This design comes from an exercise in tuning for small area on the open sky130 flow, not from production work. Only simulation tests tie the RTL to the original design; equivalence was not proved. The series may have gaps, and a smaller design here may also do less where the tests do not look.

==> flow/design.v <==
module spi_slave_gpio_regmap (
  input  logic       clk,
  input  logic       rst_n,
  input  logic       cs,        
  input  logic       sclk,
  input  logic       mosi,
  output logic       miso,
  input  logic [7:0] gpio_in,
  output logic [7:0] gpio_out
);
  localparam logic [7:0] ID_VALUE = 8'hA5;
  logic sclk_d1, sclk_d2;
  logic cs_d1,   cs_d2;
  logic mosi_d1, mosi_d2;
  always_ff @(posedge clk or negedge rst_n) begin
    if (!rst_n) begin
      cs_d1 <= 1; cs_d2 <= 1;
    end else begin
      cs_d1 <= cs;
      cs_d2 <= cs_d1;
    end
  end
  always_ff @(posedge clk) begin
    sclk_d1 <= sclk;
    sclk_d2 <= sclk_d1;
    mosi_d1 <= mosi;
    mosi_d2 <= mosi_d1;
  end
  wire sclk_rise =  sclk_d1 & ~sclk_d2;
  wire sclk_fall = ~sclk_d1 &  sclk_d2;
  wire cs_active = ~cs_d2;
  logic [2:0] bit_cnt;
  logic [1:0] byte_cnt;
  logic [7:0] shift_in;
  logic       rw;
  logic [7:0] addr;
  logic [7:0] gpio_reg;
  logic [7:0] wbuf;
  logic       wpend;
  logic [4:0] phase;
  logic       sweep;
  logic [7:0] rbuf;       
  logic [3:0] nout;       
  wire rise_act  = cs_active & sclk_rise;
  wire fall_act  = cs_active & sclk_fall;
  wire byte_done = rise_act & (bit_cnt == 3'd7);
  wire [7:0] full_byte = {shift_in[6:0], mosi_d2};
  wire ld_addr = byte_done & (byte_cnt == 2'd1);
  wire rd_load = ld_addr & ~rw;
  wire wr_evt  = byte_done & (byte_cnt == 2'd2) & rw;
  wire [7:0] addr_nx = ld_addr ? full_byte : addr;
  wire [7:0] wbuf_nx = wr_evt  ? full_byte : wbuf;
  wire       wact  = wr_evt | wpend;
  wire       wslot = (addr[4:0] == phase);
  logic [255:0] ring [0:7];
  logic [7:0]   ins;
  genvar gr;
  generate
    for (gr = 0; gr < 8; gr++) begin : g_ring
      logic [7:0] slot_in;
      assign ins[gr] = sweep | (wact & wslot & (addr[7:5] == gr));
      for (genvar j = 0; j < 8; j++) begin : g_bit
        sgr_ao22 u_in (.a({ins[gr], ~ins[gr]}), .b({wbuf_nx[j], ring[gr][j]}), .y(slot_in[j]));
      end
      always_ff @(posedge clk)
        ring[gr] <= {slot_in, ring[gr][255:8]};
    end
  endgenerate
  wire [4:0] rpos = addr_nx[4:0] - phase;    
  wire [2:0] rsel = addr_nx[7:5];
  function automatic logic is_tap(input int j, input int p);
    case (j)
      7: is_tap = (p % 2) == 0;
      6: is_tap = (p % 4) == 0;
      5: is_tap = (p == 0) || (p == 6) || (p == 12) || (p == 18) || (p == 24) || (p == 28);
      4: is_tap = (p % 8) == 0;
      3: is_tap = (p % 8) == 0;
      2: is_tap = (p == 0) || (p == 10) || (p == 20);
      1: is_tap = (p == 0) || (p == 10) || (p == 20);
      default: is_tap = (p % 16) == 0;
    endcase
  endfunction
  logic [7:0]  r_oh, r_oh_n;
  logic [15:0] p_oh;
  logic [7:0]  aligned;
  logic [7:0]  tapv;
  always_comb begin
    for (int r = 0; r < 8; r++) begin
      r_oh[r]   = (rsel == r);
      r_oh_n[r] = ~r_oh[r];
    end
    for (int k = 0; k < 16; k++) p_oh[k] = (rpos == 2*k);
    for (int j = 0; j < 8; j++) begin
      aligned[j] = 1'b0;
      for (int k = 0; k < 16; k++)
        if (is_tap(j, 2*k)) aligned[j] = aligned[j] | p_oh[k];
    end
  end
  wire tl1;
  sgr_aoi32 utl1 (.a({p_oh[0], p_oh[1], p_oh[2]}), .b({ring[0][7], ring[0][23], ring[0][39]}), .y(tl1));
  wire tl2;
  sgr_aoi32 utl2 (.a({p_oh[3], p_oh[4], p_oh[5]}), .b({ring[0][55], ring[0][71], ring[0][87]}), .y(tl2));
  wire tl3;
  sgr_aoi32 utl3 (.a({p_oh[6], p_oh[7], p_oh[8]}), .b({ring[0][103], ring[0][119], ring[0][135]}), .y(tl3));
  wire tl4;
  sgr_aoi32 utl4 (.a({p_oh[9], p_oh[10], p_oh[11]}), .b({ring[0][151], ring[0][167], ring[0][183]}), .y(tl4));
  wire tl5;
  sgr_aoi32 utl5 (.a({p_oh[12], p_oh[13], p_oh[14]}), .b({ring[0][199], ring[0][215], ring[0][231]}), .y(tl5));
  wire tl6;
  sgr_nand2 utl6 (.a({p_oh[15], ring[0][247]}), .y(tl6));
  wire tg7;
  sgr_nand3 utg7 (.a({tl1, tl2, tl3}), .y(tg7));
  wire tg8;
  sgr_nand3 utg8 (.a({tl4, tl5, tl6}), .y(tg8));
  wire tl9;
  sgr_aoi32 utl9 (.a({p_oh[0], p_oh[1], p_oh[2]}), .b({ring[1][7], ring[1][23], ring[1][39]}), .y(tl9));
  wire tl10;
  sgr_aoi32 utl10 (.a({p_oh[3], p_oh[4], p_oh[5]}), .b({ring[1][55], ring[1][71], ring[1][87]}), .y(tl10));
  wire tl11;
  sgr_aoi32 utl11 (.a({p_oh[6], p_oh[7], p_oh[8]}), .b({ring[1][103], ring[1][119], ring[1][135]}), .y(tl11));
  wire tl12;
  sgr_aoi32 utl12 (.a({p_oh[9], p_oh[10], p_oh[11]}), .b({ring[1][151], ring[1][167], ring[1][183]}), .y(tl12));
  wire tl13;
  sgr_aoi32 utl13 (.a({p_oh[12], p_oh[13], p_oh[14]}), .b({ring[1][199], ring[1][215], ring[1][231]}), .y(tl13));
  wire tl14;
  sgr_nand2 utl14 (.a({p_oh[15], ring[1][247]}), .y(tl14));
  wire tg15;
  sgr_nand3 utg15 (.a({tl9, tl10, tl11}), .y(tg15));
  wire tg16;
  sgr_nand3 utg16 (.a({tl12, tl13, tl14}), .y(tg16));
  wire tl17;
  sgr_aoi32 utl17 (.a({p_oh[0], p_oh[1], p_oh[2]}), .b({ring[2][7], ring[2][23], ring[2][39]}), .y(tl17));
  wire tl18;
  sgr_aoi32 utl18 (.a({p_oh[3], p_oh[4], p_oh[5]}), .b({ring[2][55], ring[2][71], ring[2][87]}), .y(tl18));
  wire tl19;
  sgr_aoi32 utl19 (.a({p_oh[6], p_oh[7], p_oh[8]}), .b({ring[2][103], ring[2][119], ring[2][135]}), .y(tl19));
  wire tl20;
  sgr_aoi32 utl20 (.a({p_oh[9], p_oh[10], p_oh[11]}), .b({ring[2][151], ring[2][167], ring[2][183]}), .y(tl20));
  wire tl21;
  sgr_aoi32 utl21 (.a({p_oh[12], p_oh[13], p_oh[14]}), .b({ring[2][199], ring[2][215], ring[2][231]}), .y(tl21));
  wire tl22;
  sgr_nand2 utl22 (.a({p_oh[15], ring[2][247]}), .y(tl22));
  wire tg23;
  sgr_nand3 utg23 (.a({tl17, tl18, tl19}), .y(tg23));
  wire tg24;
  sgr_nand3 utg24 (.a({tl20, tl21, tl22}), .y(tg24));
  wire tl25;
  sgr_aoi32 utl25 (.a({p_oh[0], p_oh[1], p_oh[2]}), .b({ring[3][7], ring[3][23], ring[3][39]}), .y(tl25));
  wire tl26;
  sgr_aoi32 utl26 (.a({p_oh[3], p_oh[4], p_oh[5]}), .b({ring[3][55], ring[3][71], ring[3][87]}), .y(tl26));
  wire tl27;
  sgr_aoi32 utl27 (.a({p_oh[6], p_oh[7], p_oh[8]}), .b({ring[3][103], ring[3][119], ring[3][135]}), .y(tl27));
  wire tl28;
  sgr_aoi32 utl28 (.a({p_oh[9], p_oh[10], p_oh[11]}), .b({ring[3][151], ring[3][167], ring[3][183]}), .y(tl28));
  wire tl29;
  sgr_aoi32 utl29 (.a({p_oh[12], p_oh[13], p_oh[14]}), .b({ring[3][199], ring[3][215], ring[3][231]}), .y(tl29));
  wire tl30;
  sgr_nand2 utl30 (.a({p_oh[15], ring[3][247]}), .y(tl30));
  wire tg31;
  sgr_nand3 utg31 (.a({tl25, tl26, tl27}), .y(tg31));
  wire tg32;
  sgr_nand3 utg32 (.a({tl28, tl29, tl30}), .y(tg32));
  wire tl33;
  sgr_aoi32 utl33 (.a({p_oh[0], p_oh[1], p_oh[2]}), .b({ring[4][7], ring[4][23], ring[4][39]}), .y(tl33));
  wire tl34;
  sgr_aoi32 utl34 (.a({p_oh[3], p_oh[4], p_oh[5]}), .b({ring[4][55], ring[4][71], ring[4][87]}), .y(tl34));
  wire tl35;
  sgr_aoi32 utl35 (.a({p_oh[6], p_oh[7], p_oh[8]}), .b({ring[4][103], ring[4][119], ring[4][135]}), .y(tl35));
  wire tl36;
  sgr_aoi32 utl36 (.a({p_oh[9], p_oh[10], p_oh[11]}), .b({ring[4][151], ring[4][167], ring[4][183]}), .y(tl36));
  wire tl37;
  sgr_aoi32 utl37 (.a({p_oh[12], p_oh[13], p_oh[14]}), .b({ring[4][199], ring[4][215], ring[4][231]}), .y(tl37));
  wire tl38;
  sgr_nand2 utl38 (.a({p_oh[15], ring[4][247]}), .y(tl38));
  wire tg39;
  sgr_nand3 utg39 (.a({tl33, tl34, tl35}), .y(tg39));
  wire tg40;
  sgr_nand3 utg40 (.a({tl36, tl37, tl38}), .y(tg40));
  wire tl41;
  sgr_aoi32 utl41 (.a({p_oh[0], p_oh[1], p_oh[2]}), .b({ring[5][7], ring[5][23], ring[5][39]}), .y(tl41));
  wire tl42;
  sgr_aoi32 utl42 (.a({p_oh[3], p_oh[4], p_oh[5]}), .b({ring[5][55], ring[5][71], ring[5][87]}), .y(tl42));
  wire tl43;
  sgr_aoi32 utl43 (.a({p_oh[6], p_oh[7], p_oh[8]}), .b({ring[5][103], ring[5][119], ring[5][135]}), .y(tl43));
  wire tl44;
  sgr_aoi32 utl44 (.a({p_oh[9], p_oh[10], p_oh[11]}), .b({ring[5][151], ring[5][167], ring[5][183]}), .y(tl44));
  wire tl45;
  sgr_aoi32 utl45 (.a({p_oh[12], p_oh[13], p_oh[14]}), .b({ring[5][199], ring[5][215], ring[5][231]}), .y(tl45));
  wire tl46;
  sgr_nand2 utl46 (.a({p_oh[15], ring[5][247]}), .y(tl46));
  wire tg47;
  sgr_nand3 utg47 (.a({tl41, tl42, tl43}), .y(tg47));
  wire tg48;
  sgr_nand3 utg48 (.a({tl44, tl45, tl46}), .y(tg48));
  wire tl49;
  sgr_aoi32 utl49 (.a({p_oh[0], p_oh[1], p_oh[2]}), .b({ring[6][7], ring[6][23], ring[6][39]}), .y(tl49));
  wire tl50;
  sgr_aoi32 utl50 (.a({p_oh[3], p_oh[4], p_oh[5]}), .b({ring[6][55], ring[6][71], ring[6][87]}), .y(tl50));
  wire tl51;
  sgr_aoi32 utl51 (.a({p_oh[6], p_oh[7], p_oh[8]}), .b({ring[6][103], ring[6][119], ring[6][135]}), .y(tl51));
  wire tl52;
  sgr_aoi32 utl52 (.a({p_oh[9], p_oh[10], p_oh[11]}), .b({ring[6][151], ring[6][167], ring[6][183]}), .y(tl52));
  wire tl53;
  sgr_aoi32 utl53 (.a({p_oh[12], p_oh[13], p_oh[14]}), .b({ring[6][199], ring[6][215], ring[6][231]}), .y(tl53));
  wire tl54;
  sgr_nand2 utl54 (.a({p_oh[15], ring[6][247]}), .y(tl54));
  wire tg55;
  sgr_nand3 utg55 (.a({tl49, tl50, tl51}), .y(tg55));
  wire tg56;
  sgr_nand3 utg56 (.a({tl52, tl53, tl54}), .y(tg56));
  wire tl57;
  sgr_aoi32 utl57 (.a({p_oh[0], p_oh[1], p_oh[2]}), .b({ring[7][7], ring[7][23], ring[7][39]}), .y(tl57));
  wire tl58;
  sgr_aoi32 utl58 (.a({p_oh[3], p_oh[4], p_oh[5]}), .b({ring[7][55], ring[7][71], ring[7][87]}), .y(tl58));
  wire tl59;
  sgr_aoi32 utl59 (.a({p_oh[6], p_oh[7], p_oh[8]}), .b({ring[7][103], ring[7][119], ring[7][135]}), .y(tl59));
  wire tl60;
  sgr_aoi32 utl60 (.a({p_oh[9], p_oh[10], p_oh[11]}), .b({ring[7][151], ring[7][167], ring[7][183]}), .y(tl60));
  wire tl61;
  sgr_aoi32 utl61 (.a({p_oh[12], p_oh[13], p_oh[14]}), .b({ring[7][199], ring[7][215], ring[7][231]}), .y(tl61));
  wire tl62;
  sgr_nand2 utl62 (.a({p_oh[15], ring[7][247]}), .y(tl62));
  wire tg63;
  sgr_nand3 utg63 (.a({tl57, tl58, tl59}), .y(tg63));
  wire tg64;
  sgr_nand3 utg64 (.a({tl60, tl61, tl62}), .y(tg64));
  wire tl65;
  sgr_aoi32 utl65 (.a({r_oh[0], r_oh[0], r_oh[1]}), .b({tg7, tg8, tg15}), .y(tl65));
  wire tl66;
  sgr_aoi32 utl66 (.a({r_oh[1], r_oh[2], r_oh[2]}), .b({tg16, tg23, tg24}), .y(tl66));
  wire tl67;
  sgr_aoi32 utl67 (.a({r_oh[3], r_oh[3], r_oh[4]}), .b({tg31, tg32, tg39}), .y(tl67));
  wire tl68;
  sgr_aoi32 utl68 (.a({r_oh[4], r_oh[5], r_oh[5]}), .b({tg40, tg47, tg48}), .y(tl68));
  wire tl69;
  sgr_aoi32 utl69 (.a({r_oh[6], r_oh[6], r_oh[7]}), .b({tg55, tg56, tg63}), .y(tl69));
  wire tl70;
  sgr_nand2 utl70 (.a({r_oh[7], tg64}), .y(tl70));
  wire tg71;
  sgr_nand3 utg71 (.a({tl65, tl66, tl67}), .y(tg71));
  wire tg72;
  sgr_nand3 utg72 (.a({tl68, tl69, tl70}), .y(tg72));
  wire tg73;
  sgr_nor2 utg73 (.a({tg71, tg72}), .y(tg73));
  wire tg74;
  sgr_inv utg74 (.a(tg73), .y(tg74));
  assign tapv[7] = tg74;
  wire tl75;
  sgr_aoi32 utl75 (.a({p_oh[0], p_oh[2], p_oh[4]}), .b({ring[0][6], ring[0][38], ring[0][70]}), .y(tl75));
  wire tl76;
  sgr_aoi32 utl76 (.a({p_oh[6], p_oh[8], p_oh[10]}), .b({ring[0][102], ring[0][134], ring[0][166]}), .y(tl76));
  wire tl77;
  sgr_nand2 utl77 (.a({p_oh[12], ring[0][198]}), .y(tl77));
  wire tl78;
  sgr_nand2 utl78 (.a({p_oh[14], ring[0][230]}), .y(tl78));
  wire tg79;
  sgr_nand4 utg79 (.a({tl75, tl76, tl77, tl78}), .y(tg79));
  wire tl80;
  sgr_aoi32 utl80 (.a({p_oh[0], p_oh[2], p_oh[4]}), .b({ring[1][6], ring[1][38], ring[1][70]}), .y(tl80));
  wire tl81;
  sgr_aoi32 utl81 (.a({p_oh[6], p_oh[8], p_oh[10]}), .b({ring[1][102], ring[1][134], ring[1][166]}), .y(tl81));
  wire tl82;
  sgr_nand2 utl82 (.a({p_oh[12], ring[1][198]}), .y(tl82));
  wire tl83;
  sgr_nand2 utl83 (.a({p_oh[14], ring[1][230]}), .y(tl83));
  wire tg84;
  sgr_nand4 utg84 (.a({tl80, tl81, tl82, tl83}), .y(tg84));
  wire tl85;
  sgr_aoi32 utl85 (.a({p_oh[0], p_oh[2], p_oh[4]}), .b({ring[2][6], ring[2][38], ring[2][70]}), .y(tl85));
  wire tl86;
  sgr_aoi32 utl86 (.a({p_oh[6], p_oh[8], p_oh[10]}), .b({ring[2][102], ring[2][134], ring[2][166]}), .y(tl86));
  wire tl87;
  sgr_nand2 utl87 (.a({p_oh[12], ring[2][198]}), .y(tl87));
  wire tl88;
  sgr_nand2 utl88 (.a({p_oh[14], ring[2][230]}), .y(tl88));
  wire tg89;
  sgr_nand4 utg89 (.a({tl85, tl86, tl87, tl88}), .y(tg89));
  wire tl90;
  sgr_aoi32 utl90 (.a({p_oh[0], p_oh[2], p_oh[4]}), .b({ring[3][6], ring[3][38], ring[3][70]}), .y(tl90));
  wire tl91;
  sgr_aoi32 utl91 (.a({p_oh[6], p_oh[8], p_oh[10]}), .b({ring[3][102], ring[3][134], ring[3][166]}), .y(tl91));
  wire tl92;
  sgr_nand2 utl92 (.a({p_oh[12], ring[3][198]}), .y(tl92));
  wire tl93;
  sgr_nand2 utl93 (.a({p_oh[14], ring[3][230]}), .y(tl93));
  wire tg94;
  sgr_nand4 utg94 (.a({tl90, tl91, tl92, tl93}), .y(tg94));
  wire tl95;
  sgr_aoi32 utl95 (.a({p_oh[0], p_oh[2], p_oh[4]}), .b({ring[4][6], ring[4][38], ring[4][70]}), .y(tl95));
  wire tl96;
  sgr_aoi32 utl96 (.a({p_oh[6], p_oh[8], p_oh[10]}), .b({ring[4][102], ring[4][134], ring[4][166]}), .y(tl96));
  wire tl97;
  sgr_nand2 utl97 (.a({p_oh[12], ring[4][198]}), .y(tl97));
  wire tl98;
  sgr_nand2 utl98 (.a({p_oh[14], ring[4][230]}), .y(tl98));
  wire tg99;
  sgr_nand4 utg99 (.a({tl95, tl96, tl97, tl98}), .y(tg99));
  wire tl100;
  sgr_aoi32 utl100 (.a({p_oh[0], p_oh[2], p_oh[4]}), .b({ring[5][6], ring[5][38], ring[5][70]}), .y(tl100));
  wire tl101;
  sgr_aoi32 utl101 (.a({p_oh[6], p_oh[8], p_oh[10]}), .b({ring[5][102], ring[5][134], ring[5][166]}), .y(tl101));
  wire tl102;
  sgr_nand2 utl102 (.a({p_oh[12], ring[5][198]}), .y(tl102));
  wire tl103;
  sgr_nand2 utl103 (.a({p_oh[14], ring[5][230]}), .y(tl103));
  wire tg104;
  sgr_nand4 utg104 (.a({tl100, tl101, tl102, tl103}), .y(tg104));
  wire tl105;
  sgr_aoi32 utl105 (.a({p_oh[0], p_oh[2], p_oh[4]}), .b({ring[6][6], ring[6][38], ring[6][70]}), .y(tl105));
  wire tl106;
  sgr_aoi32 utl106 (.a({p_oh[6], p_oh[8], p_oh[10]}), .b({ring[6][102], ring[6][134], ring[6][166]}), .y(tl106));
  wire tl107;
  sgr_nand2 utl107 (.a({p_oh[12], ring[6][198]}), .y(tl107));
  wire tl108;
  sgr_nand2 utl108 (.a({p_oh[14], ring[6][230]}), .y(tl108));
  wire tg109;
  sgr_nand4 utg109 (.a({tl105, tl106, tl107, tl108}), .y(tg109));
  wire tl110;
  sgr_aoi32 utl110 (.a({p_oh[0], p_oh[2], p_oh[4]}), .b({ring[7][6], ring[7][38], ring[7][70]}), .y(tl110));
  wire tl111;
  sgr_aoi32 utl111 (.a({p_oh[6], p_oh[8], p_oh[10]}), .b({ring[7][102], ring[7][134], ring[7][166]}), .y(tl111));
  wire tl112;
  sgr_nand2 utl112 (.a({p_oh[12], ring[7][198]}), .y(tl112));
  wire tl113;
  sgr_nand2 utl113 (.a({p_oh[14], ring[7][230]}), .y(tl113));
  wire tg114;
  sgr_nand4 utg114 (.a({tl110, tl111, tl112, tl113}), .y(tg114));
  wire tl115;
  sgr_aoi32 utl115 (.a({r_oh[0], r_oh[1], r_oh[2]}), .b({tg79, tg84, tg89}), .y(tl115));
  wire tl116;
  sgr_aoi32 utl116 (.a({r_oh[3], r_oh[4], r_oh[5]}), .b({tg94, tg99, tg104}), .y(tl116));
  wire tl117;
  sgr_nand2 utl117 (.a({r_oh[6], tg109}), .y(tl117));
  wire tl118;
  sgr_nand2 utl118 (.a({r_oh[7], tg114}), .y(tl118));
  wire tg119;
  sgr_nand4 utg119 (.a({tl115, tl116, tl117, tl118}), .y(tg119));
  assign tapv[6] = tg119;
  wire tl120;
  sgr_aoi32 utl120 (.a({p_oh[0], p_oh[3], p_oh[6]}), .b({ring[0][5], ring[0][53], ring[0][101]}), .y(tl120));
  wire tl121;
  sgr_aoi32 utl121 (.a({p_oh[9], p_oh[12], p_oh[14]}), .b({ring[0][149], ring[0][197], ring[0][229]}), .y(tl121));
  wire tg122;
  sgr_nand2 utg122 (.a({tl120, tl121}), .y(tg122));
  wire tl123;
  sgr_aoi32 utl123 (.a({p_oh[0], p_oh[3], p_oh[6]}), .b({ring[1][5], ring[1][53], ring[1][101]}), .y(tl123));
  wire tl124;
  sgr_aoi32 utl124 (.a({p_oh[9], p_oh[12], p_oh[14]}), .b({ring[1][149], ring[1][197], ring[1][229]}), .y(tl124));
  wire tg125;
  sgr_nand2 utg125 (.a({tl123, tl124}), .y(tg125));
  wire tl126;
  sgr_aoi32 utl126 (.a({p_oh[0], p_oh[3], p_oh[6]}), .b({ring[2][5], ring[2][53], ring[2][101]}), .y(tl126));
  wire tl127;
  sgr_aoi32 utl127 (.a({p_oh[9], p_oh[12], p_oh[14]}), .b({ring[2][149], ring[2][197], ring[2][229]}), .y(tl127));
  wire tg128;
  sgr_nand2 utg128 (.a({tl126, tl127}), .y(tg128));
  wire tl129;
  sgr_aoi32 utl129 (.a({p_oh[0], p_oh[3], p_oh[6]}), .b({ring[3][5], ring[3][53], ring[3][101]}), .y(tl129));
  wire tl130;
  sgr_aoi32 utl130 (.a({p_oh[9], p_oh[12], p_oh[14]}), .b({ring[3][149], ring[3][197], ring[3][229]}), .y(tl130));
  wire tg131;
  sgr_nand2 utg131 (.a({tl129, tl130}), .y(tg131));
  wire tl132;
  sgr_aoi32 utl132 (.a({p_oh[0], p_oh[3], p_oh[6]}), .b({ring[4][5], ring[4][53], ring[4][101]}), .y(tl132));
  wire tl133;
  sgr_aoi32 utl133 (.a({p_oh[9], p_oh[12], p_oh[14]}), .b({ring[4][149], ring[4][197], ring[4][229]}), .y(tl133));
  wire tg134;
  sgr_nand2 utg134 (.a({tl132, tl133}), .y(tg134));
  wire tl135;
  sgr_aoi32 utl135 (.a({p_oh[0], p_oh[3], p_oh[6]}), .b({ring[5][5], ring[5][53], ring[5][101]}), .y(tl135));
  wire tl136;
  sgr_aoi32 utl136 (.a({p_oh[9], p_oh[12], p_oh[14]}), .b({ring[5][149], ring[5][197], ring[5][229]}), .y(tl136));
  wire tg137;
  sgr_nand2 utg137 (.a({tl135, tl136}), .y(tg137));
  wire tl138;
  sgr_aoi32 utl138 (.a({p_oh[0], p_oh[3], p_oh[6]}), .b({ring[6][5], ring[6][53], ring[6][101]}), .y(tl138));
  wire tl139;
  sgr_aoi32 utl139 (.a({p_oh[9], p_oh[12], p_oh[14]}), .b({ring[6][149], ring[6][197], ring[6][229]}), .y(tl139));
  wire tg140;
  sgr_nand2 utg140 (.a({tl138, tl139}), .y(tg140));
  wire tl141;
  sgr_aoi32 utl141 (.a({p_oh[0], p_oh[3], p_oh[6]}), .b({ring[7][5], ring[7][53], ring[7][101]}), .y(tl141));
  wire tl142;
  sgr_aoi32 utl142 (.a({p_oh[9], p_oh[12], p_oh[14]}), .b({ring[7][149], ring[7][197], ring[7][229]}), .y(tl142));
  wire tg143;
  sgr_nand2 utg143 (.a({tl141, tl142}), .y(tg143));
  wire tl144;
  sgr_aoi32 utl144 (.a({r_oh[0], r_oh[1], r_oh[2]}), .b({tg122, tg125, tg128}), .y(tl144));
  wire tl145;
  sgr_aoi32 utl145 (.a({r_oh[3], r_oh[4], r_oh[5]}), .b({tg131, tg134, tg137}), .y(tl145));
  wire tl146;
  sgr_nand2 utl146 (.a({r_oh[6], tg140}), .y(tl146));
  wire tl147;
  sgr_nand2 utl147 (.a({r_oh[7], tg143}), .y(tl147));
  wire tg148;
  sgr_nand4 utg148 (.a({tl144, tl145, tl146, tl147}), .y(tg148));
  assign tapv[5] = tg148;
  wire tl149;
  sgr_aoi32 utl149 (.a({p_oh[0], p_oh[4], p_oh[8]}), .b({ring[0][4], ring[0][68], ring[0][132]}), .y(tl149));
  wire tl150;
  sgr_nand2 utl150 (.a({p_oh[12], ring[0][196]}), .y(tl150));
  wire tg151;
  sgr_nand2 utg151 (.a({tl149, tl150}), .y(tg151));
  wire tl152;
  sgr_aoi32 utl152 (.a({p_oh[0], p_oh[4], p_oh[8]}), .b({ring[1][4], ring[1][68], ring[1][132]}), .y(tl152));
  wire tl153;
  sgr_nand2 utl153 (.a({p_oh[12], ring[1][196]}), .y(tl153));
  wire tg154;
  sgr_nand2 utg154 (.a({tl152, tl153}), .y(tg154));
  wire tl155;
  sgr_aoi32 utl155 (.a({p_oh[0], p_oh[4], p_oh[8]}), .b({ring[2][4], ring[2][68], ring[2][132]}), .y(tl155));
  wire tl156;
  sgr_nand2 utl156 (.a({p_oh[12], ring[2][196]}), .y(tl156));
  wire tg157;
  sgr_nand2 utg157 (.a({tl155, tl156}), .y(tg157));
  wire tl158;
  sgr_aoi32 utl158 (.a({p_oh[0], p_oh[4], p_oh[8]}), .b({ring[3][4], ring[3][68], ring[3][132]}), .y(tl158));
  wire tl159;
  sgr_nand2 utl159 (.a({p_oh[12], ring[3][196]}), .y(tl159));
  wire tg160;
  sgr_nand2 utg160 (.a({tl158, tl159}), .y(tg160));
  wire tl161;
  sgr_aoi32 utl161 (.a({p_oh[0], p_oh[4], p_oh[8]}), .b({ring[4][4], ring[4][68], ring[4][132]}), .y(tl161));
  wire tl162;
  sgr_nand2 utl162 (.a({p_oh[12], ring[4][196]}), .y(tl162));
  wire tg163;
  sgr_nand2 utg163 (.a({tl161, tl162}), .y(tg163));
  wire tl164;
  sgr_aoi32 utl164 (.a({p_oh[0], p_oh[4], p_oh[8]}), .b({ring[5][4], ring[5][68], ring[5][132]}), .y(tl164));
  wire tl165;
  sgr_nand2 utl165 (.a({p_oh[12], ring[5][196]}), .y(tl165));
  wire tg166;
  sgr_nand2 utg166 (.a({tl164, tl165}), .y(tg166));
  wire tl167;
  sgr_aoi32 utl167 (.a({p_oh[0], p_oh[4], p_oh[8]}), .b({ring[6][4], ring[6][68], ring[6][132]}), .y(tl167));
  wire tl168;
  sgr_nand2 utl168 (.a({p_oh[12], ring[6][196]}), .y(tl168));
  wire tg169;
  sgr_nand2 utg169 (.a({tl167, tl168}), .y(tg169));
  wire tl170;
  sgr_aoi32 utl170 (.a({p_oh[0], p_oh[4], p_oh[8]}), .b({ring[7][4], ring[7][68], ring[7][132]}), .y(tl170));
  wire tl171;
  sgr_nand2 utl171 (.a({p_oh[12], ring[7][196]}), .y(tl171));
  wire tg172;
  sgr_nand2 utg172 (.a({tl170, tl171}), .y(tg172));
  wire tl173;
  sgr_aoi32 utl173 (.a({r_oh[0], r_oh[1], r_oh[2]}), .b({tg151, tg154, tg157}), .y(tl173));
  wire tl174;
  sgr_aoi32 utl174 (.a({r_oh[3], r_oh[4], r_oh[5]}), .b({tg160, tg163, tg166}), .y(tl174));
  wire tl175;
  sgr_nand2 utl175 (.a({r_oh[6], tg169}), .y(tl175));
  wire tl176;
  sgr_nand2 utl176 (.a({r_oh[7], tg172}), .y(tl176));
  wire tg177;
  sgr_nand4 utg177 (.a({tl173, tl174, tl175, tl176}), .y(tg177));
  assign tapv[4] = tg177;
  wire tl178;
  sgr_aoi32 utl178 (.a({p_oh[0], p_oh[4], p_oh[8]}), .b({ring[0][3], ring[0][67], ring[0][131]}), .y(tl178));
  wire tl179;
  sgr_nand2 utl179 (.a({p_oh[12], ring[0][195]}), .y(tl179));
  wire tg180;
  sgr_nand2 utg180 (.a({tl178, tl179}), .y(tg180));
  wire tl181;
  sgr_aoi32 utl181 (.a({p_oh[0], p_oh[4], p_oh[8]}), .b({ring[1][3], ring[1][67], ring[1][131]}), .y(tl181));
  wire tl182;
  sgr_nand2 utl182 (.a({p_oh[12], ring[1][195]}), .y(tl182));
  wire tg183;
  sgr_nand2 utg183 (.a({tl181, tl182}), .y(tg183));
  wire tl184;
  sgr_aoi32 utl184 (.a({p_oh[0], p_oh[4], p_oh[8]}), .b({ring[2][3], ring[2][67], ring[2][131]}), .y(tl184));
  wire tl185;
  sgr_nand2 utl185 (.a({p_oh[12], ring[2][195]}), .y(tl185));
  wire tg186;
  sgr_nand2 utg186 (.a({tl184, tl185}), .y(tg186));
  wire tl187;
  sgr_aoi32 utl187 (.a({p_oh[0], p_oh[4], p_oh[8]}), .b({ring[3][3], ring[3][67], ring[3][131]}), .y(tl187));
  wire tl188;
  sgr_nand2 utl188 (.a({p_oh[12], ring[3][195]}), .y(tl188));
  wire tg189;
  sgr_nand2 utg189 (.a({tl187, tl188}), .y(tg189));
  wire tl190;
  sgr_aoi32 utl190 (.a({p_oh[0], p_oh[4], p_oh[8]}), .b({ring[4][3], ring[4][67], ring[4][131]}), .y(tl190));
  wire tl191;
  sgr_nand2 utl191 (.a({p_oh[12], ring[4][195]}), .y(tl191));
  wire tg192;
  sgr_nand2 utg192 (.a({tl190, tl191}), .y(tg192));
  wire tl193;
  sgr_aoi32 utl193 (.a({p_oh[0], p_oh[4], p_oh[8]}), .b({ring[5][3], ring[5][67], ring[5][131]}), .y(tl193));
  wire tl194;
  sgr_nand2 utl194 (.a({p_oh[12], ring[5][195]}), .y(tl194));
  wire tg195;
  sgr_nand2 utg195 (.a({tl193, tl194}), .y(tg195));
  wire tl196;
  sgr_aoi32 utl196 (.a({p_oh[0], p_oh[4], p_oh[8]}), .b({ring[6][3], ring[6][67], ring[6][131]}), .y(tl196));
  wire tl197;
  sgr_nand2 utl197 (.a({p_oh[12], ring[6][195]}), .y(tl197));
  wire tg198;
  sgr_nand2 utg198 (.a({tl196, tl197}), .y(tg198));
  wire tl199;
  sgr_aoi32 utl199 (.a({p_oh[0], p_oh[4], p_oh[8]}), .b({ring[7][3], ring[7][67], ring[7][131]}), .y(tl199));
  wire tl200;
  sgr_nand2 utl200 (.a({p_oh[12], ring[7][195]}), .y(tl200));
  wire tg201;
  sgr_nand2 utg201 (.a({tl199, tl200}), .y(tg201));
  wire tl202;
  sgr_aoi32 utl202 (.a({r_oh[0], r_oh[1], r_oh[2]}), .b({tg180, tg183, tg186}), .y(tl202));
  wire tl203;
  sgr_aoi32 utl203 (.a({r_oh[3], r_oh[4], r_oh[5]}), .b({tg189, tg192, tg195}), .y(tl203));
  wire tl204;
  sgr_nand2 utl204 (.a({r_oh[6], tg198}), .y(tl204));
  wire tl205;
  sgr_nand2 utl205 (.a({r_oh[7], tg201}), .y(tl205));
  wire tg206;
  sgr_nand4 utg206 (.a({tl202, tl203, tl204, tl205}), .y(tg206));
  assign tapv[3] = tg206;
  wire tl207;
  sgr_aoi32 utl207 (.a({p_oh[0], p_oh[5], p_oh[10]}), .b({ring[0][2], ring[0][82], ring[0][162]}), .y(tl207));
  wire tg208;
  sgr_nor2 utg208 (.a({r_oh_n[0], tl207}), .y(tg208));
  wire tl209;
  sgr_aoi32 utl209 (.a({p_oh[0], p_oh[5], p_oh[10]}), .b({ring[1][2], ring[1][82], ring[1][162]}), .y(tl209));
  wire tg210;
  sgr_nor2 utg210 (.a({r_oh_n[1], tl209}), .y(tg210));
  wire tl211;
  sgr_aoi32 utl211 (.a({p_oh[0], p_oh[5], p_oh[10]}), .b({ring[2][2], ring[2][82], ring[2][162]}), .y(tl211));
  wire tg212;
  sgr_nor2 utg212 (.a({r_oh_n[2], tl211}), .y(tg212));
  wire tl213;
  sgr_aoi32 utl213 (.a({p_oh[0], p_oh[5], p_oh[10]}), .b({ring[3][2], ring[3][82], ring[3][162]}), .y(tl213));
  wire tg214;
  sgr_nor2 utg214 (.a({r_oh_n[3], tl213}), .y(tg214));
  wire tl215;
  sgr_aoi32 utl215 (.a({p_oh[0], p_oh[5], p_oh[10]}), .b({ring[4][2], ring[4][82], ring[4][162]}), .y(tl215));
  wire tg216;
  sgr_nor2 utg216 (.a({r_oh_n[4], tl215}), .y(tg216));
  wire tl217;
  sgr_aoi32 utl217 (.a({p_oh[0], p_oh[5], p_oh[10]}), .b({ring[5][2], ring[5][82], ring[5][162]}), .y(tl217));
  wire tg218;
  sgr_nor2 utg218 (.a({r_oh_n[5], tl217}), .y(tg218));
  wire tl219;
  sgr_aoi32 utl219 (.a({p_oh[0], p_oh[5], p_oh[10]}), .b({ring[6][2], ring[6][82], ring[6][162]}), .y(tl219));
  wire tg220;
  sgr_nor2 utg220 (.a({r_oh_n[6], tl219}), .y(tg220));
  wire tl221;
  sgr_aoi32 utl221 (.a({p_oh[0], p_oh[5], p_oh[10]}), .b({ring[7][2], ring[7][82], ring[7][162]}), .y(tl221));
  wire tg222;
  sgr_nor2 utg222 (.a({r_oh_n[7], tl221}), .y(tg222));
  wire tg223;
  sgr_nor4 utg223 (.a({tg208, tg210, tg212, tg214}), .y(tg223));
  wire tg224;
  sgr_nor4 utg224 (.a({tg216, tg218, tg220, tg222}), .y(tg224));
  wire tg225;
  sgr_nand2 utg225 (.a({tg223, tg224}), .y(tg225));
  assign tapv[2] = tg225;
  wire tl226;
  sgr_aoi32 utl226 (.a({p_oh[0], p_oh[5], p_oh[10]}), .b({ring[0][1], ring[0][81], ring[0][161]}), .y(tl226));
  wire tg227;
  sgr_nor2 utg227 (.a({r_oh_n[0], tl226}), .y(tg227));
  wire tl228;
  sgr_aoi32 utl228 (.a({p_oh[0], p_oh[5], p_oh[10]}), .b({ring[1][1], ring[1][81], ring[1][161]}), .y(tl228));
  wire tg229;
  sgr_nor2 utg229 (.a({r_oh_n[1], tl228}), .y(tg229));
  wire tl230;
  sgr_aoi32 utl230 (.a({p_oh[0], p_oh[5], p_oh[10]}), .b({ring[2][1], ring[2][81], ring[2][161]}), .y(tl230));
  wire tg231;
  sgr_nor2 utg231 (.a({r_oh_n[2], tl230}), .y(tg231));
  wire tl232;
  sgr_aoi32 utl232 (.a({p_oh[0], p_oh[5], p_oh[10]}), .b({ring[3][1], ring[3][81], ring[3][161]}), .y(tl232));
  wire tg233;
  sgr_nor2 utg233 (.a({r_oh_n[3], tl232}), .y(tg233));
  wire tl234;
  sgr_aoi32 utl234 (.a({p_oh[0], p_oh[5], p_oh[10]}), .b({ring[4][1], ring[4][81], ring[4][161]}), .y(tl234));
  wire tg235;
  sgr_nor2 utg235 (.a({r_oh_n[4], tl234}), .y(tg235));
  wire tl236;
  sgr_aoi32 utl236 (.a({p_oh[0], p_oh[5], p_oh[10]}), .b({ring[5][1], ring[5][81], ring[5][161]}), .y(tl236));
  wire tg237;
  sgr_nor2 utg237 (.a({r_oh_n[5], tl236}), .y(tg237));
  wire tl238;
  sgr_aoi32 utl238 (.a({p_oh[0], p_oh[5], p_oh[10]}), .b({ring[6][1], ring[6][81], ring[6][161]}), .y(tl238));
  wire tg239;
  sgr_nor2 utg239 (.a({r_oh_n[6], tl238}), .y(tg239));
  wire tl240;
  sgr_aoi32 utl240 (.a({p_oh[0], p_oh[5], p_oh[10]}), .b({ring[7][1], ring[7][81], ring[7][161]}), .y(tl240));
  wire tg241;
  sgr_nor2 utg241 (.a({r_oh_n[7], tl240}), .y(tg241));
  wire tg242;
  sgr_nor4 utg242 (.a({tg227, tg229, tg231, tg233}), .y(tg242));
  wire tg243;
  sgr_nor4 utg243 (.a({tg235, tg237, tg239, tg241}), .y(tg243));
  wire tg244;
  sgr_nand2 utg244 (.a({tg242, tg243}), .y(tg244));
  assign tapv[1] = tg244;
  wire tl245;
  sgr_nand2 utl245 (.a({p_oh[0], ring[0][0]}), .y(tl245));
  wire tl246;
  sgr_nand2 utl246 (.a({p_oh[8], ring[0][128]}), .y(tl246));
  wire tg247;
  sgr_nand2 utg247 (.a({tl245, tl246}), .y(tg247));
  wire tl248;
  sgr_nand2 utl248 (.a({p_oh[0], ring[1][0]}), .y(tl248));
  wire tl249;
  sgr_nand2 utl249 (.a({p_oh[8], ring[1][128]}), .y(tl249));
  wire tg250;
  sgr_nand2 utg250 (.a({tl248, tl249}), .y(tg250));
  wire tl251;
  sgr_nand2 utl251 (.a({p_oh[0], ring[2][0]}), .y(tl251));
  wire tl252;
  sgr_nand2 utl252 (.a({p_oh[8], ring[2][128]}), .y(tl252));
  wire tg253;
  sgr_nand2 utg253 (.a({tl251, tl252}), .y(tg253));
  wire tl254;
  sgr_nand2 utl254 (.a({p_oh[0], ring[3][0]}), .y(tl254));
  wire tl255;
  sgr_nand2 utl255 (.a({p_oh[8], ring[3][128]}), .y(tl255));
  wire tg256;
  sgr_nand2 utg256 (.a({tl254, tl255}), .y(tg256));
  wire tl257;
  sgr_nand2 utl257 (.a({p_oh[0], ring[4][0]}), .y(tl257));
  wire tl258;
  sgr_nand2 utl258 (.a({p_oh[8], ring[4][128]}), .y(tl258));
  wire tg259;
  sgr_nand2 utg259 (.a({tl257, tl258}), .y(tg259));
  wire tl260;
  sgr_nand2 utl260 (.a({p_oh[0], ring[5][0]}), .y(tl260));
  wire tl261;
  sgr_nand2 utl261 (.a({p_oh[8], ring[5][128]}), .y(tl261));
  wire tg262;
  sgr_nand2 utg262 (.a({tl260, tl261}), .y(tg262));
  wire tl263;
  sgr_nand2 utl263 (.a({p_oh[0], ring[6][0]}), .y(tl263));
  wire tl264;
  sgr_nand2 utl264 (.a({p_oh[8], ring[6][128]}), .y(tl264));
  wire tg265;
  sgr_nand2 utg265 (.a({tl263, tl264}), .y(tg265));
  wire tl266;
  sgr_nand2 utl266 (.a({p_oh[0], ring[7][0]}), .y(tl266));
  wire tl267;
  sgr_nand2 utl267 (.a({p_oh[8], ring[7][128]}), .y(tl267));
  wire tg268;
  sgr_nand2 utg268 (.a({tl266, tl267}), .y(tg268));
  wire tl269;
  sgr_aoi32 utl269 (.a({r_oh[0], r_oh[1], r_oh[2]}), .b({tg247, tg250, tg253}), .y(tl269));
  wire tl270;
  sgr_aoi32 utl270 (.a({r_oh[3], r_oh[4], r_oh[5]}), .b({tg256, tg259, tg262}), .y(tl270));
  wire tl271;
  sgr_nand2 utl271 (.a({r_oh[6], tg265}), .y(tl271));
  wire tl272;
  sgr_nand2 utl272 (.a({r_oh[7], tg268}), .y(tl272));
  wire tg273;
  sgr_nand4 utg273 (.a({tl269, tl270, tl271, tl272}), .y(tg273));
  assign tapv[0] = tg273;
  wire       special = (addr_nx[7:1] == 7'd0);
  wire [7:0] spec_val = addr_nx[0] ? gpio_in : ID_VALUE;
  wire [7:0] cap = aligned & {8{~special}};
  logic [7:0] rbuf_nx;
  always_comb
    for (int j = 0; j < 8; j++)
      rbuf_nx[j] = cap[j] ? tapv[j] : (rd_load ? spec_val[j] : rbuf[j]);
  always_ff @(posedge clk or negedge rst_n) begin
    if (!rst_n) begin
      gpio_reg <= 0;
      wbuf     <= 0;
      wpend    <= 0;
      phase    <= 0;
      sweep    <= 1;
      nout     <= 4'd8;
      miso     <= 0;
    end else begin
      phase <= phase + 5'd1;
      if (phase == 5'd31) sweep <= 1'b0;
      wbuf  <= wbuf_nx;
      wpend <= wact & ~wslot;
      if (wr_evt && addr == 8'h02)
        gpio_reg <= full_byte;
      if (rd_load)
        nout <= 4'd0;
      if (fall_act) begin
        if (nout[3]) begin
          miso <= 1'b0;
        end else begin
          miso <= rbuf_nx[~nout[2:0]];
          nout <= nout + 4'd1;
        end
      end
    end
  end
  always_ff @(posedge clk) begin
    addr <= addr_nx;
    rbuf <= rbuf_nx;
    if (!cs_active) begin
      bit_cnt  <= 0;
      byte_cnt <= 0;
    end
    if (rise_act) begin
      shift_in <= full_byte;
      if (bit_cnt == 3'd7) begin
        if (byte_cnt == 2'd0) rw <= full_byte[0];
        byte_cnt <= byte_cnt + 1;
        bit_cnt  <= 0;
      end else begin
        bit_cnt <= bit_cnt + 1;
      end
    end
  end
  assign gpio_out = gpio_reg;
endmodule
module sgr_inv (input logic a, output logic y);
  assign y = ~a;
endmodule
module sgr_nand2 (input logic [1:0] a, output logic y);
  assign y = ~&a;
endmodule
module sgr_nand3 (input logic [2:0] a, output logic y);
  assign y = ~&a;
endmodule
module sgr_nand4 (input logic [3:0] a, output logic y);
  assign y = ~&a;
endmodule
module sgr_nor2 (input logic [1:0] a, output logic y);
  assign y = ~|a;
endmodule
module sgr_nor3 (input logic [2:0] a, output logic y);
  assign y = ~|a;
endmodule
module sgr_nor4 (input logic [3:0] a, output logic y);
  assign y = ~|a;
endmodule
module sgr_aoi22 (input logic [1:0] a, input logic [1:0] b, output logic y);
  assign y = ~|(a & b);
endmodule
module sgr_aoi32 (input logic [2:0] a, input logic [2:0] b, output logic y);
  assign y = ~|(a & b);
endmodule
module sgr_ao22 (input logic [1:0] a, input logic [1:0] b, output logic y);
  assign y = |(a & b);
endmodule
==> flow/flow/run.sh <==
#!/bin/bash
# Standard layout, with clock tree synthesis told not to add dummy loads and
# the port buffers made with the smallest buffer.
set -euo pipefail
export CTS_ARGS="-sink_clustering_enable -repair_clock_nets -buf_list sky130_fd_sc_hd__clkbuf_8 -sink_clustering_buffer sky130_fd_sc_hd__clkbuf_16 -sink_clustering_size 30 -sink_clustering_max_diameter 60 -dont_use_dummy_load"
export BUFFER_PORTS_ARGS="-buffer_cell sky130_fd_sc_hd__buf_1"
bash standard.sh > standard_flow.log 2>&1
==> flow/standard.sh <==
#!/bin/bash
# synth_recipe.tcl (not shown) runs the flow's synth.tcl, then flattens the netlist and writes it again
# the make line also repeats each setting of config.mk as NAME=value (left out here)
make -C /OpenROAD-flow-scripts/flow DESIGN_CONFIG=/design/flow/config.mk WORK_HOME=/design/flow/orfs CLKGATE_MAP_FILE= SYNTH_SCRIPT=/design/flow/synth_recipe.tcl "${@:-finish}"
==> flow/config.mk <==
export PLATFORM = sky130hd
export DESIGN_NAME = spi_slave_gpio_regmap
export DESIGN_NICKNAME = spi_slave_gpio_regmap
export VERILOG_FILES = /design/flow/design.v
export SDC_FILE = /design/flow/constraint.sdc
export NUM_CORES = 4
export LEC_CHECK = 0
export CAP_MARGIN = 20
export CORE_MARGIN = 2
export CORE_UTILIZATION = 65
export PLACE_DENSITY = 0.75
export SLEW_MARGIN = 20
export SYNTH_HIERARCHICAL = 1
==> flow/constraint.sdc <==
create_clock -name core_clock -period 10.0 [get_ports {clk}]
set_input_delay 2.0000 -clock core_clock [delete_from_list [all_inputs] [get_ports {clk}]]
set_output_delay 2.0000 -clock core_clock [all_outputs]
set_load 0.01 [all_outputs]
Fig. 1: run 1, top view of the die
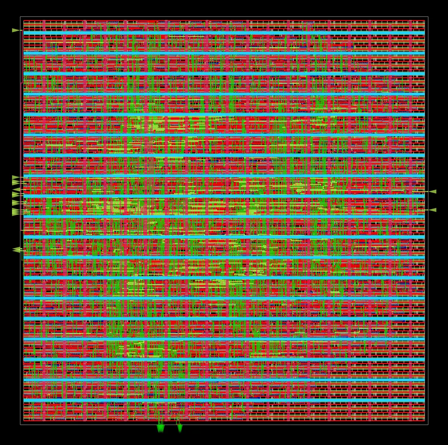
Die Ht: 272 um
post-route insts no fill: 3772

Fig. 2: run 1, cell classes on the final placement
Drawn at 1.5 px/um.
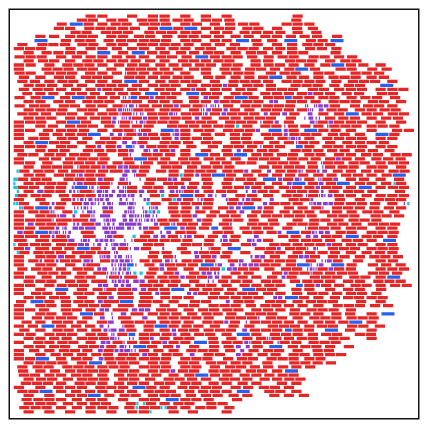
legend:
  clock-net drivers:
    color: blue
    cells: 86
  remaining logic cells:
    color: purple
    cells: 589
  registers:
    color: red
    cells: 2111
  remaining buffers and delay cells:
    color: cyan
    cells: 34
Core ar.: 0.0712 mm^2
row count: 98
Final Util: 70.3%
Seq/total area: 84.9%
Finished Cell Area: 0.0501 mm^2

==> impl_metrics.csv, run 1 <==
group,metric,value,unit
run_status,status,"finished clean",
grt,antenna_found_initial,2,
grt,grt-ovfl-total,0,
yosys,synth_area_leaders,"dfxtp_1 (89%), a222oi_1 (2.6%), dfrtp_1 (1.4%)",
critical_path,path_buf_inv,2,
timing,worst_pin_slew,1.08,ns
grt,grt.busiest_layer,"met2",
yosys,ys_seq_area_share,91.1,%
timing,slew_headroom,28.1,%
timing,rsz0062_at_grt,"no",
clocking,cts-htree-levels,3,
place,port_buffers,21,
critical_path,arrival,7.19,ns
drt,postRouteAntennaNets,0,
final_layout,largest-register,"ring",
clocking,cts.sinks,2111,
critical_path,path_max_fanout,48,
drt,remaining_drc_errors,0,
drt,drt_iter0_drc,2261,
final_layout,drive_above_1_share,5.39,%
grt,grt_pass1_vias,19800,
final_layout,largest_reg_flops,2048,
critical_path,cpMostUsedCell,"ha_1",
clocking,cts_tree,"yes",
floorplanning,ios,22,
clocking,insertion_delay,0.80,ns
final_layout,fillers,4390,
timing,drv_slew,0,
clocking,clockBufferDepth,3,
clocking,ctsHoldBuffers,0,
place,dpl.hpwl,48400,um
yosys,ys_warn_count,8,
critical_path,crit_family,"compound AO/OA/AOI/OAI gates",
yosys,synth_flop_cell,"dfxtp_1",
timing,fin_tns_setup,0,ns
timing,timing.final.setup_violations,0,
clocking,cts-root-buf,"clkbuf_8",
floorplanning,die-area,0.0740,mm^2
yosys,avgSynthCellArea,17.2,um^2
yosys,synth_nets,2735,
yosys,ys_ff_latch,2111,
timing,fin_worst_skew,0.0925,ns
grt,grt_pass1_wl,121000,um
final_layout,nNetsFinal,2848,
timing,setup_slack,3.43,ns
place,pre_cts_ws,3.66,ns
clocking,cts_made_buffers,86,
floorplanning,initial_core_util,65.5,%
grt,grtUsageMet1,32.4,%
floorplanning,dieWidth,272,um
final_layout,area_delta_synth_final,7.32,%
drt,viasPerCell,5.18,
critical_path,end_kind,"flop",
critical_path,crit_slowest_cell,"a222oi_1",
timing,period_share,65.7,%
yosys,ys_types,59,
critical_path,cp_slowest_stage_delay,0.63,ns
clocking,cts_resized,0,
yosys,syn_inst,2709,
final_layout,mostFrequentLayoutCells,"dfxtp_1 (2070), nand2_1 (128), a222oi_1 (119)",
critical_path,start_kind,"flop",
grt,use_met2,33.4,%
yosys,yosys.area.top_type,"dfxtp_1",
clocking,cts_setup_buffers,0,
final_layout,layout_commonest_cell,"dfxtp_1",
critical_path,critical_path_class,"flop to flop",
yosys,syn_area,0.0467,mm^2
yosys,synth_edf_count,11,
worst_hold_path,hp-class,"flop to flop",
timing,fin_crit,6.57,ns
grt,met3_usage,3.57,%
timing,fmax,152,MHz
grt,grt_max_degree,49,
timing,finalHoldViolCount,0,
clocking,clk_pin_slew,0.11,ns
yosys,netlist.area_leader.share,88.8,%
flow_run,drv_cap,0,
critical_path,worstPathCellList,"ha_1, ha_1, nand3b_1, nor2_4, mux2_2, inv_1, ha_1, fa_1, nand2b_1, a21oi_1, xor2_1, xnor2_1, nand2_1, nor2_4, buf_4, a222oi_1, nand2_1, a222oi_1, nand4_1, mux2_2, o211a_1, a21boi_1, o211ai_1",
drt,dr.pass1.iters,9,
place,place.gp.congestion,0.897,
yosys,async_flop_share,1.42,%
critical_path,crit_required,10.62,ns
Fig. 3: run 1, wire density map
Drawn at 1.5 px/um. 27 x 27 tiles, from dark blue (low) to red (high), scaled to the fullest tile. Values are wire area over tile area, all layers added.
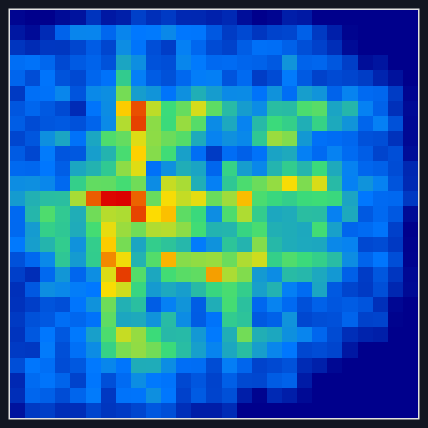
fullest tile: 0.62
mean over tiles: 0.17
tiles over half the peak: 15%
drt wl/cell: 21.3 um
GRT Total Usage: 21.8%
routed wire length: 80400 um
DR vias: 19600

==> run 1: per-module statistics from Yosys, one instance, submodules excluded <==
module                 cell area [um^2]  flip-flops and latches
spi_slave_gpio_regmap             44200                    2111
sgr_ao22                           8.76                       0
sgr_nand2                          3.75                       0
sgr_nor4                           12.5                       0
sgr_inv                            3.75                       0
sgr_aoi32                          10.0                       0
sgr_nand3                          5.00                       0
sgr_nor2                           3.75                       0
sgr_nand4                          6.26                       0
==> run 1: synth_stat cells, types with 8 or more instances <==
master	instances
ha_1	12
nand2_1	128
dfrtp_1	26
dfxtp_1	2070
nand4_1	14
inv_1	36
a222oi_1	119
nand3_1	36
edfxtp_1	11
a21oi_1	8
mux2_2	25
a22o_1	64
xnor2_1	8
nor2_1	54
==> run 1: cells by family after synthesis <==
group,synth area share [%]
AO/OA/AOI/OAI,4.42
XOR/XNOR,0.330
adder cells (fa/ha/maj),0.365
buffers and inverters,0.389
flip-flops,91.1
multiplexers,0.676
AND/OR/NAND/NOR,2.70
==> run 1: final timing paths <==
path / start / end / slack, ns / cells after the start
max: bit_cnt[0] / miso / 3.43 / 23
min: ring[3][99] / ring[3][91] / 0.26 / 0
max reg2reg: bit_cnt[0] / miso / 3.43 / 23
min reg2reg: ring[3][99] / ring[3][91] / 0.26 / 0
max in group asynchronous: rst_n / wbuf[2] / 8.06 / 1
min in group asynchronous: rst_n / gpio_reg[3] / 1.31 / 1
==> run 1: metal layers <==
| metal | vias to the layer above | routed length [um] | share of wire, % |
|---|---|---|---|
| met5 | - | 0 | 0 |
| met4 | 0 | 1950 | 2.4 |
| met3 | 126 | 5090 | 6.3 |
| met2 | 648 | 35500 | 44 |
| met1 | 9562 | 37800 | 47 |
| li1 | 9214 | - | - |
==> run 1: area by class of cell <==
type | instances | area [um^2] | area share [%]
multi-input cells | 553 | 4000 | 7.99
flip-flops and latches | 2111 | 42500 | 84.9
repair buffers | 34 | 178 | 0.355
well taps | 950 | 1190 | 2.37
inverters | 36 | 135 | 0.270
clock buffers | 86 | 2050 | 4.09
diodes | 2 | 5.00 | 0.00999
==> run 1: stage by stage <==
step	utilization [%]	cell area (um^2)	cells	hold WS (ns)
global route	70.3	50100	3772	0.255
finish	70.3	50100	3772	0.261
CTS	70.3	50100	3770	0.251
floorplan	-	46700	2709	0.310
global placement	67.4	48000	3684	0.310
detailed placement	67.4	48000	3684	0.312
Fig. 4: run 1, the metal 3 layer
Drawn at 2 px/um. Cells faint in the background.
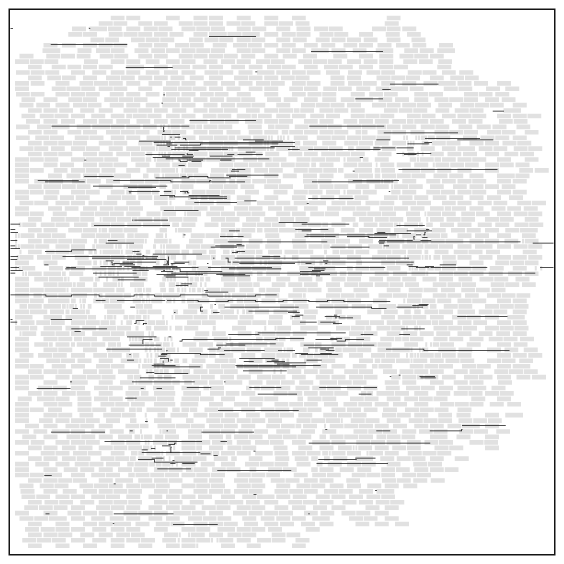

==> inputs of run 2 (changes only) <==
==> flow/flow/run.sh (replaced) <==
#!/bin/bash
# Standard layout, with clock tree synthesis told not to add dummy loads and
# the port buffers made with the smallest buffer.
set -euo pipefail
export CTS_ARGS="-sink_clustering_enable -repair_clock_nets -buf_list sky130_fd_sc_hd__clkbuf_8 -sink_clustering_size 20 -sink_clustering_max_diameter 60 -dont_use_dummy_load"
export BUFFER_PORTS_ARGS="-buffer_cell sky130_fd_sc_hd__buf_1"
bash standard.sh > standard_flow.log 2>&1
--- a/flow/config.mk
+++ b/flow/config.mk
@@ -7,7 +7,7 @@
 export LEC_CHECK = 0
 export CAP_MARGIN = 20
 export CORE_MARGIN = 2
-export CORE_UTILIZATION = 65
-export PLACE_DENSITY = 0.75
+export CORE_UTILIZATION = 75
+export PLACE_DENSITY = 0.85
 export SLEW_MARGIN = 20
 export SYNTH_HIERARCHICAL = 1
Fig. 5: run 2, the metal 3 layer
Drawn at 2 px/um. Cells faint in the background.
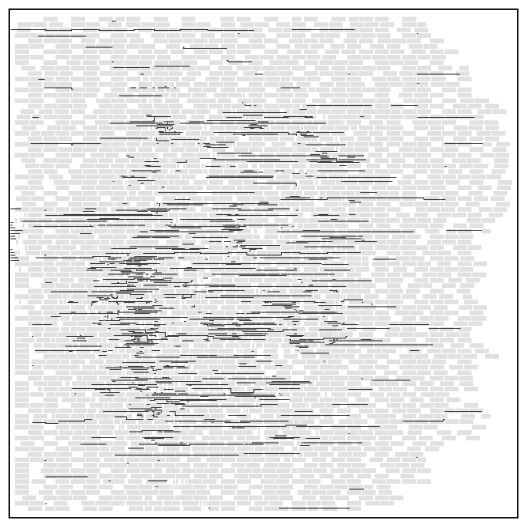
main direction: horizontal
nets with wire on the layer: 345
longest straight run: 72.7 um
share of all routed wire: 8.2%
routed wire length: 90900 um
DR vias: 20900

Fig. 6: run 2, clock wiring as the flow saved it
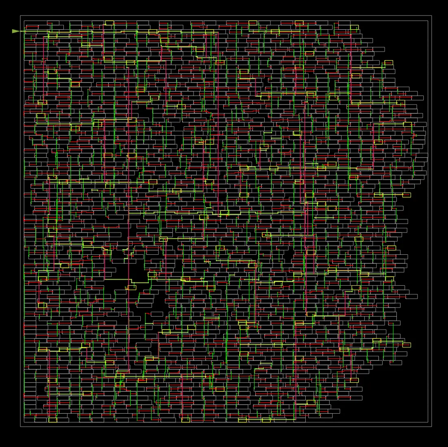
clk_buf instances: 116
clock skew: 0.103 ns

==> impl_metrics.csv, run 2 <==
group,metric,value,unit
timing,timing.final.setup_violations,0,
critical_path,crit_required,10.65,ns
floorplanning,die-area,0.0642,mm^2
timing,fmax,144,MHz
critical_path,r2r_cells,23,
drt,dr.pass1.iters,8,
yosys,synth_most_common_cell,"dfxtp_1",
critical_path,critical_path_class,"flop to flop",
clocking,cts_tree,"yes",
clocking,ctsHoldBuffers,0,
critical_path,arrival,7.60,ns
place,port_buffers,21,
critical_path,start_kind,"flop",
clocking,clockBufferDepth,3,
floorplanning,fp.coreArea,0.0616,mm^2
timing,slew_headroom,22.9,%
final_layout,finalInstanceArea,0.0495,mm^2
drt,met1_length,36700,um
clocking,insertion_delay,0.78,ns
critical_path,cpMostUsedCell,"ha_1",
yosys,async_flop_share,1.42,%
place,place_area,0.0479,mm^2
floorplanning,rows,91,
yosys,yosys.area.top_type,"dfxtp_1",
yosys,ys_warn_count,8,
yosys,ys_ff_latch,2111,
critical_path,r2r-start,"bit_cnt[0]",
yosys,netlist.area_leader.share,88.8,%
place,place.gp.congestion,0.922,
timing,period_share,69.4,%
clocking,cts_setup_buffers,0,
drt,top_layer_used,"met4",
yosys,avgSynthCellArea,17.2,um^2
grt,grt_pass1_vias,21500,
timing,worst_pin_slew,1.16,ns
drt,remaining_drc_errors,0,
clocking,cts-htree-levels,3,
critical_path,r2r_slack,3.06,ns
critical_path,path_max_fanout,57,
critical_path,cp_slowest_stage_delay,0.60,ns
yosys,synth_common_cells,"dfxtp_1 (2070), nand2_1 (128), a222oi_1 (119)",
final_layout,largest_reg_flops,2048,
yosys,ys_types,59,
grt,grt-ovfl-total,0,
worst_hold_path,worstHoldStart,"ring[5][8]",
place,dpl.hpwl,56300,um
place,dp.cells,3569,
grt,antenna_found_initial,2,
timing,rsz0062_at_grt,"no",
clocking,cts_made_buffers,116,
floorplanning,dieWidth,253,um
yosys,syn_inst,2709,
worst_hold_path,hold_end,"ring[5][0]",
drt,postRouteAntennaNets,0,
timing,drv_slew,0,
final_layout,fin_cells,3686,
drt,viasPerCell,5.67,
run_status,status,"finished clean",
floorplanning,ios,22,
critical_path,timing.rr.end,"miso",
grt,grt_max_degree,58,
final_layout,largest-register,"ring",
timing,finalHoldViolCount,0,
timing,setup_slack,3.06,ns
floorplanning,initial_core_util,75.8,%
yosys,syn_area,0.0467,mm^2
critical_path,end_kind,"flop",
final_layout,area_delta_synth_final,6.00,%
grt,grt_pass1_wl,134000,um
place,pre_cts_ws,3.37,ns
final_layout,mostFrequentLayoutCells,"dfxtp_1 (2070), nand2_1 (128), a222oi_1 (119)",
critical_path,worstPathCellList,"ha_1, ha_1, nand3b_1, nor2_4, mux2_2, inv_1, ha_1, fa_1, nand2b_1, a21oi_1, xor2_1, xnor2_1, nand2_1, nor2_4, buf_4, a222oi_1, nand2_1, a222oi_1, nand4_1, mux2_2, o211a_1, a21boi_1, o211ai_1",
timing,fin_tns_setup,0,ns
yosys,synth_edf_count,11,
final_layout,drive_above_1_share,6.29,%
floorplanning,die_h,253,um
yosys,ys_seq_area_share,91.1,%
flow_run,drv_cap,0,
drt,routedWlPerCell,24.7,um
timing,fin_crit,6.94,ns
clocking,cts.sinks,2111,
clocking,cts_resized,0,
final_layout,fillers,2668,
clocking,clk_pin_slew,0.12,ns
drt,wl_met2,41500,um
yosys,synth_area_leaders,"dfxtp_1 (89%), a222oi_1 (2.6%), dfrtp_1 (1.4%)",
worst_hold_path,min_path_cells,0,
final_layout,layout_commonest_cell,"dfxtp_1",
worst_hold_path,hp-class,"flop to flop",
yosys,synth_nets,2735,
critical_path,crit_slowest_cell,"a222oi_1",
grt,grt_usage,28.7,%
drt,routed-wl-met3,7460,um
drt,drt_iter0_drc,2553,
clocking,cts-root-buf,"clkbuf_8",
final_layout,nNetsFinal,2876,
yosys,synth_flop_cell,"dfxtp_1",
Fig. 7: run 2, cell classes on the final placement
Drawn at 1.5 px/um.
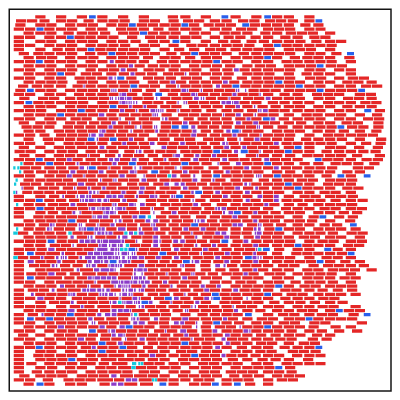
legend:
  remaining logic cells:
    color: purple
    cells: 589
  clock-net drivers:
    color: blue
    cells: 116
  remaining buffers and delay cells:
    color: cyan
    cells: 32
  registers:
    color: red
    cells: 2111

Fig. 8: run 2, register map, names as in the netlist
Drawn at 2 px/um.
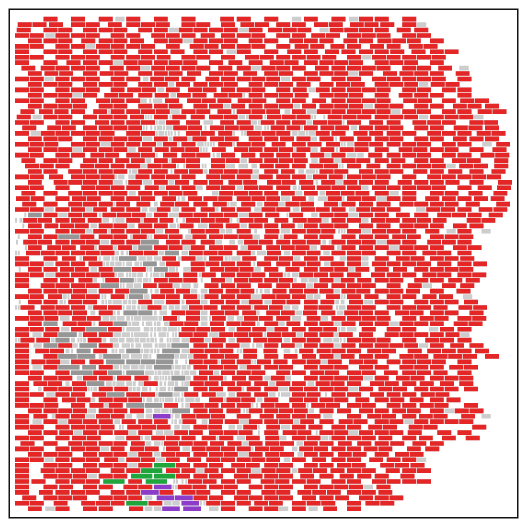
legend:
  gpio_reg:
    color: purple
    placed_flops: 8
  shift_in:
    color: green
    placed_flops: 7
    where: south-west
  ring:
    color: red
    placed_flops: 2048
    where: all over the die
not colored: 48
Storage cell area: 0.0425 mm^2
Final Util: 80.3%
Seq/total area: 86.0%

-- run 2: cell type report --
type,count,area (um^2),share of cell area [%]
sequential,2111,42500,86.0
multi-input combinational,553,4000,8.08
clock buffer,116,1600,3.23
tap,837,1050,2.12
timing repair buffer,32,163,0.329
inverter,36,135,0.273
antenna,1,2.50,0.00506
-- run 2: worst max path at each step --
stage          endpoint        from  cells after the start
2_1_floorplan      miso  bit_cnt[0]                     23
3_3_place_gp       miso  bit_cnt[0]                     23
3_5_place_dp       miso  bit_cnt[0]                     23
4_1_cts            miso  bit_cnt[0]                     23
5_1_grt            miso  bit_cnt[0]                     23
6_report           miso  bit_cnt[0]                     23
-- run 2: cells by family after synthesis --
kind of cell / count (synthesis) / share of synthesized area [%]
compound gates: 222 / 4.42
xor+xnor: 16 / 0.330
fa+ha+maj: 13 / 0.365
buf+inv: 45 / 0.389
flops: 2111 / 91.1
mux: 28 / 0.676
simple gates: 274 / 2.70
-- run 2: layer usage --
layer / track usage, % / up-vias
met5: 0 / -
met4: 15.3 / 0
met3: 5.35 / 357
met2: 45.4 / 1191
met1: 38.2 / 10100
li1: - / 9238
-- run 2: per-module statistics from Yosys, one instance, submodules excluded, a selection --
| module | copies in the design | cells inside | flip-flops and latches |
|---|---|---|---|
| sgr_nand3 | 18 | 1 | 0 |
| sgr_nand4 | 13 | 1 | 0 |
| sgr_aoi32 | 119 | 1 | 0 |
| sgr_nand2 | 101 | 1 | 0 |
| sgr_nor4 | 4 | 1 | 0 |
| spi_slave_gpio_regmap | 1 | 2372 | 2111 |
-- run 2: through the flow --
step / hold WS (ns)
after global placement: 0.309
after detailed placement: 0.312
after global routing: 0.291
after floorplan: 0.310
after CTS: 0.285
final: 0.289
-- run 2: worst max-delay path, delay by kind of cell (launching register included) --
family	cells	cell delay (ns)
AOI/OAI and AO/OA	6	1.96
buffers and inverters	2	0.46
DFF	1	0.41
and+or+nand+nor	7	1.68
adders and majority gates	4	1.11
muxes	2	0.62
xor gates and xnor gates	2	0.54
Fig. 9: run 2, top view of the die
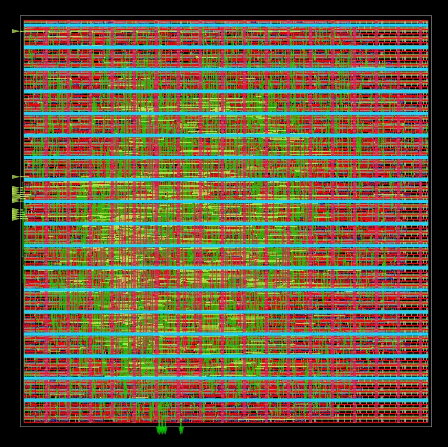

==> inputs of run 3 (changes only) <==
--- a/flow/config.mk
+++ b/flow/config.mk
@@ -7,7 +7,8 @@
 export LEC_CHECK = 0
 export CAP_MARGIN = 20
 export CORE_MARGIN = 2
-export CORE_UTILIZATION = 75
-export PLACE_DENSITY = 0.85
+export CORE_UTILIZATION = 65
+export GPL_TIMING_DRIVEN = 0
+export PLACE_DENSITY = 0.75
 export SLEW_MARGIN = 20
 export SYNTH_HIERARCHICAL = 1
Fig. 10: run 3, top view of the die
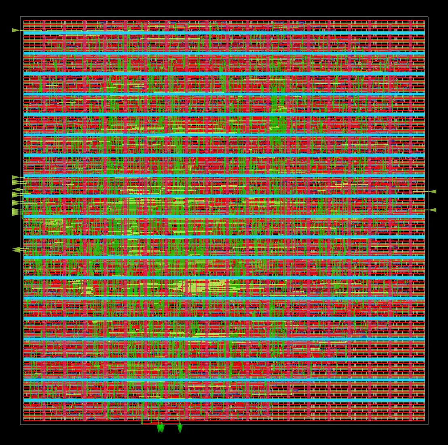
Finished Cell Area: 0.0499 mm^2
post-route insts no fill: 3811
top-level I/O count: 22
Final Util: 70.1%
routed wire length: 77800 um

Fig. 11: run 3, register map, names as in the netlist
Drawn at 1.5 px/um.
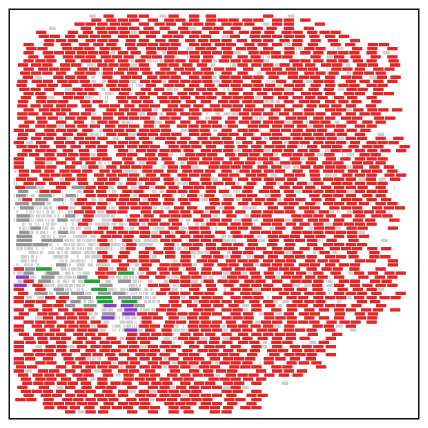
legend:
  shift_in:
    color: green
    placed_flops: 7
  gpio_reg:
    color: purple
    placed_flops: 8
    where: south-west
  ring:
    color: red
    placed_flops: 2048
    where: all over the die
not colored: 48

==> impl_metrics.csv, run 3 <==
group,metric,value,unit
critical_path,end_kind,"flop",
place,place.gp.congestion,0.814,
critical_path,endpoint,"miso",
timing,setup_slack,2.87,ns
clocking,cts_made_buffers,116,
critical_path,start_kind,"flop",
yosys,synth_nets,2735,
clocking,cts_resized,0,
final_layout,largest_reg_flops,2048,
yosys,ys_ff_latch,2111,
yosys,syn_inst,2709,
final_layout,layout_commonest_cell,"dfxtp_1",
drt,remaining_drc_errors,0,
critical_path,crit_slowest_cell,"a222oi_1",
grt,grt-ovfl-total,0,
drt,postRouteAntennaNets,0,
clocking,cts-htree-levels,3,
timing,fin_tns_setup,0,ns
yosys,avgSynthCellArea,17.2,um^2
critical_path,cp_slowest_stage_delay,1.04,ns
final_layout,mostFrequentLayoutCells,"dfxtp_1 (2070), nand2_1 (128), a222oi_1 (119)",
timing,timing.final.setup_violations,0,
timing,drv_slew,0,
place,pre_cts_ws,2.88,ns
final_layout,area_delta_synth_final,7.02,%
place,port_buffers,21,
critical_path,cpMostUsedCell,"ha_1",
critical_path,r2r_slack,2.87,ns
yosys,syn_area,0.0467,mm^2
final_layout,ff_latch_area,0.0425,mm^2
clocking,cts_setup_buffers,0,
floorplanning,dieWidth,272,um
critical_path,cp.depth,25,
yosys,synth_edf_count,11,
run_status,status,"finished clean",
critical_path,critical_path_class,"flop to flop",
final_layout,largest-register,"ring",
timing,fmax,140,MHz
critical_path,path_buf_inv,4,
yosys,ys_warn_count,8,
yosys,ys_seq_area_share,91.1,%
yosys,synth_most_common_cell,"dfxtp_1",
worst_hold_path,hp-class,"flop to flop",
drt,dr.pass1.iters,6,
drt,viasPerCell,5.17,
timing,fin_crit,7.13,ns
grt,grt_pass1_wl,118000,um
grt,grt_max_degree,31,
drt,routedWlPerCell,20.4,um
timing,finalHoldViolCount,0,
yosys,async_flop_share,1.42,%
floorplanning,fp.coreArea,0.0712,mm^2
clocking,clockBufferDepth,3,
place,place_area,0.0483,mm^2
critical_path,arrival,7.71,ns
grt,use_met2,32.0,%
yosys,yosys.area.top_type,"dfxtp_1",
grt,grt_pass1_vias,20000,
final_layout,drive_above_1_share,6.54,%
place,dpl.hpwl,47700,um
critical_path,crit_family,"compound AO/OA/AOI/OAI gates",
critical_path,r2r_cells,25,
yosys,synth_area_leaders,"dfxtp_1 (89%), a222oi_1 (2.6%), dfrtp_1 (1.4%)",
clocking,cts.sinks,2111,
floorplanning,die-area,0.0740,mm^2
floorplanning,initial_core_util,65.5,%
yosys,ys_types,59,
final_layout,nNetsFinal,2888,
grt,antenna_found_initial,1,
yosys,synth_flop_cell,"dfxtp_1",
floorplanning,die_h,272,um
critical_path,r2r-start,"bit_cnt[0]",
clocking,cts_tree,"yes",
yosys,synth_common_cells,"dfxtp_1 (2070), nand2_1 (128), a222oi_1 (119)",
timing,slew_headroom,14.3,%
Fig. 12: run 3, clock wiring as the flow saved it
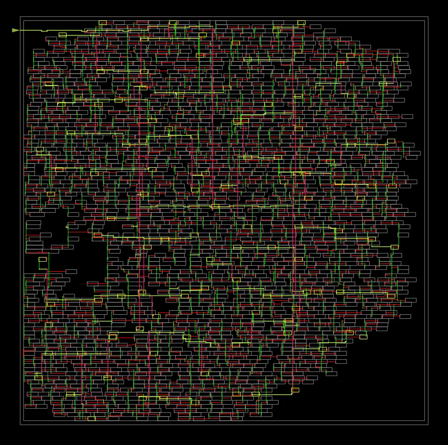
Seq cells: 2111
clock skew: 0.0838 ns
worst skew pair latency: 0.76 ns

Fig. 13: run 3, the metal 3 layer
Drawn at 2 px/um. Cells faint in the background.
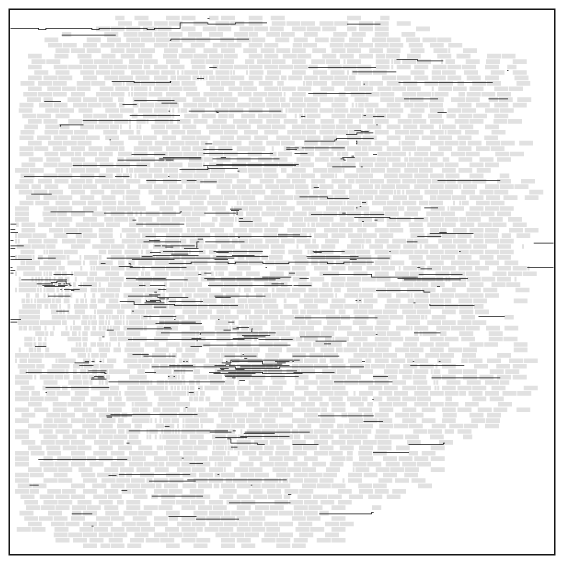
wire length on this layer: 4710 um
main direction: horizontal
GR Layer Usage met3: 3.50%
DR vias: 19700

## run 3: worst min-delay path by stage
stage / start / slack, ns / to / cells past startpoint
2_1_floorplan: mosi_d1 / 0.31 / mosi_d2 / 0
3_3_place_gp: ring[6][157] / 0.31 / ring[6][149] / 0
3_5_place_dp: ring[0][189] / 0.31 / ring[0][181] / 0
4_1_cts: ring[2][27] / 0.25 / ring[2][19] / 0
5_1_grt: ring[2][83] / 0.26 / ring[2][75] / 0
6_report: ring[2][27] / 0.25 / ring[2][19] / 0
## run 3: cells by family (layout without fill, tap and decap cells)
kind of cell	Yosys count	in the layout	share of synthesized area [%]
AO/OA/AOI/OAI	222	222	4.42
XOR/XNOR	16	16	0.330
adder cells (fa/ha/maj)	13	13	0.365
buffers and inverters	45	196	0.389
flip-flops	2111	2111	91.1
multiplexers	28	28	0.676
other	0	1	0
AND/OR/NAND/NOR	274	274	2.70
## run 3: Yosys stat by module (local to each module, per instance)
module / flip-flops and latches / cell area (um^2)
sgr_nand3: 0 / 5.00
sgr_nand2: 0 / 3.75
sgr_nor2: 0 / 3.75
sgr_nand4: 0 / 6.26
sgr_nor4: 0 / 12.5
sgr_ao22: 0 / 8.76
sgr_inv: 0 / 3.75
sgr_aoi32: 0 / 10.0
spi_slave_gpio_regmap: 2111 / 44200
## run 3: area by class of cell
cell class / instances / share of cell area, %
Antenna cell: 1 / 0.00501
Buffer: 9 / 0.0927
Clock buffer: 116 / 3.20
Inverter: 36 / 0.271
Multi-Input combinational cell: 553 / 8.08
Sequential cell: 2111 / 85.1
Tap cell: 950 / 2.38
Timing Repair Buffer: 35 / 0.824
## run 3: stage by stage
step,hold slack [ns],instances
2_1_floorplan,0.310,2709
3_3_place_gp,0.310,3680
3_5_place_dp,0.312,3694
4_1_cts,0.252,3810
5_1_grt,0.257,3811
6_report,0.251,3811
## run 3: metal layers
metal | share of wire [%] | routed length (um) | vias to the layer above
li1 | - | - | 9249
met1 | 47 | 36600 | 9706
met2 | 44 | 34200 | 600
met4 | 2.9 | 2280 | 0
met3 | 6.1 | 4710 | 151
met5 | 0 | 0 | -
Fig. 14: run 3, wire density map
Drawn at 1.5 px/um. 27 x 27 tiles, from dark blue (low) to red (high), scaled to the fullest tile. Values are wire area over tile area, all layers added.
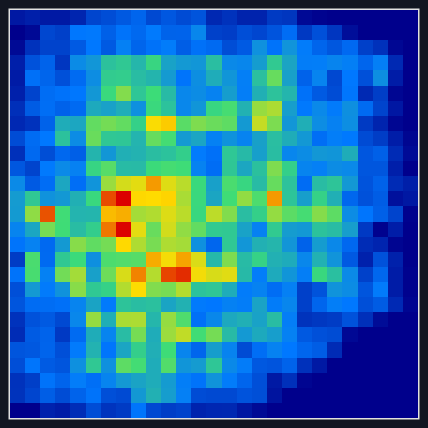

==> inputs of run 4 (changes only) <==
--- a/flow/config.mk
+++ b/flow/config.mk
@@ -8,7 +8,6 @@
 export CAP_MARGIN = 20
 export CORE_MARGIN = 2
 export CORE_UTILIZATION = 65
-export GPL_TIMING_DRIVEN = 0
 export PLACE_DENSITY = 0.75
 export SLEW_MARGIN = 20
 export SYNTH_HIERARCHICAL = 1
Fig. 15: run 4, wire density map
Drawn at 1.5 px/um. 27 x 27 tiles, from dark blue (low) to red (high), scaled to the fullest tile. Values are wire area over tile area, all layers added.
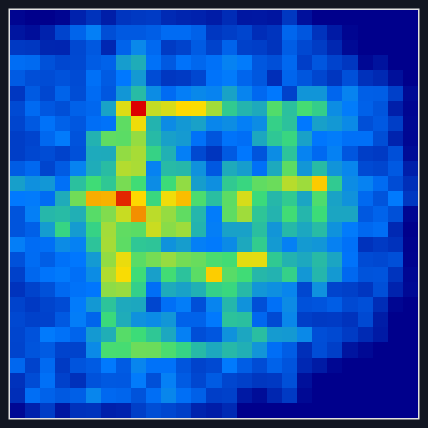
emptiest ninth of the die: south-east
fullest tile: 0.68
densest ninth of the die: center

Fig. 16: run 4, top view of the die
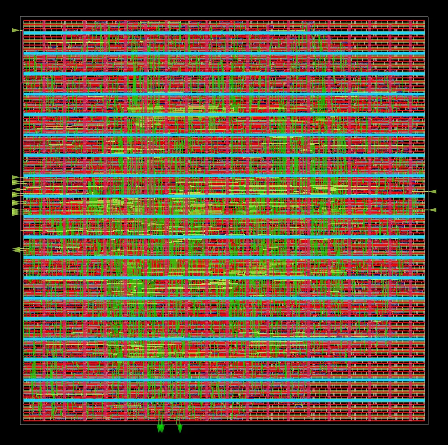
routed wire length: 79000 um
Finished Cell Area: 0.0496 mm^2

==> impl_metrics.csv, run 4 <==
group,metric,value,unit
timing,slew_headroom,28.4,%
clocking,cts_resized,0,
grt,grt_pass1_vias,19800,
grt,grt_pass1_wl,119000,um
yosys,async_flop_share,1.42,%
critical_path,cp_slowest_stage_delay,0.67,ns
critical_path,setup.worst_path.start,"bit_cnt[0]",
yosys,synth_common_cells,"dfxtp_1 (2070), nand2_1 (128), a222oi_1 (119)",
critical_path,r2r_slack,3.51,ns
timing,timing.final.setup_violations,0,
timing,drv_slew,0,
critical_path,r2r-start,"bit_cnt[0]",
place,dpl.hpwl,48400,um
yosys,ys_warn_count,8,
critical_path,crit_slowest_cell,"buf_4",
yosys,synth_flop_cell,"dfxtp_1",
timing,worst_pin_slew,1.07,ns
place,pre_cts_ws,3.66,ns
grt,grt_max_degree,49,
final_layout,fillers,4478,
critical_path,timing.rr.end,"miso",
critical_path,worstPathCellList,"ha_1, ha_1, nand3b_1, nor2_4, mux2_2, inv_1, ha_1, fa_1, nand2b_1, a21oi_1, xor2_1, xnor2_1, nand2_1, nor2_4, buf_4, a222oi_1, nand2_1, a222oi_1, nand4_1, mux2_2, nor2_1, or4b_1, o211ai_1",
floorplanning,dieWidth,272,um
final_layout,layout_commonest_cell,"dfxtp_1",
grt,grt_usage,21.4,%
worst_hold_path,hold_end,"ring[0][149]",
clocking,clk_pin_slew,0.11,ns
yosys,yosys.area.top_type,"dfxtp_1",
timing,fin_tns_setup,0,ns
final_layout,fin_cells,3803,
clocking,cts_setup_buffers,0,
place,place.gp.congestion,0.897,
critical_path,path_max_fanout,48,
place,port_buffers,21,
critical_path,start_kind,"flop",
clocking,ctsHoldBuffers,0,
floorplanning,fp.coreArea,0.0712,mm^2
final_layout,nNetsFinal,2879,
floorplanning,rows,98,
final_layout,area_delta_synth_final,6.38,%
worst_hold_path,min_path_cells,0,
yosys,syn_inst,2709,
yosys,ys_seq_area_share,91.1,%
yosys,avgSynthCellArea,17.2,um^2
place,place_area,0.0480,mm^2
clocking,cts-root-buf,"clkbuf_8",
yosys,ys_ff_latch,2111,
run_status,status,"finished clean",
timing,period_share,64.9,%
timing,setup_slack,3.51,ns
floorplanning,ios,22,
drt,dr.pass1.iters,7,
final_layout,largest-register,"ring",
drt,remaining_drc_errors,0,
yosys,ys_types,59,
floorplanning,initial_core_util,65.5,%
critical_path,r2r_cells,23,
grt,grt-ovfl-total,0,
yosys,synth_most_common_cell,"dfxtp_1",
timing,fin_worst_skew,0.0918,ns
critical_path,arrival,7.16,ns
flow_run,drv_cap,0,
floorplanning,die_h,272,um
final_layout,largest_reg_flops,2048,
floorplanning,die-area,0.0740,mm^2
timing,fin_crit,6.49,ns
final_layout,mostFrequentLayoutCells,"dfxtp_1 (2070), nand2_1 (128), a222oi_1 (119)",
critical_path,crit_required,10.67,ns
worst_hold_path,worstHoldStart,"ring[0][157]",
critical_path,critical_path_class,"flop to flop",
final_layout,drive_above_1_share,6.42,%
critical_path,cpMostUsedCell,"ha_1",
critical_path,end_kind,"flop",
timing,fmax,154,MHz
yosys,netlist.area_leader.share,88.8,%
clocking,clockBufferDepth,3,
drt,drt_iter0_drc,2005,
clocking,cts-htree-levels,3,
yosys,synth_edf_count,11,
grt,antenna_found_initial,2,
yosys,syn_area,0.0467,mm^2
drt,routedWlPerCell,20.8,um
timing,finalHoldViolCount,0,
drt,postRouteAntennaNets,0,
timing,rsz0062_at_grt,"no",
yosys,synth_nets,2735,
yosys,synth_area_leaders,"dfxtp_1 (89%), a222oi_1 (2.6%), dfrtp_1 (1.4%)",
clocking,cts_tree,"yes",
worst_hold_path,hp-class,"flop to flop",
place,dp.cells,3684,
drt,viasPerCell,5.14,
Fig. 17: run 4, the metal 3 layer
Drawn at 2 px/um. Cells faint in the background.
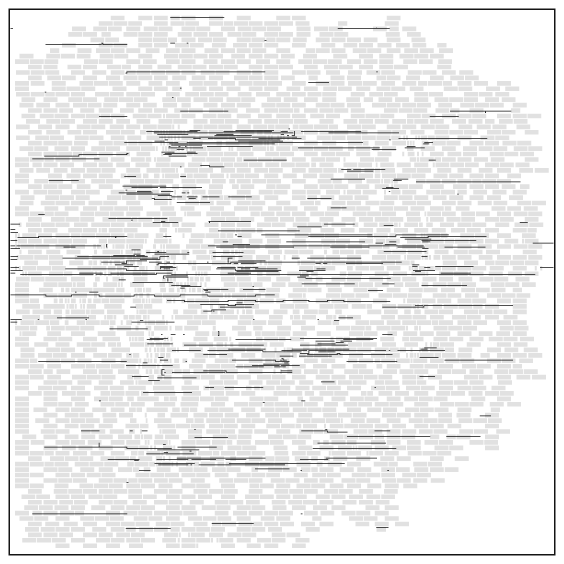
main direction: horizontal
wire length on this layer: 5590 um
share of all routed wire: 7.1%
nets with wire on the layer: 190
longest straight run: 182 um
DR vias: 19600
GR Layer Usage met3: 4.10%

Fig. 18: run 4, clock wiring as the flow saved it
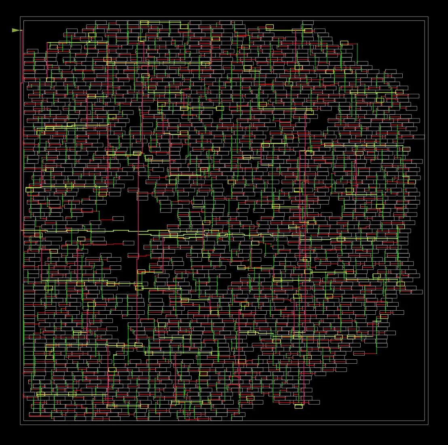
clk_buf instances: 117
worst skew pair latency: 0.75 ns
clock sinks: 2111
CTS Buf Count: 117

-- run 4: final cells by class --
| type | count | area, um^2 | share of cell area (%) |
|---|---|---|---|
| flip-flops and latches | 2111 | 42500 | 85.7 |
| multi-input cells | 553 | 4000 | 8.06 |
| clock buffers | 117 | 1610 | 3.24 |
| well taps | 950 | 1190 | 2.39 |
| repair buffers | 34 | 178 | 0.358 |
| inverters | 36 | 135 | 0.272 |
| diodes | 2 | 5.00 | 0.0101 |
-- run 4: kinds of logic after synthesis --
group,count (synthesis),synth area share (%)
and+or+nand+nor,274,2.70
AOI/OAI and AO/OA,222,4.42
adders and majority gates,13,0.365
muxes,28,0.676
buffers and inverters,45,0.389
DFF,2111,91.1
xor gates and xnor gates,16,0.330
-- run 4: how the worst max path moves through the flow --
stage	to	slack, ns	cells after the start
2_1_floorplan	miso	3.54	23
5_1_grt	miso	3.04	23
4_1_cts	miso	3.60	23
3_3_place_gp	miso	3.87	23
3_5_place_dp	miso	3.66	23
6_report	miso	3.51	23
-- run 4: per-stage QoR --
| step | hold slack, ns | util (%) |
|---|---|---|
| floorplan | 0.310 | - |
| global placement | 0.310 | 67.4 |
| detailed placement | 0.312 | 67.4 |
| CTS | 0.268 | 69.7 |
| global route | 0.262 | 69.7 |
| finish | 0.264 | 69.7 |
-- run 4: critical path: cells and delay by family, from the launching register on --
kind	cells	cell delay, ns
AO/OA/AOI/OAI	4	0.61
XOR/XNOR	2	0.58
adder cells (fa/ha/maj)	4	1.06
buffers and inverters	2	0.73
flip-flops	1	0.39
multiplexers	2	0.51
AND/OR/NAND/NOR	9	2.47
-- run 4: per-layer routing --
metal	track usage (%)	part of all wire [%]	vias to the layer above
li1	-	-	9238
met1	31.2	46	9508
met3	4.10	7.1	145
met5	0	0	-
met2	32.4	44	669
met4	7.88	2.9	0
-- run 4: modules after synthesis (local to each module, per instance), a selection --
module / cells / flip-flops and latches
sgr_aoi32: 1 / 0
sgr_nand3: 1 / 0
spi_slave_gpio_regmap: 2372 / 2111
sgr_ao22: 1 / 0
sgr_nand4: 1 / 0
sgr_inv: 1 / 0
Fig. 19: run 4, register map, names as in the netlist
Drawn at 1.5 px/um.
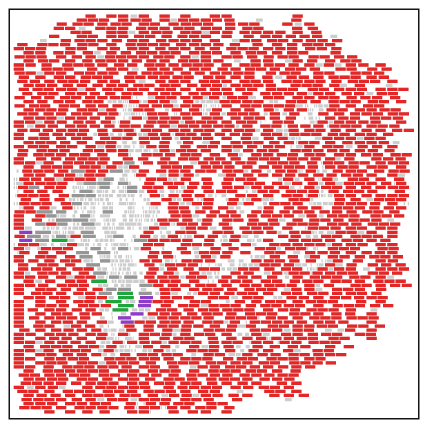

==> inputs of run 5 (changes only) <==
==> flow/flow/run.sh (replaced) <==
#!/bin/bash
# Standard layout, with clock tree synthesis told not to add dummy loads and
# the port buffers made with the smallest buffer.
set -euo pipefail
export CTS_ARGS="-sink_clustering_enable -repair_clock_nets -buf_list sky130_fd_sc_hd__clkbuf_8 -sink_clustering_buffer sky130_fd_sc_hd__clkbuf_4 -sink_clustering_size 11 -sink_clustering_max_diameter 45 -dont_use_dummy_load"
export BUFFER_PORTS_ARGS="-buffer_cell sky130_fd_sc_hd__buf_1"
bash standard.sh > standard_flow.log 2>&1
Fig. 20: run 5, register map, names as in the netlist
Drawn at 1.5 px/um.
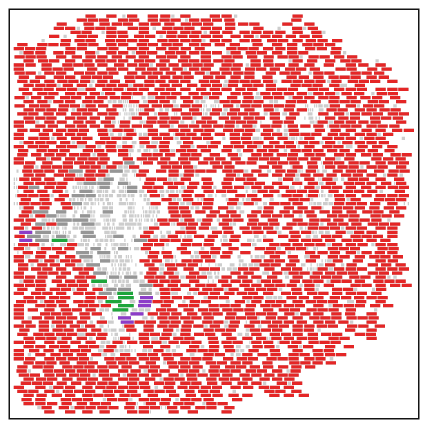
Final Util: 69.8%
Seq/total area: 85.5%

Fig. 21: run 5, clock wiring as the flow saved it
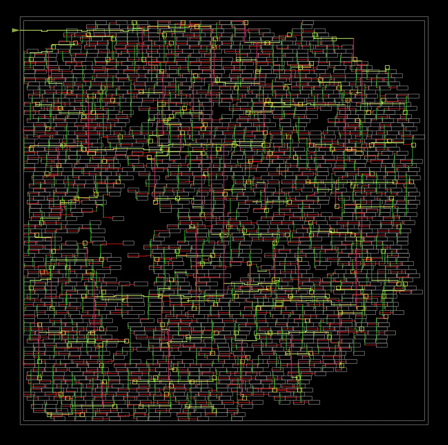
clock skew: 0.0987 ns
worst skew pair latency: 0.82 ns
CTS Buf Count: 211
clk_buf instances: 211

==> impl_metrics.csv, run 5 <==
group,metric,value,unit
grt,grt-ovfl-total,0,
timing,setup_slack,3.58,ns
yosys,avgSynthCellArea,17.2,um^2
clocking,clk_pin_slew,0.10,ns
clocking,cts_resized,0,
place,dpl.hpwl,48400,um
yosys,ys_seq_area_share,91.1,%
drt,viasPerCell,5.17,
critical_path,cpMostUsedCell,"ha_1",
clocking,cts_tree,"yes",
critical_path,end_kind,"flop",
yosys,synth_common_cells,"dfxtp_1 (2070), nand2_1 (128), a222oi_1 (119)",
clocking,cts-root-buf,"clkbuf_8",
grt,antenna_found_initial,2,
timing,fmax,156,MHz
timing,timing.final.setup_violations,0,
yosys,ys_warn_count,8,
timing,worst_pin_slew,1.09,ns
critical_path,crit_required,10.67,ns
worst_hold_path,worstHoldStart,"ring[2][171]",
clocking,cts-htree-levels,4,
critical_path,crit_family,"compound AO/OA/AOI/OAI gates",
grt,grt_pass1_wl,120000,um
critical_path,worstPathCellList,"ha_1, ha_1, nand3b_1, nor2_4, mux2_2, inv_1, ha_1, fa_1, nand2b_1, a21oi_1, xor2_1, xnor2_1, nand2_1, nor2_4, buf_4, a222oi_1, nand2_1, a222oi_1, nand4_1, mux2_2, o211a_1, a21boi_1, o211ai_1",
yosys,netlist.area_leader.share,88.8,%
yosys,synth_most_common_cell,"dfxtp_1",
timing,drv_slew,0,
yosys,synth_nets,2735,
final_layout,nNetsFinal,2973,
timing,fin_tns_setup,0,ns
yosys,yosys.area.top_type,"dfxtp_1",
grt,grt_pass1_vias,20600,
drt,drt_iter0_drc,1879,
critical_path,start_kind,"flop",
critical_path,r2r_cells,23,
drt,routedWlPerCell,20.2,um
critical_path,r2r-start,"bit_cnt[0]",
timing,fin_crit,6.42,ns
critical_path,setup.worst_path.start,"bit_cnt[0]",
timing,finalHoldViolCount,0,
worst_hold_path,min_path_cells,0,
floorplanning,ios,22,
critical_path,arrival,7.09,ns
worst_hold_path,hp-class,"flop to flop",
yosys,async_flop_share,1.42,%
critical_path,path_max_fanout,48,
final_layout,largest-register,"ring",
timing,slew_headroom,27.4,%
flow_run,drv_cap,0,
drt,dr.pass1.iters,9,
clocking,ctsHoldBuffers,0,
yosys,synth_flop_cell,"dfxtp_1",
final_layout,layout_commonest_cell,"dfxtp_1",
critical_path,critical_path_class,"flop to flop",
yosys,syn_inst,2709,
floorplanning,initial_core_util,65.5,%
clocking,cts_setup_buffers,0,
place,port_buffers,21,
final_layout,area_delta_synth_final,6.55,%
place,pre_cts_ws,3.66,ns
timing,period_share,64.2,%
final_layout,largest_reg_flops,2048,
drt,postRouteAntennaNets,0,
timing,rsz0062_at_grt,"no",
floorplanning,rows,98,
yosys,synth_edf_count,11,
drt,remaining_drc_errors,0,
clocking,clockBufferDepth,3,
final_layout,multiInputGateArea,0.00400,mm^2
final_layout,drive_above_1_share,9.41,%
final_layout,mostFrequentLayoutCells,"dfxtp_1 (2070), clkbuf_4 (194), nand2_1 (128)",
yosys,ys_types,59,
critical_path,cp_slowest_stage_delay,0.59,ns
final_layout,fillers,4520,
yosys,syn_area,0.0467,mm^2
final_layout,ff_latch_area,0.0425,mm^2
clocking,cts.sinks,2111,
yosys,ys_ff_latch,2111,
place,place.gp.congestion,0.897,
yosys,synth_area_leaders,"dfxtp_1 (89%), a222oi_1 (2.6%), dfrtp_1 (1.4%)",
critical_path,cp.depth,23,
grt,grt_usage,21.8,%
floorplanning,fp.coreArea,0.0712,mm^2
run_status,status,"finished clean",
grt,grt_max_degree,49,
critical_path,crit_slowest_cell,"a222oi_1",
critical_path,path_buf_inv,2,
Fig. 22: run 5, top view of the die
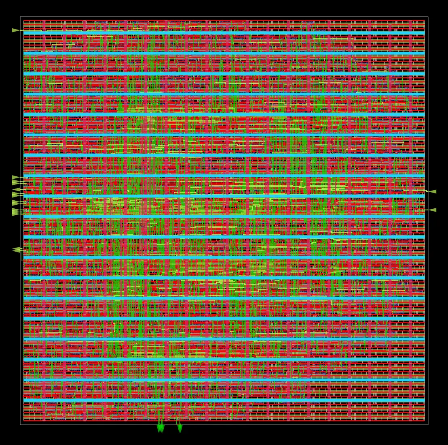
die area: 0.0740 mm^2
routed wire length: 78800 um
die extent in x: 272 um
Finished Cell Area: 0.0497 mm^2

Fig. 23: run 5, the metal 3 layer
Drawn at 2 px/um. Cells faint in the background.
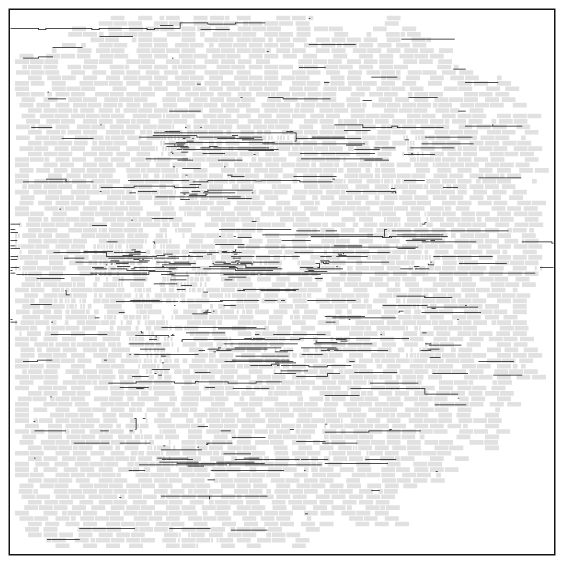
GR Layer Usage met3: 5.40%
DR vias: 20200

[run 5: changes by cell type in the layout (fill, tap and decap cells not counted), sizes merged]
cell,previous run,this run
clkbuf,118,212
[run 5: worst paths after layout]
| check | slack, ns | endpoint |
|---|---|---|
| setup reg to reg | 3.58 | miso |
| hold / removal | 0.27 | ring[2][163] |
| min in group asynchronous | 1.29 | gpio_reg[5] |
| setup / recovery | 3.58 | miso |
| hold reg to reg | 0.27 | ring[2][163] |
| max in group asynchronous | 8.14 | wbuf[6] |
[run 5: metal layers]
metal  vias to the layer above  track usage [%]  share of wire, %
met5                         -                0                 0
met1                      9745             31.3                47
met3                       166             5.40               7.3
met2                       756             31.9                43
met4                         0             8.96               3.1
li1                       9498                -                 -
[run 5: cells by family (layout without fill, tap and decap cells)]
logic type / Yosys count / after routing / share of synthesized area, %
simple gates: 274 / 274 / 2.70
other cells: 0 / 2 / 0
mux: 28 / 28 / 0.676
fa+ha+maj: 13 / 13 / 0.365
xor+xnor: 16 / 16 / 0.330
compound gates: 222 / 222 / 4.42
flops: 2111 / 2111 / 91.1
buf+inv: 45 / 281 / 0.389
[run 5: Yosys stat by module (local to each module, per instance)]
module / cell area [um^2] / times used
sgr_ao22: 8.76 / 64
sgr_nand3: 5.00 / 18
sgr_inv: 3.75 / 1
sgr_nor2: 3.75 / 17
spi_slave_gpio_regmap: 44200 / 1
sgr_nand2: 3.75 / 101
sgr_aoi32: 10.0 / 119
sgr_nand4: 6.26 / 13
sgr_nor4: 12.5 / 4
[run 5: area by class of cell]
class | count | share of cell area, %
repair buffers | 34 | 0.357
flip-flops and latches | 2111 | 85.5
well taps | 950 | 2.39
multi-input cells | 553 | 8.04
inverters | 36 | 0.272
diodes | 2 | 0.0101
clock buffers | 211 | 3.40
[run 5: metrics by stage]
| stage | instances | hold slack (ns) | area (um^2) | utilization, % |
|---|---|---|---|---|
| floorplan | 2709 | 0.310 | 46700 | - |
| global placement | 3684 | 0.310 | 48000 | 67.4 |
| detailed placement | 3684 | 0.312 | 48000 | 67.4 |
| CTS | 3895 | 0.265 | 49700 | 69.8 |
| global route | 3896 | 0.277 | 49700 | 69.8 |
| finish | 3897 | 0.270 | 49700 | 69.8 |
[run 5: worst reg2reg max path, cell delays in order, from the launching register on]
cell      delay, ns
edfxtp_1       0.37
ha_1           0.16
ha_1           0.23
nand3b_1       0.23
nor2_4         0.41
mux2_2         0.28
inv_1          0.06
ha_1           0.20
fa_1           0.44
nand2b_1       0.17
a21oi_1        0.15
xor2_1         0.34
xnor2_1        0.19
nand2_1        0.22
nor2_4         0.15
buf_4          0.40
a222oi_1       0.42
nand2_1        0.10
a222oi_1       0.59
nand4_1        0.32
mux2_2         0.36
o211a_1        0.24
a21boi_1       0.15
o211ai_1       0.12
Fig. 24: run 5, wire density map
Drawn at 1.5 px/um. 27 x 27 tiles, from dark blue (low) to red (high), scaled to the fullest tile. Values are wire area over tile area, all layers added.
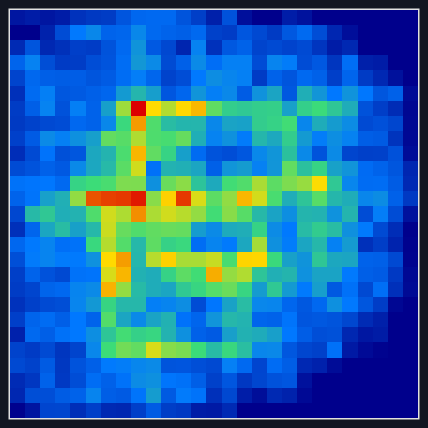

==> inputs of run 6 (changes only) <==
==> flow/flow/run.sh (replaced) <==
#!/bin/bash
# Standard layout, with clock tree synthesis told not to add dummy loads and
# the port buffers made with the smallest buffer.
set -euo pipefail
export CTS_ARGS="-sink_clustering_enable -repair_clock_nets -buf_list sky130_fd_sc_hd__clkbuf_4 -sink_clustering_size 10 -sink_clustering_max_diameter 40 -dont_use_dummy_load"
export BUFFER_PORTS_ARGS="-buffer_cell sky130_fd_sc_hd__buf_1"
bash standard.sh > standard_flow.log 2>&1
Fig. 25: run 6, wire density map
Drawn at 1.5 px/um. 27 x 27 tiles, from dark blue (low) to red (high), scaled to the fullest tile. Values are wire area over tile area, all layers added.
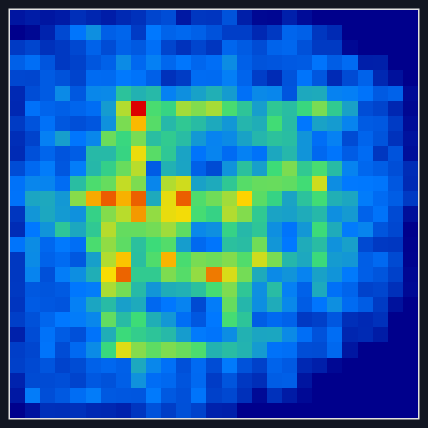
drt wl/cell: 20.0 um
routed wire length: 78400 um
GRT Total Usage: 21.7%
DR vias: 20300

Fig. 26: run 6, cell classes on the final placement
Drawn at 1.5 px/um.
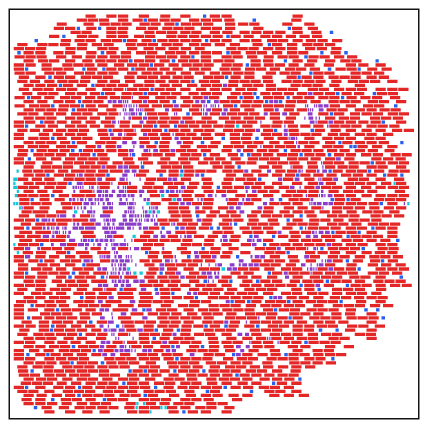
legend:
  remaining logic cells:
    color: purple
    cells: 589
  registers:
    color: red
    cells: 2111
  clock-net drivers:
    color: blue
    cells: 233
  remaining buffers and delay cells:
    color: cyan
    cells: 34
Finished Cell Area: 0.0498 mm^2
Final Util: 69.9%
Seq/total area: 85.4%

Fig. 27: run 6, register map, names as in the netlist
Drawn at 1.5 px/um.
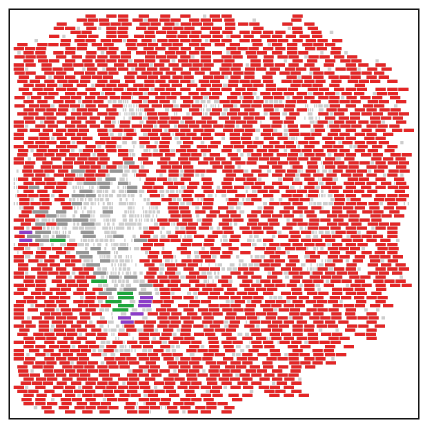

Fig. 28: run 6, clock wiring as the flow saved it
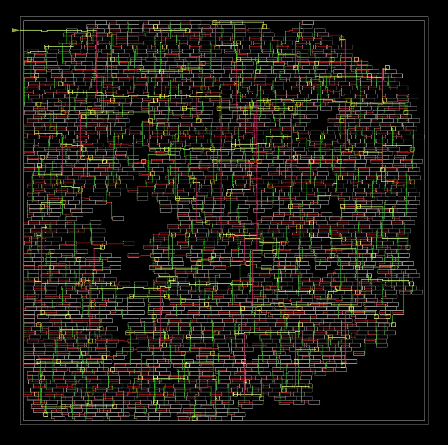
clk_buf instances: 233
worst skew pair latency: 1.08 ns
clock skew: 0.115 ns

==> impl_metrics.csv, run 6 <==
group,metric,value,unit
floorplanning,die_h,272,um
critical_path,crit_required,10.92,ns
critical_path,r2r-start,"bit_cnt[0]",
worst_hold_path,min_path_cells,0,
place,dpl.hpwl,48400,um
final_layout,layout_commonest_cell,"dfxtp_1",
timing,slew_headroom,28.3,%
drt,postRouteAntennaNets,0,
final_layout,drive_above_1_share,10.1,%
yosys,ys_seq_area_share,91.1,%
run_status,status,"finished clean",
critical_path,path_max_fanout,48,
grt,grt_pass1_wl,120000,um
clocking,cts.sinks,2111,
critical_path,end_kind,"flop",
place,dp.cells,3684,
clocking,clk_pin_slew,0.10,ns
critical_path,arrival,7.35,ns
timing,finalHoldViolCount,0,
critical_path,r2r_cells,23,
timing,timing.final.setup_violations,0,
timing,fmax,155,MHz
yosys,yosys.area.top_type,"dfxtp_1",
grt,antenna_found_initial,3,
final_layout,mostFrequentLayoutCells,"dfxtp_1 (2070), clkbuf_4 (233), nand2_1 (128)",
flow_run,drv_cap,0,
grt,grt_max_degree,49,
worst_hold_path,hp-class,"flop to flop",
yosys,ys_ff_latch,2111,
timing,worst_pin_slew,1.07,ns
critical_path,critical_path_class,"flop to flop",
clocking,cts_made_buffers,233,
clocking,clockBufferDepth,3,
yosys,netlist.area_leader.share,88.8,%
drt,remaining_drc_errors,0,
place,place.gp.congestion,0.897,
drt,dr.pass1.iters,6,
worst_hold_path,hold_end,"ring[3][107]",
floorplanning,rows,98,
yosys,synth_area_leaders,"dfxtp_1 (89%), a222oi_1 (2.6%), dfrtp_1 (1.4%)",
drt,drt_iter0_drc,1922,
clocking,cts_setup_buffers,0,
yosys,synth_edf_count,11,
yosys,ys_warn_count,8,
timing,drv_slew,0,
place,port_buffers,21,
critical_path,r2r_slack,3.57,ns
yosys,async_flop_share,1.42,%
floorplanning,die-area,0.0740,mm^2
clocking,ctsHoldBuffers,0,
floorplanning,dieWidth,272,um
final_layout,area_delta_synth_final,6.69,%
timing,fin_tns_setup,0,ns
grt,grt_pass1_vias,20800,
critical_path,start_kind,"flop",
yosys,ys_types,59,
grt,grt-ovfl-total,0,
drt,viasPerCell,5.16,
yosys,synth_nets,2735,
floorplanning,ios,22,
clocking,cts-root-buf,"clkbuf_4",
final_layout,nNetsFinal,2995,
yosys,synth_most_common_cell,"dfxtp_1",
floorplanning,fp.coreArea,0.0712,mm^2
yosys,synth_common_cells,"dfxtp_1 (2070), nand2_1 (128), a222oi_1 (119)",
timing,fin_crit,6.43,ns
timing,rsz0062_at_grt,"no",
final_layout,largest-register,"ring",
yosys,syn_area,0.0467,mm^2
final_layout,fin_cells,3923,
timing,period_share,64.3,%
clocking,cts_tree,"yes",
yosys,syn_inst,2709,
critical_path,timing.rr.end,"miso",
floorplanning,initial_core_util,65.5,%
clocking,cts_resized,0,
final_layout,largest_reg_flops,2048,
yosys,avgSynthCellArea,17.2,um^2
yosys,synth_flop_cell,"dfxtp_1",
worst_hold_path,worstHoldStart,"ring[3][115]",
clocking,cts-htree-levels,4,
run 6: critical path, stage by stage (launching register included):
cell      delay (ns)
edfxtp_1        0.37
ha_1            0.16
ha_1            0.23
nand3b_1        0.22
nor2_4          0.41
mux2_2          0.28
inv_1           0.06
ha_1            0.20
fa_1            0.44
nand2b_1        0.17
a21oi_1         0.15
xor2_1          0.33
xnor2_1         0.18
nand2_1         0.22
nor2_4          0.15
buf_4           0.40
a222oi_1        0.39
nand2_1         0.10
a222oi_1        0.63
nand4_1         0.33
mux2_2          0.36
o211a_1         0.23
a21boi_1        0.15
o211ai_1        0.12
run 6: through the flow:
stage                     hold slack [ns]  cell area [um^2]  setup WS (ns)
after global routing                0.230             49800           3.10
after floorplan                     0.310             46700           3.54
after detailed placement            0.312             48000           3.66
final                               0.239             49800           3.57
after global placement              0.310             48000           3.87
after CTS                           0.233             49800           3.65
run 6: Yosys stat by module (local to each module, per instance):
module                 cells  copies in the design
sgr_nor2                   1                    17
sgr_nand4                  1                    13
sgr_nand2                  1                   101
sgr_aoi32                  1                   119
sgr_nor4                   1                     4
spi_slave_gpio_regmap   2372                     1
sgr_nand3                  1                    18
sgr_ao22                   1                    64
sgr_inv                    1                     1
run 6: logic make-up after synthesis:
| group | after synthesis | share of synthesized area [%] |
|---|---|---|
| and+or+nand+nor | 274 | 2.70 |
| xor gates and xnor gates | 16 | 0.330 |
| AOI/OAI and AO/OA | 222 | 4.42 |
| buffers and inverters | 45 | 0.389 |
| DFF | 2111 | 91.1 |
| muxes | 28 | 0.676 |
| adders and majority gates | 13 | 0.365 |
run 6: worst max-delay path by stage:
stage / startpoint / to / cells after the start / slack, ns
2_1_floorplan: bit_cnt[0] / miso / 23 / 3.54
3_3_place_gp: bit_cnt[0] / miso / 23 / 3.87
3_5_place_dp: bit_cnt[0] / miso / 23 / 3.66
4_1_cts: bit_cnt[0] / miso / 23 / 3.65
5_1_grt: bit_cnt[0] / miso / 23 / 3.10
6_report: bit_cnt[0] / miso / 23 / 3.57
run 6: final cells by class:
type / count / area (um^2)
flip-flops and latches: 2111 / 42500
fillers: 4518 / 21400
multi-input cells: 553 / 4000
clock buffers: 233 / 1750
well taps: 950 / 1190
repair buffers: 34 / 178
inverters: 36 / 135
diodes: 6 / 15.0
run 6: layer usage:
layer | GRT usage (%) | routed length [um] | up-vias
met5 | 0 | 0 | -
li1 | - | - | 9560
met3 | 5.47 | 5950 | 153
met1 | 31.0 | 35900 | 9790
met4 | 9.07 | 2190 | 0
met2 | 32.0 | 34300 | 755
Fig. 29: run 6, the metal 3 layer
Drawn at 2 px/um. Cells faint in the background.
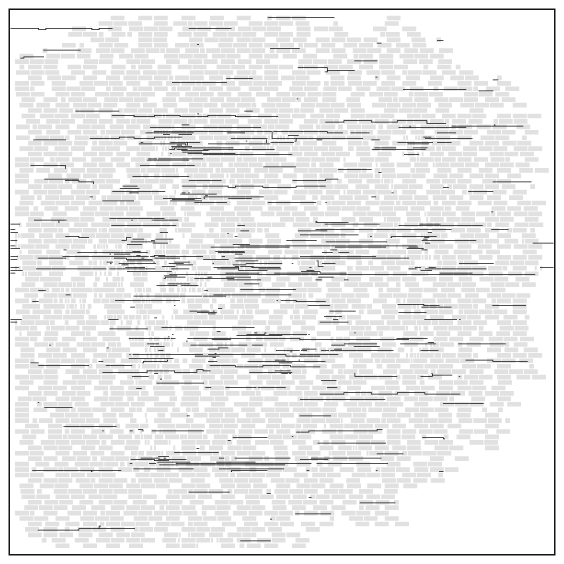

==> inputs of run 7 (changes only) <==
--- a/flow/design.v
+++ b/flow/design.v
@@ -35,11 +35,11 @@
   logic       rw;
   logic [7:0] addr;
   logic [7:0] gpio_reg;
-  logic [7:0] wbuf;
   logic       wpend;
   logic [4:0] phase;
   logic       sweep;
-  logic [7:0] rbuf;       
+  logic [7:0] dbuf;
+  logic [7:0] dbuf_nx;
   logic [3:0] nout;       
   wire rise_act  = cs_active & sclk_rise;
   wire fall_act  = cs_active & sclk_fall;
@@ -49,7 +49,6 @@
   wire rd_load = ld_addr & ~rw;
   wire wr_evt  = byte_done & (byte_cnt == 2'd2) & rw;
   wire [7:0] addr_nx = ld_addr ? full_byte : addr;
-  wire [7:0] wbuf_nx = wr_evt  ? full_byte : wbuf;
   wire       wact  = wr_evt | wpend;
   wire       wslot = (addr[4:0] == phase);
   logic [255:0] ring [0:7];
@@ -60,7 +59,7 @@
       logic [7:0] slot_in;
       assign ins[gr] = sweep | (wact & wslot & (addr[7:5] == gr));
       for (genvar j = 0; j < 8; j++) begin : g_bit
-        sgr_ao22 u_in (.a({ins[gr], ~ins[gr]}), .b({wbuf_nx[j], ring[gr][j]}), .y(slot_in[j]));
+        sgr_ao22 u_in (.a({ins[gr], ~ins[gr]}), .b({dbuf_nx[j], ring[gr][j]}), .y(slot_in[j]));
       end
       always_ff @(posedge clk)
         ring[gr] <= {slot_in, ring[gr][255:8]};
@@ -652,15 +651,16 @@
   assign tapv[0] = tg273;
   wire       special = (addr_nx[7:1] == 7'd0);
   wire [7:0] spec_val = addr_nx[0] ? gpio_in : ID_VALUE;
-  wire [7:0] cap = aligned & {8{~special}};
-  logic [7:0] rbuf_nx;
+  wire       reading = rd_load | ~nout[3];
+  wire [7:0] cap = aligned & {8{~special & reading}};
   always_comb
     for (int j = 0; j < 8; j++)
-      rbuf_nx[j] = cap[j] ? tapv[j] : (rd_load ? spec_val[j] : rbuf[j]);
+      dbuf_nx[j] = wr_evt ? full_byte[j] :
+                   cap[j] ? tapv[j] : (rd_load ? spec_val[j] : dbuf[j]);
   always_ff @(posedge clk or negedge rst_n) begin
     if (!rst_n) begin
       gpio_reg <= 0;
-      wbuf     <= 0;
+      dbuf     <= 0;
       wpend    <= 0;
       phase    <= 0;
       sweep    <= 1;
@@ -669,7 +669,7 @@
     end else begin
       phase <= phase + 5'd1;
       if (phase == 5'd31) sweep <= 1'b0;
-      wbuf  <= wbuf_nx;
+      dbuf  <= dbuf_nx;
       wpend <= wact & ~wslot;
       if (wr_evt && addr == 8'h02)
         gpio_reg <= full_byte;
@@ -679,7 +679,7 @@
         if (nout[3]) begin
           miso <= 1'b0;
         end else begin
-          miso <= rbuf_nx[~nout[2:0]];
+          miso <= dbuf_nx[~nout[2:0]];
           nout <= nout + 4'd1;
         end
       end
@@ -687,7 +687,6 @@
   end
   always_ff @(posedge clk) begin
     addr <= addr_nx;
-    rbuf <= rbuf_nx;
     if (!cs_active) begin
       bit_cnt  <= 0;
       byte_cnt <= 0;
==> flow/flow/run.sh (replaced) <==
#!/bin/bash
# Standard layout, with clock tree synthesis told not to add dummy loads and
# the port buffers made with the smallest buffer.
set -euo pipefail
export CTS_ARGS="-sink_clustering_enable -repair_clock_nets -buf_list sky130_fd_sc_hd__clkbuf_8 -sink_clustering_size 20 -sink_clustering_max_diameter 60 -dont_use_dummy_load"
export BUFFER_PORTS_ARGS="-buffer_cell sky130_fd_sc_hd__buf_1"
bash standard.sh > standard_flow.log 2>&1
Fig. 30: run 7, the metal 3 layer
Drawn at 2 px/um. Cells faint in the background.
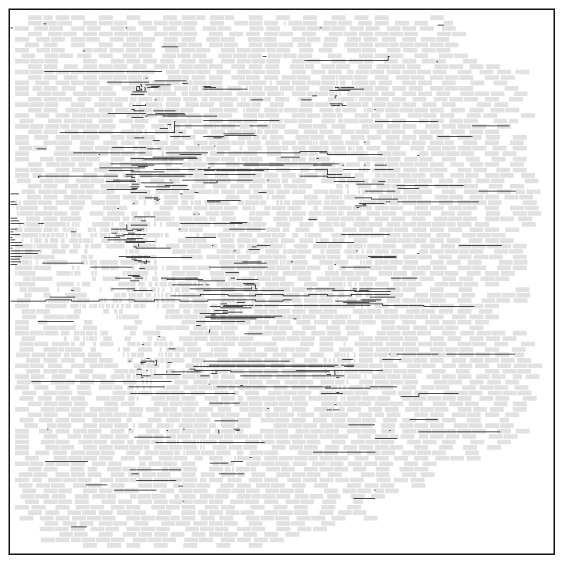
longest straight run: 70.4 um
share of all routed wire: 5.9%
nets with wire on the layer: 181
wire length on this layer: 4570 um

Fig. 31: run 7, clock wiring as the flow saved it
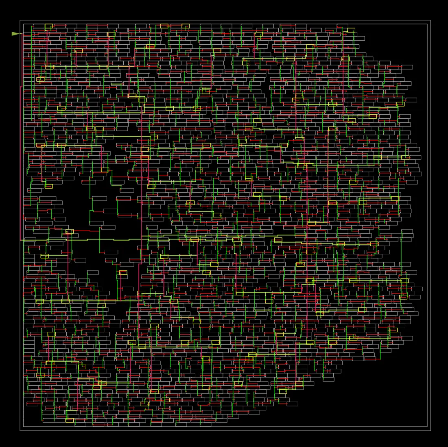
CTS Buf Count: 116
worst skew pair latency: 0.74 ns
clk_buf instances: 116

==> impl_metrics.csv, run 7 <==
group,metric,value,unit
flow_run,drv_cap,0,
clocking,clockBufferDepth,3,
drt,viasPerCell,5.15,
drt,dr.pass1.iters,7,
yosys,synth_area_leaders,"dfxtp_1 (89%), a222oi_1 (2.6%), dfrtp_1 (1.4%)",
yosys,ys_warn_count,8,
clocking,cts.sinks,2103,
yosys,syn_inst,2719,
final_layout,drive_above_1_share,6.11,%
yosys,avgSynthCellArea,17.1,um^2
clocking,cts_resized,0,
floorplanning,die_h,272,um
drt,drt_iter0_drc,1759,
floorplanning,die-area,0.0738,mm^2
place,place_area,0.0480,mm^2
critical_path,crit_family,"simple AND/OR/NAND/NOR gates",
grt,grt_pass1_wl,118000,um
yosys,syn_area,0.0466,mm^2
yosys,async_flop_share,1.43,%
critical_path,path_max_fanout,17,
yosys,netlist.area_leader.share,88.6,%
final_layout,area_delta_synth_final,6.43,%
critical_path,crit_required,10.67,ns
place,place.gp.congestion,0.848,
critical_path,cp_slowest_stage_delay,0.84,ns
critical_path,end_kind,"flop",
final_layout,largest-register,"ring",
critical_path,start_kind,"flop",
timing,fin_worst_skew,0.0991,ns
clocking,cts_setup_buffers,0,
final_layout,fin_cells,3814,
final_layout,nNetsFinal,2890,
timing,worst_pin_slew,1.17,ns
timing,holdWs,0.245,ns
clocking,ctsHoldBuffers,0,
clocking,cts-root-buf,"clkbuf_8",
yosys,ys_types,58,
yosys,synth_edf_count,11,
timing,drv_slew,0,
yosys,yosys.area.top_type,"dfxtp_1",
yosys,synth_most_common_cell,"dfxtp_1",
floorplanning,dieWidth,272,um
run_status,status,"finished clean",
clocking,clk_pin_slew,0.11,ns
yosys,synth_common_cells,"dfxtp_1 (2062), nand2_1 (133), a222oi_1 (119)",
place,dp.cells,3696,
floorplanning,rows,98,
critical_path,critical_path_class,"flop to flop",
grt,grt_max_degree,33,
final_layout,layout_commonest_cell,"dfxtp_1",
timing,fmax,141,MHz
final_layout,fillers,4445,
grt,grt_pass1_vias,20000,
final_layout,mostFrequentLayoutCells,"dfxtp_1 (2062), nand2_1 (133), a222oi_1 (119)",
critical_path,path_buf_inv,2,
final_layout,largest_reg_flops,2048,
final_layout,final_core_util,69.6,%
yosys,ys_seq_area_share,90.9,%
timing,timing.final.setup_violations,0,
grt,antenna_found_initial,5,
drt,postRouteAntennaNets,0,
clocking,cts-htree-levels,3,
place,port_buffers,21,
yosys,synth_flop_cell,"dfxtp_1",
worst_hold_path,hp-class,"flop to flop",
yosys,ys_ff_latch,2103,
Fig. 32: run 7, cell classes on the final placement
Drawn at 1.5 px/um.
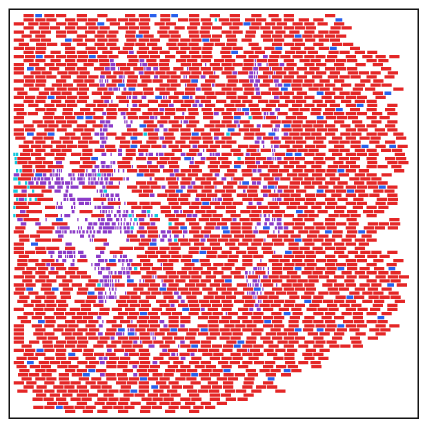
legend:
  clock-net drivers:
    color: blue
    cells: 116
  remaining buffers and delay cells:
    color: cyan
    cells: 36
  registers:
    color: red
    cells: 2103
  remaining logic cells:
    color: purple
    cells: 607

Fig. 33: run 7, wire density map
Drawn at 1.5 px/um. 27 x 27 tiles, from dark blue (low) to red (high), scaled to the fullest tile. Values are wire area over tile area, all layers added.
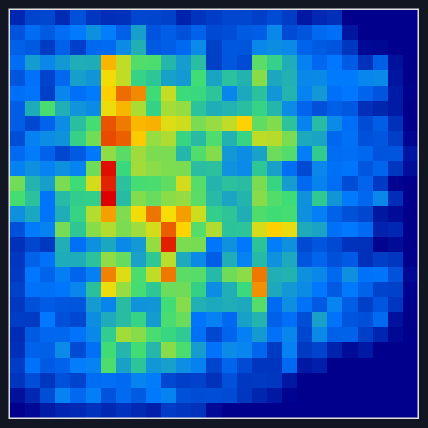
fullest tile: 0.57
mean over tiles: 0.17
densest ninth of the die: center
routed wire length: 77600 um
GRT Total Usage: 21.2%
drt wl/cell: 20.4 um

run 7: cells by family after synthesis:
group                    count (synthesis)  share of synthesized area, %
AND/OR/NAND/NOR                        283                          2.81
buffers and inverters                   42                         0.338
multiplexers                            24                         0.580
XOR/XNOR                                17                         0.349
flip-flops                            2103                          90.9
adder cells (fa/ha/maj)                 13                         0.365
AO/OA/AOI/OAI                          237                          4.63
run 7: path summary, 6_finish.rpt:
check                              from      endpoint  depth (start not counted)
setup reg to reg             bit_cnt[0]  ring[2][255]                         23
setup / recovery             bit_cnt[0]  ring[2][255]                         23
max in group asynchronous         rst_n       dbuf[2]                          1
hold / removal             ring[2][152]  ring[2][144]                          0
hold reg to reg            ring[2][152]  ring[2][144]                          0
min in group asynchronous         rst_n   gpio_reg[3]                          1
run 7: area by class of cell:
| cell class | instances | area (um^2) | share of cell area (%) |
|---|---|---|---|
| multi-input combinational | 574 | 4120 | 8.30 |
| timing repair buffer | 36 | 193 | 0.389 |
| antenna | 2 | 5.00 | 0.0101 |
| clock buffer | 116 | 1600 | 3.22 |
| inverter | 33 | 124 | 0.250 |
| sequential | 2103 | 42400 | 85.4 |
| tap | 950 | 1190 | 2.40 |
run 7: per-layer routing:
metal | track usage (%) | wire [um]
met5 | 0 | 13
met4 | 8.91 | 2840
met3 | 3.80 | 4570
met2 | 31.1 | 33000
met1 | 31.3 | 37300
run 7: per-module statistics from Yosys (local to each module, per instance):
module	cells	flip-flops and latches
sgr_ao22	1	0
sgr_aoi32	1	0
sgr_inv	1	0
sgr_nand2	1	0
sgr_nand3	1	0
sgr_nand4	1	0
sgr_nor2	1	0
sgr_nor4	1	0
spi_slave_gpio_regmap	2382	2103
run 7: stage by stage:
stage / setup slack (ns)
after floorplan: 2.94
after global placement: 2.61
after detailed placement: 3.01
after CTS: 2.91
after global routing: 2.33
final: 2.89
Fig. 34: run 7, register map, names as in the netlist
Drawn at 1.5 px/um.
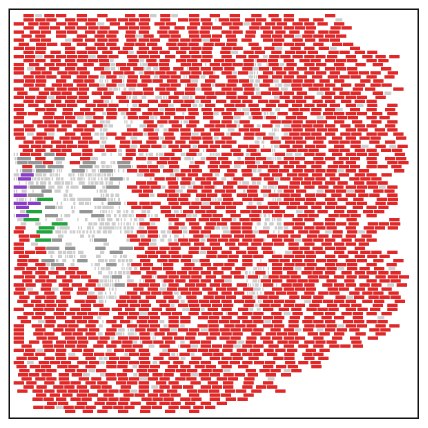

==> inputs of run 8 (changes only) <==
==> flow/flow/run.sh (replaced) <==
#!/bin/bash
# Standard layout, with clock tree synthesis told not to add dummy loads and
# the port buffers made with the smallest buffer.
set -euo pipefail
export CTS_ARGS="-sink_clustering_enable -repair_clock_nets -buf_list sky130_fd_sc_hd__clkbuf_4 -sink_clustering_buffer sky130_fd_sc_hd__clkbuf_8 -sink_clustering_size 20 -sink_clustering_max_diameter 60 -dont_use_dummy_load"
export BUFFER_PORTS_ARGS="-buffer_cell sky130_fd_sc_hd__buf_1"
bash standard.sh > standard_flow.log 2>&1
Fig. 35: run 8, register map, names as in the netlist
Drawn at 1.5 px/um.
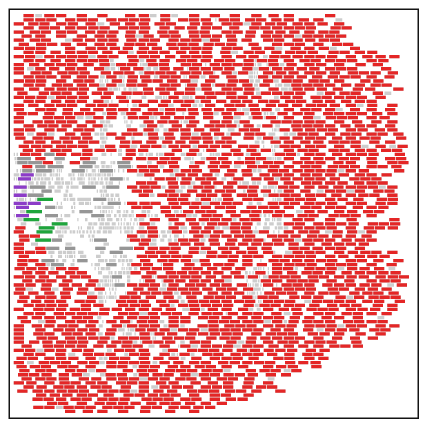
Seq/total area: 85.5%
Storage cell area: 0.0424 mm^2
Final Util: 69.5%

Fig. 36: run 8, clock wiring as the flow saved it
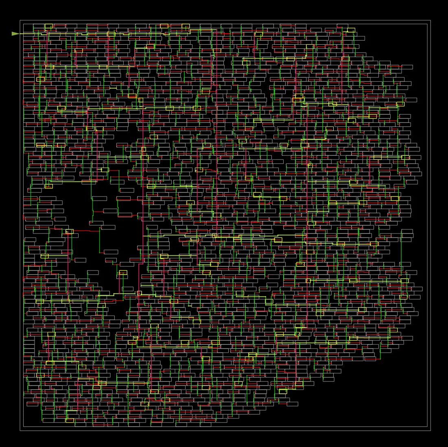
Seq cells: 2103
worst skew pair latency: 0.98 ns
clock sinks: 2103
clock skew: 0.146 ns

==> impl_metrics.csv, run 8 <==
group,metric,value,unit
run_status,status,"finished clean",
yosys,synth_most_common_cell,"dfxtp_1",
timing,drv_slew,0,
floorplanning,ios,22,
yosys,yosys.area.top_type,"dfxtp_1",
critical_path,critical_path_class,"flop to flop",
critical_path,end_kind,"flop",
drt,routedWlPerCell,20.4,um
timing,timing.final.setup_violations,0,
timing,slew_headroom,20.2,%
drt,vias,19700,
drt,drt_iter0_drc,1762,
final_layout,largest_reg_flops,2048,
critical_path,start_kind,"flop",
floorplanning,fp.coreArea,0.0712,mm^2
flow_run,drv_cap,0,
drt,wirelength,77700,um
yosys,ys_ff_latch,2103,
timing,fin_crit,7.12,ns
critical_path,crit_family,"simple AND/OR/NAND/NOR gates",
clocking,cts_setup_buffers,0,
grt,grt_pass1_wl,118000,um
grt,antenna_found_initial,5,
final_layout,layout_commonest_cell,"dfxtp_1",
critical_path,cpMostUsedCell,"ha_1",
yosys,ys_warn_count,8,
floorplanning,rows,98,
yosys,synth_nets,2745,
critical_path,path_buf_inv,1,
yosys,avgSynthCellArea,17.1,um^2
clocking,cts_resized,0,
floorplanning,die-area,0.0738,mm^2
place,place.gp.congestion,0.848,
grt,grt_max_degree,33,
timing,rsz0062_at_grt,"no",
grt,grt_pass1_vias,20000,
drt,remaining_drc_errors,0,
critical_path,worstPathCellList,"ha_1, ha_1, nand3b_2, nor2_2, mux2i_1, ha_1, fa_1, nand2b_1, a21oi_1, xor2_1, xor2_1, nand2_1, nor2_4, buf_4, a222oi_1, nand2_1, a222oi_1, nand4_1, nand2b_1, mux2i_1, o41ai_1, a31oi_1, o21ai_0, a221o_1",
timing,fmax,140,MHz
place,dpl.hpwl,48100,um
yosys,ys_seq_area_share,90.9,%
critical_path,path_max_fanout,26,
yosys,async_flop_share,1.43,%
place,port_buffers,21,
clocking,clockBufferDepth,3,
worst_hold_path,hp-class,"flop to flop",
final_layout,mostFrequentLayoutCells,"dfxtp_1 (2062), nand2_1 (133), a222oi_1 (119)",
final_layout,largest-register,"ring",
final_layout,drive_above_1_share,6.11,%
yosys,synth_area_leaders,"dfxtp_1 (89%), a222oi_1 (2.6%), dfrtp_1 (1.4%)",
critical_path,crit_slowest_cell,"a222oi_1",
final_layout,nNetsFinal,2890,
drt,postRouteAntennaNets,0,
final_layout,area_delta_synth_final,6.31,%
critical_path,arrival,7.94,ns
floorplanning,initial_core_util,65.4,%
critical_path,cp_slowest_stage_delay,0.82,ns
grt,grt_usage,21.2,%
yosys,syn_area,0.0466,mm^2
clocking,cts_made_buffers,116,
timing,setup_slack,2.88,ns
yosys,synth_flop_cell,"dfxtp_1",
clocking,clk_pin_slew,0.11,ns
yosys,synth_common_cells,"dfxtp_1 (2062), nand2_1 (133), a222oi_1 (119)",
grt,grt-ovfl-total,0,
clocking,cts_tree,"yes",
drt,dr.pass1.iters,9,
timing,period_share,71.2,%
clocking,cts-htree-levels,3,
timing,worst_pin_slew,1.20,ns
yosys,netlist.area_leader.share,88.6,%
timing,finalHoldViolCount,0,
drt,viasPerCell,5.16,
yosys,syn_inst,2719,
critical_path,crit_required,10.82,ns
timing,fin_tns_setup,0,ns
place,pre_cts_ws,3.01,ns
clocking,cts-root-buf,"clkbuf_4",
yosys,ys_types,58,
yosys,synth_edf_count,11,
clocking,ctsHoldBuffers,0,
Fig. 37: run 8, top view of the die
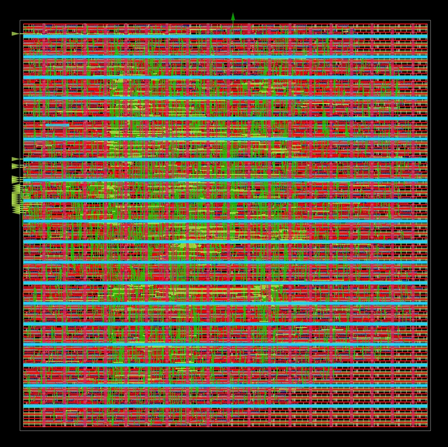
die extent in x: 272 um
Finished Cell Area: 0.0495 mm^2
post-route insts no fill: 3814
Die Ht: 272 um

Fig. 38: run 8, wire density map
Drawn at 1.5 px/um. 27 x 27 tiles, from dark blue (low) to red (high), scaled to the fullest tile. Values are wire area over tile area, all layers added.
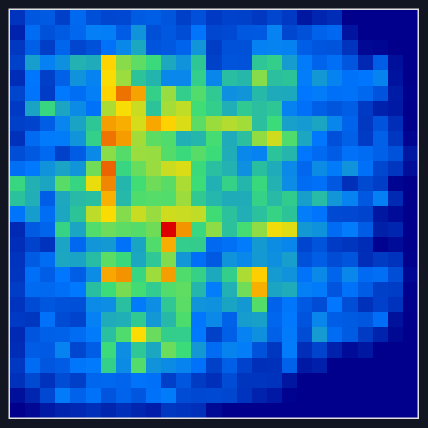
tiles over half the peak: 15%
emptiest ninth of the die: south-east
fullest tile: 0.61
nearly empty tiles: 10%
densest ninth of the die: center

[run 8: kinds of logic (layout without fill, tap and decap cells)]
group | after synthesis | count (layout) | synth area share (%)
AOI/OAI and AO/OA | 237 | 237 | 4.63
other | 0 | 2 | 0
muxes | 24 | 24 | 0.580
adders and majority gates | 13 | 13 | 0.365
buffers and inverters | 42 | 185 | 0.338
and+or+nand+nor | 283 | 283 | 2.81
DFF | 2103 | 2103 | 90.9
xor gates and xnor gates | 17 | 17 | 0.349
[run 8: worst register-to-register path, delay by kind of cell, from the launching register on]
family,cells,cell delay (ns)
AND/OR/NAND/NOR,8,2.14
AO/OA/AOI/OAI,7,2.00
adder cells (fa/ha/maj),4,1.15
multiplexers,2,0.51
XOR/XNOR,2,0.51
flip-flops,1,0.37
buffers and inverters,1,0.31
[run 8: per-module statistics from Yosys, one instance, submodules excluded]
module,times used,flops+latches,cells,area (um^2)
sgr_aoi32,119,0,1,10.0
sgr_nor4,4,0,1,12.5
sgr_nand3,18,0,1,5.00
sgr_nand4,13,0,1,6.26
sgr_inv,1,0,1,3.75
sgr_ao22,64,0,1,8.76
sgr_nor2,17,0,1,3.75
sgr_nand2,101,0,1,3.75
spi_slave_gpio_regmap,1,2103,2382,44200
[run 8: path summary, 6_finish.rpt]
check / start / endpoint / slack (ns) / cells after the start
max in group asynchronous: rst_n / dbuf[2] / 8.31 / 1
min reg2reg: ring[2][152] / ring[2][144] / 0.21 / 0
max: bit_cnt[0] / miso / 2.88 / 24
max reg2reg: bit_cnt[0] / miso / 2.88 / 24
min: ring[2][152] / ring[2][144] / 0.21 / 0
min in group asynchronous: rst_n / gpio_reg[3] / 1.13 / 1
[run 8: area by class of cell]
| cell class | count | area (um^2) |
|---|---|---|
| timing repair buffer | 36 | 193 |
| fill | 4441 | 21700 |
| clock buffer | 116 | 1540 |
| sequential | 2103 | 42400 |
| tap | 950 | 1190 |
| inverter | 33 | 124 |
| antenna | 2 | 5.00 |
| multi-input combinational | 574 | 4120 |
[run 8: stage by stage]
step,hold WS [ns],instances,instance area [um^2]
4_1_cts,0.216,3812,49500
3_5_place_dp,0.312,3696,48000
3_3_place_gp,0.310,3695,48000
2_1_floorplan,0.310,2719,46600
6_report,0.208,3814,49500
5_1_grt,0.219,3813,49500
[run 8: layer usage]
metal | share of wire [%] | global-route usage [%]
met1 | 48 | 31.3
met2 | 43 | 31.4
met5 | 0.017 | 0
met4 | 3.3 | 8.33
met3 | 6.3 | 3.93
Fig. 39: run 8, cell classes on the final placement
Drawn at 1.5 px/um.
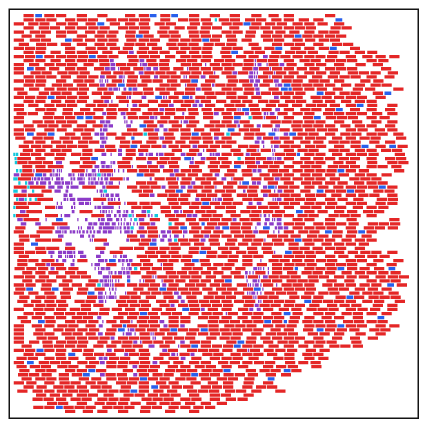

==> inputs of run 9 (changes only) <==
--- a/flow/design.v
+++ b/flow/design.v
@@ -50,14 +50,16 @@
   wire wr_evt  = byte_done & (byte_cnt == 2'd2) & rw;
   wire [7:0] addr_nx = ld_addr ? full_byte : addr;
   wire       wact  = wr_evt | wpend;
-  wire       wslot = (addr[4:0] == phase);
+  logic [7:0]  r_oh, r_oh_n;
+  logic [15:0] p_oh;
+  wire       wslot = p_oh[0];
   logic [255:0] ring [0:7];
   logic [7:0]   ins;
   genvar gr;
   generate
     for (gr = 0; gr < 8; gr++) begin : g_ring
       logic [7:0] slot_in;
-      assign ins[gr] = sweep | (wact & wslot & (addr[7:5] == gr));
+      assign ins[gr] = sweep | (wact & wslot & r_oh[gr]);
       for (genvar j = 0; j < 8; j++) begin : g_bit
         sgr_ao22 u_in (.a({ins[gr], ~ins[gr]}), .b({dbuf_nx[j], ring[gr][j]}), .y(slot_in[j]));
       end
@@ -79,8 +81,6 @@
       default: is_tap = (p % 16) == 0;
     endcase
   endfunction
-  logic [7:0]  r_oh, r_oh_n;
-  logic [15:0] p_oh;
   logic [7:0]  aligned;
   logic [7:0]  tapv;
   always_comb begin
Fig. 40: run 9, cell classes on the final placement
Drawn at 1.5 px/um.
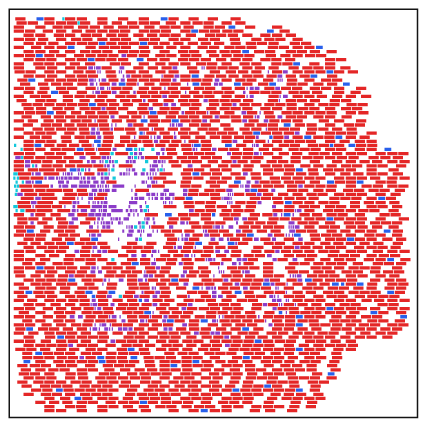
Finished Cell Area: 0.0494 mm^2
Core ar.: 0.0704 mm^2

Fig. 41: run 9, the metal 3 layer
Drawn at 2 px/um. Cells faint in the background.
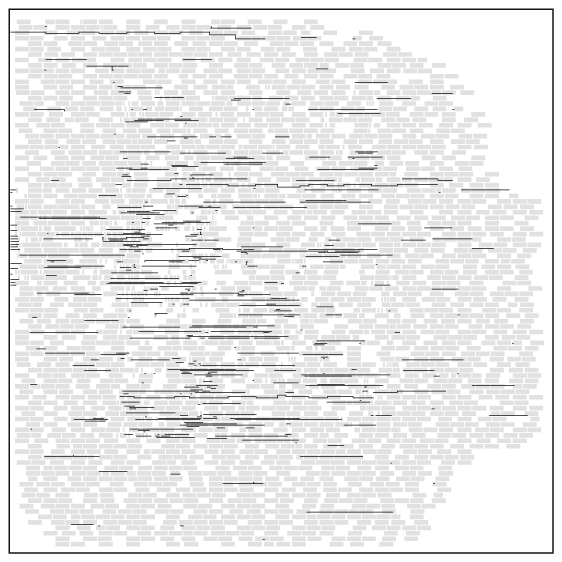
wire length on this layer: 4930 um
main direction: horizontal
share of all routed wire: 6.3%

Fig. 42: run 9, register map, names as in the netlist
Drawn at 1.5 px/um.
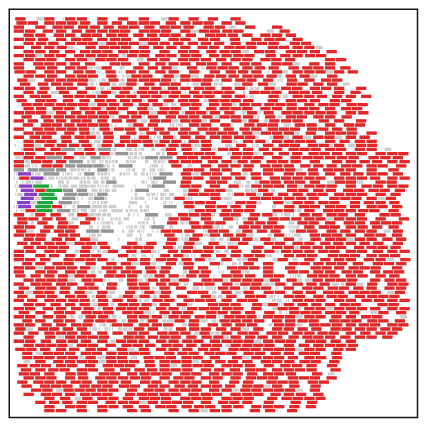
Final Util: 70.2%
Seq/total area: 85.7%

Fig. 43: run 9, top view of the die
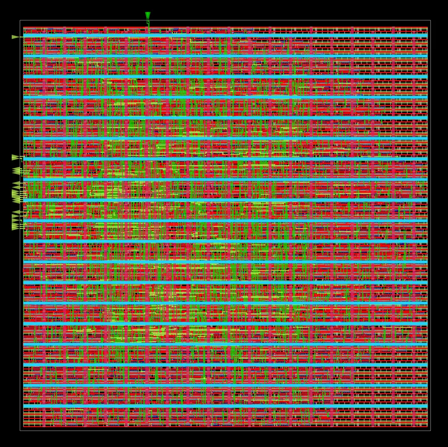
Die Ht: 271 um
die area: 0.0735 mm^2
post-route insts no fill: 3790

==> impl_metrics.csv, run 9 <==
group,metric,value,unit
drt,vias,19600,
place,dpl.hpwl,47500,um
place,place_area,0.0478,mm^2
floorplanning,initial_core_util,65.9,%
grt,antenna_found_initial,4,
critical_path,crit_required,10.91,ns
timing,fmax,138,MHz
final_layout,largest_reg_flops,2048,
critical_path,path_max_fanout,44,
clocking,cts_resized,0,
clocking,cts-htree-levels,3,
timing,fin_crit,7.23,ns
timing,timing.final.setup_violations,0,
clocking,cts-root-buf,"clkbuf_4",
timing,period_share,72.3,%
timing,worst_pin_slew,1.13,ns
clocking,cts_tree,"yes",
clocking,clk_pin_slew,0.11,ns
grt,grt_max_degree,45,
grt,grt_pass1_vias,19800,
floorplanning,dieWidth,271,um
yosys,synth_most_common_cell,"dfxtp_1",
timing,slew_headroom,23.8,%
yosys,syn_inst,2690,
place,port_buffers,21,
grt,grt_pass1_wl,119000,um
yosys,synth_nets,2716,
drt,remaining_drc_errors,0,
clocking,cts_setup_buffers,0,
yosys,ys_types,56,
yosys,netlist.area_leader.share,89.0,%
floorplanning,rows,97,
timing,rsz0062_at_grt,"no",
final_layout,fillers,4415,
yosys,ys_ff_latch,2103,
critical_path,critical_path_class,"flop to flop",
critical_path,arrival,8.14,ns
grt,grt_usage,21.4,%
final_layout,largest-register,"ring",
yosys,synth_edf_count,11,
yosys,yosys.area.top_type,"dfxtp_1",
clocking,cts_made_buffers,118,
drt,postRouteAntennaNets,0,
yosys,synth_area_leaders,"dfxtp_1 (89%), a222oi_1 (2.6%), dfrtp_1 (1.4%)",
critical_path,start_kind,"flop",
run_status,status,"finished clean",
final_layout,area_delta_synth_final,6.52,%
final_layout,layout_commonest_cell,"dfxtp_1",
timing,drv_slew,0,
timing,fin_worst_skew,0.181,ns
final_layout,mostFrequentLayoutCells,"dfxtp_1 (2062), nand2_1 (130), a222oi_1 (119)",
floorplanning,ios,22,
flow_run,drv_cap,0,
final_layout,drive_above_1_share,6.47,%
clocking,clockBufferDepth,3,
drt,routedWlPerCell,20.7,um
place,place.gp.congestion,0.906,
timing,finalHoldViolCount,0,
yosys,ys_warn_count,8,
drt,viasPerCell,5.17,
final_layout,nNetsFinal,2871,
yosys,syn_area,0.0464,mm^2
drt,dr.pass1.iters,6,
drt,wirelength,78400,um
clocking,ctsHoldBuffers,0,
clocking,cts.sinks,2103,
grt,grt-ovfl-total,0,
yosys,avgSynthCellArea,17.2,um^2
timing,fin_tns_setup,0,ns
yosys,ys_seq_area_share,91.3,%
yosys,synth_common_cells,"dfxtp_1 (2062), nand2_1 (130), a222oi_1 (119)",
worst_hold_path,hp-class,"flop to flop",
yosys,async_flop_share,1.43,%
yosys,synth_flop_cell,"dfxtp_1",
drt,drt_iter0_drc,1940,
clocking,insertion_delay,1.01,ns
critical_path,end_kind,"flop",
-- run 9: changes by cell type in the layout (fill, tap and decap cells not counted), sizes merged, moves of 3 or more --
cell	before	now
diode	2	7
o2111ai	6	0
o21ai	14	9
inv	33	29
nor2	61	56
xnor2	9	4
and2	2	5
a31o	4	1
nor2b	7	2
nor3	4	12
buf	35	43
-- run 9: path summary, 6_finish.rpt --
path                                 to  cells past startpoint  slack (ns)         start
min in group asynchronous       dbuf[0]                      1        1.04         rst_n
setup reg to reg                   miso                     25        2.77    bit_cnt[0]
hold / removal             ring[1][148]                      0        0.14  ring[1][156]
setup / recovery                   miso                     25        2.77    bit_cnt[0]
max in group asynchronous       dbuf[3]                      1        8.34         rst_n
hold reg to reg            ring[1][148]                      0        0.14  ring[1][156]
-- run 9: cells by family after synthesis --
| kind of cell | count (synthesis) | synth area share [%] |
|---|---|---|
| buffers and inverters | 38 | 0.329 |
| multiplexers | 22 | 0.542 |
| XOR/XNOR | 11 | 0.254 |
| AO/OA/AOI/OAI | 223 | 4.38 |
| AND/OR/NAND/NOR | 280 | 2.80 |
| flip-flops | 2103 | 91.3 |
| adder cells (fa/ha/maj) | 13 | 0.367 |
-- run 9: final cells by class --
| cell class | count | area (um^2) | share of cell area [%] |
|---|---|---|---|
| diodes | 7 | 17.5 | 0.0354 |
| clock buffers | 118 | 1570 | 3.17 |
| inverters | 29 | 109 | 0.220 |
| multi-input cells | 549 | 3930 | 7.95 |
| flip-flops and latches | 2103 | 42400 | 85.7 |
| well taps | 940 | 1180 | 2.38 |
| repair buffers | 44 | 253 | 0.511 |
-- run 9: worst max-delay path, cell delays in order (launching register included) --
cell and delay [ns]:
edfxtp_1 0.38, ha_1 0.16, ha_1 0.20, and4bb_1 0.49
and2_1 0.34, mux2i_1 0.21, ha_1 0.30, fa_1 0.44
nand2b_1 0.17, a21oi_1 0.16, xor2_1 0.31, xor2_2 0.17
nand2b_1 0.32, nor2_4 0.60, buf_4 0.68, a222oi_1 0.21
nand3_1 0.15, a222oi_1 0.10, nand3_1 0.13, nor2_1 0.07
inv_1 0.05, a21oi_1 0.05, a21oi_1 0.87, nor2_1 0.08
a2111oi_0 0.33, nand4b_1 0.16
-- run 9: modules after synthesis (local to each module, per instance) --
module | flops+latches | area, um^2
sgr_ao22 | 0 | 8.76
sgr_aoi32 | 0 | 10.0
sgr_inv | 0 | 3.75
sgr_nand2 | 0 | 3.75
sgr_nand3 | 0 | 5.00
sgr_nand4 | 0 | 6.26
sgr_nor2 | 0 | 3.75
sgr_nor4 | 0 | 12.5
spi_slave_gpio_regmap | 2103 | 44000
-- run 9: routing by layer --
layer | track usage, % | share of wire [%] | up-vias
li1 | - | - | 9217
met1 | 31.9 | 47 | 9486
met2 | 31.6 | 42 | 688
met3 | 3.60 | 6.3 | 185
met4 | 8.82 | 4.1 | 0
met5 | 0 | 0 | -
-- run 9: through the flow --
| stage | cells | setup slack (ns) | utilization, % | hold WS, ns |
|---|---|---|---|---|
| floorplan | 2690 | 2.98 | - | 0.310 |
| global placement | 3665 | 3.16 | 67.9 | 0.310 |
| detailed placement | 3665 | 2.94 | 67.9 | 0.312 |
| CTS | 3783 | 2.91 | 70.2 | 0.144 |
| global route | 3789 | 2.22 | 70.2 | 0.133 |
| finish | 3790 | 2.77 | 70.2 | 0.135 |
Fig. 44: run 9, wire density map
Drawn at 1.5 px/um. 27 x 27 tiles, from dark blue (low) to red (high), scaled to the fullest tile. Values are wire area over tile area, all layers added.
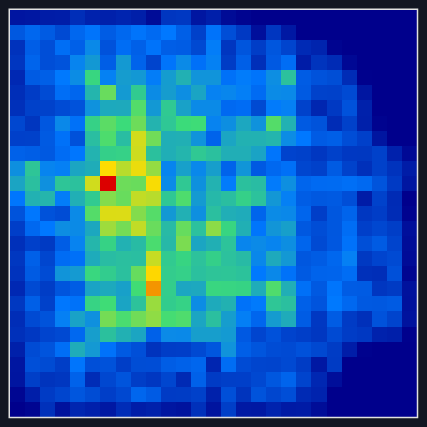

==> inputs of run 10 (changes only) <==
--- a/flow/config.mk
+++ b/flow/config.mk
@@ -7,7 +7,7 @@
 export LEC_CHECK = 0
 export CAP_MARGIN = 20
 export CORE_MARGIN = 2
-export CORE_UTILIZATION = 65
-export PLACE_DENSITY = 0.75
+export CORE_UTILIZATION = 72
+export PLACE_DENSITY = 0.82
 export SLEW_MARGIN = 20
 export SYNTH_HIERARCHICAL = 1
Fig. 45: run 10, wire density map
Drawn at 1.5 px/um. 26 x 26 tiles, from dark blue (low) to red (high), scaled to the fullest tile. Values are wire area over tile area, all layers added.
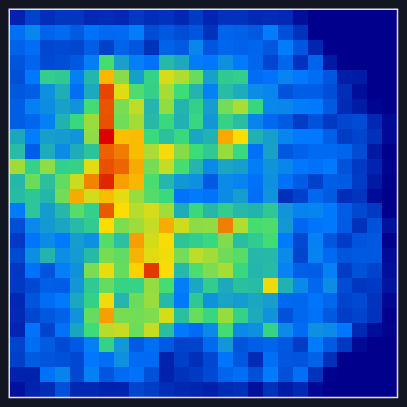
drt wl/cell: 23.1 um
GRT Total Usage: 25.9%
DR vias: 20400
routed wire length: 85600 um

Fig. 46: run 10, top view of the die
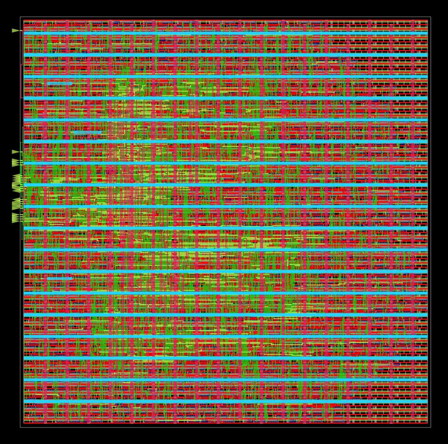
post-route insts no fill: 3698
row count: 93

==> impl_metrics.csv, run 10 <==
group,metric,value,unit
clocking,cts_resized,0,
clocking,ctsHoldBuffers,0,
yosys,avgSynthCellArea,17.2,um^2
clocking,cts-root-buf,"clkbuf_4",
timing,fmax,138,MHz
timing,drv_slew,0,
grt,grt_pass1_vias,21200,
worst_hold_path,hp-class,"flop to flop",
yosys,yosys.area.top_type,"dfxtp_1",
timing,slew_headroom,23.1,%
final_layout,layout_commonest_cell,"dfxtp_1",
drt,viasPerCell,5.51,
critical_path,start_kind,"flop",
floorplanning,initial_core_util,72.4,%
drt,postRouteAntennaNets,0,
timing,rsz0062_at_grt,"no",
grt,antenna_found_initial,5,
drt,remaining_drc_errors,0,
final_layout,area_delta_synth_final,6.18,%
floorplanning,die-area,0.0665,mm^2
clocking,clk_pin_slew,0.12,ns
yosys,ys_seq_area_share,91.3,%
yosys,synth_most_common_cell,"dfxtp_1",
place,pre_cts_ws,2.91,ns
clocking,cts_made_buffers,115,
yosys,ys_warn_count,8,
grt,grt_pass1_wl,127000,um
grt,grt-ovfl-total,0,
timing,fin_crit,7.24,ns
critical_path,crit_slowest_cell,"nor2_2",
timing,setup_slack,2.76,ns
yosys,netlist.area_leader.share,89.0,%
timing,period_share,72.4,%
timing,timing.final.setup_violations,0,
floorplanning,die_h,258,um
yosys,synth_flop_cell,"dfxtp_1",
critical_path,end_kind,"flop",
clocking,cts_setup_buffers,0,
final_layout,largest_reg_flops,2048,
clocking,cts.sinks,2103,
critical_path,critical_path_class,"flop to flop",
final_layout,nNetsFinal,2869,
place,port_buffers,21,
place,dp.cells,3581,
critical_path,crit_required,10.92,ns
yosys,syn_area,0.0464,mm^2
critical_path,arrival,8.16,ns
yosys,async_flop_share,1.43,%
timing,worst_pin_slew,1.15,ns
yosys,ys_types,56,
timing,finalHoldViolCount,0,
yosys,synth_nets,2716,
critical_path,path_max_fanout,16,
floorplanning,dieWidth,258,um
drt,drt_iter0_drc,2252,
drt,dr.pass1.iters,9,
run_status,status,"finished clean",
floorplanning,ios,22,
yosys,synth_common_cells,"dfxtp_1 (2062), nand2_1 (130), a222oi_1 (119)",
final_layout,largest-register,"ring",
clocking,insertion_delay,1.02,ns
yosys,synth_edf_count,11,
final_layout,mostFrequentLayoutCells,"dfxtp_1 (2062), nand2_1 (130), a222oi_1 (119)",
yosys,syn_inst,2690,
final_layout,drive_above_1_share,6.37,%
clocking,clockBufferDepth,3,
critical_path,cp_slowest_stage_delay,0.93,ns
clocking,cts_tree,"yes",
flow_run,drv_cap,0,
critical_path,worstPathCellList,"ha_1, ha_1, and4bb_1, and2_1, mux2i_1, ha_1, fa_1, nand2b_1, a21oi_1, xor2_1, xor2_2, nand2b_1, nor2_2, a222oi_1, nand3_1, a222oi_1, nand3_1, nor2_1, inv_1, a21oi_1, a21oi_1, nor2_1, a2111oi_0, nand4b_1",
grt,grt_max_degree,35,
clocking,cts-htree-levels,3,
yosys,ys_ff_latch,2103,
timing,fin_tns_setup,0,ns
place,place.gp.congestion,0.937,
yosys,synth_area_leaders,"dfxtp_1 (89%), a222oi_1 (2.6%), dfrtp_1 (1.4%)",
place,dpl.hpwl,53100,um
Fig. 47: run 10, cell classes on the final placement
Drawn at 1.5 px/um.
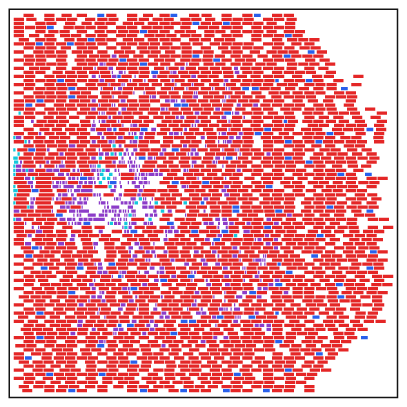
Final Util: 76.8%
Finished Cell Area: 0.0493 mm^2
Core ar.: 0.0641 mm^2

Fig. 48: run 10, clock wiring as the flow saved it
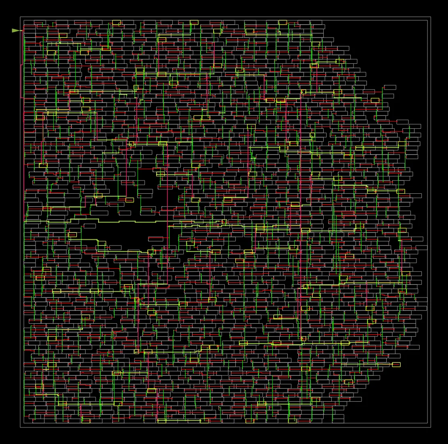
clock skew: 0.114 ns

## run 10: cell counts after synthesis
No cell type changed its count.
## run 10: per-stage QoR
step / utilization, % / hold slack (ns) / instance area (um^2)
floorplan: - / 0.310 / 46400
global placement: 74.4 / 0.310 / 47700
detailed placement: 74.4 / 0.312 / 47700
CTS: 76.8 / 0.233 / 49200
global route: 76.8 / 0.254 / 49300
finish: 76.8 / 0.241 / 49300
## run 10: metal layers
metal	GRT usage [%]	part of all wire [%]	wire length [um]
met1	35.3	42	36100
met5	0	0.050	43
met4	11.8	4.5	3840
met3	5.46	8.1	6900
met2	40.6	45	38800
## run 10: per-module statistics from Yosys, one instance, submodules excluded
module	cells	flops+latches	cell area [um^2]	times used
sgr_nand3	1	0	5.00	18
sgr_nor4	1	0	12.5	4
sgr_nand4	1	0	6.26	13
sgr_nor2	1	0	3.75	17
sgr_nand2	1	0	3.75	101
sgr_ao22	1	0	8.76	64
sgr_aoi32	1	0	10.0	119
spi_slave_gpio_regmap	2353	2103	44000	1
sgr_inv	1	0	3.75	1
## run 10: area by class of cell
class | instances | area, um^2
flip-flops and latches | 2103 | 42400
fillers | 3281 | 14900
multi-input cells | 549 | 3920
clock buffers | 115 | 1530
well taps | 855 | 1070
repair buffers | 45 | 260
inverters | 29 | 109
diodes | 2 | 5.00
## run 10: cell families after synthesis
kind of cell	count (synthesis)	share of synthesized area (%)
DFF	2103	91.3
adders and majority gates	13	0.367
buffers and inverters	38	0.329
AOI/OAI and AO/OA	223	4.38
xor gates and xnor gates	11	0.254
muxes	22	0.542
and+or+nand+nor	280	2.80
## run 10: path summary, 6_finish.rpt
path,startpoint,to,slack [ns],depth (start not counted)
min,ring[5][228],ring[5][220],0.24,0
max reg2reg,bit_cnt[0],miso,2.76,24
max in group asynchronous,rst_n,dbuf[1],8.37,1
max,bit_cnt[0],miso,2.76,24
min in group asynchronous,rst_n,wpend,1.10,1
min reg2reg,ring[5][228],ring[5][220],0.24,0
## run 10: critical path, delay by kind of cell (launching register included)
family | cells | cell delay [ns]
flops | 1 | 0.39
fa+ha+maj | 4 | 1.11
buf+inv | 1 | 0.07
simple gates | 10 | 2.96
mux | 1 | 0.21
compound gates | 6 | 1.93
xor+xnor | 2 | 0.50
==> inputs of run 11 (changes only) <==
==> flow/config.mk (replaced) <==
export PLATFORM = sky130hd
export DESIGN_NAME = spi_slave_gpio_regmap
export DESIGN_NICKNAME = spi_slave_gpio_regmap
export VERILOG_FILES = /design/flow/design.v
export SDC_FILE = /design/flow/constraint.sdc
export NUM_CORES = 4
export LEC_CHECK = 0
export CAP_MARGIN = 0
export CORE_MARGIN = 2
export CORE_UTILIZATION = 65
export PLACE_DENSITY = 0.75
export SLEW_MARGIN = 0
export SYNTH_HIERARCHICAL = 1
Fig. 49: run 11, clock wiring as the flow saved it
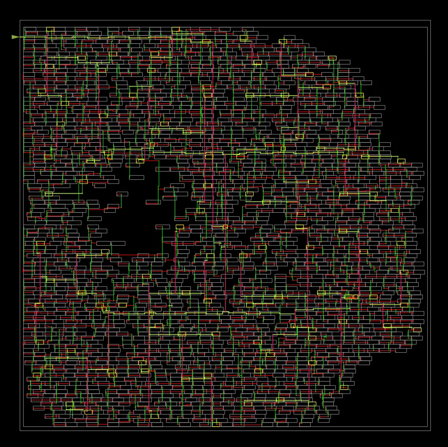
CTS Buf Count: 118
clk_buf instances: 118
clock skew: 0.181 ns

==> impl_metrics.csv, run 11 <==
group,metric,value,unit
run_status,status,"finished clean",
yosys,async_flop_share,1.43,%
yosys,synthMuxAreaShare,0.542,%
yosys,netlist.area_leader.share,89.0,%
grt,grt_usage,21.4,%
grt,antenna_found_initial,4,
final_layout,mostFrequentLayoutCells,"dfxtp_1 (2062), nand2_1 (130), a222oi_1 (119)",
drt,remaining_drc_errors,0,
floorplanning,initial_core_util,65.9,%
drt,postRouteAntennaNets,0,
final_layout,multiInputGateArea,0.00393,mm^2
yosys,ys_warn_count,8,
timing,rsz0062_at_grt,"no",
floorplanning,die_h,271,um
grt,grt-ovfl-total,0,
final_layout,nNetsFinal,2871,
yosys,avgSynthCellArea,17.2,um^2
drt,wirelength,78400,um
drt,routedWlPerCell,20.7,um
yosys,yosys.area.top_type,"dfxtp_1",
floorplanning,dieWidth,271,um
yosys,syn_area,0.0464,mm^2
yosys,synth_flop_cell,"dfxtp_1",
floorplanning,die-area,0.0735,mm^2
yosys,ys_types,56,
worst_hold_path,hp-class,"flop to flop",
critical_path,arrival,8.14,ns
critical_path,crit_required,10.91,ns
yosys,synth_top_family_by_area,"compound AO/OA/AOI/OAI gates",
yosys,synth_most_common_cell,"dfxtp_1",
clocking,clockBufferDepth,3,
critical_path,critical_path_class,"flop to flop",
critical_path,cp_slowest_stage_delay,0.87,ns
yosys,synth_common_cells,"dfxtp_1 (2062), nand2_1 (130), a222oi_1 (119)",
final_layout,largest_reg_flops,2048,
timing,finalHoldViolCount,0,
clocking,cts_setup_buffers,0,
grt,grt_pass1_wl,119000,um
drt,drt_iter0_drc,1940,
grt,grt_max_degree,45,
clocking,ctsHoldBuffers,0,
final_layout,largest-register,"ring",
flow_run,drv_cap,0,
clocking,cts_resized,0,
yosys,ys_seq_area_share,91.3,%
final_layout,area_delta_synth_final,6.52,%
floorplanning,ios,22,
place,pre_cts_ws,2.94,ns
yosys,synth_nets,2716,
final_layout,fillers,4415,
timing,drv_slew,0,
yosys,synth_edf_count,11,
final_layout,drive_above_1_share,6.47,%
critical_path,crit_slowest_cell,"a21oi_1",
floorplanning,rows,97,
timing,fin_tns_setup,0,ns
timing,worst_pin_slew,1.13,ns
place,port_buffers,21,
drt,viasPerCell,5.17,
clocking,cts-htree-levels,3,
yosys,synth-xor-area-share,0.254,%
clocking,cts.sinks,2103,
timing,timing.final.setup_violations,0,
timing,period_share,72.3,%
drt,dr.pass1.iters,6,
clocking,clk_pin_slew,0.11,ns
clocking,insertion_delay,1.01,ns
final_layout,layout_commonest_cell,"dfxtp_1",
clocking,cts_tree,"yes",
critical_path,start_kind,"flop",
yosys,syn_inst,2690,
critical_path,path_max_fanout,44,
floorplanning,fp.coreArea,0.0704,mm^2
timing,setup_slack,2.77,ns
timing,fmax,138,MHz
place,dpl.hpwl,47500,um
drt,vias,19600,
final_layout,ff_latch_area,0.0424,mm^2
yosys,ys_ff_latch,2103,
yosys,synth_area_leaders,"dfxtp_1 (89%), a222oi_1 (2.6%), dfrtp_1 (1.4%)",
place,place.gp.congestion,0.906,
clocking,cts-root-buf,"clkbuf_4",
timing,fin_crit,7.23,ns
yosys,synthAdderAreaFrac,0.367,%
critical_path,end_kind,"flop",
yosys,synth_compound_area_share,4.38,%
grt,grt_pass1_vias,19800,
timing,slew_headroom,23.8,%
yosys,synth-simple-area-share,2.80,%
## run 11: Yosys stat by module (local to each module, per instance), excerpt
module | area [um^2] | copies in the design
spi_slave_gpio_regmap | 44000 | 1
sgr_nand4 | 6.26 | 13
sgr_nand2 | 3.75 | 101
sgr_inv | 3.75 | 1
sgr_ao22 | 8.76 | 64
sgr_aoi32 | 10.0 | 119
sgr_nor2 | 3.75 | 17
sgr_nand3 | 5.00 | 18
## run 11: cell families after synthesis
logic type                 count (synthesis)
AOI/OAI and AO/OA                        223
xor gates and xnor gates                  11
adders and majority gates                 13
buffers and inverters                     38
DFF                                     2103
muxes                                     22
and+or+nand+nor                          280
## run 11: worst paths after layout
check / to / startpoint / slack [ns] / cells past startpoint
worst max-delay path: miso / bit_cnt[0] / 2.77 / 25
max in group asynchronous: dbuf[3] / rst_n / 8.34 / 1
worst min-delay path: ring[1][148] / ring[1][156] / 0.14 / 0
min in group asynchronous: dbuf[0] / rst_n / 1.04 / 1
worst max register to register: miso / bit_cnt[0] / 2.77 / 25
worst min register to register: ring[1][148] / ring[1][156] / 0.14 / 0
## run 11: per-layer routing
layer / global-route usage, % / part of all wire (%) / wire length [um]
met1: 31.9 / 47 / 37000
met2: 31.6 / 42 / 33200
met3: 3.60 / 6.3 / 4930
met4: 8.82 / 4.1 / 3230
met5: 0 / 0 / 0
## run 11: area by class of cell
type | count | area share [%]
repair buffers | 44 | 0.511
diodes | 7 | 0.0354
flip-flops and latches | 2103 | 85.7
multi-input cells | 549 | 7.95
clock buffers | 118 | 3.17
well taps | 940 | 2.38
inverters | 29 | 0.220
## run 11: through the flow
stage	cell area, um^2	hold slack [ns]	std cells	util (%)
after floorplan	46400	0.310	2690	-
after global placement	47800	0.310	3665	67.9
after detailed placement	47800	0.312	3665	67.9
after CTS	49400	0.144	3783	70.2
after global routing	49400	0.133	3789	70.2
final	49400	0.135	3790	70.2
## run 11: critical path: cells and delay by family, from the launching register on
family | cells | cell delay [ns]
AND/OR/NAND/NOR | 10 | 2.51
flip-flops | 1 | 0.38
adder cells (fa/ha/maj) | 4 | 1.10
buffers and inverters | 2 | 0.73
XOR/XNOR | 2 | 0.48
multiplexers | 1 | 0.21
AO/OA/AOI/OAI | 6 | 1.72

## re-timing with driven ports
The flow's constraints put no driver on any port. The routed layouts listed below were extracted and timed again, unchanged, in two steps.
Step 1 sets driving cells, clkbuf_16 on the clock port and buf_2 on the other inputs (assumed; they add their load-dependent delay and slew).
Step 2 also shifts input and output timing later by t, the mid clock arrival at the registers, as if the neighbouring blocks saw the same clock.
a / b / c = ideal / step 1 / step 2; a / b = the first two.
run	t, ns	setup slack, ns	hold WS [ns]	worst setup path at the end	cell pins on the clock port's net
run 1	0.799	3.435 / 3.435 / 3.435	0.261 / 0.261 / 0.261	register to register	1
run 2	0.789	3.058 / 3.058 / 3.058	0.289 / 0.289 / 0.289	register to register	1
run 3	0.764	2.875 / 2.875 / 2.875	0.251 / 0.251 / 0.251	register to register	1
run 4	0.784	3.513 / 3.513 / 3.513	0.264 / 0.264 / 0.264	register to register	1
run 5	0.840	3.584 / 3.584 / 3.584	0.270 / 0.270 / 0.270	register to register	1
run 6	1.075	3.566 / 3.566 / 3.566	0.239 / 0.239 / 0.239	register to register	1
run 7	0.771	2.890 / 2.890 / 2.890	0.245 / 0.245 / 0.245	register to register	1
run 8	0.992	2.876 / 2.876 / 2.876	0.208 / 0.208 / 0.208	register to register	1
run 9	0.997	2.769 / 2.769 / 2.769	0.135 / 0.135 / 0.135	register to register	1
run 10	1.015	2.762 / 2.762 / 2.762	0.241 / 0.241 / 0.241	register to register	1
run 11	0.997	2.769 / 2.769 / 2.769	0.135 / 0.135 / 0.135	register to register	1
After both steps every run listed still meets setup and hold.
